This is an optimization exercise on Yosys and OpenROAD, whose aim is small area, a short achievable clock period and few clock cycles per item, not a production implementation. Only simulation tests tie the RTL to the original design; equivalence was not proved. Not every run is shown, and edits may drop behaviour that the tests do not exercise.

==> design/flow/design.v <==
`timescale 1ns / 1ps
module top_level_enc(
	input  clk,
	input  reset,
	input  start,
	input  [127:0] message,
	input  [127:0] e_key,
	input  [127:0] n,
	output [127:0] c,
	output reg done
    );
	localparam K  = 4;
	localparam IT = 33;
	localparam RB = 132;
	localparam [2:0] IDLE = 3'd0, DBL = 3'd1, PREP = 3'd2, ITER = 3'd3,
	                 CONV = 3'd4, FIN = 3'd5;
	localparam [1:0] K_SQ = 2'd0, K_MM = 2'd1, K_FN = 2'd2;
	reg  [2:0]   state;
	reg  [1:0]   kind;         
	reg  [7:0]   cnt;
	reg  [7:0]   bitidx;       
	reg          ebq;          
	reg          found;        
	reg  [128:0] X;           
	reg  [127:0] M;            
	reg  [127:0] N;            
	reg  [K-1:0] np;           
	reg  [129:0] Ss, Sc;      
	reg          cin;          
	reg  [K-1:0] adig;         
	assign c = X[127:0];
	function [K-1:0] negInv(input [K-1:0] v);
		reg [K+1:0] x;
		integer t;
		begin
			x = v;                       
			for (t = 0; t < 3; t = t + 1)
				x = x * (2 - v * x);
			negInv = -x;
		end
	endfunction
	wire selB_X = (kind == K_SQ);
	wire selB_M = (kind == K_MM);
	wire selB_1 = (kind == K_FN);
	wire [128:0] B = ({129{selB_X}} & X) | ({129{selB_M}} & {1'b0, M}) | {128'd0, selB_1};
	wire [128:0] pp0 = {129{adig[0]}} & B;
	wire [128:0] pp1 = {129{adig[1]}} & B;
	wire [128:0] pp2 = {129{adig[2]}} & B;
	wire [128:0] pp3 = {129{adig[3]}} & B;
	wire [K-1:0] vlow = Ss[K-1:0] + Sc[K-1:0] + {{(K-1){1'b0}}, cin} + (pp0[K-1:0] << 0) + (pp1[K-1:0] << 1) + (pp2[K-1:0] << 2) + (pp3[K-1:0] << 3);
	wire [2*K-1:0] qfull = vlow * np;
	wire [K-1:0] q = qfull[K-1:0];
	wire [127:0] qq0 = {128{q[0]}} & N;
	wire [127:0] qq1 = {128{q[1]}} & N;
	wire [127:0] qq2 = {128{q[2]}} & N;
	wire [127:0] qq3 = {128{q[3]}} & N;
	wire [133:0] ts, tc;
  wire f0_s = Ss[0] ^ Sc[0] ^ cin;
  wire f0_c = (Ss[0] & Sc[0]) | (Ss[0] & cin) | (Sc[0] & cin);
  wire f1_s = pp0[0] ^ f0_s ^ qq0[0];
  wire f1_c = (pp0[0] & f0_s) | (pp0[0] & qq0[0]) | (f0_s & qq0[0]);
  wire f2_s = Ss[1] ^ Sc[1] ^ f0_c;
  wire f2_c = (Ss[1] & Sc[1]) | (Ss[1] & f0_c) | (Sc[1] & f0_c);
  wire f3_s = pp0[1] ^ pp1[0] ^ f2_s;
  wire f3_c = (pp0[1] & pp1[0]) | (pp0[1] & f2_s) | (pp1[0] & f2_s);
  wire f4_s = f3_s ^ qq0[1] ^ qq1[0];
  wire f4_c = (f3_s & qq0[1]) | (f3_s & qq1[0]) | (qq0[1] & qq1[0]);
  wire f5_s = Ss[2] ^ Sc[2] ^ pp0[2];
  wire f5_c = (Ss[2] & Sc[2]) | (Ss[2] & pp0[2]) | (Sc[2] & pp0[2]);
  wire f6_s = pp1[1] ^ pp2[0] ^ f2_c;
  wire f6_c = (pp1[1] & pp2[0]) | (pp1[1] & f2_c) | (pp2[0] & f2_c);
  wire f7_s = f5_s ^ f6_s ^ f3_c;
  wire f7_c = (f5_s & f6_s) | (f5_s & f3_c) | (f6_s & f3_c);
  wire f8_s = qq0[2] ^ qq1[1] ^ qq2[0];
  wire f8_c = (qq0[2] & qq1[1]) | (qq0[2] & qq2[0]) | (qq1[1] & qq2[0]);
  wire f9_s = f7_s ^ f4_c ^ f8_s;
  wire f9_c = (f7_s & f4_c) | (f7_s & f8_s) | (f4_c & f8_s);
  wire f10_s = Ss[3] ^ Sc[3] ^ pp0[3];
  wire f10_c = (Ss[3] & Sc[3]) | (Ss[3] & pp0[3]) | (Sc[3] & pp0[3]);
  wire f11_s = pp1[2] ^ pp2[1] ^ pp3[0];
  wire f11_c = (pp1[2] & pp2[1]) | (pp1[2] & pp3[0]) | (pp2[1] & pp3[0]);
  wire f12_s = f5_c ^ f10_s ^ f11_s;
  wire f12_c = (f5_c & f10_s) | (f5_c & f11_s) | (f10_s & f11_s);
  wire f13_s = f6_c ^ qq0[3] ^ qq1[2];
  wire f13_c = (f6_c & qq0[3]) | (f6_c & qq1[2]) | (qq0[3] & qq1[2]);
  wire f14_s = qq2[1] ^ qq3[0] ^ f12_s;
  wire f14_c = (qq2[1] & qq3[0]) | (qq2[1] & f12_s) | (qq3[0] & f12_s);
  wire f15_s = f7_c ^ f8_c ^ f13_s;
  wire f15_c = (f7_c & f8_c) | (f7_c & f13_s) | (f8_c & f13_s);
  wire f16_s = f14_s ^ f9_c ^ f15_s;
  wire f16_c = (f14_s & f9_c) | (f14_s & f15_s) | (f9_c & f15_s);
  wire f17_s = Ss[4] ^ Sc[4] ^ pp0[4];
  wire f17_c = (Ss[4] & Sc[4]) | (Ss[4] & pp0[4]) | (Sc[4] & pp0[4]);
  wire f18_s = pp1[3] ^ pp2[2] ^ pp3[1];
  wire f18_c = (pp1[3] & pp2[2]) | (pp1[3] & pp3[1]) | (pp2[2] & pp3[1]);
  wire f19_s = f10_c ^ f11_c ^ f17_s;
  wire f19_c = (f10_c & f11_c) | (f10_c & f17_s) | (f11_c & f17_s);
  wire f20_s = f18_s ^ f12_c ^ qq0[4];
  wire f20_c = (f18_s & f12_c) | (f18_s & qq0[4]) | (f12_c & qq0[4]);
  wire f21_s = qq1[3] ^ qq2[2] ^ qq3[1];
  wire f21_c = (qq1[3] & qq2[2]) | (qq1[3] & qq3[1]) | (qq2[2] & qq3[1]);
  wire f22_s = f19_s ^ f13_c ^ f14_c;
  wire f22_c = (f19_s & f13_c) | (f19_s & f14_c) | (f13_c & f14_c);
  wire f23_s = f20_s ^ f21_s ^ f15_c;
  wire f23_c = (f20_s & f21_s) | (f20_s & f15_c) | (f21_s & f15_c);
  wire f24_s = f22_s ^ f16_c ^ f23_s;
  wire f24_c = (f22_s & f16_c) | (f22_s & f23_s) | (f16_c & f23_s);
  wire f25_s = Ss[5] ^ Sc[5] ^ pp0[5];
  wire f25_c = (Ss[5] & Sc[5]) | (Ss[5] & pp0[5]) | (Sc[5] & pp0[5]);
  wire f26_s = pp1[4] ^ pp2[3] ^ pp3[2];
  wire f26_c = (pp1[4] & pp2[3]) | (pp1[4] & pp3[2]) | (pp2[3] & pp3[2]);
  wire f27_s = f17_c ^ f18_c ^ f25_s;
  wire f27_c = (f17_c & f18_c) | (f17_c & f25_s) | (f18_c & f25_s);
  wire f28_s = f26_s ^ f19_c ^ qq0[5];
  wire f28_c = (f26_s & f19_c) | (f26_s & qq0[5]) | (f19_c & qq0[5]);
  wire f29_s = qq1[4] ^ qq2[3] ^ qq3[2];
  wire f29_c = (qq1[4] & qq2[3]) | (qq1[4] & qq3[2]) | (qq2[3] & qq3[2]);
  wire f30_s = f27_s ^ f20_c ^ f21_c;
  wire f30_c = (f27_s & f20_c) | (f27_s & f21_c) | (f20_c & f21_c);
  wire f31_s = f28_s ^ f29_s ^ f22_c;
  wire f31_c = (f28_s & f29_s) | (f28_s & f22_c) | (f29_s & f22_c);
  wire f32_s = f30_s ^ f23_c ^ f31_s;
  wire f32_c = (f30_s & f23_c) | (f30_s & f31_s) | (f23_c & f31_s);
  wire f33_s = Ss[6] ^ Sc[6] ^ pp0[6];
  wire f33_c = (Ss[6] & Sc[6]) | (Ss[6] & pp0[6]) | (Sc[6] & pp0[6]);
  wire f34_s = pp1[5] ^ pp2[4] ^ pp3[3];
  wire f34_c = (pp1[5] & pp2[4]) | (pp1[5] & pp3[3]) | (pp2[4] & pp3[3]);
  wire f35_s = f25_c ^ f26_c ^ f33_s;
  wire f35_c = (f25_c & f26_c) | (f25_c & f33_s) | (f26_c & f33_s);
  wire f36_s = f34_s ^ f27_c ^ qq0[6];
  wire f36_c = (f34_s & f27_c) | (f34_s & qq0[6]) | (f27_c & qq0[6]);
  wire f37_s = qq1[5] ^ qq2[4] ^ qq3[3];
  wire f37_c = (qq1[5] & qq2[4]) | (qq1[5] & qq3[3]) | (qq2[4] & qq3[3]);
  wire f38_s = f35_s ^ f28_c ^ f29_c;
  wire f38_c = (f35_s & f28_c) | (f35_s & f29_c) | (f28_c & f29_c);
  wire f39_s = f36_s ^ f37_s ^ f30_c;
  wire f39_c = (f36_s & f37_s) | (f36_s & f30_c) | (f37_s & f30_c);
  wire f40_s = f38_s ^ f31_c ^ f39_s;
  wire f40_c = (f38_s & f31_c) | (f38_s & f39_s) | (f31_c & f39_s);
  wire f41_s = Ss[7] ^ Sc[7] ^ pp0[7];
  wire f41_c = (Ss[7] & Sc[7]) | (Ss[7] & pp0[7]) | (Sc[7] & pp0[7]);
  wire f42_s = pp1[6] ^ pp2[5] ^ pp3[4];
  wire f42_c = (pp1[6] & pp2[5]) | (pp1[6] & pp3[4]) | (pp2[5] & pp3[4]);
  wire f43_s = f33_c ^ f34_c ^ f41_s;
  wire f43_c = (f33_c & f34_c) | (f33_c & f41_s) | (f34_c & f41_s);
  wire f44_s = f42_s ^ f35_c ^ qq0[7];
  wire f44_c = (f42_s & f35_c) | (f42_s & qq0[7]) | (f35_c & qq0[7]);
  wire f45_s = qq1[6] ^ qq2[5] ^ qq3[4];
  wire f45_c = (qq1[6] & qq2[5]) | (qq1[6] & qq3[4]) | (qq2[5] & qq3[4]);
  wire f46_s = f43_s ^ f36_c ^ f37_c;
  wire f46_c = (f43_s & f36_c) | (f43_s & f37_c) | (f36_c & f37_c);
  wire f47_s = f44_s ^ f45_s ^ f38_c;
  wire f47_c = (f44_s & f45_s) | (f44_s & f38_c) | (f45_s & f38_c);
  wire f48_s = f46_s ^ f39_c ^ f47_s;
  wire f48_c = (f46_s & f39_c) | (f46_s & f47_s) | (f39_c & f47_s);
  wire f49_s = Ss[8] ^ Sc[8] ^ pp0[8];
  wire f49_c = (Ss[8] & Sc[8]) | (Ss[8] & pp0[8]) | (Sc[8] & pp0[8]);
  wire f50_s = pp1[7] ^ pp2[6] ^ pp3[5];
  wire f50_c = (pp1[7] & pp2[6]) | (pp1[7] & pp3[5]) | (pp2[6] & pp3[5]);
  wire f51_s = f41_c ^ f42_c ^ f49_s;
  wire f51_c = (f41_c & f42_c) | (f41_c & f49_s) | (f42_c & f49_s);
  wire f52_s = f50_s ^ f43_c ^ qq0[8];
  wire f52_c = (f50_s & f43_c) | (f50_s & qq0[8]) | (f43_c & qq0[8]);
  wire f53_s = qq1[7] ^ qq2[6] ^ qq3[5];
  wire f53_c = (qq1[7] & qq2[6]) | (qq1[7] & qq3[5]) | (qq2[6] & qq3[5]);
  wire f54_s = f51_s ^ f44_c ^ f45_c;
  wire f54_c = (f51_s & f44_c) | (f51_s & f45_c) | (f44_c & f45_c);
  wire f55_s = f52_s ^ f53_s ^ f46_c;
  wire f55_c = (f52_s & f53_s) | (f52_s & f46_c) | (f53_s & f46_c);
  wire f56_s = f54_s ^ f47_c ^ f55_s;
  wire f56_c = (f54_s & f47_c) | (f54_s & f55_s) | (f47_c & f55_s);
  wire f57_s = Ss[9] ^ Sc[9] ^ pp0[9];
  wire f57_c = (Ss[9] & Sc[9]) | (Ss[9] & pp0[9]) | (Sc[9] & pp0[9]);
  wire f58_s = pp1[8] ^ pp2[7] ^ pp3[6];
  wire f58_c = (pp1[8] & pp2[7]) | (pp1[8] & pp3[6]) | (pp2[7] & pp3[6]);
  wire f59_s = f49_c ^ f50_c ^ f57_s;
  wire f59_c = (f49_c & f50_c) | (f49_c & f57_s) | (f50_c & f57_s);
  wire f60_s = f58_s ^ f51_c ^ qq0[9];
  wire f60_c = (f58_s & f51_c) | (f58_s & qq0[9]) | (f51_c & qq0[9]);
  wire f61_s = qq1[8] ^ qq2[7] ^ qq3[6];
  wire f61_c = (qq1[8] & qq2[7]) | (qq1[8] & qq3[6]) | (qq2[7] & qq3[6]);
  wire f62_s = f59_s ^ f52_c ^ f53_c;
  wire f62_c = (f59_s & f52_c) | (f59_s & f53_c) | (f52_c & f53_c);
  wire f63_s = f60_s ^ f61_s ^ f54_c;
  wire f63_c = (f60_s & f61_s) | (f60_s & f54_c) | (f61_s & f54_c);
  wire f64_s = f62_s ^ f55_c ^ f63_s;
  wire f64_c = (f62_s & f55_c) | (f62_s & f63_s) | (f55_c & f63_s);
  wire f65_s = Ss[10] ^ Sc[10] ^ pp0[10];
  wire f65_c = (Ss[10] & Sc[10]) | (Ss[10] & pp0[10]) | (Sc[10] & pp0[10]);
  wire f66_s = pp1[9] ^ pp2[8] ^ pp3[7];
  wire f66_c = (pp1[9] & pp2[8]) | (pp1[9] & pp3[7]) | (pp2[8] & pp3[7]);
  wire f67_s = f57_c ^ f58_c ^ f65_s;
  wire f67_c = (f57_c & f58_c) | (f57_c & f65_s) | (f58_c & f65_s);
  wire f68_s = f66_s ^ f59_c ^ qq0[10];
  wire f68_c = (f66_s & f59_c) | (f66_s & qq0[10]) | (f59_c & qq0[10]);
  wire f69_s = qq1[9] ^ qq2[8] ^ qq3[7];
  wire f69_c = (qq1[9] & qq2[8]) | (qq1[9] & qq3[7]) | (qq2[8] & qq3[7]);
  wire f70_s = f67_s ^ f60_c ^ f61_c;
  wire f70_c = (f67_s & f60_c) | (f67_s & f61_c) | (f60_c & f61_c);
  wire f71_s = f68_s ^ f69_s ^ f62_c;
  wire f71_c = (f68_s & f69_s) | (f68_s & f62_c) | (f69_s & f62_c);
  wire f72_s = f70_s ^ f63_c ^ f71_s;
  wire f72_c = (f70_s & f63_c) | (f70_s & f71_s) | (f63_c & f71_s);
  wire f73_s = Ss[11] ^ Sc[11] ^ pp0[11];
  wire f73_c = (Ss[11] & Sc[11]) | (Ss[11] & pp0[11]) | (Sc[11] & pp0[11]);
  wire f74_s = pp1[10] ^ pp2[9] ^ pp3[8];
  wire f74_c = (pp1[10] & pp2[9]) | (pp1[10] & pp3[8]) | (pp2[9] & pp3[8]);
  wire f75_s = f65_c ^ f66_c ^ f73_s;
  wire f75_c = (f65_c & f66_c) | (f65_c & f73_s) | (f66_c & f73_s);
  wire f76_s = f74_s ^ f67_c ^ qq0[11];
  wire f76_c = (f74_s & f67_c) | (f74_s & qq0[11]) | (f67_c & qq0[11]);
  wire f77_s = qq1[10] ^ qq2[9] ^ qq3[8];
  wire f77_c = (qq1[10] & qq2[9]) | (qq1[10] & qq3[8]) | (qq2[9] & qq3[8]);
  wire f78_s = f75_s ^ f68_c ^ f69_c;
  wire f78_c = (f75_s & f68_c) | (f75_s & f69_c) | (f68_c & f69_c);
  wire f79_s = f76_s ^ f77_s ^ f70_c;
  wire f79_c = (f76_s & f77_s) | (f76_s & f70_c) | (f77_s & f70_c);
  wire f80_s = f78_s ^ f71_c ^ f79_s;
  wire f80_c = (f78_s & f71_c) | (f78_s & f79_s) | (f71_c & f79_s);
  wire f81_s = Ss[12] ^ Sc[12] ^ pp0[12];
  wire f81_c = (Ss[12] & Sc[12]) | (Ss[12] & pp0[12]) | (Sc[12] & pp0[12]);
  wire f82_s = pp1[11] ^ pp2[10] ^ pp3[9];
  wire f82_c = (pp1[11] & pp2[10]) | (pp1[11] & pp3[9]) | (pp2[10] & pp3[9]);
  wire f83_s = f73_c ^ f74_c ^ f81_s;
  wire f83_c = (f73_c & f74_c) | (f73_c & f81_s) | (f74_c & f81_s);
  wire f84_s = f82_s ^ f75_c ^ qq0[12];
  wire f84_c = (f82_s & f75_c) | (f82_s & qq0[12]) | (f75_c & qq0[12]);
  wire f85_s = qq1[11] ^ qq2[10] ^ qq3[9];
  wire f85_c = (qq1[11] & qq2[10]) | (qq1[11] & qq3[9]) | (qq2[10] & qq3[9]);
  wire f86_s = f83_s ^ f76_c ^ f77_c;
  wire f86_c = (f83_s & f76_c) | (f83_s & f77_c) | (f76_c & f77_c);
  wire f87_s = f84_s ^ f85_s ^ f78_c;
  wire f87_c = (f84_s & f85_s) | (f84_s & f78_c) | (f85_s & f78_c);
  wire f88_s = f86_s ^ f79_c ^ f87_s;
  wire f88_c = (f86_s & f79_c) | (f86_s & f87_s) | (f79_c & f87_s);
  wire f89_s = Ss[13] ^ Sc[13] ^ pp0[13];
  wire f89_c = (Ss[13] & Sc[13]) | (Ss[13] & pp0[13]) | (Sc[13] & pp0[13]);
  wire f90_s = pp1[12] ^ pp2[11] ^ pp3[10];
  wire f90_c = (pp1[12] & pp2[11]) | (pp1[12] & pp3[10]) | (pp2[11] & pp3[10]);
  wire f91_s = f81_c ^ f82_c ^ f89_s;
  wire f91_c = (f81_c & f82_c) | (f81_c & f89_s) | (f82_c & f89_s);
  wire f92_s = f90_s ^ f83_c ^ qq0[13];
  wire f92_c = (f90_s & f83_c) | (f90_s & qq0[13]) | (f83_c & qq0[13]);
  wire f93_s = qq1[12] ^ qq2[11] ^ qq3[10];
  wire f93_c = (qq1[12] & qq2[11]) | (qq1[12] & qq3[10]) | (qq2[11] & qq3[10]);
  wire f94_s = f91_s ^ f84_c ^ f85_c;
  wire f94_c = (f91_s & f84_c) | (f91_s & f85_c) | (f84_c & f85_c);
  wire f95_s = f92_s ^ f93_s ^ f86_c;
  wire f95_c = (f92_s & f93_s) | (f92_s & f86_c) | (f93_s & f86_c);
  wire f96_s = f94_s ^ f87_c ^ f95_s;
  wire f96_c = (f94_s & f87_c) | (f94_s & f95_s) | (f87_c & f95_s);
  wire f97_s = Ss[14] ^ Sc[14] ^ pp0[14];
  wire f97_c = (Ss[14] & Sc[14]) | (Ss[14] & pp0[14]) | (Sc[14] & pp0[14]);
  wire f98_s = pp1[13] ^ pp2[12] ^ pp3[11];
  wire f98_c = (pp1[13] & pp2[12]) | (pp1[13] & pp3[11]) | (pp2[12] & pp3[11]);
  wire f99_s = f89_c ^ f90_c ^ f97_s;
  wire f99_c = (f89_c & f90_c) | (f89_c & f97_s) | (f90_c & f97_s);
  wire f100_s = f98_s ^ f91_c ^ qq0[14];
  wire f100_c = (f98_s & f91_c) | (f98_s & qq0[14]) | (f91_c & qq0[14]);
  wire f101_s = qq1[13] ^ qq2[12] ^ qq3[11];
  wire f101_c = (qq1[13] & qq2[12]) | (qq1[13] & qq3[11]) | (qq2[12] & qq3[11]);
  wire f102_s = f99_s ^ f92_c ^ f93_c;
  wire f102_c = (f99_s & f92_c) | (f99_s & f93_c) | (f92_c & f93_c);
  wire f103_s = f100_s ^ f101_s ^ f94_c;
  wire f103_c = (f100_s & f101_s) | (f100_s & f94_c) | (f101_s & f94_c);
  wire f104_s = f102_s ^ f95_c ^ f103_s;
  wire f104_c = (f102_s & f95_c) | (f102_s & f103_s) | (f95_c & f103_s);
  wire f105_s = Ss[15] ^ Sc[15] ^ pp0[15];
  wire f105_c = (Ss[15] & Sc[15]) | (Ss[15] & pp0[15]) | (Sc[15] & pp0[15]);
  wire f106_s = pp1[14] ^ pp2[13] ^ pp3[12];
  wire f106_c = (pp1[14] & pp2[13]) | (pp1[14] & pp3[12]) | (pp2[13] & pp3[12]);
  wire f107_s = f97_c ^ f98_c ^ f105_s;
  wire f107_c = (f97_c & f98_c) | (f97_c & f105_s) | (f98_c & f105_s);
  wire f108_s = f106_s ^ f99_c ^ qq0[15];
  wire f108_c = (f106_s & f99_c) | (f106_s & qq0[15]) | (f99_c & qq0[15]);
  wire f109_s = qq1[14] ^ qq2[13] ^ qq3[12];
  wire f109_c = (qq1[14] & qq2[13]) | (qq1[14] & qq3[12]) | (qq2[13] & qq3[12]);
  wire f110_s = f107_s ^ f100_c ^ f101_c;
  wire f110_c = (f107_s & f100_c) | (f107_s & f101_c) | (f100_c & f101_c);
  wire f111_s = f108_s ^ f109_s ^ f102_c;
  wire f111_c = (f108_s & f109_s) | (f108_s & f102_c) | (f109_s & f102_c);
  wire f112_s = f110_s ^ f103_c ^ f111_s;
  wire f112_c = (f110_s & f103_c) | (f110_s & f111_s) | (f103_c & f111_s);
  wire f113_s = Ss[16] ^ Sc[16] ^ pp0[16];
  wire f113_c = (Ss[16] & Sc[16]) | (Ss[16] & pp0[16]) | (Sc[16] & pp0[16]);
  wire f114_s = pp1[15] ^ pp2[14] ^ pp3[13];
  wire f114_c = (pp1[15] & pp2[14]) | (pp1[15] & pp3[13]) | (pp2[14] & pp3[13]);
  wire f115_s = f105_c ^ f106_c ^ f113_s;
  wire f115_c = (f105_c & f106_c) | (f105_c & f113_s) | (f106_c & f113_s);
  wire f116_s = f114_s ^ f107_c ^ qq0[16];
  wire f116_c = (f114_s & f107_c) | (f114_s & qq0[16]) | (f107_c & qq0[16]);
  wire f117_s = qq1[15] ^ qq2[14] ^ qq3[13];
  wire f117_c = (qq1[15] & qq2[14]) | (qq1[15] & qq3[13]) | (qq2[14] & qq3[13]);
  wire f118_s = f115_s ^ f108_c ^ f109_c;
  wire f118_c = (f115_s & f108_c) | (f115_s & f109_c) | (f108_c & f109_c);
  wire f119_s = f116_s ^ f117_s ^ f110_c;
  wire f119_c = (f116_s & f117_s) | (f116_s & f110_c) | (f117_s & f110_c);
  wire f120_s = f118_s ^ f111_c ^ f119_s;
  wire f120_c = (f118_s & f111_c) | (f118_s & f119_s) | (f111_c & f119_s);
  wire f121_s = Ss[17] ^ Sc[17] ^ pp0[17];
  wire f121_c = (Ss[17] & Sc[17]) | (Ss[17] & pp0[17]) | (Sc[17] & pp0[17]);
  wire f122_s = pp1[16] ^ pp2[15] ^ pp3[14];
  wire f122_c = (pp1[16] & pp2[15]) | (pp1[16] & pp3[14]) | (pp2[15] & pp3[14]);
  wire f123_s = f113_c ^ f114_c ^ f121_s;
  wire f123_c = (f113_c & f114_c) | (f113_c & f121_s) | (f114_c & f121_s);
  wire f124_s = f122_s ^ f115_c ^ qq0[17];
  wire f124_c = (f122_s & f115_c) | (f122_s & qq0[17]) | (f115_c & qq0[17]);
  wire f125_s = qq1[16] ^ qq2[15] ^ qq3[14];
  wire f125_c = (qq1[16] & qq2[15]) | (qq1[16] & qq3[14]) | (qq2[15] & qq3[14]);
  wire f126_s = f123_s ^ f116_c ^ f117_c;
  wire f126_c = (f123_s & f116_c) | (f123_s & f117_c) | (f116_c & f117_c);
  wire f127_s = f124_s ^ f125_s ^ f118_c;
  wire f127_c = (f124_s & f125_s) | (f124_s & f118_c) | (f125_s & f118_c);
  wire f128_s = f126_s ^ f119_c ^ f127_s;
  wire f128_c = (f126_s & f119_c) | (f126_s & f127_s) | (f119_c & f127_s);
  wire f129_s = Ss[18] ^ Sc[18] ^ pp0[18];
  wire f129_c = (Ss[18] & Sc[18]) | (Ss[18] & pp0[18]) | (Sc[18] & pp0[18]);
  wire f130_s = pp1[17] ^ pp2[16] ^ pp3[15];
  wire f130_c = (pp1[17] & pp2[16]) | (pp1[17] & pp3[15]) | (pp2[16] & pp3[15]);
  wire f131_s = f121_c ^ f122_c ^ f129_s;
  wire f131_c = (f121_c & f122_c) | (f121_c & f129_s) | (f122_c & f129_s);
  wire f132_s = f130_s ^ f123_c ^ qq0[18];
  wire f132_c = (f130_s & f123_c) | (f130_s & qq0[18]) | (f123_c & qq0[18]);
  wire f133_s = qq1[17] ^ qq2[16] ^ qq3[15];
  wire f133_c = (qq1[17] & qq2[16]) | (qq1[17] & qq3[15]) | (qq2[16] & qq3[15]);
  wire f134_s = f131_s ^ f124_c ^ f125_c;
  wire f134_c = (f131_s & f124_c) | (f131_s & f125_c) | (f124_c & f125_c);
  wire f135_s = f132_s ^ f133_s ^ f126_c;
  wire f135_c = (f132_s & f133_s) | (f132_s & f126_c) | (f133_s & f126_c);
  wire f136_s = f134_s ^ f127_c ^ f135_s;
  wire f136_c = (f134_s & f127_c) | (f134_s & f135_s) | (f127_c & f135_s);
  wire f137_s = Ss[19] ^ Sc[19] ^ pp0[19];
  wire f137_c = (Ss[19] & Sc[19]) | (Ss[19] & pp0[19]) | (Sc[19] & pp0[19]);
  wire f138_s = pp1[18] ^ pp2[17] ^ pp3[16];
  wire f138_c = (pp1[18] & pp2[17]) | (pp1[18] & pp3[16]) | (pp2[17] & pp3[16]);
  wire f139_s = f129_c ^ f130_c ^ f137_s;
  wire f139_c = (f129_c & f130_c) | (f129_c & f137_s) | (f130_c & f137_s);
  wire f140_s = f138_s ^ f131_c ^ qq0[19];
  wire f140_c = (f138_s & f131_c) | (f138_s & qq0[19]) | (f131_c & qq0[19]);
  wire f141_s = qq1[18] ^ qq2[17] ^ qq3[16];
  wire f141_c = (qq1[18] & qq2[17]) | (qq1[18] & qq3[16]) | (qq2[17] & qq3[16]);
  wire f142_s = f139_s ^ f132_c ^ f133_c;
  wire f142_c = (f139_s & f132_c) | (f139_s & f133_c) | (f132_c & f133_c);
  wire f143_s = f140_s ^ f141_s ^ f134_c;
  wire f143_c = (f140_s & f141_s) | (f140_s & f134_c) | (f141_s & f134_c);
  wire f144_s = f142_s ^ f135_c ^ f143_s;
  wire f144_c = (f142_s & f135_c) | (f142_s & f143_s) | (f135_c & f143_s);
  wire f145_s = Ss[20] ^ Sc[20] ^ pp0[20];
  wire f145_c = (Ss[20] & Sc[20]) | (Ss[20] & pp0[20]) | (Sc[20] & pp0[20]);
  wire f146_s = pp1[19] ^ pp2[18] ^ pp3[17];
  wire f146_c = (pp1[19] & pp2[18]) | (pp1[19] & pp3[17]) | (pp2[18] & pp3[17]);
  wire f147_s = f137_c ^ f138_c ^ f145_s;
  wire f147_c = (f137_c & f138_c) | (f137_c & f145_s) | (f138_c & f145_s);
  wire f148_s = f146_s ^ f139_c ^ qq0[20];
  wire f148_c = (f146_s & f139_c) | (f146_s & qq0[20]) | (f139_c & qq0[20]);
  wire f149_s = qq1[19] ^ qq2[18] ^ qq3[17];
  wire f149_c = (qq1[19] & qq2[18]) | (qq1[19] & qq3[17]) | (qq2[18] & qq3[17]);
  wire f150_s = f147_s ^ f140_c ^ f141_c;
  wire f150_c = (f147_s & f140_c) | (f147_s & f141_c) | (f140_c & f141_c);
  wire f151_s = f148_s ^ f149_s ^ f142_c;
  wire f151_c = (f148_s & f149_s) | (f148_s & f142_c) | (f149_s & f142_c);
  wire f152_s = f150_s ^ f143_c ^ f151_s;
  wire f152_c = (f150_s & f143_c) | (f150_s & f151_s) | (f143_c & f151_s);
  wire f153_s = Ss[21] ^ Sc[21] ^ pp0[21];
  wire f153_c = (Ss[21] & Sc[21]) | (Ss[21] & pp0[21]) | (Sc[21] & pp0[21]);
  wire f154_s = pp1[20] ^ pp2[19] ^ pp3[18];
  wire f154_c = (pp1[20] & pp2[19]) | (pp1[20] & pp3[18]) | (pp2[19] & pp3[18]);
  wire f155_s = f145_c ^ f146_c ^ f153_s;
  wire f155_c = (f145_c & f146_c) | (f145_c & f153_s) | (f146_c & f153_s);
  wire f156_s = f154_s ^ f147_c ^ qq0[21];
  wire f156_c = (f154_s & f147_c) | (f154_s & qq0[21]) | (f147_c & qq0[21]);
  wire f157_s = qq1[20] ^ qq2[19] ^ qq3[18];
  wire f157_c = (qq1[20] & qq2[19]) | (qq1[20] & qq3[18]) | (qq2[19] & qq3[18]);
  wire f158_s = f155_s ^ f148_c ^ f149_c;
  wire f158_c = (f155_s & f148_c) | (f155_s & f149_c) | (f148_c & f149_c);
  wire f159_s = f156_s ^ f157_s ^ f150_c;
  wire f159_c = (f156_s & f157_s) | (f156_s & f150_c) | (f157_s & f150_c);
  wire f160_s = f158_s ^ f151_c ^ f159_s;
  wire f160_c = (f158_s & f151_c) | (f158_s & f159_s) | (f151_c & f159_s);
  wire f161_s = Ss[22] ^ Sc[22] ^ pp0[22];
  wire f161_c = (Ss[22] & Sc[22]) | (Ss[22] & pp0[22]) | (Sc[22] & pp0[22]);
  wire f162_s = pp1[21] ^ pp2[20] ^ pp3[19];
  wire f162_c = (pp1[21] & pp2[20]) | (pp1[21] & pp3[19]) | (pp2[20] & pp3[19]);
  wire f163_s = f153_c ^ f154_c ^ f161_s;
  wire f163_c = (f153_c & f154_c) | (f153_c & f161_s) | (f154_c & f161_s);
  wire f164_s = f162_s ^ f155_c ^ qq0[22];
  wire f164_c = (f162_s & f155_c) | (f162_s & qq0[22]) | (f155_c & qq0[22]);
  wire f165_s = qq1[21] ^ qq2[20] ^ qq3[19];
  wire f165_c = (qq1[21] & qq2[20]) | (qq1[21] & qq3[19]) | (qq2[20] & qq3[19]);
  wire f166_s = f163_s ^ f156_c ^ f157_c;
  wire f166_c = (f163_s & f156_c) | (f163_s & f157_c) | (f156_c & f157_c);
  wire f167_s = f164_s ^ f165_s ^ f158_c;
  wire f167_c = (f164_s & f165_s) | (f164_s & f158_c) | (f165_s & f158_c);
  wire f168_s = f166_s ^ f159_c ^ f167_s;
  wire f168_c = (f166_s & f159_c) | (f166_s & f167_s) | (f159_c & f167_s);
  wire f169_s = Ss[23] ^ Sc[23] ^ pp0[23];
  wire f169_c = (Ss[23] & Sc[23]) | (Ss[23] & pp0[23]) | (Sc[23] & pp0[23]);
  wire f170_s = pp1[22] ^ pp2[21] ^ pp3[20];
  wire f170_c = (pp1[22] & pp2[21]) | (pp1[22] & pp3[20]) | (pp2[21] & pp3[20]);
  wire f171_s = f161_c ^ f162_c ^ f169_s;
  wire f171_c = (f161_c & f162_c) | (f161_c & f169_s) | (f162_c & f169_s);
  wire f172_s = f170_s ^ f163_c ^ qq0[23];
  wire f172_c = (f170_s & f163_c) | (f170_s & qq0[23]) | (f163_c & qq0[23]);
  wire f173_s = qq1[22] ^ qq2[21] ^ qq3[20];
  wire f173_c = (qq1[22] & qq2[21]) | (qq1[22] & qq3[20]) | (qq2[21] & qq3[20]);
  wire f174_s = f171_s ^ f164_c ^ f165_c;
  wire f174_c = (f171_s & f164_c) | (f171_s & f165_c) | (f164_c & f165_c);
  wire f175_s = f172_s ^ f173_s ^ f166_c;
  wire f175_c = (f172_s & f173_s) | (f172_s & f166_c) | (f173_s & f166_c);
  wire f176_s = f174_s ^ f167_c ^ f175_s;
  wire f176_c = (f174_s & f167_c) | (f174_s & f175_s) | (f167_c & f175_s);
  wire f177_s = Ss[24] ^ Sc[24] ^ pp0[24];
  wire f177_c = (Ss[24] & Sc[24]) | (Ss[24] & pp0[24]) | (Sc[24] & pp0[24]);
  wire f178_s = pp1[23] ^ pp2[22] ^ pp3[21];
  wire f178_c = (pp1[23] & pp2[22]) | (pp1[23] & pp3[21]) | (pp2[22] & pp3[21]);
  wire f179_s = f169_c ^ f170_c ^ f177_s;
  wire f179_c = (f169_c & f170_c) | (f169_c & f177_s) | (f170_c & f177_s);
  wire f180_s = f178_s ^ f171_c ^ qq0[24];
  wire f180_c = (f178_s & f171_c) | (f178_s & qq0[24]) | (f171_c & qq0[24]);
  wire f181_s = qq1[23] ^ qq2[22] ^ qq3[21];
  wire f181_c = (qq1[23] & qq2[22]) | (qq1[23] & qq3[21]) | (qq2[22] & qq3[21]);
  wire f182_s = f179_s ^ f172_c ^ f173_c;
  wire f182_c = (f179_s & f172_c) | (f179_s & f173_c) | (f172_c & f173_c);
  wire f183_s = f180_s ^ f181_s ^ f174_c;
  wire f183_c = (f180_s & f181_s) | (f180_s & f174_c) | (f181_s & f174_c);
  wire f184_s = f182_s ^ f175_c ^ f183_s;
  wire f184_c = (f182_s & f175_c) | (f182_s & f183_s) | (f175_c & f183_s);
  wire f185_s = Ss[25] ^ Sc[25] ^ pp0[25];
  wire f185_c = (Ss[25] & Sc[25]) | (Ss[25] & pp0[25]) | (Sc[25] & pp0[25]);
  wire f186_s = pp1[24] ^ pp2[23] ^ pp3[22];
  wire f186_c = (pp1[24] & pp2[23]) | (pp1[24] & pp3[22]) | (pp2[23] & pp3[22]);
  wire f187_s = f177_c ^ f178_c ^ f185_s;
  wire f187_c = (f177_c & f178_c) | (f177_c & f185_s) | (f178_c & f185_s);
  wire f188_s = f186_s ^ f179_c ^ qq0[25];
  wire f188_c = (f186_s & f179_c) | (f186_s & qq0[25]) | (f179_c & qq0[25]);
  wire f189_s = qq1[24] ^ qq2[23] ^ qq3[22];
  wire f189_c = (qq1[24] & qq2[23]) | (qq1[24] & qq3[22]) | (qq2[23] & qq3[22]);
  wire f190_s = f187_s ^ f180_c ^ f181_c;
  wire f190_c = (f187_s & f180_c) | (f187_s & f181_c) | (f180_c & f181_c);
  wire f191_s = f188_s ^ f189_s ^ f182_c;
  wire f191_c = (f188_s & f189_s) | (f188_s & f182_c) | (f189_s & f182_c);
  wire f192_s = f190_s ^ f183_c ^ f191_s;
  wire f192_c = (f190_s & f183_c) | (f190_s & f191_s) | (f183_c & f191_s);
  wire f193_s = Ss[26] ^ Sc[26] ^ pp0[26];
  wire f193_c = (Ss[26] & Sc[26]) | (Ss[26] & pp0[26]) | (Sc[26] & pp0[26]);
  wire f194_s = pp1[25] ^ pp2[24] ^ pp3[23];
  wire f194_c = (pp1[25] & pp2[24]) | (pp1[25] & pp3[23]) | (pp2[24] & pp3[23]);
  wire f195_s = f185_c ^ f186_c ^ f193_s;
  wire f195_c = (f185_c & f186_c) | (f185_c & f193_s) | (f186_c & f193_s);
  wire f196_s = f194_s ^ f187_c ^ qq0[26];
  wire f196_c = (f194_s & f187_c) | (f194_s & qq0[26]) | (f187_c & qq0[26]);
  wire f197_s = qq1[25] ^ qq2[24] ^ qq3[23];
  wire f197_c = (qq1[25] & qq2[24]) | (qq1[25] & qq3[23]) | (qq2[24] & qq3[23]);
  wire f198_s = f195_s ^ f188_c ^ f189_c;
  wire f198_c = (f195_s & f188_c) | (f195_s & f189_c) | (f188_c & f189_c);
  wire f199_s = f196_s ^ f197_s ^ f190_c;
  wire f199_c = (f196_s & f197_s) | (f196_s & f190_c) | (f197_s & f190_c);
  wire f200_s = f198_s ^ f191_c ^ f199_s;
  wire f200_c = (f198_s & f191_c) | (f198_s & f199_s) | (f191_c & f199_s);
  wire f201_s = Ss[27] ^ Sc[27] ^ pp0[27];
  wire f201_c = (Ss[27] & Sc[27]) | (Ss[27] & pp0[27]) | (Sc[27] & pp0[27]);
  wire f202_s = pp1[26] ^ pp2[25] ^ pp3[24];
  wire f202_c = (pp1[26] & pp2[25]) | (pp1[26] & pp3[24]) | (pp2[25] & pp3[24]);
  wire f203_s = f193_c ^ f194_c ^ f201_s;
  wire f203_c = (f193_c & f194_c) | (f193_c & f201_s) | (f194_c & f201_s);
  wire f204_s = f202_s ^ f195_c ^ qq0[27];
  wire f204_c = (f202_s & f195_c) | (f202_s & qq0[27]) | (f195_c & qq0[27]);
  wire f205_s = qq1[26] ^ qq2[25] ^ qq3[24];
  wire f205_c = (qq1[26] & qq2[25]) | (qq1[26] & qq3[24]) | (qq2[25] & qq3[24]);
  wire f206_s = f203_s ^ f196_c ^ f197_c;
  wire f206_c = (f203_s & f196_c) | (f203_s & f197_c) | (f196_c & f197_c);
  wire f207_s = f204_s ^ f205_s ^ f198_c;
  wire f207_c = (f204_s & f205_s) | (f204_s & f198_c) | (f205_s & f198_c);
  wire f208_s = f206_s ^ f199_c ^ f207_s;
  wire f208_c = (f206_s & f199_c) | (f206_s & f207_s) | (f199_c & f207_s);
  wire f209_s = Ss[28] ^ Sc[28] ^ pp0[28];
  wire f209_c = (Ss[28] & Sc[28]) | (Ss[28] & pp0[28]) | (Sc[28] & pp0[28]);
  wire f210_s = pp1[27] ^ pp2[26] ^ pp3[25];
  wire f210_c = (pp1[27] & pp2[26]) | (pp1[27] & pp3[25]) | (pp2[26] & pp3[25]);
  wire f211_s = f201_c ^ f202_c ^ f209_s;
  wire f211_c = (f201_c & f202_c) | (f201_c & f209_s) | (f202_c & f209_s);
  wire f212_s = f210_s ^ f203_c ^ qq0[28];
  wire f212_c = (f210_s & f203_c) | (f210_s & qq0[28]) | (f203_c & qq0[28]);
  wire f213_s = qq1[27] ^ qq2[26] ^ qq3[25];
  wire f213_c = (qq1[27] & qq2[26]) | (qq1[27] & qq3[25]) | (qq2[26] & qq3[25]);
  wire f214_s = f211_s ^ f204_c ^ f205_c;
  wire f214_c = (f211_s & f204_c) | (f211_s & f205_c) | (f204_c & f205_c);
  wire f215_s = f212_s ^ f213_s ^ f206_c;
  wire f215_c = (f212_s & f213_s) | (f212_s & f206_c) | (f213_s & f206_c);
  wire f216_s = f214_s ^ f207_c ^ f215_s;
  wire f216_c = (f214_s & f207_c) | (f214_s & f215_s) | (f207_c & f215_s);
  wire f217_s = Ss[29] ^ Sc[29] ^ pp0[29];
  wire f217_c = (Ss[29] & Sc[29]) | (Ss[29] & pp0[29]) | (Sc[29] & pp0[29]);
  wire f218_s = pp1[28] ^ pp2[27] ^ pp3[26];
  wire f218_c = (pp1[28] & pp2[27]) | (pp1[28] & pp3[26]) | (pp2[27] & pp3[26]);
  wire f219_s = f209_c ^ f210_c ^ f217_s;
  wire f219_c = (f209_c & f210_c) | (f209_c & f217_s) | (f210_c & f217_s);
  wire f220_s = f218_s ^ f211_c ^ qq0[29];
  wire f220_c = (f218_s & f211_c) | (f218_s & qq0[29]) | (f211_c & qq0[29]);
  wire f221_s = qq1[28] ^ qq2[27] ^ qq3[26];
  wire f221_c = (qq1[28] & qq2[27]) | (qq1[28] & qq3[26]) | (qq2[27] & qq3[26]);
  wire f222_s = f219_s ^ f212_c ^ f213_c;
  wire f222_c = (f219_s & f212_c) | (f219_s & f213_c) | (f212_c & f213_c);
  wire f223_s = f220_s ^ f221_s ^ f214_c;
  wire f223_c = (f220_s & f221_s) | (f220_s & f214_c) | (f221_s & f214_c);
  wire f224_s = f222_s ^ f215_c ^ f223_s;
  wire f224_c = (f222_s & f215_c) | (f222_s & f223_s) | (f215_c & f223_s);
  wire f225_s = Ss[30] ^ Sc[30] ^ pp0[30];
  wire f225_c = (Ss[30] & Sc[30]) | (Ss[30] & pp0[30]) | (Sc[30] & pp0[30]);
  wire f226_s = pp1[29] ^ pp2[28] ^ pp3[27];
  wire f226_c = (pp1[29] & pp2[28]) | (pp1[29] & pp3[27]) | (pp2[28] & pp3[27]);
  wire f227_s = f217_c ^ f218_c ^ f225_s;
  wire f227_c = (f217_c & f218_c) | (f217_c & f225_s) | (f218_c & f225_s);
  wire f228_s = f226_s ^ f219_c ^ qq0[30];
  wire f228_c = (f226_s & f219_c) | (f226_s & qq0[30]) | (f219_c & qq0[30]);
  wire f229_s = qq1[29] ^ qq2[28] ^ qq3[27];
  wire f229_c = (qq1[29] & qq2[28]) | (qq1[29] & qq3[27]) | (qq2[28] & qq3[27]);
  wire f230_s = f227_s ^ f220_c ^ f221_c;
  wire f230_c = (f227_s & f220_c) | (f227_s & f221_c) | (f220_c & f221_c);
  wire f231_s = f228_s ^ f229_s ^ f222_c;
  wire f231_c = (f228_s & f229_s) | (f228_s & f222_c) | (f229_s & f222_c);
  wire f232_s = f230_s ^ f223_c ^ f231_s;
  wire f232_c = (f230_s & f223_c) | (f230_s & f231_s) | (f223_c & f231_s);
  wire f233_s = Ss[31] ^ Sc[31] ^ pp0[31];
  wire f233_c = (Ss[31] & Sc[31]) | (Ss[31] & pp0[31]) | (Sc[31] & pp0[31]);
  wire f234_s = pp1[30] ^ pp2[29] ^ pp3[28];
  wire f234_c = (pp1[30] & pp2[29]) | (pp1[30] & pp3[28]) | (pp2[29] & pp3[28]);
  wire f235_s = f225_c ^ f226_c ^ f233_s;
  wire f235_c = (f225_c & f226_c) | (f225_c & f233_s) | (f226_c & f233_s);
  wire f236_s = f234_s ^ f227_c ^ qq0[31];
  wire f236_c = (f234_s & f227_c) | (f234_s & qq0[31]) | (f227_c & qq0[31]);
  wire f237_s = qq1[30] ^ qq2[29] ^ qq3[28];
  wire f237_c = (qq1[30] & qq2[29]) | (qq1[30] & qq3[28]) | (qq2[29] & qq3[28]);
  wire f238_s = f235_s ^ f228_c ^ f229_c;
  wire f238_c = (f235_s & f228_c) | (f235_s & f229_c) | (f228_c & f229_c);
  wire f239_s = f236_s ^ f237_s ^ f230_c;
  wire f239_c = (f236_s & f237_s) | (f236_s & f230_c) | (f237_s & f230_c);
  wire f240_s = f238_s ^ f231_c ^ f239_s;
  wire f240_c = (f238_s & f231_c) | (f238_s & f239_s) | (f231_c & f239_s);
  wire f241_s = Ss[32] ^ Sc[32] ^ pp0[32];
  wire f241_c = (Ss[32] & Sc[32]) | (Ss[32] & pp0[32]) | (Sc[32] & pp0[32]);
  wire f242_s = pp1[31] ^ pp2[30] ^ pp3[29];
  wire f242_c = (pp1[31] & pp2[30]) | (pp1[31] & pp3[29]) | (pp2[30] & pp3[29]);
  wire f243_s = f233_c ^ f234_c ^ f241_s;
  wire f243_c = (f233_c & f234_c) | (f233_c & f241_s) | (f234_c & f241_s);
  wire f244_s = f242_s ^ f235_c ^ qq0[32];
  wire f244_c = (f242_s & f235_c) | (f242_s & qq0[32]) | (f235_c & qq0[32]);
  wire f245_s = qq1[31] ^ qq2[30] ^ qq3[29];
  wire f245_c = (qq1[31] & qq2[30]) | (qq1[31] & qq3[29]) | (qq2[30] & qq3[29]);
  wire f246_s = f243_s ^ f236_c ^ f237_c;
  wire f246_c = (f243_s & f236_c) | (f243_s & f237_c) | (f236_c & f237_c);
  wire f247_s = f244_s ^ f245_s ^ f238_c;
  wire f247_c = (f244_s & f245_s) | (f244_s & f238_c) | (f245_s & f238_c);
  wire f248_s = f246_s ^ f239_c ^ f247_s;
  wire f248_c = (f246_s & f239_c) | (f246_s & f247_s) | (f239_c & f247_s);
  wire f249_s = Ss[33] ^ Sc[33] ^ pp0[33];
  wire f249_c = (Ss[33] & Sc[33]) | (Ss[33] & pp0[33]) | (Sc[33] & pp0[33]);
  wire f250_s = pp1[32] ^ pp2[31] ^ pp3[30];
  wire f250_c = (pp1[32] & pp2[31]) | (pp1[32] & pp3[30]) | (pp2[31] & pp3[30]);
  wire f251_s = f241_c ^ f242_c ^ f249_s;
  wire f251_c = (f241_c & f242_c) | (f241_c & f249_s) | (f242_c & f249_s);
  wire f252_s = f250_s ^ f243_c ^ qq0[33];
  wire f252_c = (f250_s & f243_c) | (f250_s & qq0[33]) | (f243_c & qq0[33]);
  wire f253_s = qq1[32] ^ qq2[31] ^ qq3[30];
  wire f253_c = (qq1[32] & qq2[31]) | (qq1[32] & qq3[30]) | (qq2[31] & qq3[30]);
  wire f254_s = f251_s ^ f244_c ^ f245_c;
  wire f254_c = (f251_s & f244_c) | (f251_s & f245_c) | (f244_c & f245_c);
  wire f255_s = f252_s ^ f253_s ^ f246_c;
  wire f255_c = (f252_s & f253_s) | (f252_s & f246_c) | (f253_s & f246_c);
  wire f256_s = f254_s ^ f247_c ^ f255_s;
  wire f256_c = (f254_s & f247_c) | (f254_s & f255_s) | (f247_c & f255_s);
  wire f257_s = Ss[34] ^ Sc[34] ^ pp0[34];
  wire f257_c = (Ss[34] & Sc[34]) | (Ss[34] & pp0[34]) | (Sc[34] & pp0[34]);
  wire f258_s = pp1[33] ^ pp2[32] ^ pp3[31];
  wire f258_c = (pp1[33] & pp2[32]) | (pp1[33] & pp3[31]) | (pp2[32] & pp3[31]);
  wire f259_s = f249_c ^ f250_c ^ f257_s;
  wire f259_c = (f249_c & f250_c) | (f249_c & f257_s) | (f250_c & f257_s);
  wire f260_s = f258_s ^ f251_c ^ qq0[34];
  wire f260_c = (f258_s & f251_c) | (f258_s & qq0[34]) | (f251_c & qq0[34]);
  wire f261_s = qq1[33] ^ qq2[32] ^ qq3[31];
  wire f261_c = (qq1[33] & qq2[32]) | (qq1[33] & qq3[31]) | (qq2[32] & qq3[31]);
  wire f262_s = f259_s ^ f252_c ^ f253_c;
  wire f262_c = (f259_s & f252_c) | (f259_s & f253_c) | (f252_c & f253_c);
  wire f263_s = f260_s ^ f261_s ^ f254_c;
  wire f263_c = (f260_s & f261_s) | (f260_s & f254_c) | (f261_s & f254_c);
  wire f264_s = f262_s ^ f255_c ^ f263_s;
  wire f264_c = (f262_s & f255_c) | (f262_s & f263_s) | (f255_c & f263_s);
  wire f265_s = Ss[35] ^ Sc[35] ^ pp0[35];
  wire f265_c = (Ss[35] & Sc[35]) | (Ss[35] & pp0[35]) | (Sc[35] & pp0[35]);
  wire f266_s = pp1[34] ^ pp2[33] ^ pp3[32];
  wire f266_c = (pp1[34] & pp2[33]) | (pp1[34] & pp3[32]) | (pp2[33] & pp3[32]);
  wire f267_s = f257_c ^ f258_c ^ f265_s;
  wire f267_c = (f257_c & f258_c) | (f257_c & f265_s) | (f258_c & f265_s);
  wire f268_s = f266_s ^ f259_c ^ qq0[35];
  wire f268_c = (f266_s & f259_c) | (f266_s & qq0[35]) | (f259_c & qq0[35]);
  wire f269_s = qq1[34] ^ qq2[33] ^ qq3[32];
  wire f269_c = (qq1[34] & qq2[33]) | (qq1[34] & qq3[32]) | (qq2[33] & qq3[32]);
  wire f270_s = f267_s ^ f260_c ^ f261_c;
  wire f270_c = (f267_s & f260_c) | (f267_s & f261_c) | (f260_c & f261_c);
  wire f271_s = f268_s ^ f269_s ^ f262_c;
  wire f271_c = (f268_s & f269_s) | (f268_s & f262_c) | (f269_s & f262_c);
  wire f272_s = f270_s ^ f263_c ^ f271_s;
  wire f272_c = (f270_s & f263_c) | (f270_s & f271_s) | (f263_c & f271_s);
  wire f273_s = Ss[36] ^ Sc[36] ^ pp0[36];
  wire f273_c = (Ss[36] & Sc[36]) | (Ss[36] & pp0[36]) | (Sc[36] & pp0[36]);
  wire f274_s = pp1[35] ^ pp2[34] ^ pp3[33];
  wire f274_c = (pp1[35] & pp2[34]) | (pp1[35] & pp3[33]) | (pp2[34] & pp3[33]);
  wire f275_s = f265_c ^ f266_c ^ f273_s;
  wire f275_c = (f265_c & f266_c) | (f265_c & f273_s) | (f266_c & f273_s);
  wire f276_s = f274_s ^ f267_c ^ qq0[36];
  wire f276_c = (f274_s & f267_c) | (f274_s & qq0[36]) | (f267_c & qq0[36]);
  wire f277_s = qq1[35] ^ qq2[34] ^ qq3[33];
  wire f277_c = (qq1[35] & qq2[34]) | (qq1[35] & qq3[33]) | (qq2[34] & qq3[33]);
  wire f278_s = f275_s ^ f268_c ^ f269_c;
  wire f278_c = (f275_s & f268_c) | (f275_s & f269_c) | (f268_c & f269_c);
  wire f279_s = f276_s ^ f277_s ^ f270_c;
  wire f279_c = (f276_s & f277_s) | (f276_s & f270_c) | (f277_s & f270_c);
  wire f280_s = f278_s ^ f271_c ^ f279_s;
  wire f280_c = (f278_s & f271_c) | (f278_s & f279_s) | (f271_c & f279_s);
  wire f281_s = Ss[37] ^ Sc[37] ^ pp0[37];
  wire f281_c = (Ss[37] & Sc[37]) | (Ss[37] & pp0[37]) | (Sc[37] & pp0[37]);
  wire f282_s = pp1[36] ^ pp2[35] ^ pp3[34];
  wire f282_c = (pp1[36] & pp2[35]) | (pp1[36] & pp3[34]) | (pp2[35] & pp3[34]);
  wire f283_s = f273_c ^ f274_c ^ f281_s;
  wire f283_c = (f273_c & f274_c) | (f273_c & f281_s) | (f274_c & f281_s);
  wire f284_s = f282_s ^ f275_c ^ qq0[37];
  wire f284_c = (f282_s & f275_c) | (f282_s & qq0[37]) | (f275_c & qq0[37]);
  wire f285_s = qq1[36] ^ qq2[35] ^ qq3[34];
  wire f285_c = (qq1[36] & qq2[35]) | (qq1[36] & qq3[34]) | (qq2[35] & qq3[34]);
  wire f286_s = f283_s ^ f276_c ^ f277_c;
  wire f286_c = (f283_s & f276_c) | (f283_s & f277_c) | (f276_c & f277_c);
  wire f287_s = f284_s ^ f285_s ^ f278_c;
  wire f287_c = (f284_s & f285_s) | (f284_s & f278_c) | (f285_s & f278_c);
  wire f288_s = f286_s ^ f279_c ^ f287_s;
  wire f288_c = (f286_s & f279_c) | (f286_s & f287_s) | (f279_c & f287_s);
  wire f289_s = Ss[38] ^ Sc[38] ^ pp0[38];
  wire f289_c = (Ss[38] & Sc[38]) | (Ss[38] & pp0[38]) | (Sc[38] & pp0[38]);
  wire f290_s = pp1[37] ^ pp2[36] ^ pp3[35];
  wire f290_c = (pp1[37] & pp2[36]) | (pp1[37] & pp3[35]) | (pp2[36] & pp3[35]);
  wire f291_s = f281_c ^ f282_c ^ f289_s;
  wire f291_c = (f281_c & f282_c) | (f281_c & f289_s) | (f282_c & f289_s);
  wire f292_s = f290_s ^ f283_c ^ qq0[38];
  wire f292_c = (f290_s & f283_c) | (f290_s & qq0[38]) | (f283_c & qq0[38]);
  wire f293_s = qq1[37] ^ qq2[36] ^ qq3[35];
  wire f293_c = (qq1[37] & qq2[36]) | (qq1[37] & qq3[35]) | (qq2[36] & qq3[35]);
  wire f294_s = f291_s ^ f284_c ^ f285_c;
  wire f294_c = (f291_s & f284_c) | (f291_s & f285_c) | (f284_c & f285_c);
  wire f295_s = f292_s ^ f293_s ^ f286_c;
  wire f295_c = (f292_s & f293_s) | (f292_s & f286_c) | (f293_s & f286_c);
  wire f296_s = f294_s ^ f287_c ^ f295_s;
  wire f296_c = (f294_s & f287_c) | (f294_s & f295_s) | (f287_c & f295_s);
  wire f297_s = Ss[39] ^ Sc[39] ^ pp0[39];
  wire f297_c = (Ss[39] & Sc[39]) | (Ss[39] & pp0[39]) | (Sc[39] & pp0[39]);
  wire f298_s = pp1[38] ^ pp2[37] ^ pp3[36];
  wire f298_c = (pp1[38] & pp2[37]) | (pp1[38] & pp3[36]) | (pp2[37] & pp3[36]);
  wire f299_s = f289_c ^ f290_c ^ f297_s;
  wire f299_c = (f289_c & f290_c) | (f289_c & f297_s) | (f290_c & f297_s);
  wire f300_s = f298_s ^ f291_c ^ qq0[39];
  wire f300_c = (f298_s & f291_c) | (f298_s & qq0[39]) | (f291_c & qq0[39]);
  wire f301_s = qq1[38] ^ qq2[37] ^ qq3[36];
  wire f301_c = (qq1[38] & qq2[37]) | (qq1[38] & qq3[36]) | (qq2[37] & qq3[36]);
  wire f302_s = f299_s ^ f292_c ^ f293_c;
  wire f302_c = (f299_s & f292_c) | (f299_s & f293_c) | (f292_c & f293_c);
  wire f303_s = f300_s ^ f301_s ^ f294_c;
  wire f303_c = (f300_s & f301_s) | (f300_s & f294_c) | (f301_s & f294_c);
  wire f304_s = f302_s ^ f295_c ^ f303_s;
  wire f304_c = (f302_s & f295_c) | (f302_s & f303_s) | (f295_c & f303_s);
  wire f305_s = Ss[40] ^ Sc[40] ^ pp0[40];
  wire f305_c = (Ss[40] & Sc[40]) | (Ss[40] & pp0[40]) | (Sc[40] & pp0[40]);
  wire f306_s = pp1[39] ^ pp2[38] ^ pp3[37];
  wire f306_c = (pp1[39] & pp2[38]) | (pp1[39] & pp3[37]) | (pp2[38] & pp3[37]);
  wire f307_s = f297_c ^ f298_c ^ f305_s;
  wire f307_c = (f297_c & f298_c) | (f297_c & f305_s) | (f298_c & f305_s);
  wire f308_s = f306_s ^ f299_c ^ qq0[40];
  wire f308_c = (f306_s & f299_c) | (f306_s & qq0[40]) | (f299_c & qq0[40]);
  wire f309_s = qq1[39] ^ qq2[38] ^ qq3[37];
  wire f309_c = (qq1[39] & qq2[38]) | (qq1[39] & qq3[37]) | (qq2[38] & qq3[37]);
  wire f310_s = f307_s ^ f300_c ^ f301_c;
  wire f310_c = (f307_s & f300_c) | (f307_s & f301_c) | (f300_c & f301_c);
  wire f311_s = f308_s ^ f309_s ^ f302_c;
  wire f311_c = (f308_s & f309_s) | (f308_s & f302_c) | (f309_s & f302_c);
  wire f312_s = f310_s ^ f303_c ^ f311_s;
  wire f312_c = (f310_s & f303_c) | (f310_s & f311_s) | (f303_c & f311_s);
  wire f313_s = Ss[41] ^ Sc[41] ^ pp0[41];
  wire f313_c = (Ss[41] & Sc[41]) | (Ss[41] & pp0[41]) | (Sc[41] & pp0[41]);
  wire f314_s = pp1[40] ^ pp2[39] ^ pp3[38];
  wire f314_c = (pp1[40] & pp2[39]) | (pp1[40] & pp3[38]) | (pp2[39] & pp3[38]);
  wire f315_s = f305_c ^ f306_c ^ f313_s;
  wire f315_c = (f305_c & f306_c) | (f305_c & f313_s) | (f306_c & f313_s);
  wire f316_s = f314_s ^ f307_c ^ qq0[41];
  wire f316_c = (f314_s & f307_c) | (f314_s & qq0[41]) | (f307_c & qq0[41]);
  wire f317_s = qq1[40] ^ qq2[39] ^ qq3[38];
  wire f317_c = (qq1[40] & qq2[39]) | (qq1[40] & qq3[38]) | (qq2[39] & qq3[38]);
  wire f318_s = f315_s ^ f308_c ^ f309_c;
  wire f318_c = (f315_s & f308_c) | (f315_s & f309_c) | (f308_c & f309_c);
  wire f319_s = f316_s ^ f317_s ^ f310_c;
  wire f319_c = (f316_s & f317_s) | (f316_s & f310_c) | (f317_s & f310_c);
  wire f320_s = f318_s ^ f311_c ^ f319_s;
  wire f320_c = (f318_s & f311_c) | (f318_s & f319_s) | (f311_c & f319_s);
  wire f321_s = Ss[42] ^ Sc[42] ^ pp0[42];
  wire f321_c = (Ss[42] & Sc[42]) | (Ss[42] & pp0[42]) | (Sc[42] & pp0[42]);
  wire f322_s = pp1[41] ^ pp2[40] ^ pp3[39];
  wire f322_c = (pp1[41] & pp2[40]) | (pp1[41] & pp3[39]) | (pp2[40] & pp3[39]);
  wire f323_s = f313_c ^ f314_c ^ f321_s;
  wire f323_c = (f313_c & f314_c) | (f313_c & f321_s) | (f314_c & f321_s);
  wire f324_s = f322_s ^ f315_c ^ qq0[42];
  wire f324_c = (f322_s & f315_c) | (f322_s & qq0[42]) | (f315_c & qq0[42]);
  wire f325_s = qq1[41] ^ qq2[40] ^ qq3[39];
  wire f325_c = (qq1[41] & qq2[40]) | (qq1[41] & qq3[39]) | (qq2[40] & qq3[39]);
  wire f326_s = f323_s ^ f316_c ^ f317_c;
  wire f326_c = (f323_s & f316_c) | (f323_s & f317_c) | (f316_c & f317_c);
  wire f327_s = f324_s ^ f325_s ^ f318_c;
  wire f327_c = (f324_s & f325_s) | (f324_s & f318_c) | (f325_s & f318_c);
  wire f328_s = f326_s ^ f319_c ^ f327_s;
  wire f328_c = (f326_s & f319_c) | (f326_s & f327_s) | (f319_c & f327_s);
  wire f329_s = Ss[43] ^ Sc[43] ^ pp0[43];
  wire f329_c = (Ss[43] & Sc[43]) | (Ss[43] & pp0[43]) | (Sc[43] & pp0[43]);
  wire f330_s = pp1[42] ^ pp2[41] ^ pp3[40];
  wire f330_c = (pp1[42] & pp2[41]) | (pp1[42] & pp3[40]) | (pp2[41] & pp3[40]);
  wire f331_s = f321_c ^ f322_c ^ f329_s;
  wire f331_c = (f321_c & f322_c) | (f321_c & f329_s) | (f322_c & f329_s);
  wire f332_s = f330_s ^ f323_c ^ qq0[43];
  wire f332_c = (f330_s & f323_c) | (f330_s & qq0[43]) | (f323_c & qq0[43]);
  wire f333_s = qq1[42] ^ qq2[41] ^ qq3[40];
  wire f333_c = (qq1[42] & qq2[41]) | (qq1[42] & qq3[40]) | (qq2[41] & qq3[40]);
  wire f334_s = f331_s ^ f324_c ^ f325_c;
  wire f334_c = (f331_s & f324_c) | (f331_s & f325_c) | (f324_c & f325_c);
  wire f335_s = f332_s ^ f333_s ^ f326_c;
  wire f335_c = (f332_s & f333_s) | (f332_s & f326_c) | (f333_s & f326_c);
  wire f336_s = f334_s ^ f327_c ^ f335_s;
  wire f336_c = (f334_s & f327_c) | (f334_s & f335_s) | (f327_c & f335_s);
  wire f337_s = Ss[44] ^ Sc[44] ^ pp0[44];
  wire f337_c = (Ss[44] & Sc[44]) | (Ss[44] & pp0[44]) | (Sc[44] & pp0[44]);
  wire f338_s = pp1[43] ^ pp2[42] ^ pp3[41];
  wire f338_c = (pp1[43] & pp2[42]) | (pp1[43] & pp3[41]) | (pp2[42] & pp3[41]);
  wire f339_s = f329_c ^ f330_c ^ f337_s;
  wire f339_c = (f329_c & f330_c) | (f329_c & f337_s) | (f330_c & f337_s);
  wire f340_s = f338_s ^ f331_c ^ qq0[44];
  wire f340_c = (f338_s & f331_c) | (f338_s & qq0[44]) | (f331_c & qq0[44]);
  wire f341_s = qq1[43] ^ qq2[42] ^ qq3[41];
  wire f341_c = (qq1[43] & qq2[42]) | (qq1[43] & qq3[41]) | (qq2[42] & qq3[41]);
  wire f342_s = f339_s ^ f332_c ^ f333_c;
  wire f342_c = (f339_s & f332_c) | (f339_s & f333_c) | (f332_c & f333_c);
  wire f343_s = f340_s ^ f341_s ^ f334_c;
  wire f343_c = (f340_s & f341_s) | (f340_s & f334_c) | (f341_s & f334_c);
  wire f344_s = f342_s ^ f335_c ^ f343_s;
  wire f344_c = (f342_s & f335_c) | (f342_s & f343_s) | (f335_c & f343_s);
  wire f345_s = Ss[45] ^ Sc[45] ^ pp0[45];
  wire f345_c = (Ss[45] & Sc[45]) | (Ss[45] & pp0[45]) | (Sc[45] & pp0[45]);
  wire f346_s = pp1[44] ^ pp2[43] ^ pp3[42];
  wire f346_c = (pp1[44] & pp2[43]) | (pp1[44] & pp3[42]) | (pp2[43] & pp3[42]);
  wire f347_s = f337_c ^ f338_c ^ f345_s;
  wire f347_c = (f337_c & f338_c) | (f337_c & f345_s) | (f338_c & f345_s);
  wire f348_s = f346_s ^ f339_c ^ qq0[45];
  wire f348_c = (f346_s & f339_c) | (f346_s & qq0[45]) | (f339_c & qq0[45]);
  wire f349_s = qq1[44] ^ qq2[43] ^ qq3[42];
  wire f349_c = (qq1[44] & qq2[43]) | (qq1[44] & qq3[42]) | (qq2[43] & qq3[42]);
  wire f350_s = f347_s ^ f340_c ^ f341_c;
  wire f350_c = (f347_s & f340_c) | (f347_s & f341_c) | (f340_c & f341_c);
  wire f351_s = f348_s ^ f349_s ^ f342_c;
  wire f351_c = (f348_s & f349_s) | (f348_s & f342_c) | (f349_s & f342_c);
  wire f352_s = f350_s ^ f343_c ^ f351_s;
  wire f352_c = (f350_s & f343_c) | (f350_s & f351_s) | (f343_c & f351_s);
  wire f353_s = Ss[46] ^ Sc[46] ^ pp0[46];
  wire f353_c = (Ss[46] & Sc[46]) | (Ss[46] & pp0[46]) | (Sc[46] & pp0[46]);
  wire f354_s = pp1[45] ^ pp2[44] ^ pp3[43];
  wire f354_c = (pp1[45] & pp2[44]) | (pp1[45] & pp3[43]) | (pp2[44] & pp3[43]);
  wire f355_s = f345_c ^ f346_c ^ f353_s;
  wire f355_c = (f345_c & f346_c) | (f345_c & f353_s) | (f346_c & f353_s);
  wire f356_s = f354_s ^ f347_c ^ qq0[46];
  wire f356_c = (f354_s & f347_c) | (f354_s & qq0[46]) | (f347_c & qq0[46]);
  wire f357_s = qq1[45] ^ qq2[44] ^ qq3[43];
  wire f357_c = (qq1[45] & qq2[44]) | (qq1[45] & qq3[43]) | (qq2[44] & qq3[43]);
  wire f358_s = f355_s ^ f348_c ^ f349_c;
  wire f358_c = (f355_s & f348_c) | (f355_s & f349_c) | (f348_c & f349_c);
  wire f359_s = f356_s ^ f357_s ^ f350_c;
  wire f359_c = (f356_s & f357_s) | (f356_s & f350_c) | (f357_s & f350_c);
  wire f360_s = f358_s ^ f351_c ^ f359_s;
  wire f360_c = (f358_s & f351_c) | (f358_s & f359_s) | (f351_c & f359_s);
  wire f361_s = Ss[47] ^ Sc[47] ^ pp0[47];
  wire f361_c = (Ss[47] & Sc[47]) | (Ss[47] & pp0[47]) | (Sc[47] & pp0[47]);
  wire f362_s = pp1[46] ^ pp2[45] ^ pp3[44];
  wire f362_c = (pp1[46] & pp2[45]) | (pp1[46] & pp3[44]) | (pp2[45] & pp3[44]);
  wire f363_s = f353_c ^ f354_c ^ f361_s;
  wire f363_c = (f353_c & f354_c) | (f353_c & f361_s) | (f354_c & f361_s);
  wire f364_s = f362_s ^ f355_c ^ qq0[47];
  wire f364_c = (f362_s & f355_c) | (f362_s & qq0[47]) | (f355_c & qq0[47]);
  wire f365_s = qq1[46] ^ qq2[45] ^ qq3[44];
  wire f365_c = (qq1[46] & qq2[45]) | (qq1[46] & qq3[44]) | (qq2[45] & qq3[44]);
  wire f366_s = f363_s ^ f356_c ^ f357_c;
  wire f366_c = (f363_s & f356_c) | (f363_s & f357_c) | (f356_c & f357_c);
  wire f367_s = f364_s ^ f365_s ^ f358_c;
  wire f367_c = (f364_s & f365_s) | (f364_s & f358_c) | (f365_s & f358_c);
  wire f368_s = f366_s ^ f359_c ^ f367_s;
  wire f368_c = (f366_s & f359_c) | (f366_s & f367_s) | (f359_c & f367_s);
  wire f369_s = Ss[48] ^ Sc[48] ^ pp0[48];
  wire f369_c = (Ss[48] & Sc[48]) | (Ss[48] & pp0[48]) | (Sc[48] & pp0[48]);
  wire f370_s = pp1[47] ^ pp2[46] ^ pp3[45];
  wire f370_c = (pp1[47] & pp2[46]) | (pp1[47] & pp3[45]) | (pp2[46] & pp3[45]);
  wire f371_s = f361_c ^ f362_c ^ f369_s;
  wire f371_c = (f361_c & f362_c) | (f361_c & f369_s) | (f362_c & f369_s);
  wire f372_s = f370_s ^ f363_c ^ qq0[48];
  wire f372_c = (f370_s & f363_c) | (f370_s & qq0[48]) | (f363_c & qq0[48]);
  wire f373_s = qq1[47] ^ qq2[46] ^ qq3[45];
  wire f373_c = (qq1[47] & qq2[46]) | (qq1[47] & qq3[45]) | (qq2[46] & qq3[45]);
  wire f374_s = f371_s ^ f364_c ^ f365_c;
  wire f374_c = (f371_s & f364_c) | (f371_s & f365_c) | (f364_c & f365_c);
  wire f375_s = f372_s ^ f373_s ^ f366_c;
  wire f375_c = (f372_s & f373_s) | (f372_s & f366_c) | (f373_s & f366_c);
  wire f376_s = f374_s ^ f367_c ^ f375_s;
  wire f376_c = (f374_s & f367_c) | (f374_s & f375_s) | (f367_c & f375_s);
  wire f377_s = Ss[49] ^ Sc[49] ^ pp0[49];
  wire f377_c = (Ss[49] & Sc[49]) | (Ss[49] & pp0[49]) | (Sc[49] & pp0[49]);
  wire f378_s = pp1[48] ^ pp2[47] ^ pp3[46];
  wire f378_c = (pp1[48] & pp2[47]) | (pp1[48] & pp3[46]) | (pp2[47] & pp3[46]);
  wire f379_s = f369_c ^ f370_c ^ f377_s;
  wire f379_c = (f369_c & f370_c) | (f369_c & f377_s) | (f370_c & f377_s);
  wire f380_s = f378_s ^ f371_c ^ qq0[49];
  wire f380_c = (f378_s & f371_c) | (f378_s & qq0[49]) | (f371_c & qq0[49]);
  wire f381_s = qq1[48] ^ qq2[47] ^ qq3[46];
  wire f381_c = (qq1[48] & qq2[47]) | (qq1[48] & qq3[46]) | (qq2[47] & qq3[46]);
  wire f382_s = f379_s ^ f372_c ^ f373_c;
  wire f382_c = (f379_s & f372_c) | (f379_s & f373_c) | (f372_c & f373_c);
  wire f383_s = f380_s ^ f381_s ^ f374_c;
  wire f383_c = (f380_s & f381_s) | (f380_s & f374_c) | (f381_s & f374_c);
  wire f384_s = f382_s ^ f375_c ^ f383_s;
  wire f384_c = (f382_s & f375_c) | (f382_s & f383_s) | (f375_c & f383_s);
  wire f385_s = Ss[50] ^ Sc[50] ^ pp0[50];
  wire f385_c = (Ss[50] & Sc[50]) | (Ss[50] & pp0[50]) | (Sc[50] & pp0[50]);
  wire f386_s = pp1[49] ^ pp2[48] ^ pp3[47];
  wire f386_c = (pp1[49] & pp2[48]) | (pp1[49] & pp3[47]) | (pp2[48] & pp3[47]);
  wire f387_s = f377_c ^ f378_c ^ f385_s;
  wire f387_c = (f377_c & f378_c) | (f377_c & f385_s) | (f378_c & f385_s);
  wire f388_s = f386_s ^ f379_c ^ qq0[50];
  wire f388_c = (f386_s & f379_c) | (f386_s & qq0[50]) | (f379_c & qq0[50]);
  wire f389_s = qq1[49] ^ qq2[48] ^ qq3[47];
  wire f389_c = (qq1[49] & qq2[48]) | (qq1[49] & qq3[47]) | (qq2[48] & qq3[47]);
  wire f390_s = f387_s ^ f380_c ^ f381_c;
  wire f390_c = (f387_s & f380_c) | (f387_s & f381_c) | (f380_c & f381_c);
  wire f391_s = f388_s ^ f389_s ^ f382_c;
  wire f391_c = (f388_s & f389_s) | (f388_s & f382_c) | (f389_s & f382_c);
  wire f392_s = f390_s ^ f383_c ^ f391_s;
  wire f392_c = (f390_s & f383_c) | (f390_s & f391_s) | (f383_c & f391_s);
  wire f393_s = Ss[51] ^ Sc[51] ^ pp0[51];
  wire f393_c = (Ss[51] & Sc[51]) | (Ss[51] & pp0[51]) | (Sc[51] & pp0[51]);
  wire f394_s = pp1[50] ^ pp2[49] ^ pp3[48];
  wire f394_c = (pp1[50] & pp2[49]) | (pp1[50] & pp3[48]) | (pp2[49] & pp3[48]);
  wire f395_s = f385_c ^ f386_c ^ f393_s;
  wire f395_c = (f385_c & f386_c) | (f385_c & f393_s) | (f386_c & f393_s);
  wire f396_s = f394_s ^ f387_c ^ qq0[51];
  wire f396_c = (f394_s & f387_c) | (f394_s & qq0[51]) | (f387_c & qq0[51]);
  wire f397_s = qq1[50] ^ qq2[49] ^ qq3[48];
  wire f397_c = (qq1[50] & qq2[49]) | (qq1[50] & qq3[48]) | (qq2[49] & qq3[48]);
  wire f398_s = f395_s ^ f388_c ^ f389_c;
  wire f398_c = (f395_s & f388_c) | (f395_s & f389_c) | (f388_c & f389_c);
  wire f399_s = f396_s ^ f397_s ^ f390_c;
  wire f399_c = (f396_s & f397_s) | (f396_s & f390_c) | (f397_s & f390_c);
  wire f400_s = f398_s ^ f391_c ^ f399_s;
  wire f400_c = (f398_s & f391_c) | (f398_s & f399_s) | (f391_c & f399_s);
  wire f401_s = Ss[52] ^ Sc[52] ^ pp0[52];
  wire f401_c = (Ss[52] & Sc[52]) | (Ss[52] & pp0[52]) | (Sc[52] & pp0[52]);
  wire f402_s = pp1[51] ^ pp2[50] ^ pp3[49];
  wire f402_c = (pp1[51] & pp2[50]) | (pp1[51] & pp3[49]) | (pp2[50] & pp3[49]);
  wire f403_s = f393_c ^ f394_c ^ f401_s;
  wire f403_c = (f393_c & f394_c) | (f393_c & f401_s) | (f394_c & f401_s);
  wire f404_s = f402_s ^ f395_c ^ qq0[52];
  wire f404_c = (f402_s & f395_c) | (f402_s & qq0[52]) | (f395_c & qq0[52]);
  wire f405_s = qq1[51] ^ qq2[50] ^ qq3[49];
  wire f405_c = (qq1[51] & qq2[50]) | (qq1[51] & qq3[49]) | (qq2[50] & qq3[49]);
  wire f406_s = f403_s ^ f396_c ^ f397_c;
  wire f406_c = (f403_s & f396_c) | (f403_s & f397_c) | (f396_c & f397_c);
  wire f407_s = f404_s ^ f405_s ^ f398_c;
  wire f407_c = (f404_s & f405_s) | (f404_s & f398_c) | (f405_s & f398_c);
  wire f408_s = f406_s ^ f399_c ^ f407_s;
  wire f408_c = (f406_s & f399_c) | (f406_s & f407_s) | (f399_c & f407_s);
  wire f409_s = Ss[53] ^ Sc[53] ^ pp0[53];
  wire f409_c = (Ss[53] & Sc[53]) | (Ss[53] & pp0[53]) | (Sc[53] & pp0[53]);
  wire f410_s = pp1[52] ^ pp2[51] ^ pp3[50];
  wire f410_c = (pp1[52] & pp2[51]) | (pp1[52] & pp3[50]) | (pp2[51] & pp3[50]);
  wire f411_s = f401_c ^ f402_c ^ f409_s;
  wire f411_c = (f401_c & f402_c) | (f401_c & f409_s) | (f402_c & f409_s);
  wire f412_s = f410_s ^ f403_c ^ qq0[53];
  wire f412_c = (f410_s & f403_c) | (f410_s & qq0[53]) | (f403_c & qq0[53]);
  wire f413_s = qq1[52] ^ qq2[51] ^ qq3[50];
  wire f413_c = (qq1[52] & qq2[51]) | (qq1[52] & qq3[50]) | (qq2[51] & qq3[50]);
  wire f414_s = f411_s ^ f404_c ^ f405_c;
  wire f414_c = (f411_s & f404_c) | (f411_s & f405_c) | (f404_c & f405_c);
  wire f415_s = f412_s ^ f413_s ^ f406_c;
  wire f415_c = (f412_s & f413_s) | (f412_s & f406_c) | (f413_s & f406_c);
  wire f416_s = f414_s ^ f407_c ^ f415_s;
  wire f416_c = (f414_s & f407_c) | (f414_s & f415_s) | (f407_c & f415_s);
  wire f417_s = Ss[54] ^ Sc[54] ^ pp0[54];
  wire f417_c = (Ss[54] & Sc[54]) | (Ss[54] & pp0[54]) | (Sc[54] & pp0[54]);
  wire f418_s = pp1[53] ^ pp2[52] ^ pp3[51];
  wire f418_c = (pp1[53] & pp2[52]) | (pp1[53] & pp3[51]) | (pp2[52] & pp3[51]);
  wire f419_s = f409_c ^ f410_c ^ f417_s;
  wire f419_c = (f409_c & f410_c) | (f409_c & f417_s) | (f410_c & f417_s);
  wire f420_s = f418_s ^ f411_c ^ qq0[54];
  wire f420_c = (f418_s & f411_c) | (f418_s & qq0[54]) | (f411_c & qq0[54]);
  wire f421_s = qq1[53] ^ qq2[52] ^ qq3[51];
  wire f421_c = (qq1[53] & qq2[52]) | (qq1[53] & qq3[51]) | (qq2[52] & qq3[51]);
  wire f422_s = f419_s ^ f412_c ^ f413_c;
  wire f422_c = (f419_s & f412_c) | (f419_s & f413_c) | (f412_c & f413_c);
  wire f423_s = f420_s ^ f421_s ^ f414_c;
  wire f423_c = (f420_s & f421_s) | (f420_s & f414_c) | (f421_s & f414_c);
  wire f424_s = f422_s ^ f415_c ^ f423_s;
  wire f424_c = (f422_s & f415_c) | (f422_s & f423_s) | (f415_c & f423_s);
  wire f425_s = Ss[55] ^ Sc[55] ^ pp0[55];
  wire f425_c = (Ss[55] & Sc[55]) | (Ss[55] & pp0[55]) | (Sc[55] & pp0[55]);
  wire f426_s = pp1[54] ^ pp2[53] ^ pp3[52];
  wire f426_c = (pp1[54] & pp2[53]) | (pp1[54] & pp3[52]) | (pp2[53] & pp3[52]);
  wire f427_s = f417_c ^ f418_c ^ f425_s;
  wire f427_c = (f417_c & f418_c) | (f417_c & f425_s) | (f418_c & f425_s);
  wire f428_s = f426_s ^ f419_c ^ qq0[55];
  wire f428_c = (f426_s & f419_c) | (f426_s & qq0[55]) | (f419_c & qq0[55]);
  wire f429_s = qq1[54] ^ qq2[53] ^ qq3[52];
  wire f429_c = (qq1[54] & qq2[53]) | (qq1[54] & qq3[52]) | (qq2[53] & qq3[52]);
  wire f430_s = f427_s ^ f420_c ^ f421_c;
  wire f430_c = (f427_s & f420_c) | (f427_s & f421_c) | (f420_c & f421_c);
  wire f431_s = f428_s ^ f429_s ^ f422_c;
  wire f431_c = (f428_s & f429_s) | (f428_s & f422_c) | (f429_s & f422_c);
  wire f432_s = f430_s ^ f423_c ^ f431_s;
  wire f432_c = (f430_s & f423_c) | (f430_s & f431_s) | (f423_c & f431_s);
  wire f433_s = Ss[56] ^ Sc[56] ^ pp0[56];
  wire f433_c = (Ss[56] & Sc[56]) | (Ss[56] & pp0[56]) | (Sc[56] & pp0[56]);
  wire f434_s = pp1[55] ^ pp2[54] ^ pp3[53];
  wire f434_c = (pp1[55] & pp2[54]) | (pp1[55] & pp3[53]) | (pp2[54] & pp3[53]);
  wire f435_s = f425_c ^ f426_c ^ f433_s;
  wire f435_c = (f425_c & f426_c) | (f425_c & f433_s) | (f426_c & f433_s);
  wire f436_s = f434_s ^ f427_c ^ qq0[56];
  wire f436_c = (f434_s & f427_c) | (f434_s & qq0[56]) | (f427_c & qq0[56]);
  wire f437_s = qq1[55] ^ qq2[54] ^ qq3[53];
  wire f437_c = (qq1[55] & qq2[54]) | (qq1[55] & qq3[53]) | (qq2[54] & qq3[53]);
  wire f438_s = f435_s ^ f428_c ^ f429_c;
  wire f438_c = (f435_s & f428_c) | (f435_s & f429_c) | (f428_c & f429_c);
  wire f439_s = f436_s ^ f437_s ^ f430_c;
  wire f439_c = (f436_s & f437_s) | (f436_s & f430_c) | (f437_s & f430_c);
  wire f440_s = f438_s ^ f431_c ^ f439_s;
  wire f440_c = (f438_s & f431_c) | (f438_s & f439_s) | (f431_c & f439_s);
  wire f441_s = Ss[57] ^ Sc[57] ^ pp0[57];
  wire f441_c = (Ss[57] & Sc[57]) | (Ss[57] & pp0[57]) | (Sc[57] & pp0[57]);
  wire f442_s = pp1[56] ^ pp2[55] ^ pp3[54];
  wire f442_c = (pp1[56] & pp2[55]) | (pp1[56] & pp3[54]) | (pp2[55] & pp3[54]);
  wire f443_s = f433_c ^ f434_c ^ f441_s;
  wire f443_c = (f433_c & f434_c) | (f433_c & f441_s) | (f434_c & f441_s);
  wire f444_s = f442_s ^ f435_c ^ qq0[57];
  wire f444_c = (f442_s & f435_c) | (f442_s & qq0[57]) | (f435_c & qq0[57]);
  wire f445_s = qq1[56] ^ qq2[55] ^ qq3[54];
  wire f445_c = (qq1[56] & qq2[55]) | (qq1[56] & qq3[54]) | (qq2[55] & qq3[54]);
  wire f446_s = f443_s ^ f436_c ^ f437_c;
  wire f446_c = (f443_s & f436_c) | (f443_s & f437_c) | (f436_c & f437_c);
  wire f447_s = f444_s ^ f445_s ^ f438_c;
  wire f447_c = (f444_s & f445_s) | (f444_s & f438_c) | (f445_s & f438_c);
  wire f448_s = f446_s ^ f439_c ^ f447_s;
  wire f448_c = (f446_s & f439_c) | (f446_s & f447_s) | (f439_c & f447_s);
  wire f449_s = Ss[58] ^ Sc[58] ^ pp0[58];
  wire f449_c = (Ss[58] & Sc[58]) | (Ss[58] & pp0[58]) | (Sc[58] & pp0[58]);
  wire f450_s = pp1[57] ^ pp2[56] ^ pp3[55];
  wire f450_c = (pp1[57] & pp2[56]) | (pp1[57] & pp3[55]) | (pp2[56] & pp3[55]);
  wire f451_s = f441_c ^ f442_c ^ f449_s;
  wire f451_c = (f441_c & f442_c) | (f441_c & f449_s) | (f442_c & f449_s);
  wire f452_s = f450_s ^ f443_c ^ qq0[58];
  wire f452_c = (f450_s & f443_c) | (f450_s & qq0[58]) | (f443_c & qq0[58]);
  wire f453_s = qq1[57] ^ qq2[56] ^ qq3[55];
  wire f453_c = (qq1[57] & qq2[56]) | (qq1[57] & qq3[55]) | (qq2[56] & qq3[55]);
  wire f454_s = f451_s ^ f444_c ^ f445_c;
  wire f454_c = (f451_s & f444_c) | (f451_s & f445_c) | (f444_c & f445_c);
  wire f455_s = f452_s ^ f453_s ^ f446_c;
  wire f455_c = (f452_s & f453_s) | (f452_s & f446_c) | (f453_s & f446_c);
  wire f456_s = f454_s ^ f447_c ^ f455_s;
  wire f456_c = (f454_s & f447_c) | (f454_s & f455_s) | (f447_c & f455_s);
  wire f457_s = Ss[59] ^ Sc[59] ^ pp0[59];
  wire f457_c = (Ss[59] & Sc[59]) | (Ss[59] & pp0[59]) | (Sc[59] & pp0[59]);
  wire f458_s = pp1[58] ^ pp2[57] ^ pp3[56];
  wire f458_c = (pp1[58] & pp2[57]) | (pp1[58] & pp3[56]) | (pp2[57] & pp3[56]);
  wire f459_s = f449_c ^ f450_c ^ f457_s;
  wire f459_c = (f449_c & f450_c) | (f449_c & f457_s) | (f450_c & f457_s);
  wire f460_s = f458_s ^ f451_c ^ qq0[59];
  wire f460_c = (f458_s & f451_c) | (f458_s & qq0[59]) | (f451_c & qq0[59]);
  wire f461_s = qq1[58] ^ qq2[57] ^ qq3[56];
  wire f461_c = (qq1[58] & qq2[57]) | (qq1[58] & qq3[56]) | (qq2[57] & qq3[56]);
  wire f462_s = f459_s ^ f452_c ^ f453_c;
  wire f462_c = (f459_s & f452_c) | (f459_s & f453_c) | (f452_c & f453_c);
  wire f463_s = f460_s ^ f461_s ^ f454_c;
  wire f463_c = (f460_s & f461_s) | (f460_s & f454_c) | (f461_s & f454_c);
  wire f464_s = f462_s ^ f455_c ^ f463_s;
  wire f464_c = (f462_s & f455_c) | (f462_s & f463_s) | (f455_c & f463_s);
  wire f465_s = Ss[60] ^ Sc[60] ^ pp0[60];
  wire f465_c = (Ss[60] & Sc[60]) | (Ss[60] & pp0[60]) | (Sc[60] & pp0[60]);
  wire f466_s = pp1[59] ^ pp2[58] ^ pp3[57];
  wire f466_c = (pp1[59] & pp2[58]) | (pp1[59] & pp3[57]) | (pp2[58] & pp3[57]);
  wire f467_s = f457_c ^ f458_c ^ f465_s;
  wire f467_c = (f457_c & f458_c) | (f457_c & f465_s) | (f458_c & f465_s);
  wire f468_s = f466_s ^ f459_c ^ qq0[60];
  wire f468_c = (f466_s & f459_c) | (f466_s & qq0[60]) | (f459_c & qq0[60]);
  wire f469_s = qq1[59] ^ qq2[58] ^ qq3[57];
  wire f469_c = (qq1[59] & qq2[58]) | (qq1[59] & qq3[57]) | (qq2[58] & qq3[57]);
  wire f470_s = f467_s ^ f460_c ^ f461_c;
  wire f470_c = (f467_s & f460_c) | (f467_s & f461_c) | (f460_c & f461_c);
  wire f471_s = f468_s ^ f469_s ^ f462_c;
  wire f471_c = (f468_s & f469_s) | (f468_s & f462_c) | (f469_s & f462_c);
  wire f472_s = f470_s ^ f463_c ^ f471_s;
  wire f472_c = (f470_s & f463_c) | (f470_s & f471_s) | (f463_c & f471_s);
  wire f473_s = Ss[61] ^ Sc[61] ^ pp0[61];
  wire f473_c = (Ss[61] & Sc[61]) | (Ss[61] & pp0[61]) | (Sc[61] & pp0[61]);
  wire f474_s = pp1[60] ^ pp2[59] ^ pp3[58];
  wire f474_c = (pp1[60] & pp2[59]) | (pp1[60] & pp3[58]) | (pp2[59] & pp3[58]);
  wire f475_s = f465_c ^ f466_c ^ f473_s;
  wire f475_c = (f465_c & f466_c) | (f465_c & f473_s) | (f466_c & f473_s);
  wire f476_s = f474_s ^ f467_c ^ qq0[61];
  wire f476_c = (f474_s & f467_c) | (f474_s & qq0[61]) | (f467_c & qq0[61]);
  wire f477_s = qq1[60] ^ qq2[59] ^ qq3[58];
  wire f477_c = (qq1[60] & qq2[59]) | (qq1[60] & qq3[58]) | (qq2[59] & qq3[58]);
  wire f478_s = f475_s ^ f468_c ^ f469_c;
  wire f478_c = (f475_s & f468_c) | (f475_s & f469_c) | (f468_c & f469_c);
  wire f479_s = f476_s ^ f477_s ^ f470_c;
  wire f479_c = (f476_s & f477_s) | (f476_s & f470_c) | (f477_s & f470_c);
  wire f480_s = f478_s ^ f471_c ^ f479_s;
  wire f480_c = (f478_s & f471_c) | (f478_s & f479_s) | (f471_c & f479_s);
  wire f481_s = Ss[62] ^ Sc[62] ^ pp0[62];
  wire f481_c = (Ss[62] & Sc[62]) | (Ss[62] & pp0[62]) | (Sc[62] & pp0[62]);
  wire f482_s = pp1[61] ^ pp2[60] ^ pp3[59];
  wire f482_c = (pp1[61] & pp2[60]) | (pp1[61] & pp3[59]) | (pp2[60] & pp3[59]);
  wire f483_s = f473_c ^ f474_c ^ f481_s;
  wire f483_c = (f473_c & f474_c) | (f473_c & f481_s) | (f474_c & f481_s);
  wire f484_s = f482_s ^ f475_c ^ qq0[62];
  wire f484_c = (f482_s & f475_c) | (f482_s & qq0[62]) | (f475_c & qq0[62]);
  wire f485_s = qq1[61] ^ qq2[60] ^ qq3[59];
  wire f485_c = (qq1[61] & qq2[60]) | (qq1[61] & qq3[59]) | (qq2[60] & qq3[59]);
  wire f486_s = f483_s ^ f476_c ^ f477_c;
  wire f486_c = (f483_s & f476_c) | (f483_s & f477_c) | (f476_c & f477_c);
  wire f487_s = f484_s ^ f485_s ^ f478_c;
  wire f487_c = (f484_s & f485_s) | (f484_s & f478_c) | (f485_s & f478_c);
  wire f488_s = f486_s ^ f479_c ^ f487_s;
  wire f488_c = (f486_s & f479_c) | (f486_s & f487_s) | (f479_c & f487_s);
  wire f489_s = Ss[63] ^ Sc[63] ^ pp0[63];
  wire f489_c = (Ss[63] & Sc[63]) | (Ss[63] & pp0[63]) | (Sc[63] & pp0[63]);
  wire f490_s = pp1[62] ^ pp2[61] ^ pp3[60];
  wire f490_c = (pp1[62] & pp2[61]) | (pp1[62] & pp3[60]) | (pp2[61] & pp3[60]);
  wire f491_s = f481_c ^ f482_c ^ f489_s;
  wire f491_c = (f481_c & f482_c) | (f481_c & f489_s) | (f482_c & f489_s);
  wire f492_s = f490_s ^ f483_c ^ qq0[63];
  wire f492_c = (f490_s & f483_c) | (f490_s & qq0[63]) | (f483_c & qq0[63]);
  wire f493_s = qq1[62] ^ qq2[61] ^ qq3[60];
  wire f493_c = (qq1[62] & qq2[61]) | (qq1[62] & qq3[60]) | (qq2[61] & qq3[60]);
  wire f494_s = f491_s ^ f484_c ^ f485_c;
  wire f494_c = (f491_s & f484_c) | (f491_s & f485_c) | (f484_c & f485_c);
  wire f495_s = f492_s ^ f493_s ^ f486_c;
  wire f495_c = (f492_s & f493_s) | (f492_s & f486_c) | (f493_s & f486_c);
  wire f496_s = f494_s ^ f487_c ^ f495_s;
  wire f496_c = (f494_s & f487_c) | (f494_s & f495_s) | (f487_c & f495_s);
  wire f497_s = Ss[64] ^ Sc[64] ^ pp0[64];
  wire f497_c = (Ss[64] & Sc[64]) | (Ss[64] & pp0[64]) | (Sc[64] & pp0[64]);
  wire f498_s = pp1[63] ^ pp2[62] ^ pp3[61];
  wire f498_c = (pp1[63] & pp2[62]) | (pp1[63] & pp3[61]) | (pp2[62] & pp3[61]);
  wire f499_s = f489_c ^ f490_c ^ f497_s;
  wire f499_c = (f489_c & f490_c) | (f489_c & f497_s) | (f490_c & f497_s);
  wire f500_s = f498_s ^ f491_c ^ qq0[64];
  wire f500_c = (f498_s & f491_c) | (f498_s & qq0[64]) | (f491_c & qq0[64]);
  wire f501_s = qq1[63] ^ qq2[62] ^ qq3[61];
  wire f501_c = (qq1[63] & qq2[62]) | (qq1[63] & qq3[61]) | (qq2[62] & qq3[61]);
  wire f502_s = f499_s ^ f492_c ^ f493_c;
  wire f502_c = (f499_s & f492_c) | (f499_s & f493_c) | (f492_c & f493_c);
  wire f503_s = f500_s ^ f501_s ^ f494_c;
  wire f503_c = (f500_s & f501_s) | (f500_s & f494_c) | (f501_s & f494_c);
  wire f504_s = f502_s ^ f495_c ^ f503_s;
  wire f504_c = (f502_s & f495_c) | (f502_s & f503_s) | (f495_c & f503_s);
  wire f505_s = Ss[65] ^ Sc[65] ^ pp0[65];
  wire f505_c = (Ss[65] & Sc[65]) | (Ss[65] & pp0[65]) | (Sc[65] & pp0[65]);
  wire f506_s = pp1[64] ^ pp2[63] ^ pp3[62];
  wire f506_c = (pp1[64] & pp2[63]) | (pp1[64] & pp3[62]) | (pp2[63] & pp3[62]);
  wire f507_s = f497_c ^ f498_c ^ f505_s;
  wire f507_c = (f497_c & f498_c) | (f497_c & f505_s) | (f498_c & f505_s);
  wire f508_s = f506_s ^ f499_c ^ qq0[65];
  wire f508_c = (f506_s & f499_c) | (f506_s & qq0[65]) | (f499_c & qq0[65]);
  wire f509_s = qq1[64] ^ qq2[63] ^ qq3[62];
  wire f509_c = (qq1[64] & qq2[63]) | (qq1[64] & qq3[62]) | (qq2[63] & qq3[62]);
  wire f510_s = f507_s ^ f500_c ^ f501_c;
  wire f510_c = (f507_s & f500_c) | (f507_s & f501_c) | (f500_c & f501_c);
  wire f511_s = f508_s ^ f509_s ^ f502_c;
  wire f511_c = (f508_s & f509_s) | (f508_s & f502_c) | (f509_s & f502_c);
  wire f512_s = f510_s ^ f503_c ^ f511_s;
  wire f512_c = (f510_s & f503_c) | (f510_s & f511_s) | (f503_c & f511_s);
  wire f513_s = Ss[66] ^ Sc[66] ^ pp0[66];
  wire f513_c = (Ss[66] & Sc[66]) | (Ss[66] & pp0[66]) | (Sc[66] & pp0[66]);
  wire f514_s = pp1[65] ^ pp2[64] ^ pp3[63];
  wire f514_c = (pp1[65] & pp2[64]) | (pp1[65] & pp3[63]) | (pp2[64] & pp3[63]);
  wire f515_s = f505_c ^ f506_c ^ f513_s;
  wire f515_c = (f505_c & f506_c) | (f505_c & f513_s) | (f506_c & f513_s);
  wire f516_s = f514_s ^ f507_c ^ qq0[66];
  wire f516_c = (f514_s & f507_c) | (f514_s & qq0[66]) | (f507_c & qq0[66]);
  wire f517_s = qq1[65] ^ qq2[64] ^ qq3[63];
  wire f517_c = (qq1[65] & qq2[64]) | (qq1[65] & qq3[63]) | (qq2[64] & qq3[63]);
  wire f518_s = f515_s ^ f508_c ^ f509_c;
  wire f518_c = (f515_s & f508_c) | (f515_s & f509_c) | (f508_c & f509_c);
  wire f519_s = f516_s ^ f517_s ^ f510_c;
  wire f519_c = (f516_s & f517_s) | (f516_s & f510_c) | (f517_s & f510_c);
  wire f520_s = f518_s ^ f511_c ^ f519_s;
  wire f520_c = (f518_s & f511_c) | (f518_s & f519_s) | (f511_c & f519_s);
  wire f521_s = Ss[67] ^ Sc[67] ^ pp0[67];
  wire f521_c = (Ss[67] & Sc[67]) | (Ss[67] & pp0[67]) | (Sc[67] & pp0[67]);
  wire f522_s = pp1[66] ^ pp2[65] ^ pp3[64];
  wire f522_c = (pp1[66] & pp2[65]) | (pp1[66] & pp3[64]) | (pp2[65] & pp3[64]);
  wire f523_s = f513_c ^ f514_c ^ f521_s;
  wire f523_c = (f513_c & f514_c) | (f513_c & f521_s) | (f514_c & f521_s);
  wire f524_s = f522_s ^ f515_c ^ qq0[67];
  wire f524_c = (f522_s & f515_c) | (f522_s & qq0[67]) | (f515_c & qq0[67]);
  wire f525_s = qq1[66] ^ qq2[65] ^ qq3[64];
  wire f525_c = (qq1[66] & qq2[65]) | (qq1[66] & qq3[64]) | (qq2[65] & qq3[64]);
  wire f526_s = f523_s ^ f516_c ^ f517_c;
  wire f526_c = (f523_s & f516_c) | (f523_s & f517_c) | (f516_c & f517_c);
  wire f527_s = f524_s ^ f525_s ^ f518_c;
  wire f527_c = (f524_s & f525_s) | (f524_s & f518_c) | (f525_s & f518_c);
  wire f528_s = f526_s ^ f519_c ^ f527_s;
  wire f528_c = (f526_s & f519_c) | (f526_s & f527_s) | (f519_c & f527_s);
  wire f529_s = Ss[68] ^ Sc[68] ^ pp0[68];
  wire f529_c = (Ss[68] & Sc[68]) | (Ss[68] & pp0[68]) | (Sc[68] & pp0[68]);
  wire f530_s = pp1[67] ^ pp2[66] ^ pp3[65];
  wire f530_c = (pp1[67] & pp2[66]) | (pp1[67] & pp3[65]) | (pp2[66] & pp3[65]);
  wire f531_s = f521_c ^ f522_c ^ f529_s;
  wire f531_c = (f521_c & f522_c) | (f521_c & f529_s) | (f522_c & f529_s);
  wire f532_s = f530_s ^ f523_c ^ qq0[68];
  wire f532_c = (f530_s & f523_c) | (f530_s & qq0[68]) | (f523_c & qq0[68]);
  wire f533_s = qq1[67] ^ qq2[66] ^ qq3[65];
  wire f533_c = (qq1[67] & qq2[66]) | (qq1[67] & qq3[65]) | (qq2[66] & qq3[65]);
  wire f534_s = f531_s ^ f524_c ^ f525_c;
  wire f534_c = (f531_s & f524_c) | (f531_s & f525_c) | (f524_c & f525_c);
  wire f535_s = f532_s ^ f533_s ^ f526_c;
  wire f535_c = (f532_s & f533_s) | (f532_s & f526_c) | (f533_s & f526_c);
  wire f536_s = f534_s ^ f527_c ^ f535_s;
  wire f536_c = (f534_s & f527_c) | (f534_s & f535_s) | (f527_c & f535_s);
  wire f537_s = Ss[69] ^ Sc[69] ^ pp0[69];
  wire f537_c = (Ss[69] & Sc[69]) | (Ss[69] & pp0[69]) | (Sc[69] & pp0[69]);
  wire f538_s = pp1[68] ^ pp2[67] ^ pp3[66];
  wire f538_c = (pp1[68] & pp2[67]) | (pp1[68] & pp3[66]) | (pp2[67] & pp3[66]);
  wire f539_s = f529_c ^ f530_c ^ f537_s;
  wire f539_c = (f529_c & f530_c) | (f529_c & f537_s) | (f530_c & f537_s);
  wire f540_s = f538_s ^ f531_c ^ qq0[69];
  wire f540_c = (f538_s & f531_c) | (f538_s & qq0[69]) | (f531_c & qq0[69]);
  wire f541_s = qq1[68] ^ qq2[67] ^ qq3[66];
  wire f541_c = (qq1[68] & qq2[67]) | (qq1[68] & qq3[66]) | (qq2[67] & qq3[66]);
  wire f542_s = f539_s ^ f532_c ^ f533_c;
  wire f542_c = (f539_s & f532_c) | (f539_s & f533_c) | (f532_c & f533_c);
  wire f543_s = f540_s ^ f541_s ^ f534_c;
  wire f543_c = (f540_s & f541_s) | (f540_s & f534_c) | (f541_s & f534_c);
  wire f544_s = f542_s ^ f535_c ^ f543_s;
  wire f544_c = (f542_s & f535_c) | (f542_s & f543_s) | (f535_c & f543_s);
  wire f545_s = Ss[70] ^ Sc[70] ^ pp0[70];
  wire f545_c = (Ss[70] & Sc[70]) | (Ss[70] & pp0[70]) | (Sc[70] & pp0[70]);
  wire f546_s = pp1[69] ^ pp2[68] ^ pp3[67];
  wire f546_c = (pp1[69] & pp2[68]) | (pp1[69] & pp3[67]) | (pp2[68] & pp3[67]);
  wire f547_s = f537_c ^ f538_c ^ f545_s;
  wire f547_c = (f537_c & f538_c) | (f537_c & f545_s) | (f538_c & f545_s);
  wire f548_s = f546_s ^ f539_c ^ qq0[70];
  wire f548_c = (f546_s & f539_c) | (f546_s & qq0[70]) | (f539_c & qq0[70]);
  wire f549_s = qq1[69] ^ qq2[68] ^ qq3[67];
  wire f549_c = (qq1[69] & qq2[68]) | (qq1[69] & qq3[67]) | (qq2[68] & qq3[67]);
  wire f550_s = f547_s ^ f540_c ^ f541_c;
  wire f550_c = (f547_s & f540_c) | (f547_s & f541_c) | (f540_c & f541_c);
  wire f551_s = f548_s ^ f549_s ^ f542_c;
  wire f551_c = (f548_s & f549_s) | (f548_s & f542_c) | (f549_s & f542_c);
  wire f552_s = f550_s ^ f543_c ^ f551_s;
  wire f552_c = (f550_s & f543_c) | (f550_s & f551_s) | (f543_c & f551_s);
  wire f553_s = Ss[71] ^ Sc[71] ^ pp0[71];
  wire f553_c = (Ss[71] & Sc[71]) | (Ss[71] & pp0[71]) | (Sc[71] & pp0[71]);
  wire f554_s = pp1[70] ^ pp2[69] ^ pp3[68];
  wire f554_c = (pp1[70] & pp2[69]) | (pp1[70] & pp3[68]) | (pp2[69] & pp3[68]);
  wire f555_s = f545_c ^ f546_c ^ f553_s;
  wire f555_c = (f545_c & f546_c) | (f545_c & f553_s) | (f546_c & f553_s);
  wire f556_s = f554_s ^ f547_c ^ qq0[71];
  wire f556_c = (f554_s & f547_c) | (f554_s & qq0[71]) | (f547_c & qq0[71]);
  wire f557_s = qq1[70] ^ qq2[69] ^ qq3[68];
  wire f557_c = (qq1[70] & qq2[69]) | (qq1[70] & qq3[68]) | (qq2[69] & qq3[68]);
  wire f558_s = f555_s ^ f548_c ^ f549_c;
  wire f558_c = (f555_s & f548_c) | (f555_s & f549_c) | (f548_c & f549_c);
  wire f559_s = f556_s ^ f557_s ^ f550_c;
  wire f559_c = (f556_s & f557_s) | (f556_s & f550_c) | (f557_s & f550_c);
  wire f560_s = f558_s ^ f551_c ^ f559_s;
  wire f560_c = (f558_s & f551_c) | (f558_s & f559_s) | (f551_c & f559_s);
  wire f561_s = Ss[72] ^ Sc[72] ^ pp0[72];
  wire f561_c = (Ss[72] & Sc[72]) | (Ss[72] & pp0[72]) | (Sc[72] & pp0[72]);
  wire f562_s = pp1[71] ^ pp2[70] ^ pp3[69];
  wire f562_c = (pp1[71] & pp2[70]) | (pp1[71] & pp3[69]) | (pp2[70] & pp3[69]);
  wire f563_s = f553_c ^ f554_c ^ f561_s;
  wire f563_c = (f553_c & f554_c) | (f553_c & f561_s) | (f554_c & f561_s);
  wire f564_s = f562_s ^ f555_c ^ qq0[72];
  wire f564_c = (f562_s & f555_c) | (f562_s & qq0[72]) | (f555_c & qq0[72]);
  wire f565_s = qq1[71] ^ qq2[70] ^ qq3[69];
  wire f565_c = (qq1[71] & qq2[70]) | (qq1[71] & qq3[69]) | (qq2[70] & qq3[69]);
  wire f566_s = f563_s ^ f556_c ^ f557_c;
  wire f566_c = (f563_s & f556_c) | (f563_s & f557_c) | (f556_c & f557_c);
  wire f567_s = f564_s ^ f565_s ^ f558_c;
  wire f567_c = (f564_s & f565_s) | (f564_s & f558_c) | (f565_s & f558_c);
  wire f568_s = f566_s ^ f559_c ^ f567_s;
  wire f568_c = (f566_s & f559_c) | (f566_s & f567_s) | (f559_c & f567_s);
  wire f569_s = Ss[73] ^ Sc[73] ^ pp0[73];
  wire f569_c = (Ss[73] & Sc[73]) | (Ss[73] & pp0[73]) | (Sc[73] & pp0[73]);
  wire f570_s = pp1[72] ^ pp2[71] ^ pp3[70];
  wire f570_c = (pp1[72] & pp2[71]) | (pp1[72] & pp3[70]) | (pp2[71] & pp3[70]);
  wire f571_s = f561_c ^ f562_c ^ f569_s;
  wire f571_c = (f561_c & f562_c) | (f561_c & f569_s) | (f562_c & f569_s);
  wire f572_s = f570_s ^ f563_c ^ qq0[73];
  wire f572_c = (f570_s & f563_c) | (f570_s & qq0[73]) | (f563_c & qq0[73]);
  wire f573_s = qq1[72] ^ qq2[71] ^ qq3[70];
  wire f573_c = (qq1[72] & qq2[71]) | (qq1[72] & qq3[70]) | (qq2[71] & qq3[70]);
  wire f574_s = f571_s ^ f564_c ^ f565_c;
  wire f574_c = (f571_s & f564_c) | (f571_s & f565_c) | (f564_c & f565_c);
  wire f575_s = f572_s ^ f573_s ^ f566_c;
  wire f575_c = (f572_s & f573_s) | (f572_s & f566_c) | (f573_s & f566_c);
  wire f576_s = f574_s ^ f567_c ^ f575_s;
  wire f576_c = (f574_s & f567_c) | (f574_s & f575_s) | (f567_c & f575_s);
  wire f577_s = Ss[74] ^ Sc[74] ^ pp0[74];
  wire f577_c = (Ss[74] & Sc[74]) | (Ss[74] & pp0[74]) | (Sc[74] & pp0[74]);
  wire f578_s = pp1[73] ^ pp2[72] ^ pp3[71];
  wire f578_c = (pp1[73] & pp2[72]) | (pp1[73] & pp3[71]) | (pp2[72] & pp3[71]);
  wire f579_s = f569_c ^ f570_c ^ f577_s;
  wire f579_c = (f569_c & f570_c) | (f569_c & f577_s) | (f570_c & f577_s);
  wire f580_s = f578_s ^ f571_c ^ qq0[74];
  wire f580_c = (f578_s & f571_c) | (f578_s & qq0[74]) | (f571_c & qq0[74]);
  wire f581_s = qq1[73] ^ qq2[72] ^ qq3[71];
  wire f581_c = (qq1[73] & qq2[72]) | (qq1[73] & qq3[71]) | (qq2[72] & qq3[71]);
  wire f582_s = f579_s ^ f572_c ^ f573_c;
  wire f582_c = (f579_s & f572_c) | (f579_s & f573_c) | (f572_c & f573_c);
  wire f583_s = f580_s ^ f581_s ^ f574_c;
  wire f583_c = (f580_s & f581_s) | (f580_s & f574_c) | (f581_s & f574_c);
  wire f584_s = f582_s ^ f575_c ^ f583_s;
  wire f584_c = (f582_s & f575_c) | (f582_s & f583_s) | (f575_c & f583_s);
  wire f585_s = Ss[75] ^ Sc[75] ^ pp0[75];
  wire f585_c = (Ss[75] & Sc[75]) | (Ss[75] & pp0[75]) | (Sc[75] & pp0[75]);
  wire f586_s = pp1[74] ^ pp2[73] ^ pp3[72];
  wire f586_c = (pp1[74] & pp2[73]) | (pp1[74] & pp3[72]) | (pp2[73] & pp3[72]);
  wire f587_s = f577_c ^ f578_c ^ f585_s;
  wire f587_c = (f577_c & f578_c) | (f577_c & f585_s) | (f578_c & f585_s);
  wire f588_s = f586_s ^ f579_c ^ qq0[75];
  wire f588_c = (f586_s & f579_c) | (f586_s & qq0[75]) | (f579_c & qq0[75]);
  wire f589_s = qq1[74] ^ qq2[73] ^ qq3[72];
  wire f589_c = (qq1[74] & qq2[73]) | (qq1[74] & qq3[72]) | (qq2[73] & qq3[72]);
  wire f590_s = f587_s ^ f580_c ^ f581_c;
  wire f590_c = (f587_s & f580_c) | (f587_s & f581_c) | (f580_c & f581_c);
  wire f591_s = f588_s ^ f589_s ^ f582_c;
  wire f591_c = (f588_s & f589_s) | (f588_s & f582_c) | (f589_s & f582_c);
  wire f592_s = f590_s ^ f583_c ^ f591_s;
  wire f592_c = (f590_s & f583_c) | (f590_s & f591_s) | (f583_c & f591_s);
  wire f593_s = Ss[76] ^ Sc[76] ^ pp0[76];
  wire f593_c = (Ss[76] & Sc[76]) | (Ss[76] & pp0[76]) | (Sc[76] & pp0[76]);
  wire f594_s = pp1[75] ^ pp2[74] ^ pp3[73];
  wire f594_c = (pp1[75] & pp2[74]) | (pp1[75] & pp3[73]) | (pp2[74] & pp3[73]);
  wire f595_s = f585_c ^ f586_c ^ f593_s;
  wire f595_c = (f585_c & f586_c) | (f585_c & f593_s) | (f586_c & f593_s);
  wire f596_s = f594_s ^ f587_c ^ qq0[76];
  wire f596_c = (f594_s & f587_c) | (f594_s & qq0[76]) | (f587_c & qq0[76]);
  wire f597_s = qq1[75] ^ qq2[74] ^ qq3[73];
  wire f597_c = (qq1[75] & qq2[74]) | (qq1[75] & qq3[73]) | (qq2[74] & qq3[73]);
  wire f598_s = f595_s ^ f588_c ^ f589_c;
  wire f598_c = (f595_s & f588_c) | (f595_s & f589_c) | (f588_c & f589_c);
  wire f599_s = f596_s ^ f597_s ^ f590_c;
  wire f599_c = (f596_s & f597_s) | (f596_s & f590_c) | (f597_s & f590_c);
  wire f600_s = f598_s ^ f591_c ^ f599_s;
  wire f600_c = (f598_s & f591_c) | (f598_s & f599_s) | (f591_c & f599_s);
  wire f601_s = Ss[77] ^ Sc[77] ^ pp0[77];
  wire f601_c = (Ss[77] & Sc[77]) | (Ss[77] & pp0[77]) | (Sc[77] & pp0[77]);
  wire f602_s = pp1[76] ^ pp2[75] ^ pp3[74];
  wire f602_c = (pp1[76] & pp2[75]) | (pp1[76] & pp3[74]) | (pp2[75] & pp3[74]);
  wire f603_s = f593_c ^ f594_c ^ f601_s;
  wire f603_c = (f593_c & f594_c) | (f593_c & f601_s) | (f594_c & f601_s);
  wire f604_s = f602_s ^ f595_c ^ qq0[77];
  wire f604_c = (f602_s & f595_c) | (f602_s & qq0[77]) | (f595_c & qq0[77]);
  wire f605_s = qq1[76] ^ qq2[75] ^ qq3[74];
  wire f605_c = (qq1[76] & qq2[75]) | (qq1[76] & qq3[74]) | (qq2[75] & qq3[74]);
  wire f606_s = f603_s ^ f596_c ^ f597_c;
  wire f606_c = (f603_s & f596_c) | (f603_s & f597_c) | (f596_c & f597_c);
  wire f607_s = f604_s ^ f605_s ^ f598_c;
  wire f607_c = (f604_s & f605_s) | (f604_s & f598_c) | (f605_s & f598_c);
  wire f608_s = f606_s ^ f599_c ^ f607_s;
  wire f608_c = (f606_s & f599_c) | (f606_s & f607_s) | (f599_c & f607_s);
  wire f609_s = Ss[78] ^ Sc[78] ^ pp0[78];
  wire f609_c = (Ss[78] & Sc[78]) | (Ss[78] & pp0[78]) | (Sc[78] & pp0[78]);
  wire f610_s = pp1[77] ^ pp2[76] ^ pp3[75];
  wire f610_c = (pp1[77] & pp2[76]) | (pp1[77] & pp3[75]) | (pp2[76] & pp3[75]);
  wire f611_s = f601_c ^ f602_c ^ f609_s;
  wire f611_c = (f601_c & f602_c) | (f601_c & f609_s) | (f602_c & f609_s);
  wire f612_s = f610_s ^ f603_c ^ qq0[78];
  wire f612_c = (f610_s & f603_c) | (f610_s & qq0[78]) | (f603_c & qq0[78]);
  wire f613_s = qq1[77] ^ qq2[76] ^ qq3[75];
  wire f613_c = (qq1[77] & qq2[76]) | (qq1[77] & qq3[75]) | (qq2[76] & qq3[75]);
  wire f614_s = f611_s ^ f604_c ^ f605_c;
  wire f614_c = (f611_s & f604_c) | (f611_s & f605_c) | (f604_c & f605_c);
  wire f615_s = f612_s ^ f613_s ^ f606_c;
  wire f615_c = (f612_s & f613_s) | (f612_s & f606_c) | (f613_s & f606_c);
  wire f616_s = f614_s ^ f607_c ^ f615_s;
  wire f616_c = (f614_s & f607_c) | (f614_s & f615_s) | (f607_c & f615_s);
  wire f617_s = Ss[79] ^ Sc[79] ^ pp0[79];
  wire f617_c = (Ss[79] & Sc[79]) | (Ss[79] & pp0[79]) | (Sc[79] & pp0[79]);
  wire f618_s = pp1[78] ^ pp2[77] ^ pp3[76];
  wire f618_c = (pp1[78] & pp2[77]) | (pp1[78] & pp3[76]) | (pp2[77] & pp3[76]);
  wire f619_s = f609_c ^ f610_c ^ f617_s;
  wire f619_c = (f609_c & f610_c) | (f609_c & f617_s) | (f610_c & f617_s);
  wire f620_s = f618_s ^ f611_c ^ qq0[79];
  wire f620_c = (f618_s & f611_c) | (f618_s & qq0[79]) | (f611_c & qq0[79]);
  wire f621_s = qq1[78] ^ qq2[77] ^ qq3[76];
  wire f621_c = (qq1[78] & qq2[77]) | (qq1[78] & qq3[76]) | (qq2[77] & qq3[76]);
  wire f622_s = f619_s ^ f612_c ^ f613_c;
  wire f622_c = (f619_s & f612_c) | (f619_s & f613_c) | (f612_c & f613_c);
  wire f623_s = f620_s ^ f621_s ^ f614_c;
  wire f623_c = (f620_s & f621_s) | (f620_s & f614_c) | (f621_s & f614_c);
  wire f624_s = f622_s ^ f615_c ^ f623_s;
  wire f624_c = (f622_s & f615_c) | (f622_s & f623_s) | (f615_c & f623_s);
  wire f625_s = Ss[80] ^ Sc[80] ^ pp0[80];
  wire f625_c = (Ss[80] & Sc[80]) | (Ss[80] & pp0[80]) | (Sc[80] & pp0[80]);
  wire f626_s = pp1[79] ^ pp2[78] ^ pp3[77];
  wire f626_c = (pp1[79] & pp2[78]) | (pp1[79] & pp3[77]) | (pp2[78] & pp3[77]);
  wire f627_s = f617_c ^ f618_c ^ f625_s;
  wire f627_c = (f617_c & f618_c) | (f617_c & f625_s) | (f618_c & f625_s);
  wire f628_s = f626_s ^ f619_c ^ qq0[80];
  wire f628_c = (f626_s & f619_c) | (f626_s & qq0[80]) | (f619_c & qq0[80]);
  wire f629_s = qq1[79] ^ qq2[78] ^ qq3[77];
  wire f629_c = (qq1[79] & qq2[78]) | (qq1[79] & qq3[77]) | (qq2[78] & qq3[77]);
  wire f630_s = f627_s ^ f620_c ^ f621_c;
  wire f630_c = (f627_s & f620_c) | (f627_s & f621_c) | (f620_c & f621_c);
  wire f631_s = f628_s ^ f629_s ^ f622_c;
  wire f631_c = (f628_s & f629_s) | (f628_s & f622_c) | (f629_s & f622_c);
  wire f632_s = f630_s ^ f623_c ^ f631_s;
  wire f632_c = (f630_s & f623_c) | (f630_s & f631_s) | (f623_c & f631_s);
  wire f633_s = Ss[81] ^ Sc[81] ^ pp0[81];
  wire f633_c = (Ss[81] & Sc[81]) | (Ss[81] & pp0[81]) | (Sc[81] & pp0[81]);
  wire f634_s = pp1[80] ^ pp2[79] ^ pp3[78];
  wire f634_c = (pp1[80] & pp2[79]) | (pp1[80] & pp3[78]) | (pp2[79] & pp3[78]);
  wire f635_s = f625_c ^ f626_c ^ f633_s;
  wire f635_c = (f625_c & f626_c) | (f625_c & f633_s) | (f626_c & f633_s);
  wire f636_s = f634_s ^ f627_c ^ qq0[81];
  wire f636_c = (f634_s & f627_c) | (f634_s & qq0[81]) | (f627_c & qq0[81]);
  wire f637_s = qq1[80] ^ qq2[79] ^ qq3[78];
  wire f637_c = (qq1[80] & qq2[79]) | (qq1[80] & qq3[78]) | (qq2[79] & qq3[78]);
  wire f638_s = f635_s ^ f628_c ^ f629_c;
  wire f638_c = (f635_s & f628_c) | (f635_s & f629_c) | (f628_c & f629_c);
  wire f639_s = f636_s ^ f637_s ^ f630_c;
  wire f639_c = (f636_s & f637_s) | (f636_s & f630_c) | (f637_s & f630_c);
  wire f640_s = f638_s ^ f631_c ^ f639_s;
  wire f640_c = (f638_s & f631_c) | (f638_s & f639_s) | (f631_c & f639_s);
  wire f641_s = Ss[82] ^ Sc[82] ^ pp0[82];
  wire f641_c = (Ss[82] & Sc[82]) | (Ss[82] & pp0[82]) | (Sc[82] & pp0[82]);
  wire f642_s = pp1[81] ^ pp2[80] ^ pp3[79];
  wire f642_c = (pp1[81] & pp2[80]) | (pp1[81] & pp3[79]) | (pp2[80] & pp3[79]);
  wire f643_s = f633_c ^ f634_c ^ f641_s;
  wire f643_c = (f633_c & f634_c) | (f633_c & f641_s) | (f634_c & f641_s);
  wire f644_s = f642_s ^ f635_c ^ qq0[82];
  wire f644_c = (f642_s & f635_c) | (f642_s & qq0[82]) | (f635_c & qq0[82]);
  wire f645_s = qq1[81] ^ qq2[80] ^ qq3[79];
  wire f645_c = (qq1[81] & qq2[80]) | (qq1[81] & qq3[79]) | (qq2[80] & qq3[79]);
  wire f646_s = f643_s ^ f636_c ^ f637_c;
  wire f646_c = (f643_s & f636_c) | (f643_s & f637_c) | (f636_c & f637_c);
  wire f647_s = f644_s ^ f645_s ^ f638_c;
  wire f647_c = (f644_s & f645_s) | (f644_s & f638_c) | (f645_s & f638_c);
  wire f648_s = f646_s ^ f639_c ^ f647_s;
  wire f648_c = (f646_s & f639_c) | (f646_s & f647_s) | (f639_c & f647_s);
  wire f649_s = Ss[83] ^ Sc[83] ^ pp0[83];
  wire f649_c = (Ss[83] & Sc[83]) | (Ss[83] & pp0[83]) | (Sc[83] & pp0[83]);
  wire f650_s = pp1[82] ^ pp2[81] ^ pp3[80];
  wire f650_c = (pp1[82] & pp2[81]) | (pp1[82] & pp3[80]) | (pp2[81] & pp3[80]);
  wire f651_s = f641_c ^ f642_c ^ f649_s;
  wire f651_c = (f641_c & f642_c) | (f641_c & f649_s) | (f642_c & f649_s);
  wire f652_s = f650_s ^ f643_c ^ qq0[83];
  wire f652_c = (f650_s & f643_c) | (f650_s & qq0[83]) | (f643_c & qq0[83]);
  wire f653_s = qq1[82] ^ qq2[81] ^ qq3[80];
  wire f653_c = (qq1[82] & qq2[81]) | (qq1[82] & qq3[80]) | (qq2[81] & qq3[80]);
  wire f654_s = f651_s ^ f644_c ^ f645_c;
  wire f654_c = (f651_s & f644_c) | (f651_s & f645_c) | (f644_c & f645_c);
  wire f655_s = f652_s ^ f653_s ^ f646_c;
  wire f655_c = (f652_s & f653_s) | (f652_s & f646_c) | (f653_s & f646_c);
  wire f656_s = f654_s ^ f647_c ^ f655_s;
  wire f656_c = (f654_s & f647_c) | (f654_s & f655_s) | (f647_c & f655_s);
  wire f657_s = Ss[84] ^ Sc[84] ^ pp0[84];
  wire f657_c = (Ss[84] & Sc[84]) | (Ss[84] & pp0[84]) | (Sc[84] & pp0[84]);
  wire f658_s = pp1[83] ^ pp2[82] ^ pp3[81];
  wire f658_c = (pp1[83] & pp2[82]) | (pp1[83] & pp3[81]) | (pp2[82] & pp3[81]);
  wire f659_s = f649_c ^ f650_c ^ f657_s;
  wire f659_c = (f649_c & f650_c) | (f649_c & f657_s) | (f650_c & f657_s);
  wire f660_s = f658_s ^ f651_c ^ qq0[84];
  wire f660_c = (f658_s & f651_c) | (f658_s & qq0[84]) | (f651_c & qq0[84]);
  wire f661_s = qq1[83] ^ qq2[82] ^ qq3[81];
  wire f661_c = (qq1[83] & qq2[82]) | (qq1[83] & qq3[81]) | (qq2[82] & qq3[81]);
  wire f662_s = f659_s ^ f652_c ^ f653_c;
  wire f662_c = (f659_s & f652_c) | (f659_s & f653_c) | (f652_c & f653_c);
  wire f663_s = f660_s ^ f661_s ^ f654_c;
  wire f663_c = (f660_s & f661_s) | (f660_s & f654_c) | (f661_s & f654_c);
  wire f664_s = f662_s ^ f655_c ^ f663_s;
  wire f664_c = (f662_s & f655_c) | (f662_s & f663_s) | (f655_c & f663_s);
  wire f665_s = Ss[85] ^ Sc[85] ^ pp0[85];
  wire f665_c = (Ss[85] & Sc[85]) | (Ss[85] & pp0[85]) | (Sc[85] & pp0[85]);
  wire f666_s = pp1[84] ^ pp2[83] ^ pp3[82];
  wire f666_c = (pp1[84] & pp2[83]) | (pp1[84] & pp3[82]) | (pp2[83] & pp3[82]);
  wire f667_s = f657_c ^ f658_c ^ f665_s;
  wire f667_c = (f657_c & f658_c) | (f657_c & f665_s) | (f658_c & f665_s);
  wire f668_s = f666_s ^ f659_c ^ qq0[85];
  wire f668_c = (f666_s & f659_c) | (f666_s & qq0[85]) | (f659_c & qq0[85]);
  wire f669_s = qq1[84] ^ qq2[83] ^ qq3[82];
  wire f669_c = (qq1[84] & qq2[83]) | (qq1[84] & qq3[82]) | (qq2[83] & qq3[82]);
  wire f670_s = f667_s ^ f660_c ^ f661_c;
  wire f670_c = (f667_s & f660_c) | (f667_s & f661_c) | (f660_c & f661_c);
  wire f671_s = f668_s ^ f669_s ^ f662_c;
  wire f671_c = (f668_s & f669_s) | (f668_s & f662_c) | (f669_s & f662_c);
  wire f672_s = f670_s ^ f663_c ^ f671_s;
  wire f672_c = (f670_s & f663_c) | (f670_s & f671_s) | (f663_c & f671_s);
  wire f673_s = Ss[86] ^ Sc[86] ^ pp0[86];
  wire f673_c = (Ss[86] & Sc[86]) | (Ss[86] & pp0[86]) | (Sc[86] & pp0[86]);
  wire f674_s = pp1[85] ^ pp2[84] ^ pp3[83];
  wire f674_c = (pp1[85] & pp2[84]) | (pp1[85] & pp3[83]) | (pp2[84] & pp3[83]);
  wire f675_s = f665_c ^ f666_c ^ f673_s;
  wire f675_c = (f665_c & f666_c) | (f665_c & f673_s) | (f666_c & f673_s);
  wire f676_s = f674_s ^ f667_c ^ qq0[86];
  wire f676_c = (f674_s & f667_c) | (f674_s & qq0[86]) | (f667_c & qq0[86]);
  wire f677_s = qq1[85] ^ qq2[84] ^ qq3[83];
  wire f677_c = (qq1[85] & qq2[84]) | (qq1[85] & qq3[83]) | (qq2[84] & qq3[83]);
  wire f678_s = f675_s ^ f668_c ^ f669_c;
  wire f678_c = (f675_s & f668_c) | (f675_s & f669_c) | (f668_c & f669_c);
  wire f679_s = f676_s ^ f677_s ^ f670_c;
  wire f679_c = (f676_s & f677_s) | (f676_s & f670_c) | (f677_s & f670_c);
  wire f680_s = f678_s ^ f671_c ^ f679_s;
  wire f680_c = (f678_s & f671_c) | (f678_s & f679_s) | (f671_c & f679_s);
  wire f681_s = Ss[87] ^ Sc[87] ^ pp0[87];
  wire f681_c = (Ss[87] & Sc[87]) | (Ss[87] & pp0[87]) | (Sc[87] & pp0[87]);
  wire f682_s = pp1[86] ^ pp2[85] ^ pp3[84];
  wire f682_c = (pp1[86] & pp2[85]) | (pp1[86] & pp3[84]) | (pp2[85] & pp3[84]);
  wire f683_s = f673_c ^ f674_c ^ f681_s;
  wire f683_c = (f673_c & f674_c) | (f673_c & f681_s) | (f674_c & f681_s);
  wire f684_s = f682_s ^ f675_c ^ qq0[87];
  wire f684_c = (f682_s & f675_c) | (f682_s & qq0[87]) | (f675_c & qq0[87]);
  wire f685_s = qq1[86] ^ qq2[85] ^ qq3[84];
  wire f685_c = (qq1[86] & qq2[85]) | (qq1[86] & qq3[84]) | (qq2[85] & qq3[84]);
  wire f686_s = f683_s ^ f676_c ^ f677_c;
  wire f686_c = (f683_s & f676_c) | (f683_s & f677_c) | (f676_c & f677_c);
  wire f687_s = f684_s ^ f685_s ^ f678_c;
  wire f687_c = (f684_s & f685_s) | (f684_s & f678_c) | (f685_s & f678_c);
  wire f688_s = f686_s ^ f679_c ^ f687_s;
  wire f688_c = (f686_s & f679_c) | (f686_s & f687_s) | (f679_c & f687_s);
  wire f689_s = Ss[88] ^ Sc[88] ^ pp0[88];
  wire f689_c = (Ss[88] & Sc[88]) | (Ss[88] & pp0[88]) | (Sc[88] & pp0[88]);
  wire f690_s = pp1[87] ^ pp2[86] ^ pp3[85];
  wire f690_c = (pp1[87] & pp2[86]) | (pp1[87] & pp3[85]) | (pp2[86] & pp3[85]);
  wire f691_s = f681_c ^ f682_c ^ f689_s;
  wire f691_c = (f681_c & f682_c) | (f681_c & f689_s) | (f682_c & f689_s);
  wire f692_s = f690_s ^ f683_c ^ qq0[88];
  wire f692_c = (f690_s & f683_c) | (f690_s & qq0[88]) | (f683_c & qq0[88]);
  wire f693_s = qq1[87] ^ qq2[86] ^ qq3[85];
  wire f693_c = (qq1[87] & qq2[86]) | (qq1[87] & qq3[85]) | (qq2[86] & qq3[85]);
  wire f694_s = f691_s ^ f684_c ^ f685_c;
  wire f694_c = (f691_s & f684_c) | (f691_s & f685_c) | (f684_c & f685_c);
  wire f695_s = f692_s ^ f693_s ^ f686_c;
  wire f695_c = (f692_s & f693_s) | (f692_s & f686_c) | (f693_s & f686_c);
  wire f696_s = f694_s ^ f687_c ^ f695_s;
  wire f696_c = (f694_s & f687_c) | (f694_s & f695_s) | (f687_c & f695_s);
  wire f697_s = Ss[89] ^ Sc[89] ^ pp0[89];
  wire f697_c = (Ss[89] & Sc[89]) | (Ss[89] & pp0[89]) | (Sc[89] & pp0[89]);
  wire f698_s = pp1[88] ^ pp2[87] ^ pp3[86];
  wire f698_c = (pp1[88] & pp2[87]) | (pp1[88] & pp3[86]) | (pp2[87] & pp3[86]);
  wire f699_s = f689_c ^ f690_c ^ f697_s;
  wire f699_c = (f689_c & f690_c) | (f689_c & f697_s) | (f690_c & f697_s);
  wire f700_s = f698_s ^ f691_c ^ qq0[89];
  wire f700_c = (f698_s & f691_c) | (f698_s & qq0[89]) | (f691_c & qq0[89]);
  wire f701_s = qq1[88] ^ qq2[87] ^ qq3[86];
  wire f701_c = (qq1[88] & qq2[87]) | (qq1[88] & qq3[86]) | (qq2[87] & qq3[86]);
  wire f702_s = f699_s ^ f692_c ^ f693_c;
  wire f702_c = (f699_s & f692_c) | (f699_s & f693_c) | (f692_c & f693_c);
  wire f703_s = f700_s ^ f701_s ^ f694_c;
  wire f703_c = (f700_s & f701_s) | (f700_s & f694_c) | (f701_s & f694_c);
  wire f704_s = f702_s ^ f695_c ^ f703_s;
  wire f704_c = (f702_s & f695_c) | (f702_s & f703_s) | (f695_c & f703_s);
  wire f705_s = Ss[90] ^ Sc[90] ^ pp0[90];
  wire f705_c = (Ss[90] & Sc[90]) | (Ss[90] & pp0[90]) | (Sc[90] & pp0[90]);
  wire f706_s = pp1[89] ^ pp2[88] ^ pp3[87];
  wire f706_c = (pp1[89] & pp2[88]) | (pp1[89] & pp3[87]) | (pp2[88] & pp3[87]);
  wire f707_s = f697_c ^ f698_c ^ f705_s;
  wire f707_c = (f697_c & f698_c) | (f697_c & f705_s) | (f698_c & f705_s);
  wire f708_s = f706_s ^ f699_c ^ qq0[90];
  wire f708_c = (f706_s & f699_c) | (f706_s & qq0[90]) | (f699_c & qq0[90]);
  wire f709_s = qq1[89] ^ qq2[88] ^ qq3[87];
  wire f709_c = (qq1[89] & qq2[88]) | (qq1[89] & qq3[87]) | (qq2[88] & qq3[87]);
  wire f710_s = f707_s ^ f700_c ^ f701_c;
  wire f710_c = (f707_s & f700_c) | (f707_s & f701_c) | (f700_c & f701_c);
  wire f711_s = f708_s ^ f709_s ^ f702_c;
  wire f711_c = (f708_s & f709_s) | (f708_s & f702_c) | (f709_s & f702_c);
  wire f712_s = f710_s ^ f703_c ^ f711_s;
  wire f712_c = (f710_s & f703_c) | (f710_s & f711_s) | (f703_c & f711_s);
  wire f713_s = Ss[91] ^ Sc[91] ^ pp0[91];
  wire f713_c = (Ss[91] & Sc[91]) | (Ss[91] & pp0[91]) | (Sc[91] & pp0[91]);
  wire f714_s = pp1[90] ^ pp2[89] ^ pp3[88];
  wire f714_c = (pp1[90] & pp2[89]) | (pp1[90] & pp3[88]) | (pp2[89] & pp3[88]);
  wire f715_s = f705_c ^ f706_c ^ f713_s;
  wire f715_c = (f705_c & f706_c) | (f705_c & f713_s) | (f706_c & f713_s);
  wire f716_s = f714_s ^ f707_c ^ qq0[91];
  wire f716_c = (f714_s & f707_c) | (f714_s & qq0[91]) | (f707_c & qq0[91]);
  wire f717_s = qq1[90] ^ qq2[89] ^ qq3[88];
  wire f717_c = (qq1[90] & qq2[89]) | (qq1[90] & qq3[88]) | (qq2[89] & qq3[88]);
  wire f718_s = f715_s ^ f708_c ^ f709_c;
  wire f718_c = (f715_s & f708_c) | (f715_s & f709_c) | (f708_c & f709_c);
  wire f719_s = f716_s ^ f717_s ^ f710_c;
  wire f719_c = (f716_s & f717_s) | (f716_s & f710_c) | (f717_s & f710_c);
  wire f720_s = f718_s ^ f711_c ^ f719_s;
  wire f720_c = (f718_s & f711_c) | (f718_s & f719_s) | (f711_c & f719_s);
  wire f721_s = Ss[92] ^ Sc[92] ^ pp0[92];
  wire f721_c = (Ss[92] & Sc[92]) | (Ss[92] & pp0[92]) | (Sc[92] & pp0[92]);
  wire f722_s = pp1[91] ^ pp2[90] ^ pp3[89];
  wire f722_c = (pp1[91] & pp2[90]) | (pp1[91] & pp3[89]) | (pp2[90] & pp3[89]);
  wire f723_s = f713_c ^ f714_c ^ f721_s;
  wire f723_c = (f713_c & f714_c) | (f713_c & f721_s) | (f714_c & f721_s);
  wire f724_s = f722_s ^ f715_c ^ qq0[92];
  wire f724_c = (f722_s & f715_c) | (f722_s & qq0[92]) | (f715_c & qq0[92]);
  wire f725_s = qq1[91] ^ qq2[90] ^ qq3[89];
  wire f725_c = (qq1[91] & qq2[90]) | (qq1[91] & qq3[89]) | (qq2[90] & qq3[89]);
  wire f726_s = f723_s ^ f716_c ^ f717_c;
  wire f726_c = (f723_s & f716_c) | (f723_s & f717_c) | (f716_c & f717_c);
  wire f727_s = f724_s ^ f725_s ^ f718_c;
  wire f727_c = (f724_s & f725_s) | (f724_s & f718_c) | (f725_s & f718_c);
  wire f728_s = f726_s ^ f719_c ^ f727_s;
  wire f728_c = (f726_s & f719_c) | (f726_s & f727_s) | (f719_c & f727_s);
  wire f729_s = Ss[93] ^ Sc[93] ^ pp0[93];
  wire f729_c = (Ss[93] & Sc[93]) | (Ss[93] & pp0[93]) | (Sc[93] & pp0[93]);
  wire f730_s = pp1[92] ^ pp2[91] ^ pp3[90];
  wire f730_c = (pp1[92] & pp2[91]) | (pp1[92] & pp3[90]) | (pp2[91] & pp3[90]);
  wire f731_s = f721_c ^ f722_c ^ f729_s;
  wire f731_c = (f721_c & f722_c) | (f721_c & f729_s) | (f722_c & f729_s);
  wire f732_s = f730_s ^ f723_c ^ qq0[93];
  wire f732_c = (f730_s & f723_c) | (f730_s & qq0[93]) | (f723_c & qq0[93]);
  wire f733_s = qq1[92] ^ qq2[91] ^ qq3[90];
  wire f733_c = (qq1[92] & qq2[91]) | (qq1[92] & qq3[90]) | (qq2[91] & qq3[90]);
  wire f734_s = f731_s ^ f724_c ^ f725_c;
  wire f734_c = (f731_s & f724_c) | (f731_s & f725_c) | (f724_c & f725_c);
  wire f735_s = f732_s ^ f733_s ^ f726_c;
  wire f735_c = (f732_s & f733_s) | (f732_s & f726_c) | (f733_s & f726_c);
  wire f736_s = f734_s ^ f727_c ^ f735_s;
  wire f736_c = (f734_s & f727_c) | (f734_s & f735_s) | (f727_c & f735_s);
  wire f737_s = Ss[94] ^ Sc[94] ^ pp0[94];
  wire f737_c = (Ss[94] & Sc[94]) | (Ss[94] & pp0[94]) | (Sc[94] & pp0[94]);
  wire f738_s = pp1[93] ^ pp2[92] ^ pp3[91];
  wire f738_c = (pp1[93] & pp2[92]) | (pp1[93] & pp3[91]) | (pp2[92] & pp3[91]);
  wire f739_s = f729_c ^ f730_c ^ f737_s;
  wire f739_c = (f729_c & f730_c) | (f729_c & f737_s) | (f730_c & f737_s);
  wire f740_s = f738_s ^ f731_c ^ qq0[94];
  wire f740_c = (f738_s & f731_c) | (f738_s & qq0[94]) | (f731_c & qq0[94]);
  wire f741_s = qq1[93] ^ qq2[92] ^ qq3[91];
  wire f741_c = (qq1[93] & qq2[92]) | (qq1[93] & qq3[91]) | (qq2[92] & qq3[91]);
  wire f742_s = f739_s ^ f732_c ^ f733_c;
  wire f742_c = (f739_s & f732_c) | (f739_s & f733_c) | (f732_c & f733_c);
  wire f743_s = f740_s ^ f741_s ^ f734_c;
  wire f743_c = (f740_s & f741_s) | (f740_s & f734_c) | (f741_s & f734_c);
  wire f744_s = f742_s ^ f735_c ^ f743_s;
  wire f744_c = (f742_s & f735_c) | (f742_s & f743_s) | (f735_c & f743_s);
  wire f745_s = Ss[95] ^ Sc[95] ^ pp0[95];
  wire f745_c = (Ss[95] & Sc[95]) | (Ss[95] & pp0[95]) | (Sc[95] & pp0[95]);
  wire f746_s = pp1[94] ^ pp2[93] ^ pp3[92];
  wire f746_c = (pp1[94] & pp2[93]) | (pp1[94] & pp3[92]) | (pp2[93] & pp3[92]);
  wire f747_s = f737_c ^ f738_c ^ f745_s;
  wire f747_c = (f737_c & f738_c) | (f737_c & f745_s) | (f738_c & f745_s);
  wire f748_s = f746_s ^ f739_c ^ qq0[95];
  wire f748_c = (f746_s & f739_c) | (f746_s & qq0[95]) | (f739_c & qq0[95]);
  wire f749_s = qq1[94] ^ qq2[93] ^ qq3[92];
  wire f749_c = (qq1[94] & qq2[93]) | (qq1[94] & qq3[92]) | (qq2[93] & qq3[92]);
  wire f750_s = f747_s ^ f740_c ^ f741_c;
  wire f750_c = (f747_s & f740_c) | (f747_s & f741_c) | (f740_c & f741_c);
  wire f751_s = f748_s ^ f749_s ^ f742_c;
  wire f751_c = (f748_s & f749_s) | (f748_s & f742_c) | (f749_s & f742_c);
  wire f752_s = f750_s ^ f743_c ^ f751_s;
  wire f752_c = (f750_s & f743_c) | (f750_s & f751_s) | (f743_c & f751_s);
  wire f753_s = Ss[96] ^ Sc[96] ^ pp0[96];
  wire f753_c = (Ss[96] & Sc[96]) | (Ss[96] & pp0[96]) | (Sc[96] & pp0[96]);
  wire f754_s = pp1[95] ^ pp2[94] ^ pp3[93];
  wire f754_c = (pp1[95] & pp2[94]) | (pp1[95] & pp3[93]) | (pp2[94] & pp3[93]);
  wire f755_s = f745_c ^ f746_c ^ f753_s;
  wire f755_c = (f745_c & f746_c) | (f745_c & f753_s) | (f746_c & f753_s);
  wire f756_s = f754_s ^ f747_c ^ qq0[96];
  wire f756_c = (f754_s & f747_c) | (f754_s & qq0[96]) | (f747_c & qq0[96]);
  wire f757_s = qq1[95] ^ qq2[94] ^ qq3[93];
  wire f757_c = (qq1[95] & qq2[94]) | (qq1[95] & qq3[93]) | (qq2[94] & qq3[93]);
  wire f758_s = f755_s ^ f748_c ^ f749_c;
  wire f758_c = (f755_s & f748_c) | (f755_s & f749_c) | (f748_c & f749_c);
  wire f759_s = f756_s ^ f757_s ^ f750_c;
  wire f759_c = (f756_s & f757_s) | (f756_s & f750_c) | (f757_s & f750_c);
  wire f760_s = f758_s ^ f751_c ^ f759_s;
  wire f760_c = (f758_s & f751_c) | (f758_s & f759_s) | (f751_c & f759_s);
  wire f761_s = Ss[97] ^ Sc[97] ^ pp0[97];
  wire f761_c = (Ss[97] & Sc[97]) | (Ss[97] & pp0[97]) | (Sc[97] & pp0[97]);
  wire f762_s = pp1[96] ^ pp2[95] ^ pp3[94];
  wire f762_c = (pp1[96] & pp2[95]) | (pp1[96] & pp3[94]) | (pp2[95] & pp3[94]);
  wire f763_s = f753_c ^ f754_c ^ f761_s;
  wire f763_c = (f753_c & f754_c) | (f753_c & f761_s) | (f754_c & f761_s);
  wire f764_s = f762_s ^ f755_c ^ qq0[97];
  wire f764_c = (f762_s & f755_c) | (f762_s & qq0[97]) | (f755_c & qq0[97]);
  wire f765_s = qq1[96] ^ qq2[95] ^ qq3[94];
  wire f765_c = (qq1[96] & qq2[95]) | (qq1[96] & qq3[94]) | (qq2[95] & qq3[94]);
  wire f766_s = f763_s ^ f756_c ^ f757_c;
  wire f766_c = (f763_s & f756_c) | (f763_s & f757_c) | (f756_c & f757_c);
  wire f767_s = f764_s ^ f765_s ^ f758_c;
  wire f767_c = (f764_s & f765_s) | (f764_s & f758_c) | (f765_s & f758_c);
  wire f768_s = f766_s ^ f759_c ^ f767_s;
  wire f768_c = (f766_s & f759_c) | (f766_s & f767_s) | (f759_c & f767_s);
  wire f769_s = Ss[98] ^ Sc[98] ^ pp0[98];
  wire f769_c = (Ss[98] & Sc[98]) | (Ss[98] & pp0[98]) | (Sc[98] & pp0[98]);
  wire f770_s = pp1[97] ^ pp2[96] ^ pp3[95];
  wire f770_c = (pp1[97] & pp2[96]) | (pp1[97] & pp3[95]) | (pp2[96] & pp3[95]);
  wire f771_s = f761_c ^ f762_c ^ f769_s;
  wire f771_c = (f761_c & f762_c) | (f761_c & f769_s) | (f762_c & f769_s);
  wire f772_s = f770_s ^ f763_c ^ qq0[98];
  wire f772_c = (f770_s & f763_c) | (f770_s & qq0[98]) | (f763_c & qq0[98]);
  wire f773_s = qq1[97] ^ qq2[96] ^ qq3[95];
  wire f773_c = (qq1[97] & qq2[96]) | (qq1[97] & qq3[95]) | (qq2[96] & qq3[95]);
  wire f774_s = f771_s ^ f764_c ^ f765_c;
  wire f774_c = (f771_s & f764_c) | (f771_s & f765_c) | (f764_c & f765_c);
  wire f775_s = f772_s ^ f773_s ^ f766_c;
  wire f775_c = (f772_s & f773_s) | (f772_s & f766_c) | (f773_s & f766_c);
  wire f776_s = f774_s ^ f767_c ^ f775_s;
  wire f776_c = (f774_s & f767_c) | (f774_s & f775_s) | (f767_c & f775_s);
  wire f777_s = Ss[99] ^ Sc[99] ^ pp0[99];
  wire f777_c = (Ss[99] & Sc[99]) | (Ss[99] & pp0[99]) | (Sc[99] & pp0[99]);
  wire f778_s = pp1[98] ^ pp2[97] ^ pp3[96];
  wire f778_c = (pp1[98] & pp2[97]) | (pp1[98] & pp3[96]) | (pp2[97] & pp3[96]);
  wire f779_s = f769_c ^ f770_c ^ f777_s;
  wire f779_c = (f769_c & f770_c) | (f769_c & f777_s) | (f770_c & f777_s);
  wire f780_s = f778_s ^ f771_c ^ qq0[99];
  wire f780_c = (f778_s & f771_c) | (f778_s & qq0[99]) | (f771_c & qq0[99]);
  wire f781_s = qq1[98] ^ qq2[97] ^ qq3[96];
  wire f781_c = (qq1[98] & qq2[97]) | (qq1[98] & qq3[96]) | (qq2[97] & qq3[96]);
  wire f782_s = f779_s ^ f772_c ^ f773_c;
  wire f782_c = (f779_s & f772_c) | (f779_s & f773_c) | (f772_c & f773_c);
  wire f783_s = f780_s ^ f781_s ^ f774_c;
  wire f783_c = (f780_s & f781_s) | (f780_s & f774_c) | (f781_s & f774_c);
  wire f784_s = f782_s ^ f775_c ^ f783_s;
  wire f784_c = (f782_s & f775_c) | (f782_s & f783_s) | (f775_c & f783_s);
  wire f785_s = Ss[100] ^ Sc[100] ^ pp0[100];
  wire f785_c = (Ss[100] & Sc[100]) | (Ss[100] & pp0[100]) | (Sc[100] & pp0[100]);
  wire f786_s = pp1[99] ^ pp2[98] ^ pp3[97];
  wire f786_c = (pp1[99] & pp2[98]) | (pp1[99] & pp3[97]) | (pp2[98] & pp3[97]);
  wire f787_s = f777_c ^ f778_c ^ f785_s;
  wire f787_c = (f777_c & f778_c) | (f777_c & f785_s) | (f778_c & f785_s);
  wire f788_s = f786_s ^ f779_c ^ qq0[100];
  wire f788_c = (f786_s & f779_c) | (f786_s & qq0[100]) | (f779_c & qq0[100]);
  wire f789_s = qq1[99] ^ qq2[98] ^ qq3[97];
  wire f789_c = (qq1[99] & qq2[98]) | (qq1[99] & qq3[97]) | (qq2[98] & qq3[97]);
  wire f790_s = f787_s ^ f780_c ^ f781_c;
  wire f790_c = (f787_s & f780_c) | (f787_s & f781_c) | (f780_c & f781_c);
  wire f791_s = f788_s ^ f789_s ^ f782_c;
  wire f791_c = (f788_s & f789_s) | (f788_s & f782_c) | (f789_s & f782_c);
  wire f792_s = f790_s ^ f783_c ^ f791_s;
  wire f792_c = (f790_s & f783_c) | (f790_s & f791_s) | (f783_c & f791_s);
  wire f793_s = Ss[101] ^ Sc[101] ^ pp0[101];
  wire f793_c = (Ss[101] & Sc[101]) | (Ss[101] & pp0[101]) | (Sc[101] & pp0[101]);
  wire f794_s = pp1[100] ^ pp2[99] ^ pp3[98];
  wire f794_c = (pp1[100] & pp2[99]) | (pp1[100] & pp3[98]) | (pp2[99] & pp3[98]);
  wire f795_s = f785_c ^ f786_c ^ f793_s;
  wire f795_c = (f785_c & f786_c) | (f785_c & f793_s) | (f786_c & f793_s);
  wire f796_s = f794_s ^ f787_c ^ qq0[101];
  wire f796_c = (f794_s & f787_c) | (f794_s & qq0[101]) | (f787_c & qq0[101]);
  wire f797_s = qq1[100] ^ qq2[99] ^ qq3[98];
  wire f797_c = (qq1[100] & qq2[99]) | (qq1[100] & qq3[98]) | (qq2[99] & qq3[98]);
  wire f798_s = f795_s ^ f788_c ^ f789_c;
  wire f798_c = (f795_s & f788_c) | (f795_s & f789_c) | (f788_c & f789_c);
  wire f799_s = f796_s ^ f797_s ^ f790_c;
  wire f799_c = (f796_s & f797_s) | (f796_s & f790_c) | (f797_s & f790_c);
  wire f800_s = f798_s ^ f791_c ^ f799_s;
  wire f800_c = (f798_s & f791_c) | (f798_s & f799_s) | (f791_c & f799_s);
  wire f801_s = Ss[102] ^ Sc[102] ^ pp0[102];
  wire f801_c = (Ss[102] & Sc[102]) | (Ss[102] & pp0[102]) | (Sc[102] & pp0[102]);
  wire f802_s = pp1[101] ^ pp2[100] ^ pp3[99];
  wire f802_c = (pp1[101] & pp2[100]) | (pp1[101] & pp3[99]) | (pp2[100] & pp3[99]);
  wire f803_s = f793_c ^ f794_c ^ f801_s;
  wire f803_c = (f793_c & f794_c) | (f793_c & f801_s) | (f794_c & f801_s);
  wire f804_s = f802_s ^ f795_c ^ qq0[102];
  wire f804_c = (f802_s & f795_c) | (f802_s & qq0[102]) | (f795_c & qq0[102]);
  wire f805_s = qq1[101] ^ qq2[100] ^ qq3[99];
  wire f805_c = (qq1[101] & qq2[100]) | (qq1[101] & qq3[99]) | (qq2[100] & qq3[99]);
  wire f806_s = f803_s ^ f796_c ^ f797_c;
  wire f806_c = (f803_s & f796_c) | (f803_s & f797_c) | (f796_c & f797_c);
  wire f807_s = f804_s ^ f805_s ^ f798_c;
  wire f807_c = (f804_s & f805_s) | (f804_s & f798_c) | (f805_s & f798_c);
  wire f808_s = f806_s ^ f799_c ^ f807_s;
  wire f808_c = (f806_s & f799_c) | (f806_s & f807_s) | (f799_c & f807_s);
  wire f809_s = Ss[103] ^ Sc[103] ^ pp0[103];
  wire f809_c = (Ss[103] & Sc[103]) | (Ss[103] & pp0[103]) | (Sc[103] & pp0[103]);
  wire f810_s = pp1[102] ^ pp2[101] ^ pp3[100];
  wire f810_c = (pp1[102] & pp2[101]) | (pp1[102] & pp3[100]) | (pp2[101] & pp3[100]);
  wire f811_s = f801_c ^ f802_c ^ f809_s;
  wire f811_c = (f801_c & f802_c) | (f801_c & f809_s) | (f802_c & f809_s);
  wire f812_s = f810_s ^ f803_c ^ qq0[103];
  wire f812_c = (f810_s & f803_c) | (f810_s & qq0[103]) | (f803_c & qq0[103]);
  wire f813_s = qq1[102] ^ qq2[101] ^ qq3[100];
  wire f813_c = (qq1[102] & qq2[101]) | (qq1[102] & qq3[100]) | (qq2[101] & qq3[100]);
  wire f814_s = f811_s ^ f804_c ^ f805_c;
  wire f814_c = (f811_s & f804_c) | (f811_s & f805_c) | (f804_c & f805_c);
  wire f815_s = f812_s ^ f813_s ^ f806_c;
  wire f815_c = (f812_s & f813_s) | (f812_s & f806_c) | (f813_s & f806_c);
  wire f816_s = f814_s ^ f807_c ^ f815_s;
  wire f816_c = (f814_s & f807_c) | (f814_s & f815_s) | (f807_c & f815_s);
  wire f817_s = Ss[104] ^ Sc[104] ^ pp0[104];
  wire f817_c = (Ss[104] & Sc[104]) | (Ss[104] & pp0[104]) | (Sc[104] & pp0[104]);
  wire f818_s = pp1[103] ^ pp2[102] ^ pp3[101];
  wire f818_c = (pp1[103] & pp2[102]) | (pp1[103] & pp3[101]) | (pp2[102] & pp3[101]);
  wire f819_s = f809_c ^ f810_c ^ f817_s;
  wire f819_c = (f809_c & f810_c) | (f809_c & f817_s) | (f810_c & f817_s);
  wire f820_s = f818_s ^ f811_c ^ qq0[104];
  wire f820_c = (f818_s & f811_c) | (f818_s & qq0[104]) | (f811_c & qq0[104]);
  wire f821_s = qq1[103] ^ qq2[102] ^ qq3[101];
  wire f821_c = (qq1[103] & qq2[102]) | (qq1[103] & qq3[101]) | (qq2[102] & qq3[101]);
  wire f822_s = f819_s ^ f812_c ^ f813_c;
  wire f822_c = (f819_s & f812_c) | (f819_s & f813_c) | (f812_c & f813_c);
  wire f823_s = f820_s ^ f821_s ^ f814_c;
  wire f823_c = (f820_s & f821_s) | (f820_s & f814_c) | (f821_s & f814_c);
  wire f824_s = f822_s ^ f815_c ^ f823_s;
  wire f824_c = (f822_s & f815_c) | (f822_s & f823_s) | (f815_c & f823_s);
  wire f825_s = Ss[105] ^ Sc[105] ^ pp0[105];
  wire f825_c = (Ss[105] & Sc[105]) | (Ss[105] & pp0[105]) | (Sc[105] & pp0[105]);
  wire f826_s = pp1[104] ^ pp2[103] ^ pp3[102];
  wire f826_c = (pp1[104] & pp2[103]) | (pp1[104] & pp3[102]) | (pp2[103] & pp3[102]);
  wire f827_s = f817_c ^ f818_c ^ f825_s;
  wire f827_c = (f817_c & f818_c) | (f817_c & f825_s) | (f818_c & f825_s);
  wire f828_s = f826_s ^ f819_c ^ qq0[105];
  wire f828_c = (f826_s & f819_c) | (f826_s & qq0[105]) | (f819_c & qq0[105]);
  wire f829_s = qq1[104] ^ qq2[103] ^ qq3[102];
  wire f829_c = (qq1[104] & qq2[103]) | (qq1[104] & qq3[102]) | (qq2[103] & qq3[102]);
  wire f830_s = f827_s ^ f820_c ^ f821_c;
  wire f830_c = (f827_s & f820_c) | (f827_s & f821_c) | (f820_c & f821_c);
  wire f831_s = f828_s ^ f829_s ^ f822_c;
  wire f831_c = (f828_s & f829_s) | (f828_s & f822_c) | (f829_s & f822_c);
  wire f832_s = f830_s ^ f823_c ^ f831_s;
  wire f832_c = (f830_s & f823_c) | (f830_s & f831_s) | (f823_c & f831_s);
  wire f833_s = Ss[106] ^ Sc[106] ^ pp0[106];
  wire f833_c = (Ss[106] & Sc[106]) | (Ss[106] & pp0[106]) | (Sc[106] & pp0[106]);
  wire f834_s = pp1[105] ^ pp2[104] ^ pp3[103];
  wire f834_c = (pp1[105] & pp2[104]) | (pp1[105] & pp3[103]) | (pp2[104] & pp3[103]);
  wire f835_s = f825_c ^ f826_c ^ f833_s;
  wire f835_c = (f825_c & f826_c) | (f825_c & f833_s) | (f826_c & f833_s);
  wire f836_s = f834_s ^ f827_c ^ qq0[106];
  wire f836_c = (f834_s & f827_c) | (f834_s & qq0[106]) | (f827_c & qq0[106]);
  wire f837_s = qq1[105] ^ qq2[104] ^ qq3[103];
  wire f837_c = (qq1[105] & qq2[104]) | (qq1[105] & qq3[103]) | (qq2[104] & qq3[103]);
  wire f838_s = f835_s ^ f828_c ^ f829_c;
  wire f838_c = (f835_s & f828_c) | (f835_s & f829_c) | (f828_c & f829_c);
  wire f839_s = f836_s ^ f837_s ^ f830_c;
  wire f839_c = (f836_s & f837_s) | (f836_s & f830_c) | (f837_s & f830_c);
  wire f840_s = f838_s ^ f831_c ^ f839_s;
  wire f840_c = (f838_s & f831_c) | (f838_s & f839_s) | (f831_c & f839_s);
  wire f841_s = Ss[107] ^ Sc[107] ^ pp0[107];
  wire f841_c = (Ss[107] & Sc[107]) | (Ss[107] & pp0[107]) | (Sc[107] & pp0[107]);
  wire f842_s = pp1[106] ^ pp2[105] ^ pp3[104];
  wire f842_c = (pp1[106] & pp2[105]) | (pp1[106] & pp3[104]) | (pp2[105] & pp3[104]);
  wire f843_s = f833_c ^ f834_c ^ f841_s;
  wire f843_c = (f833_c & f834_c) | (f833_c & f841_s) | (f834_c & f841_s);
  wire f844_s = f842_s ^ f835_c ^ qq0[107];
  wire f844_c = (f842_s & f835_c) | (f842_s & qq0[107]) | (f835_c & qq0[107]);
  wire f845_s = qq1[106] ^ qq2[105] ^ qq3[104];
  wire f845_c = (qq1[106] & qq2[105]) | (qq1[106] & qq3[104]) | (qq2[105] & qq3[104]);
  wire f846_s = f843_s ^ f836_c ^ f837_c;
  wire f846_c = (f843_s & f836_c) | (f843_s & f837_c) | (f836_c & f837_c);
  wire f847_s = f844_s ^ f845_s ^ f838_c;
  wire f847_c = (f844_s & f845_s) | (f844_s & f838_c) | (f845_s & f838_c);
  wire f848_s = f846_s ^ f839_c ^ f847_s;
  wire f848_c = (f846_s & f839_c) | (f846_s & f847_s) | (f839_c & f847_s);
  wire f849_s = Ss[108] ^ Sc[108] ^ pp0[108];
  wire f849_c = (Ss[108] & Sc[108]) | (Ss[108] & pp0[108]) | (Sc[108] & pp0[108]);
  wire f850_s = pp1[107] ^ pp2[106] ^ pp3[105];
  wire f850_c = (pp1[107] & pp2[106]) | (pp1[107] & pp3[105]) | (pp2[106] & pp3[105]);
  wire f851_s = f841_c ^ f842_c ^ f849_s;
  wire f851_c = (f841_c & f842_c) | (f841_c & f849_s) | (f842_c & f849_s);
  wire f852_s = f850_s ^ f843_c ^ qq0[108];
  wire f852_c = (f850_s & f843_c) | (f850_s & qq0[108]) | (f843_c & qq0[108]);
  wire f853_s = qq1[107] ^ qq2[106] ^ qq3[105];
  wire f853_c = (qq1[107] & qq2[106]) | (qq1[107] & qq3[105]) | (qq2[106] & qq3[105]);
  wire f854_s = f851_s ^ f844_c ^ f845_c;
  wire f854_c = (f851_s & f844_c) | (f851_s & f845_c) | (f844_c & f845_c);
  wire f855_s = f852_s ^ f853_s ^ f846_c;
  wire f855_c = (f852_s & f853_s) | (f852_s & f846_c) | (f853_s & f846_c);
  wire f856_s = f854_s ^ f847_c ^ f855_s;
  wire f856_c = (f854_s & f847_c) | (f854_s & f855_s) | (f847_c & f855_s);
  wire f857_s = Ss[109] ^ Sc[109] ^ pp0[109];
  wire f857_c = (Ss[109] & Sc[109]) | (Ss[109] & pp0[109]) | (Sc[109] & pp0[109]);
  wire f858_s = pp1[108] ^ pp2[107] ^ pp3[106];
  wire f858_c = (pp1[108] & pp2[107]) | (pp1[108] & pp3[106]) | (pp2[107] & pp3[106]);
  wire f859_s = f849_c ^ f850_c ^ f857_s;
  wire f859_c = (f849_c & f850_c) | (f849_c & f857_s) | (f850_c & f857_s);
  wire f860_s = f858_s ^ f851_c ^ qq0[109];
  wire f860_c = (f858_s & f851_c) | (f858_s & qq0[109]) | (f851_c & qq0[109]);
  wire f861_s = qq1[108] ^ qq2[107] ^ qq3[106];
  wire f861_c = (qq1[108] & qq2[107]) | (qq1[108] & qq3[106]) | (qq2[107] & qq3[106]);
  wire f862_s = f859_s ^ f852_c ^ f853_c;
  wire f862_c = (f859_s & f852_c) | (f859_s & f853_c) | (f852_c & f853_c);
  wire f863_s = f860_s ^ f861_s ^ f854_c;
  wire f863_c = (f860_s & f861_s) | (f860_s & f854_c) | (f861_s & f854_c);
  wire f864_s = f862_s ^ f855_c ^ f863_s;
  wire f864_c = (f862_s & f855_c) | (f862_s & f863_s) | (f855_c & f863_s);
  wire f865_s = Ss[110] ^ Sc[110] ^ pp0[110];
  wire f865_c = (Ss[110] & Sc[110]) | (Ss[110] & pp0[110]) | (Sc[110] & pp0[110]);
  wire f866_s = pp1[109] ^ pp2[108] ^ pp3[107];
  wire f866_c = (pp1[109] & pp2[108]) | (pp1[109] & pp3[107]) | (pp2[108] & pp3[107]);
  wire f867_s = f857_c ^ f858_c ^ f865_s;
  wire f867_c = (f857_c & f858_c) | (f857_c & f865_s) | (f858_c & f865_s);
  wire f868_s = f866_s ^ f859_c ^ qq0[110];
  wire f868_c = (f866_s & f859_c) | (f866_s & qq0[110]) | (f859_c & qq0[110]);
  wire f869_s = qq1[109] ^ qq2[108] ^ qq3[107];
  wire f869_c = (qq1[109] & qq2[108]) | (qq1[109] & qq3[107]) | (qq2[108] & qq3[107]);
  wire f870_s = f867_s ^ f860_c ^ f861_c;
  wire f870_c = (f867_s & f860_c) | (f867_s & f861_c) | (f860_c & f861_c);
  wire f871_s = f868_s ^ f869_s ^ f862_c;
  wire f871_c = (f868_s & f869_s) | (f868_s & f862_c) | (f869_s & f862_c);
  wire f872_s = f870_s ^ f863_c ^ f871_s;
  wire f872_c = (f870_s & f863_c) | (f870_s & f871_s) | (f863_c & f871_s);
  wire f873_s = Ss[111] ^ Sc[111] ^ pp0[111];
  wire f873_c = (Ss[111] & Sc[111]) | (Ss[111] & pp0[111]) | (Sc[111] & pp0[111]);
  wire f874_s = pp1[110] ^ pp2[109] ^ pp3[108];
  wire f874_c = (pp1[110] & pp2[109]) | (pp1[110] & pp3[108]) | (pp2[109] & pp3[108]);
  wire f875_s = f865_c ^ f866_c ^ f873_s;
  wire f875_c = (f865_c & f866_c) | (f865_c & f873_s) | (f866_c & f873_s);
  wire f876_s = f874_s ^ f867_c ^ qq0[111];
  wire f876_c = (f874_s & f867_c) | (f874_s & qq0[111]) | (f867_c & qq0[111]);
  wire f877_s = qq1[110] ^ qq2[109] ^ qq3[108];
  wire f877_c = (qq1[110] & qq2[109]) | (qq1[110] & qq3[108]) | (qq2[109] & qq3[108]);
  wire f878_s = f875_s ^ f868_c ^ f869_c;
  wire f878_c = (f875_s & f868_c) | (f875_s & f869_c) | (f868_c & f869_c);
  wire f879_s = f876_s ^ f877_s ^ f870_c;
  wire f879_c = (f876_s & f877_s) | (f876_s & f870_c) | (f877_s & f870_c);
  wire f880_s = f878_s ^ f871_c ^ f879_s;
  wire f880_c = (f878_s & f871_c) | (f878_s & f879_s) | (f871_c & f879_s);
  wire f881_s = Ss[112] ^ Sc[112] ^ pp0[112];
  wire f881_c = (Ss[112] & Sc[112]) | (Ss[112] & pp0[112]) | (Sc[112] & pp0[112]);
  wire f882_s = pp1[111] ^ pp2[110] ^ pp3[109];
  wire f882_c = (pp1[111] & pp2[110]) | (pp1[111] & pp3[109]) | (pp2[110] & pp3[109]);
  wire f883_s = f873_c ^ f874_c ^ f881_s;
  wire f883_c = (f873_c & f874_c) | (f873_c & f881_s) | (f874_c & f881_s);
  wire f884_s = f882_s ^ f875_c ^ qq0[112];
  wire f884_c = (f882_s & f875_c) | (f882_s & qq0[112]) | (f875_c & qq0[112]);
  wire f885_s = qq1[111] ^ qq2[110] ^ qq3[109];
  wire f885_c = (qq1[111] & qq2[110]) | (qq1[111] & qq3[109]) | (qq2[110] & qq3[109]);
  wire f886_s = f883_s ^ f876_c ^ f877_c;
  wire f886_c = (f883_s & f876_c) | (f883_s & f877_c) | (f876_c & f877_c);
  wire f887_s = f884_s ^ f885_s ^ f878_c;
  wire f887_c = (f884_s & f885_s) | (f884_s & f878_c) | (f885_s & f878_c);
  wire f888_s = f886_s ^ f879_c ^ f887_s;
  wire f888_c = (f886_s & f879_c) | (f886_s & f887_s) | (f879_c & f887_s);
  wire f889_s = Ss[113] ^ Sc[113] ^ pp0[113];
  wire f889_c = (Ss[113] & Sc[113]) | (Ss[113] & pp0[113]) | (Sc[113] & pp0[113]);
  wire f890_s = pp1[112] ^ pp2[111] ^ pp3[110];
  wire f890_c = (pp1[112] & pp2[111]) | (pp1[112] & pp3[110]) | (pp2[111] & pp3[110]);
  wire f891_s = f881_c ^ f882_c ^ f889_s;
  wire f891_c = (f881_c & f882_c) | (f881_c & f889_s) | (f882_c & f889_s);
  wire f892_s = f890_s ^ f883_c ^ qq0[113];
  wire f892_c = (f890_s & f883_c) | (f890_s & qq0[113]) | (f883_c & qq0[113]);
  wire f893_s = qq1[112] ^ qq2[111] ^ qq3[110];
  wire f893_c = (qq1[112] & qq2[111]) | (qq1[112] & qq3[110]) | (qq2[111] & qq3[110]);
  wire f894_s = f891_s ^ f884_c ^ f885_c;
  wire f894_c = (f891_s & f884_c) | (f891_s & f885_c) | (f884_c & f885_c);
  wire f895_s = f892_s ^ f893_s ^ f886_c;
  wire f895_c = (f892_s & f893_s) | (f892_s & f886_c) | (f893_s & f886_c);
  wire f896_s = f894_s ^ f887_c ^ f895_s;
  wire f896_c = (f894_s & f887_c) | (f894_s & f895_s) | (f887_c & f895_s);
  wire f897_s = Ss[114] ^ Sc[114] ^ pp0[114];
  wire f897_c = (Ss[114] & Sc[114]) | (Ss[114] & pp0[114]) | (Sc[114] & pp0[114]);
  wire f898_s = pp1[113] ^ pp2[112] ^ pp3[111];
  wire f898_c = (pp1[113] & pp2[112]) | (pp1[113] & pp3[111]) | (pp2[112] & pp3[111]);
  wire f899_s = f889_c ^ f890_c ^ f897_s;
  wire f899_c = (f889_c & f890_c) | (f889_c & f897_s) | (f890_c & f897_s);
  wire f900_s = f898_s ^ f891_c ^ qq0[114];
  wire f900_c = (f898_s & f891_c) | (f898_s & qq0[114]) | (f891_c & qq0[114]);
  wire f901_s = qq1[113] ^ qq2[112] ^ qq3[111];
  wire f901_c = (qq1[113] & qq2[112]) | (qq1[113] & qq3[111]) | (qq2[112] & qq3[111]);
  wire f902_s = f899_s ^ f892_c ^ f893_c;
  wire f902_c = (f899_s & f892_c) | (f899_s & f893_c) | (f892_c & f893_c);
  wire f903_s = f900_s ^ f901_s ^ f894_c;
  wire f903_c = (f900_s & f901_s) | (f900_s & f894_c) | (f901_s & f894_c);
  wire f904_s = f902_s ^ f895_c ^ f903_s;
  wire f904_c = (f902_s & f895_c) | (f902_s & f903_s) | (f895_c & f903_s);
  wire f905_s = Ss[115] ^ Sc[115] ^ pp0[115];
  wire f905_c = (Ss[115] & Sc[115]) | (Ss[115] & pp0[115]) | (Sc[115] & pp0[115]);
  wire f906_s = pp1[114] ^ pp2[113] ^ pp3[112];
  wire f906_c = (pp1[114] & pp2[113]) | (pp1[114] & pp3[112]) | (pp2[113] & pp3[112]);
  wire f907_s = f897_c ^ f898_c ^ f905_s;
  wire f907_c = (f897_c & f898_c) | (f897_c & f905_s) | (f898_c & f905_s);
  wire f908_s = f906_s ^ f899_c ^ qq0[115];
  wire f908_c = (f906_s & f899_c) | (f906_s & qq0[115]) | (f899_c & qq0[115]);
  wire f909_s = qq1[114] ^ qq2[113] ^ qq3[112];
  wire f909_c = (qq1[114] & qq2[113]) | (qq1[114] & qq3[112]) | (qq2[113] & qq3[112]);
  wire f910_s = f907_s ^ f900_c ^ f901_c;
  wire f910_c = (f907_s & f900_c) | (f907_s & f901_c) | (f900_c & f901_c);
  wire f911_s = f908_s ^ f909_s ^ f902_c;
  wire f911_c = (f908_s & f909_s) | (f908_s & f902_c) | (f909_s & f902_c);
  wire f912_s = f910_s ^ f903_c ^ f911_s;
  wire f912_c = (f910_s & f903_c) | (f910_s & f911_s) | (f903_c & f911_s);
  wire f913_s = Ss[116] ^ Sc[116] ^ pp0[116];
  wire f913_c = (Ss[116] & Sc[116]) | (Ss[116] & pp0[116]) | (Sc[116] & pp0[116]);
  wire f914_s = pp1[115] ^ pp2[114] ^ pp3[113];
  wire f914_c = (pp1[115] & pp2[114]) | (pp1[115] & pp3[113]) | (pp2[114] & pp3[113]);
  wire f915_s = f905_c ^ f906_c ^ f913_s;
  wire f915_c = (f905_c & f906_c) | (f905_c & f913_s) | (f906_c & f913_s);
  wire f916_s = f914_s ^ f907_c ^ qq0[116];
  wire f916_c = (f914_s & f907_c) | (f914_s & qq0[116]) | (f907_c & qq0[116]);
  wire f917_s = qq1[115] ^ qq2[114] ^ qq3[113];
  wire f917_c = (qq1[115] & qq2[114]) | (qq1[115] & qq3[113]) | (qq2[114] & qq3[113]);
  wire f918_s = f915_s ^ f908_c ^ f909_c;
  wire f918_c = (f915_s & f908_c) | (f915_s & f909_c) | (f908_c & f909_c);
  wire f919_s = f916_s ^ f917_s ^ f910_c;
  wire f919_c = (f916_s & f917_s) | (f916_s & f910_c) | (f917_s & f910_c);
  wire f920_s = f918_s ^ f911_c ^ f919_s;
  wire f920_c = (f918_s & f911_c) | (f918_s & f919_s) | (f911_c & f919_s);
  wire f921_s = Ss[117] ^ Sc[117] ^ pp0[117];
  wire f921_c = (Ss[117] & Sc[117]) | (Ss[117] & pp0[117]) | (Sc[117] & pp0[117]);
  wire f922_s = pp1[116] ^ pp2[115] ^ pp3[114];
  wire f922_c = (pp1[116] & pp2[115]) | (pp1[116] & pp3[114]) | (pp2[115] & pp3[114]);
  wire f923_s = f913_c ^ f914_c ^ f921_s;
  wire f923_c = (f913_c & f914_c) | (f913_c & f921_s) | (f914_c & f921_s);
  wire f924_s = f922_s ^ f915_c ^ qq0[117];
  wire f924_c = (f922_s & f915_c) | (f922_s & qq0[117]) | (f915_c & qq0[117]);
  wire f925_s = qq1[116] ^ qq2[115] ^ qq3[114];
  wire f925_c = (qq1[116] & qq2[115]) | (qq1[116] & qq3[114]) | (qq2[115] & qq3[114]);
  wire f926_s = f923_s ^ f916_c ^ f917_c;
  wire f926_c = (f923_s & f916_c) | (f923_s & f917_c) | (f916_c & f917_c);
  wire f927_s = f924_s ^ f925_s ^ f918_c;
  wire f927_c = (f924_s & f925_s) | (f924_s & f918_c) | (f925_s & f918_c);
  wire f928_s = f926_s ^ f919_c ^ f927_s;
  wire f928_c = (f926_s & f919_c) | (f926_s & f927_s) | (f919_c & f927_s);
  wire f929_s = Ss[118] ^ Sc[118] ^ pp0[118];
  wire f929_c = (Ss[118] & Sc[118]) | (Ss[118] & pp0[118]) | (Sc[118] & pp0[118]);
  wire f930_s = pp1[117] ^ pp2[116] ^ pp3[115];
  wire f930_c = (pp1[117] & pp2[116]) | (pp1[117] & pp3[115]) | (pp2[116] & pp3[115]);
  wire f931_s = f921_c ^ f922_c ^ f929_s;
  wire f931_c = (f921_c & f922_c) | (f921_c & f929_s) | (f922_c & f929_s);
  wire f932_s = f930_s ^ f923_c ^ qq0[118];
  wire f932_c = (f930_s & f923_c) | (f930_s & qq0[118]) | (f923_c & qq0[118]);
  wire f933_s = qq1[117] ^ qq2[116] ^ qq3[115];
  wire f933_c = (qq1[117] & qq2[116]) | (qq1[117] & qq3[115]) | (qq2[116] & qq3[115]);
  wire f934_s = f931_s ^ f924_c ^ f925_c;
  wire f934_c = (f931_s & f924_c) | (f931_s & f925_c) | (f924_c & f925_c);
  wire f935_s = f932_s ^ f933_s ^ f926_c;
  wire f935_c = (f932_s & f933_s) | (f932_s & f926_c) | (f933_s & f926_c);
  wire f936_s = f934_s ^ f927_c ^ f935_s;
  wire f936_c = (f934_s & f927_c) | (f934_s & f935_s) | (f927_c & f935_s);
  wire f937_s = Ss[119] ^ Sc[119] ^ pp0[119];
  wire f937_c = (Ss[119] & Sc[119]) | (Ss[119] & pp0[119]) | (Sc[119] & pp0[119]);
  wire f938_s = pp1[118] ^ pp2[117] ^ pp3[116];
  wire f938_c = (pp1[118] & pp2[117]) | (pp1[118] & pp3[116]) | (pp2[117] & pp3[116]);
  wire f939_s = f929_c ^ f930_c ^ f937_s;
  wire f939_c = (f929_c & f930_c) | (f929_c & f937_s) | (f930_c & f937_s);
  wire f940_s = f938_s ^ f931_c ^ qq0[119];
  wire f940_c = (f938_s & f931_c) | (f938_s & qq0[119]) | (f931_c & qq0[119]);
  wire f941_s = qq1[118] ^ qq2[117] ^ qq3[116];
  wire f941_c = (qq1[118] & qq2[117]) | (qq1[118] & qq3[116]) | (qq2[117] & qq3[116]);
  wire f942_s = f939_s ^ f932_c ^ f933_c;
  wire f942_c = (f939_s & f932_c) | (f939_s & f933_c) | (f932_c & f933_c);
  wire f943_s = f940_s ^ f941_s ^ f934_c;
  wire f943_c = (f940_s & f941_s) | (f940_s & f934_c) | (f941_s & f934_c);
  wire f944_s = f942_s ^ f935_c ^ f943_s;
  wire f944_c = (f942_s & f935_c) | (f942_s & f943_s) | (f935_c & f943_s);
  wire f945_s = Ss[120] ^ Sc[120] ^ pp0[120];
  wire f945_c = (Ss[120] & Sc[120]) | (Ss[120] & pp0[120]) | (Sc[120] & pp0[120]);
  wire f946_s = pp1[119] ^ pp2[118] ^ pp3[117];
  wire f946_c = (pp1[119] & pp2[118]) | (pp1[119] & pp3[117]) | (pp2[118] & pp3[117]);
  wire f947_s = f937_c ^ f938_c ^ f945_s;
  wire f947_c = (f937_c & f938_c) | (f937_c & f945_s) | (f938_c & f945_s);
  wire f948_s = f946_s ^ f939_c ^ qq0[120];
  wire f948_c = (f946_s & f939_c) | (f946_s & qq0[120]) | (f939_c & qq0[120]);
  wire f949_s = qq1[119] ^ qq2[118] ^ qq3[117];
  wire f949_c = (qq1[119] & qq2[118]) | (qq1[119] & qq3[117]) | (qq2[118] & qq3[117]);
  wire f950_s = f947_s ^ f940_c ^ f941_c;
  wire f950_c = (f947_s & f940_c) | (f947_s & f941_c) | (f940_c & f941_c);
  wire f951_s = f948_s ^ f949_s ^ f942_c;
  wire f951_c = (f948_s & f949_s) | (f948_s & f942_c) | (f949_s & f942_c);
  wire f952_s = f950_s ^ f943_c ^ f951_s;
  wire f952_c = (f950_s & f943_c) | (f950_s & f951_s) | (f943_c & f951_s);
  wire f953_s = Ss[121] ^ Sc[121] ^ pp0[121];
  wire f953_c = (Ss[121] & Sc[121]) | (Ss[121] & pp0[121]) | (Sc[121] & pp0[121]);
  wire f954_s = pp1[120] ^ pp2[119] ^ pp3[118];
  wire f954_c = (pp1[120] & pp2[119]) | (pp1[120] & pp3[118]) | (pp2[119] & pp3[118]);
  wire f955_s = f945_c ^ f946_c ^ f953_s;
  wire f955_c = (f945_c & f946_c) | (f945_c & f953_s) | (f946_c & f953_s);
  wire f956_s = f954_s ^ f947_c ^ qq0[121];
  wire f956_c = (f954_s & f947_c) | (f954_s & qq0[121]) | (f947_c & qq0[121]);
  wire f957_s = qq1[120] ^ qq2[119] ^ qq3[118];
  wire f957_c = (qq1[120] & qq2[119]) | (qq1[120] & qq3[118]) | (qq2[119] & qq3[118]);
  wire f958_s = f955_s ^ f948_c ^ f949_c;
  wire f958_c = (f955_s & f948_c) | (f955_s & f949_c) | (f948_c & f949_c);
  wire f959_s = f956_s ^ f957_s ^ f950_c;
  wire f959_c = (f956_s & f957_s) | (f956_s & f950_c) | (f957_s & f950_c);
  wire f960_s = f958_s ^ f951_c ^ f959_s;
  wire f960_c = (f958_s & f951_c) | (f958_s & f959_s) | (f951_c & f959_s);
  wire f961_s = Ss[122] ^ Sc[122] ^ pp0[122];
  wire f961_c = (Ss[122] & Sc[122]) | (Ss[122] & pp0[122]) | (Sc[122] & pp0[122]);
  wire f962_s = pp1[121] ^ pp2[120] ^ pp3[119];
  wire f962_c = (pp1[121] & pp2[120]) | (pp1[121] & pp3[119]) | (pp2[120] & pp3[119]);
  wire f963_s = f953_c ^ f954_c ^ f961_s;
  wire f963_c = (f953_c & f954_c) | (f953_c & f961_s) | (f954_c & f961_s);
  wire f964_s = f962_s ^ f955_c ^ qq0[122];
  wire f964_c = (f962_s & f955_c) | (f962_s & qq0[122]) | (f955_c & qq0[122]);
  wire f965_s = qq1[121] ^ qq2[120] ^ qq3[119];
  wire f965_c = (qq1[121] & qq2[120]) | (qq1[121] & qq3[119]) | (qq2[120] & qq3[119]);
  wire f966_s = f963_s ^ f956_c ^ f957_c;
  wire f966_c = (f963_s & f956_c) | (f963_s & f957_c) | (f956_c & f957_c);
  wire f967_s = f964_s ^ f965_s ^ f958_c;
  wire f967_c = (f964_s & f965_s) | (f964_s & f958_c) | (f965_s & f958_c);
  wire f968_s = f966_s ^ f959_c ^ f967_s;
  wire f968_c = (f966_s & f959_c) | (f966_s & f967_s) | (f959_c & f967_s);
  wire f969_s = Ss[123] ^ Sc[123] ^ pp0[123];
  wire f969_c = (Ss[123] & Sc[123]) | (Ss[123] & pp0[123]) | (Sc[123] & pp0[123]);
  wire f970_s = pp1[122] ^ pp2[121] ^ pp3[120];
  wire f970_c = (pp1[122] & pp2[121]) | (pp1[122] & pp3[120]) | (pp2[121] & pp3[120]);
  wire f971_s = f961_c ^ f962_c ^ f969_s;
  wire f971_c = (f961_c & f962_c) | (f961_c & f969_s) | (f962_c & f969_s);
  wire f972_s = f970_s ^ f963_c ^ qq0[123];
  wire f972_c = (f970_s & f963_c) | (f970_s & qq0[123]) | (f963_c & qq0[123]);
  wire f973_s = qq1[122] ^ qq2[121] ^ qq3[120];
  wire f973_c = (qq1[122] & qq2[121]) | (qq1[122] & qq3[120]) | (qq2[121] & qq3[120]);
  wire f974_s = f971_s ^ f964_c ^ f965_c;
  wire f974_c = (f971_s & f964_c) | (f971_s & f965_c) | (f964_c & f965_c);
  wire f975_s = f972_s ^ f973_s ^ f966_c;
  wire f975_c = (f972_s & f973_s) | (f972_s & f966_c) | (f973_s & f966_c);
  wire f976_s = f974_s ^ f967_c ^ f975_s;
  wire f976_c = (f974_s & f967_c) | (f974_s & f975_s) | (f967_c & f975_s);
  wire f977_s = Ss[124] ^ Sc[124] ^ pp0[124];
  wire f977_c = (Ss[124] & Sc[124]) | (Ss[124] & pp0[124]) | (Sc[124] & pp0[124]);
  wire f978_s = pp1[123] ^ pp2[122] ^ pp3[121];
  wire f978_c = (pp1[123] & pp2[122]) | (pp1[123] & pp3[121]) | (pp2[122] & pp3[121]);
  wire f979_s = f969_c ^ f970_c ^ f977_s;
  wire f979_c = (f969_c & f970_c) | (f969_c & f977_s) | (f970_c & f977_s);
  wire f980_s = f978_s ^ f971_c ^ qq0[124];
  wire f980_c = (f978_s & f971_c) | (f978_s & qq0[124]) | (f971_c & qq0[124]);
  wire f981_s = qq1[123] ^ qq2[122] ^ qq3[121];
  wire f981_c = (qq1[123] & qq2[122]) | (qq1[123] & qq3[121]) | (qq2[122] & qq3[121]);
  wire f982_s = f979_s ^ f972_c ^ f973_c;
  wire f982_c = (f979_s & f972_c) | (f979_s & f973_c) | (f972_c & f973_c);
  wire f983_s = f980_s ^ f981_s ^ f974_c;
  wire f983_c = (f980_s & f981_s) | (f980_s & f974_c) | (f981_s & f974_c);
  wire f984_s = f982_s ^ f975_c ^ f983_s;
  wire f984_c = (f982_s & f975_c) | (f982_s & f983_s) | (f975_c & f983_s);
  wire f985_s = Ss[125] ^ Sc[125] ^ pp0[125];
  wire f985_c = (Ss[125] & Sc[125]) | (Ss[125] & pp0[125]) | (Sc[125] & pp0[125]);
  wire f986_s = pp1[124] ^ pp2[123] ^ pp3[122];
  wire f986_c = (pp1[124] & pp2[123]) | (pp1[124] & pp3[122]) | (pp2[123] & pp3[122]);
  wire f987_s = f977_c ^ f978_c ^ f985_s;
  wire f987_c = (f977_c & f978_c) | (f977_c & f985_s) | (f978_c & f985_s);
  wire f988_s = f986_s ^ f979_c ^ qq0[125];
  wire f988_c = (f986_s & f979_c) | (f986_s & qq0[125]) | (f979_c & qq0[125]);
  wire f989_s = qq1[124] ^ qq2[123] ^ qq3[122];
  wire f989_c = (qq1[124] & qq2[123]) | (qq1[124] & qq3[122]) | (qq2[123] & qq3[122]);
  wire f990_s = f987_s ^ f980_c ^ f981_c;
  wire f990_c = (f987_s & f980_c) | (f987_s & f981_c) | (f980_c & f981_c);
  wire f991_s = f988_s ^ f989_s ^ f982_c;
  wire f991_c = (f988_s & f989_s) | (f988_s & f982_c) | (f989_s & f982_c);
  wire f992_s = f990_s ^ f983_c ^ f991_s;
  wire f992_c = (f990_s & f983_c) | (f990_s & f991_s) | (f983_c & f991_s);
  wire f993_s = Ss[126] ^ Sc[126] ^ pp0[126];
  wire f993_c = (Ss[126] & Sc[126]) | (Ss[126] & pp0[126]) | (Sc[126] & pp0[126]);
  wire f994_s = pp1[125] ^ pp2[124] ^ pp3[123];
  wire f994_c = (pp1[125] & pp2[124]) | (pp1[125] & pp3[123]) | (pp2[124] & pp3[123]);
  wire f995_s = f985_c ^ f986_c ^ f993_s;
  wire f995_c = (f985_c & f986_c) | (f985_c & f993_s) | (f986_c & f993_s);
  wire f996_s = f994_s ^ f987_c ^ qq0[126];
  wire f996_c = (f994_s & f987_c) | (f994_s & qq0[126]) | (f987_c & qq0[126]);
  wire f997_s = qq1[125] ^ qq2[124] ^ qq3[123];
  wire f997_c = (qq1[125] & qq2[124]) | (qq1[125] & qq3[123]) | (qq2[124] & qq3[123]);
  wire f998_s = f995_s ^ f988_c ^ f989_c;
  wire f998_c = (f995_s & f988_c) | (f995_s & f989_c) | (f988_c & f989_c);
  wire f999_s = f996_s ^ f997_s ^ f990_c;
  wire f999_c = (f996_s & f997_s) | (f996_s & f990_c) | (f997_s & f990_c);
  wire f1000_s = f998_s ^ f991_c ^ f999_s;
  wire f1000_c = (f998_s & f991_c) | (f998_s & f999_s) | (f991_c & f999_s);
  wire f1001_s = Ss[127] ^ Sc[127] ^ pp0[127];
  wire f1001_c = (Ss[127] & Sc[127]) | (Ss[127] & pp0[127]) | (Sc[127] & pp0[127]);
  wire f1002_s = pp1[126] ^ pp2[125] ^ pp3[124];
  wire f1002_c = (pp1[126] & pp2[125]) | (pp1[126] & pp3[124]) | (pp2[125] & pp3[124]);
  wire f1003_s = f993_c ^ f994_c ^ f1001_s;
  wire f1003_c = (f993_c & f994_c) | (f993_c & f1001_s) | (f994_c & f1001_s);
  wire f1004_s = f1002_s ^ f995_c ^ qq0[127];
  wire f1004_c = (f1002_s & f995_c) | (f1002_s & qq0[127]) | (f995_c & qq0[127]);
  wire f1005_s = qq1[126] ^ qq2[125] ^ qq3[124];
  wire f1005_c = (qq1[126] & qq2[125]) | (qq1[126] & qq3[124]) | (qq2[125] & qq3[124]);
  wire f1006_s = f1003_s ^ f996_c ^ f997_c;
  wire f1006_c = (f1003_s & f996_c) | (f1003_s & f997_c) | (f996_c & f997_c);
  wire f1007_s = f1004_s ^ f1005_s ^ f998_c;
  wire f1007_c = (f1004_s & f1005_s) | (f1004_s & f998_c) | (f1005_s & f998_c);
  wire f1008_s = f1006_s ^ f999_c ^ f1007_s;
  wire f1008_c = (f1006_s & f999_c) | (f1006_s & f1007_s) | (f999_c & f1007_s);
  wire f1009_s = Ss[128] ^ Sc[128] ^ pp0[128];
  wire f1009_c = (Ss[128] & Sc[128]) | (Ss[128] & pp0[128]) | (Sc[128] & pp0[128]);
  wire f1010_s = pp1[127] ^ pp2[126] ^ pp3[125];
  wire f1010_c = (pp1[127] & pp2[126]) | (pp1[127] & pp3[125]) | (pp2[126] & pp3[125]);
  wire f1011_s = f1001_c ^ f1002_c ^ f1009_s;
  wire f1011_c = (f1001_c & f1002_c) | (f1001_c & f1009_s) | (f1002_c & f1009_s);
  wire f1012_s = f1010_s ^ f1003_c ^ qq1[127];
  wire f1012_c = (f1010_s & f1003_c) | (f1010_s & qq1[127]) | (f1003_c & qq1[127]);
  wire f1013_s = qq2[126] ^ qq3[125] ^ f1011_s;
  wire f1013_c = (qq2[126] & qq3[125]) | (qq2[126] & f1011_s) | (qq3[125] & f1011_s);
  wire f1014_s = f1004_c ^ f1005_c ^ f1012_s;
  wire f1014_c = (f1004_c & f1005_c) | (f1004_c & f1012_s) | (f1005_c & f1012_s);
  wire f1015_s = f1013_s ^ f1006_c ^ f1014_s;
  wire f1015_c = (f1013_s & f1006_c) | (f1013_s & f1014_s) | (f1006_c & f1014_s);
  wire f1016_s = f1007_c ^ f1015_s ^ f1008_c;
  wire f1016_c = (f1007_c & f1015_s) | (f1007_c & f1008_c) | (f1015_s & f1008_c);
  wire f1017_s = Ss[129] ^ Sc[129] ^ pp1[128];
  wire f1017_c = (Ss[129] & Sc[129]) | (Ss[129] & pp1[128]) | (Sc[129] & pp1[128]);
  wire f1018_s = pp2[127] ^ pp3[126] ^ f1009_c;
  wire f1018_c = (pp2[127] & pp3[126]) | (pp2[127] & f1009_c) | (pp3[126] & f1009_c);
  wire f1019_s = f1010_c ^ f1017_s ^ f1018_s;
  wire f1019_c = (f1010_c & f1017_s) | (f1010_c & f1018_s) | (f1017_s & f1018_s);
  wire f1020_s = f1011_c ^ qq2[127] ^ qq3[126];
  wire f1020_c = (f1011_c & qq2[127]) | (f1011_c & qq3[126]) | (qq2[127] & qq3[126]);
  wire f1021_s = f1012_c ^ f1013_c ^ f1019_s;
  wire f1021_c = (f1012_c & f1013_c) | (f1012_c & f1019_s) | (f1013_c & f1019_s);
  wire f1022_s = f1020_s ^ f1014_c ^ f1021_s;
  wire f1022_c = (f1020_s & f1014_c) | (f1020_s & f1021_s) | (f1014_c & f1021_s);
  wire f1023_s = f1015_c ^ f1022_s ^ f1016_c;
  wire f1023_c = (f1015_c & f1022_s) | (f1015_c & f1016_c) | (f1022_s & f1016_c);
  wire f1024_s = pp2[128] ^ pp3[127] ^ f1017_c;
  wire f1024_c = (pp2[128] & pp3[127]) | (pp2[128] & f1017_c) | (pp3[127] & f1017_c);
  wire f1025_s = f1018_c ^ f1024_s ^ qq3[127];
  wire f1025_c = (f1018_c & f1024_s) | (f1018_c & qq3[127]) | (f1024_s & qq3[127]);
  wire f1026_s = f1019_c ^ f1020_c ^ f1025_s;
  wire f1026_c = (f1019_c & f1020_c) | (f1019_c & f1025_s) | (f1020_c & f1025_s);
  wire f1027_s = f1021_c ^ f1026_s ^ f1022_c;
  wire f1027_c = (f1021_c & f1026_s) | (f1021_c & f1022_c) | (f1026_s & f1022_c);
  wire f1028_s = pp3[128] ^ f1024_c ^ f1025_c;
  wire f1028_c = (pp3[128] & f1024_c) | (pp3[128] & f1025_c) | (f1024_c & f1025_c);
  wire f1029_s = f1026_c ^ f1028_s ^ f1027_c;
  wire f1029_c = (f1026_c & f1028_s) | (f1026_c & f1027_c) | (f1028_s & f1027_c);
  assign ts[0] = f1_s;
  assign tc[0] = 1'b0;
  assign ts[1] = f1_c;
  assign tc[1] = f4_s;
  assign ts[2] = f9_s;
  assign tc[2] = 1'b0;
  assign ts[3] = f16_s;
  assign tc[3] = 1'b0;
  assign ts[4] = f24_s;
  assign tc[4] = 1'b0;
  assign ts[5] = f24_c;
  assign tc[5] = f32_s;
  assign ts[6] = f32_c;
  assign tc[6] = f40_s;
  assign ts[7] = f40_c;
  assign tc[7] = f48_s;
  assign ts[8] = f48_c;
  assign tc[8] = f56_s;
  assign ts[9] = f56_c;
  assign tc[9] = f64_s;
  assign ts[10] = f64_c;
  assign tc[10] = f72_s;
  assign ts[11] = f72_c;
  assign tc[11] = f80_s;
  assign ts[12] = f80_c;
  assign tc[12] = f88_s;
  assign ts[13] = f88_c;
  assign tc[13] = f96_s;
  assign ts[14] = f96_c;
  assign tc[14] = f104_s;
  assign ts[15] = f104_c;
  assign tc[15] = f112_s;
  assign ts[16] = f112_c;
  assign tc[16] = f120_s;
  assign ts[17] = f120_c;
  assign tc[17] = f128_s;
  assign ts[18] = f128_c;
  assign tc[18] = f136_s;
  assign ts[19] = f136_c;
  assign tc[19] = f144_s;
  assign ts[20] = f144_c;
  assign tc[20] = f152_s;
  assign ts[21] = f152_c;
  assign tc[21] = f160_s;
  assign ts[22] = f160_c;
  assign tc[22] = f168_s;
  assign ts[23] = f168_c;
  assign tc[23] = f176_s;
  assign ts[24] = f176_c;
  assign tc[24] = f184_s;
  assign ts[25] = f184_c;
  assign tc[25] = f192_s;
  assign ts[26] = f192_c;
  assign tc[26] = f200_s;
  assign ts[27] = f200_c;
  assign tc[27] = f208_s;
  assign ts[28] = f208_c;
  assign tc[28] = f216_s;
  assign ts[29] = f216_c;
  assign tc[29] = f224_s;
  assign ts[30] = f224_c;
  assign tc[30] = f232_s;
  assign ts[31] = f232_c;
  assign tc[31] = f240_s;
  assign ts[32] = f240_c;
  assign tc[32] = f248_s;
  assign ts[33] = f248_c;
  assign tc[33] = f256_s;
  assign ts[34] = f256_c;
  assign tc[34] = f264_s;
  assign ts[35] = f264_c;
  assign tc[35] = f272_s;
  assign ts[36] = f272_c;
  assign tc[36] = f280_s;
  assign ts[37] = f280_c;
  assign tc[37] = f288_s;
  assign ts[38] = f288_c;
  assign tc[38] = f296_s;
  assign ts[39] = f296_c;
  assign tc[39] = f304_s;
  assign ts[40] = f304_c;
  assign tc[40] = f312_s;
  assign ts[41] = f312_c;
  assign tc[41] = f320_s;
  assign ts[42] = f320_c;
  assign tc[42] = f328_s;
  assign ts[43] = f328_c;
  assign tc[43] = f336_s;
  assign ts[44] = f336_c;
  assign tc[44] = f344_s;
  assign ts[45] = f344_c;
  assign tc[45] = f352_s;
  assign ts[46] = f352_c;
  assign tc[46] = f360_s;
  assign ts[47] = f360_c;
  assign tc[47] = f368_s;
  assign ts[48] = f368_c;
  assign tc[48] = f376_s;
  assign ts[49] = f376_c;
  assign tc[49] = f384_s;
  assign ts[50] = f384_c;
  assign tc[50] = f392_s;
  assign ts[51] = f392_c;
  assign tc[51] = f400_s;
  assign ts[52] = f400_c;
  assign tc[52] = f408_s;
  assign ts[53] = f408_c;
  assign tc[53] = f416_s;
  assign ts[54] = f416_c;
  assign tc[54] = f424_s;
  assign ts[55] = f424_c;
  assign tc[55] = f432_s;
  assign ts[56] = f432_c;
  assign tc[56] = f440_s;
  assign ts[57] = f440_c;
  assign tc[57] = f448_s;
  assign ts[58] = f448_c;
  assign tc[58] = f456_s;
  assign ts[59] = f456_c;
  assign tc[59] = f464_s;
  assign ts[60] = f464_c;
  assign tc[60] = f472_s;
  assign ts[61] = f472_c;
  assign tc[61] = f480_s;
  assign ts[62] = f480_c;
  assign tc[62] = f488_s;
  assign ts[63] = f488_c;
  assign tc[63] = f496_s;
  assign ts[64] = f496_c;
  assign tc[64] = f504_s;
  assign ts[65] = f504_c;
  assign tc[65] = f512_s;
  assign ts[66] = f512_c;
  assign tc[66] = f520_s;
  assign ts[67] = f520_c;
  assign tc[67] = f528_s;
  assign ts[68] = f528_c;
  assign tc[68] = f536_s;
  assign ts[69] = f536_c;
  assign tc[69] = f544_s;
  assign ts[70] = f544_c;
  assign tc[70] = f552_s;
  assign ts[71] = f552_c;
  assign tc[71] = f560_s;
  assign ts[72] = f560_c;
  assign tc[72] = f568_s;
  assign ts[73] = f568_c;
  assign tc[73] = f576_s;
  assign ts[74] = f576_c;
  assign tc[74] = f584_s;
  assign ts[75] = f584_c;
  assign tc[75] = f592_s;
  assign ts[76] = f592_c;
  assign tc[76] = f600_s;
  assign ts[77] = f600_c;
  assign tc[77] = f608_s;
  assign ts[78] = f608_c;
  assign tc[78] = f616_s;
  assign ts[79] = f616_c;
  assign tc[79] = f624_s;
  assign ts[80] = f624_c;
  assign tc[80] = f632_s;
  assign ts[81] = f632_c;
  assign tc[81] = f640_s;
  assign ts[82] = f640_c;
  assign tc[82] = f648_s;
  assign ts[83] = f648_c;
  assign tc[83] = f656_s;
  assign ts[84] = f656_c;
  assign tc[84] = f664_s;
  assign ts[85] = f664_c;
  assign tc[85] = f672_s;
  assign ts[86] = f672_c;
  assign tc[86] = f680_s;
  assign ts[87] = f680_c;
  assign tc[87] = f688_s;
  assign ts[88] = f688_c;
  assign tc[88] = f696_s;
  assign ts[89] = f696_c;
  assign tc[89] = f704_s;
  assign ts[90] = f704_c;
  assign tc[90] = f712_s;
  assign ts[91] = f712_c;
  assign tc[91] = f720_s;
  assign ts[92] = f720_c;
  assign tc[92] = f728_s;
  assign ts[93] = f728_c;
  assign tc[93] = f736_s;
  assign ts[94] = f736_c;
  assign tc[94] = f744_s;
  assign ts[95] = f744_c;
  assign tc[95] = f752_s;
  assign ts[96] = f752_c;
  assign tc[96] = f760_s;
  assign ts[97] = f760_c;
  assign tc[97] = f768_s;
  assign ts[98] = f768_c;
  assign tc[98] = f776_s;
  assign ts[99] = f776_c;
  assign tc[99] = f784_s;
  assign ts[100] = f784_c;
  assign tc[100] = f792_s;
  assign ts[101] = f792_c;
  assign tc[101] = f800_s;
  assign ts[102] = f800_c;
  assign tc[102] = f808_s;
  assign ts[103] = f808_c;
  assign tc[103] = f816_s;
  assign ts[104] = f816_c;
  assign tc[104] = f824_s;
  assign ts[105] = f824_c;
  assign tc[105] = f832_s;
  assign ts[106] = f832_c;
  assign tc[106] = f840_s;
  assign ts[107] = f840_c;
  assign tc[107] = f848_s;
  assign ts[108] = f848_c;
  assign tc[108] = f856_s;
  assign ts[109] = f856_c;
  assign tc[109] = f864_s;
  assign ts[110] = f864_c;
  assign tc[110] = f872_s;
  assign ts[111] = f872_c;
  assign tc[111] = f880_s;
  assign ts[112] = f880_c;
  assign tc[112] = f888_s;
  assign ts[113] = f888_c;
  assign tc[113] = f896_s;
  assign ts[114] = f896_c;
  assign tc[114] = f904_s;
  assign ts[115] = f904_c;
  assign tc[115] = f912_s;
  assign ts[116] = f912_c;
  assign tc[116] = f920_s;
  assign ts[117] = f920_c;
  assign tc[117] = f928_s;
  assign ts[118] = f928_c;
  assign tc[118] = f936_s;
  assign ts[119] = f936_c;
  assign tc[119] = f944_s;
  assign ts[120] = f944_c;
  assign tc[120] = f952_s;
  assign ts[121] = f952_c;
  assign tc[121] = f960_s;
  assign ts[122] = f960_c;
  assign tc[122] = f968_s;
  assign ts[123] = f968_c;
  assign tc[123] = f976_s;
  assign ts[124] = f976_c;
  assign tc[124] = f984_s;
  assign ts[125] = f984_c;
  assign tc[125] = f992_s;
  assign ts[126] = f992_c;
  assign tc[126] = f1000_s;
  assign ts[127] = f1000_c;
  assign tc[127] = f1008_s;
  assign ts[128] = f1016_s;
  assign tc[128] = 1'b0;
  assign ts[129] = f1023_s;
  assign tc[129] = 1'b0;
  assign ts[130] = f1023_c;
  assign tc[130] = f1027_s;
  assign ts[131] = f1029_s;
  assign tc[131] = 1'b0;
  assign ts[132] = f1028_c;
  assign tc[132] = f1029_c;
  assign ts[133] = 1'b0;
  assign tc[133] = 1'b0;
	wire [129:0] Ss_n = ts[133:K];
	wire [129:0] Sc_n = tc[133:K];
	wire        cin_n = |ts[K-1:0];
	wire selP_S  = (state == CONV);
	wire selP_X2 = (state == DBL);
	wire selP_X  = !(state == CONV || state == DBL || (state == PREP && !found));
	wire selQ_N  = (state == DBL || state == FIN);
	wire [129:0] P  = ({130{selP_S}} & Ss) | ({130{selP_X2}} & {X, 1'b0}) | ({130{selP_X}} & {1'b0, X});
	wire [129:0] Qv = ({130{selP_S}} & Sc) | ({130{selQ_N}} & ~{2'b0, N});
	wire         ci = selP_S ? cin : 1'b1;
	wire [129:0] sum = P + Qv + {129'd0, ci};
	wire         neg = sum[129];
	wire take_sum = (state == CONV) || (state == PREP && !found) ||
	                ((state == DBL || state == FIN) && !neg);
	wire [128:0] X_n = take_sum ? sum[128:0] : P[128:0];
	wire [131:0] Xpad = X;
	wire [7:0] cnt1 = cnt + 8'd1;
	wire [K-1:0] dig_next = Xpad >> (cnt1 * K);
	always @(posedge clk) begin
		N   <= n;
		np  <= negInv(n[K-1:0]);
		ebq <= (start || bitidx[7]) ? 1'b0 : e_key[bitidx[6:0]];
		Ss  <= (state == ITER) ? Ss_n : 130'd0;
		Sc  <= (state == ITER) ? Sc_n : 130'd0;
		cin <= (state == ITER) ? cin_n : 1'b0;
		if (start && !reset) X <= {1'b0, message};
		else X <= X_n;
		case (state)
			ITER:    adig <= dig_next;
			CONV:    adig <= sum[K-1:0];
			default: adig <= X[K-1:0];
		endcase
		if (state == PREP) M <= X[127:0];
		if (reset) begin
			state <= IDLE;
			done  <= 1'b0;
		end else if (start) begin
			state  <= DBL;
			done   <= 1'b0;
			cnt    <= 8'd0;
			bitidx <= 8'd127;
			found  <= 1'b0;
		end else begin
			done <= 1'b0;
			case (state)
				DBL: begin
					if (!found) begin
						if (ebq) found <= 1'b1;
						else if (!bitidx[7]) bitidx <= bitidx - 8'd1;
					end
					cnt <= cnt1;
					if (cnt == RB - 1) state <= PREP;
				end
				PREP: begin
					cnt <= 8'd0;
					if (!found) begin
						done  <= 1'b1;
						state <= IDLE;
					end else begin
						kind  <= bitidx[7] ? K_FN : K_SQ;
						state <= ITER;
					end
				end
				ITER: begin
					cnt <= cnt1;
					if (cnt == IT - 1) state <= CONV;
				end
				CONV: begin
					cnt   <= 8'd0;
					state <= ITER;
					if (kind == K_FN) state <= FIN;
					else if (kind == K_SQ && ebq) kind <= K_MM;
					else begin
						bitidx <= bitidx - 8'd1;
						kind   <= (bitidx == 8'd0) ? K_FN : K_SQ;
					end
				end
				FIN: begin
					done  <= 1'b1;
					state <= IDLE;
				end
				default: state <= IDLE;
			endcase
		end
	end
endmodule
==> design/flow/run.sh <==
#!/bin/bash
# synth_recipe.tcl (not shown) runs the flow's synth.tcl, then flattens the netlist and writes it again
# the make line also repeats each setting of config.mk as NAME=value (left out here)
make -C /OpenROAD-flow-scripts/flow DESIGN_CONFIG=/design/flow/config.mk WORK_HOME=/design/flow/orfs CLKGATE_MAP_FILE= SYNTH_SCRIPT=/design/flow/synth_recipe.tcl finish
==> design/flow/config.mk <==
export PLATFORM = sky130hd
export DESIGN_NAME = top_level_enc
export DESIGN_NICKNAME = top_level_enc
export VERILOG_FILES = /design/flow/design.v
export SDC_FILE = /design/flow/constraint.sdc
export NUM_CORES = 4
export LEC_CHECK = 0
export CAP_MARGIN = 20
export CORE_MARGIN = 2
export CORE_UTILIZATION = 45
export PLACE_DENSITY = 0.6
export SLEW_MARGIN = 20
==> design/flow/constraint.sdc <==
create_clock -name core_clock -period 10.0 [get_ports {clk}]
set_input_delay 2.0000 -clock core_clock [delete_from_list [all_inputs] [get_ports {clk}]]
set_output_delay 2.0000 -clock core_clock [all_outputs]
set_load 0.01 [all_outputs]
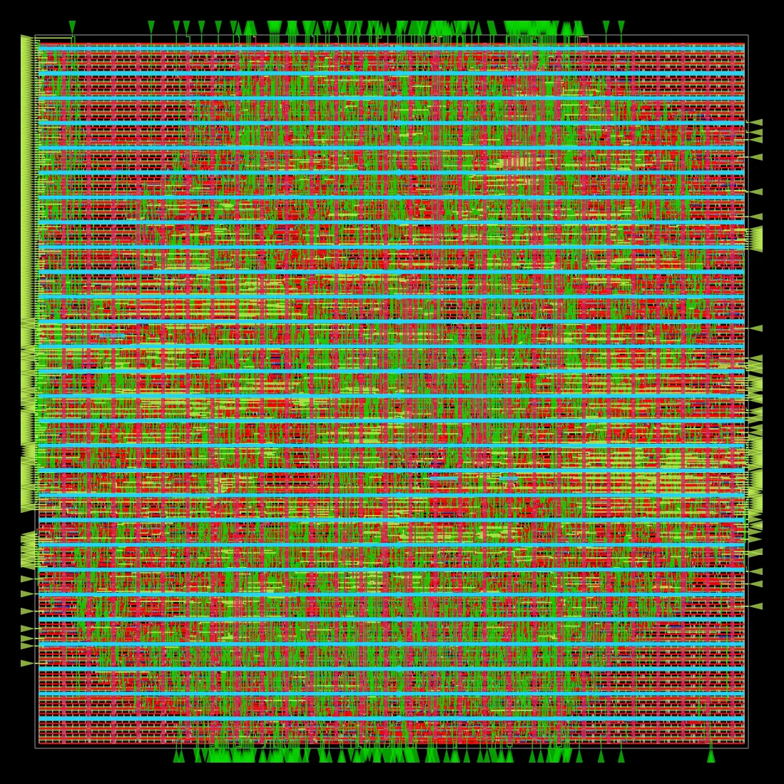
Fig. 1. The whole layout, all layers (run 1).
site row count: 141
Die H: 391 um
Layout Utilization: 0.513
Die Wd: 391 um
IO Pins: 516

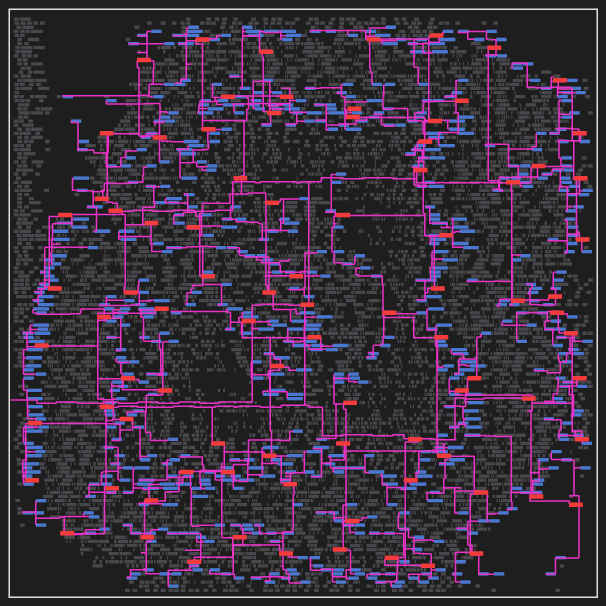
Fig. 2. Clock wires, drivers and flops (run 1).
(1.5 px per um)
Blue shows flip-flops, count 671. Magenta shows clock wires, length 12,000 um. Red shows cells driving clock nets, count 88.
There are 89 routed clock nets.
setup clock skew after layout: 0.0509 ns
latest clock arrival within the worst-skew pair: 0.74 ns

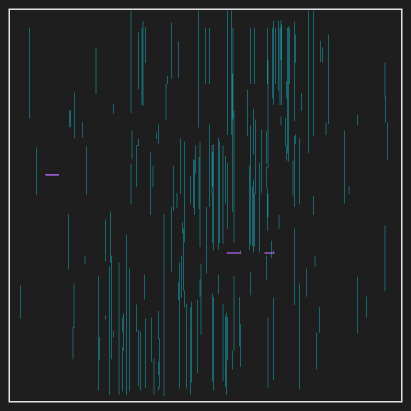
Fig. 3. Routed metal, one colour a layer (run 1).
(1 px per um) Two of the layers only.
Purple shows met5, wire length 33.1 um. Cyan shows met4, wire length 9,940 um.
post-detailed-route wirelength per cell: 23.4 um
via total after detailed routing: 52,800
post-detailed-routing wire length: 225 mm
total global routing track utilization: 0.297

## run 1: area by class of cell
class	count	area share
Antenna cell	1	0.0000329
Clock buffer	116	0.0322
Multi-Input combinational cell	4856	0.588
Clock inverter	48	0.00658
Tap cell	1930	0.0318
Inverter	1450	0.0716
Timing Repair Buffer	561	0.0735
Sequential cell	671	0.196
## run 1: path summary, 6_finish.rpt
check | end | cells past startpoint
hold / removal | ebq$_SDFF_PP0_ | 1
setup / recovery | X[48]$_DFF_P_ | 20
setup reg to reg | X[48]$_DFF_P_ | 20
hold reg to reg | ebq$_SDFF_PP0_ | 1
## run 1: registers in the layout, summed over array words and instances (netlist names)
register	flops
X	129
ebq	1
cnt	8
N	127
cin	1
kind	2
Sc	125
M	128
np	4
state	3
Ss	129
bitidx	8
found	1
done	1
adig	4
## run 1: layer usage
metal  vias up  routed length (um)  track usage
li1      23600                   -            -
met1     26700               94200        0.399
met2      2090              102000        0.468
met3       384               18900       0.0684
met4         6                9940        0.110
met5         -                  33            0
## run 1: logic make-up after synthesis
logic type | Yosys count | synth area share
AO/OA/AOI/OAI | 940 | 0.0966
XOR/XNOR | 150 | 0.0195
adder cells (fa/ha/maj) | 1177 | 0.333
buffers and inverters | 1955 | 0.117
flip-flops | 671 | 0.221
multiplexers | 216 | 0.0474
AND/OR/NAND/NOR | 2373 | 0.165
## run 1: synth_stat cells (all sizes together), types with 11 or more instances
cell type  number  area (um^2)
a21o           82          616
a21oi         194          975
a221oi        108          958
a222oi         17          170
a22oi         119          893
a31oi          23          156
and2          668         4180
and3           18          113
buf           185         1230
clkbuf        320         1200
dfxtp         524        10500
edfxtp        147         4410
fa           1028        20600
ha            148         1850
inv          1449         5440
mux2i         132         1320
mux4           82         1850
nand2         989         3710
nand2b         14         87.6
nand3          48          240
nand4          56          357
nor2          469         1760
nor2b          22          138
nor3           42          215
o21a           30          225
o21ai         111          559
o21bai         37          278
o22ai         124          776
o31ai          11          130
or3            12         75.1
xnor2          89          780
xor2           61          534
==> reports/summary.txt, run 1 <==
=================================================================================================
Outcome                                                                              finished clean
Count of max-cap constraint violations                                                          0
Min-delay src                                                                        bitidx[7]$_SDFFCE_PP0P_
Post CTS Setup Buffer Count                                                                     0
Number of filler instances in the final layout                                             13,900
Synth-to-layout area growth                                                                 12.9%
Nature of the critical path startpoint                                                  flip-flop
Number of optimization iterations in the first detailed-route pass                              6
Count of pins over their slew limit                                                             0
Critical path start-end classification                                               flip-flop to flip-flop
H-tree lvl count                                                                                3
Req. time, crit path                                                                     10.61 ns
Setup Slack @ Placement                                                                   2.19 ns
Arrival time at the worst endpoint                                                        8.42 ns
Cell area after placement                                                             73,000 um^2
Most frequent cells in the layout                                                    1,448 x sky130_fd_sc_hd__inv_1, 1,028 x sky130_fd_sc_hd__fa_1, 987 x sky130_fd_sc_hd__nand2_1
Worst setup slack for register-to-register paths                                          2.18 ns
Register Area                                                                         14,900 um^2
Async S/R FF share, synth                                                                       0
Maximum clock insertion buffer count                                                            3
Final antenna-violating net count                                                               0
Final Hold Violating Endpoints                                                                  0
Total global routing overflow                                                                   0
Flip-flop and latch count after synthesis                                                     671
Fin cells                                                                                   9,633
Total setup violations reported at the end of the flow                                          0
Worst Setup End Kind                                                                    flip-flop
Global placement routability congestion                                                     0.953
Core Region                                                                          148,000 um^2
Final critical path time including I/O delays and setup                                   7.82 ns
Critical path's largest stage delay                                                       0.79 ns
Class of the tightest hold or removal check                                          flip-flop to flip-flop
Initial antenna violation count                                                                 5
Combined area of the multi-input logic cells                                          44,700 um^2
Die Area                                                                             153,000 um^2
TritonCTS clock tree                                                                         done
Count of flip-flops with a built-in enable after synthesis                                    147
Crit share post-route                                                                       0.782
Hold WS                                                                                  0.532 ns
I/O Buffers                                                                                   515
Delay-heaviest family, CP                                                            simple AND/OR/NAND/NOR gates
Clock root cell                                                                      sky130_fd_sc_hd__clkbuf_16
Post-CTS sizing                                                                                 0
RSZ-0062 raised after global routing                                                        false
Commonest non-fill, non-tap cell in the layout                                       sky130_fd_sc_hd__inv_1
Critical Path Source                                                                 state[1]$_SDFFE_PP0P_
Final TNS setup                                                                              0 ns
Number of nets in the layout                                                                9,191
Iteration-0 DRC count of the detailed router                                                4,290
Buffering stage count on the worst path with inverters included                                 4
Cell repeated most along the worst path                                              sky130_fd_sc_hd__buf_4
Most instantiated flip-flop cell in the synthesis netlist                            sky130_fd_sc_hd__dfxtp_1
Crit path setup slack, layout                                                             2.18 ns
Gate Count Post-Synth                                                                       7,482
Number of warnings printed during yosys synthesis                                               1
Number of distinct library cell variants in the gate-level netlist after synthesis             88
Dpl cells                                                                                   9,466
Tightest Pin Transition                                                                   1.18 ns
Slowest cell on crit path                                                            sky130_fd_sc_hd__a222oi_1
Register area share after synthesis                                                         0.221
Clock slew seen by the registers of the worst setup and hold paths                        0.06 ns
Routed vias/inst                                                                             5.48
Critical register-to-register path startpoint                                        state[1]$_SDFFE_PP0P_
Initial Utilization                                                                         0.455
Hold buffers post-CTS                                                                           0
Worst-path maximum fanout                                                                      73
Post-detailed-route DRC marker count                                                            0
Normalized max-slew margin                                                                  0.213
CTS buffer count                                                                               88
Maximum number of pins on one net before global-route repair                                  145
Global-route wire length before repair                                                     344 mm
Vias in the first global route                                                             55,600
Final std cell area, no fill                                                          76,100 um^2
Fraction of final layout cells sized beyond drive strength 1                               0.0427
Mapped Avg Cell Area                                                                    9.01 um^2
Cells along the critical path                                                        nor3b_4 -> nor2b_1 -> nor2_4 -> buf_4 -> a222oi_1 -> inv_1 -> ha_1 -> nand2_1 -> nor4_2 -> a221oi_1 -> o21a_1 -> or2_2 -> a31oi_2 -> o21ai_2 -> o211ai_4 -> buf_4 -> nand2_4 -> buf_4 -> a221oi_1 -> nor2_1
Detailed placer's ending HPWL                                                              175 mm
Post-synthesis cell area                                                              67,400 um^2
Clock sinks                                                                                   671
Peak clock frequency supported by timing                                                  128 MHz
=================================================================================================
Testbench counts for the RTL of run 1, summed over its fixed seeds: cycles 124,660, ops 24.
--- run 2: outline of the changes from run 1 ---
design/flow/design.v: 2471 -> 2463 lines; modules unchanged: 0
  top_level_enc: edited, 2470 -> 2458 lines
  csa_fa: new, 4 lines
==> module csa_fa as of run 2 <==
module csa_fa(input a, input b, input c, output s, output co);
	assign s  = a ^ b ^ c;
	assign co = (a & b) | (a & c) | (b & c);
endmodule
--- a/design/flow/config.mk
+++ b/design/flow/config.mk
@@ -6,7 +6,12 @@
 export NUM_CORES = 4
 export LEC_CHECK = 0
+export ABC_CLOCK_PERIOD_IN_PS = 3000
 export CAP_MARGIN = 20
 export CORE_MARGIN = 2
 export CORE_UTILIZATION = 45
 export PLACE_DENSITY = 0.6
+export SETUP_SLACK_MARGIN = 5
 export SLEW_MARGIN = 20
+export SYNTH_HIERARCHICAL = 1
+export SYNTH_MINIMUM_KEEP_SIZE = 0
+export TNS_END_PERCENT = 100
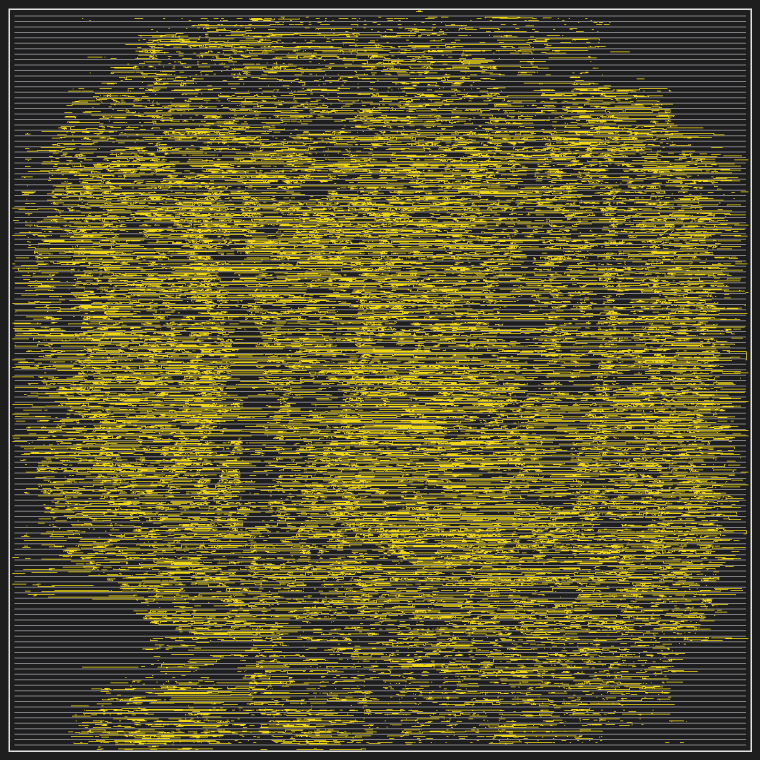
Fig. 4. Signal wires on met1 (run 2).
(2 px per um) Supply wires on this layer in grey.
The wires run mostly horizontal. 7,175 nets have wire on it. The layer carries 88.3 mm of wire. The longest straight run is 91.1 um. The layer holds 39% of the routed length.
post-detailed-routing wire length: 227 mm
GR met1 Demand/Resource: 0.425
via total after detailed routing: 48,800

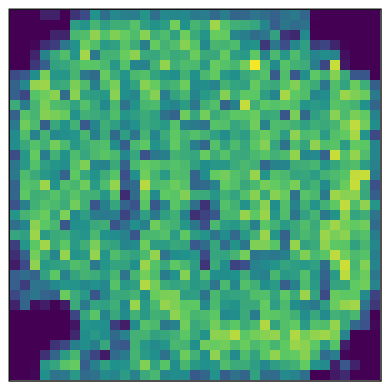
Fig. 5. Local utilization (run 2).
(1 px per um) 37 x 37 tiles, from dark purple (low) to yellow (high), 0 to 100% covered.
The fullest tile reaches 99%. 14% of the tiles are over 75% full. The emptiest ninth of the die: lower left. 7.5% of the tiles are nearly empty. The mean over all tiles is 53%.
Core Region: 133,000 um^2
Layout Utilization: 0.560

==> reports/summary.txt, run 2 <==
=================================================================================================
Outcome                                                                              finished clean
Number of distinct library cell variants in the gate-level netlist after synthesis             79   -10%
Worst Setup End Kind                                                                    flip-flop
Initial Utilization                                                                         0.453   -0.00181
Final TNS setup                                                                              0 ns   unchanged
Min-delay src                                                                        sFIN2$_SDFF_PP0_
Clock slew seen by the registers of the worst setup and hold paths                        0.06 ns   about the same
Total global routing overflow                                                                   0   unchanged
Nature of the critical path startpoint                                                  flip-flop
Initial antenna violation count                                                                11   +6
Critical path start-end classification                                               flip-flop to flip-flop
Flip-flop and latch count after synthesis                                                     676   +0.75%
Peak clock frequency supported by timing                                                  152 MHz   +19%
Synth-to-layout area growth                                                                 23.8%
Setup clock skew after layout                                                           0.0340 ns   -0.0169 ns
Site row count                                                                                134   -5.0%
Post-detailed-route wirelength per cell                                                   28.0 um   +20%
Clock sinks                                                                                   676   +0.75%
Worst setup slack for register-to-register paths                                          3.44 ns   +1.25 ns
Critical Path Source                                                                 kMM$_DFFE_PP_
Leading area contributor after synthesis                                             sky130_fd_sc_hd__fa_1
Fraction of final layout cells sized beyond drive strength 1                                0.171   +0.128
TritonCTS clock tree                                                                         done
Hold WS                                                                                  0.472 ns   -0.0593 ns
Total setup violations reported at the end of the flow                                          0   unchanged
Hold Path Depth                                                                                 1   unchanged
H-tree lvl count                                                                                3   unchanged
Global placement routability congestion                                                     0.961   +0.76%
Synth top area share                                                                        0.344   +0.0385
Number of nets in the layout                                                                7,861   -14%
Iteration-0 DRC count of the detailed router                                                4,681   +9.1%
Most common cell in the netlist                                                      sky130_fd_sc_hd__nand2_1
CP Capture Point                                                                     nSc[34]$_SDFF_PN1_
Final critical path time including I/O delays and setup                                   6.56 ns   -1.25 ns
Register area share after synthesis                                                         0.249   +0.0275
Count of flip-flops with a built-in enable after synthesis                                    148   +0.68%
Arrival time at the worst endpoint                                                        7.12 ns   -1.30 ns
Most frequent cells in the layout                                                    1,339 x sky130_fd_sc_hd__nand2_1, 777 x sky130_fd_sc_hd__fa_1, 519 x sky130_fd_sc_hd__dfxtp_1
Critical register-to-register path startpoint                                        kMM$_DFFE_PP_
Critical path's largest stage delay                                                       0.51 ns   -0.28 ns
Class of the tightest hold or removal check                                          flip-flop to flip-flop
Clock root cell                                                                      sky130_fd_sc_hd__clkbuf_16
Async S/R FF share, synth                                                                       0   unchanged
Die Wd                                                                                     370 um   -5.3%
Count of max-cap constraint violations                                                          0   unchanged
Normalized max-slew margin                                                                  0.245   +0.0321
Maximum clock insertion buffer count                                                            3   unchanged
I/O Buffers                                                                                   515   unchanged
Vias in the first global route                                                             51,600   -7.3%
Number of warnings printed during yosys synthesis                                               7   +6
Logic depth of the worst register-to-register path                                             26   +30%
Maximum number of pins on one net before global-route repair                                   86   -41%
Worst-path maximum fanout                                                                       7   -90%
Req. time, crit path                                                                     10.56 ns   -0.05 ns
Post-detailed-route DRC marker count                                                            0   unchanged
Cell area after placement                                                             67,000 um^2   -8.3%
Crit share post-route                                                                       0.656   -0.125
Post-synthesis cell area                                                              60,400 um^2   -10%
Gate Count Post-Synth                                                                       5,849   -22%
Commonest non-fill, non-tap cell in the layout                                       sky130_fd_sc_hd__nand2_1
Final Hold Violating Endpoints                                                                  0   unchanged
Cell repeated most along the worst path                                              sky130_fd_sc_hd__buf_12
Count of pins over their slew limit                                                             0   unchanged
IO Pins                                                                                       516   unchanged
Global-route wire length before repair                                                     335 mm   -2.7%
Endpoint of the most critical register-to-register path                              nSc[34]$_SDFF_PN1_
Leading cell types by total area after synthesis                                     sky130_fd_sc_hd__fa_1 34%, sky130_fd_sc_hd__dfxtp_1 18%, sky130_fd_sc_hd__nand2_1 8.6%
Ranking of synthesized cells by instance count                                       1,391 x sky130_fd_sc_hd__nand2_1, 1,037 x sky130_fd_sc_hd__fa_1, 528 x sky130_fd_sc_hd__dfxtp_1
Final std cell area, no fill                                                          74,700 um^2   -1.8%
Routed vias/inst                                                                             6.00   +9.5%
Mapped Avg Cell Area                                                                    10.3 um^2   +15%
Total global routing track utilization                                                      0.330   +0.0332
Detailed placer's ending HPWL                                                              164 mm   -6.4%
RSZ-0062 raised after global routing                                                         true
Regs by FF count                                                                     X (129), nSs (129), M (128)
CTS buffer count                                                                               87   -1.1%
Tightest Pin Transition                                                                   1.13 ns   -0.0481 ns
Latest clock arrival within the worst-skew pair                                           0.72 ns   -0.02 ns
Slowest cell on crit path                                                            sky130_fd_sc_hd__fa_1
Final antenna-violating net count                                                               0   unchanged
Number of optimization iterations in the first detailed-route pass                              7   +1
Most instantiated flip-flop cell in the synthesis netlist                            sky130_fd_sc_hd__dfxtp_1
Worst Hold Endpoint                                                                  sFIN2$_SDFF_PP0_
=================================================================================================
Testbench counts for the RTL of run 2, summed over its fixed seeds: cycles 124,684, ops 24.
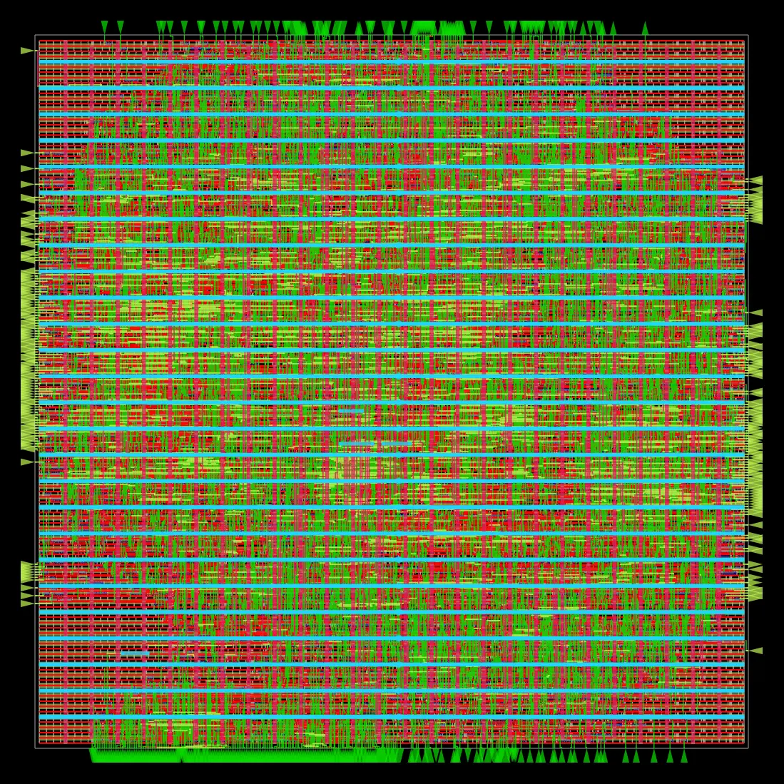
Fig. 6. The whole layout, all layers (run 2).
fin cells: 8,133
Die H: 370 um
Die Area: 137,000 um^2

[run 2: changes by cell type after synthesis, sizes merged, moves of 61 or more]
cell and delta:
a221oi -102, o21ai +61, inv -1376, xor2 +119, a221o +66, nand2b +259
mux2 +67, nand2 +402, nor2 -247, a22o +127, buf -144, mux2i -122
and2 -650, a22oi -118
[run 2: layer usage]
metal	part of all wire	track usage	up-vias
li1	-	-	20700
met1	0.39	0.425	25200
met2	0.48	0.537	2383
met3	0.090	0.0768	508
met4	0.046	0.135	8
met5	0.00024	0	-
[run 2: repair_timing]
item | in CTS | in global routing
pin swaps | 76 | 71
setup buffers | 103 | 36
setup endpoints to repair | 452 | 359
hold buffers | 0 | 0
cloned | 23 | 5
gates resized for setup | 474 | 194
[run 2: through the flow]
stage | worst slack [ns] | cells
2_1_floorplan | 3.80 | 5854
3_3_place_gp | 2.37 | 7809
3_5_place_dp | 2.97 | 7810
4_1_cts | 3.52 | 8091
5_1_grt | 3.31 | 8133
6_report | 3.44 | 8133
[run 2: cell families after synthesis]
| logic type | after synthesis | synth area share |
|---|---|---|
| compound gates | 995 | 0.114 |
| xor+xnor | 280 | 0.0406 |
| fa+ha+maj | 1176 | 0.373 |
| buf+inv | 452 | 0.0283 |
| flops | 676 | 0.249 |
| mux | 160 | 0.0448 |
| other cells | 1 | 0.0000621 |
| simple gates | 2109 | 0.151 |
[run 2: final cells by class]
cell class,count,area (um^2)
flip-flops and latches,676,15000
inverters,73,295
multi-input cells,4726,46100
fillers,11600,58600
well taps,1768,2210
clock inverters,29,283
clock buffers,126,2720
repair buffers,733,8080
repair inverters,1,8.76
diodes,1,2.50
[run 2: critical path: cells and delay by family (launching register included)]
family,cells,cell delay (ns)
AOI/OAI and AO/OA,1,0.35
xor gates and xnor gates,5,0.88
adders and majority gates,8,3.04
buffers and inverters,8,1.11
DFF,1,0.48
and+or+nand+nor,4,0.53
[run 2: Yosys stat by module, one instance, submodules excluded]
module	area, um^2	flip-flops and latches	times used
csa_fa	20.0	0	1030
top_level_enc	39700	676	1

[afterwards: timing with drivers on the ports]
The flow's constraints put no driver on any port. The routed layouts listed below were extracted and timed again, unchanged, in two steps.
Step 1 assumes that a clkbuf_16 drives the clock port and a buf_2 every other input.
Step 2 adds t to the input delays and takes it off the output delays; t is the mean of the earliest and latest rising clock arrival at the registers after step 1. Input paths then give back, and output paths get back, about the clock's delay inside the block.
Slacks: ideal ports / drivers / drivers and shift; pairs: ideal ports / drivers.
run	shift t [ns]	setup WS [ns]	clock arrival spread, ns
run 1	0.790	2.184 / 2.184 / 2.184	0.051 / 0.051
run 2	0.790	3.438 / 3.438 / 3.438	0.035 / 0.035
After both steps every run listed still meets setup and hold.
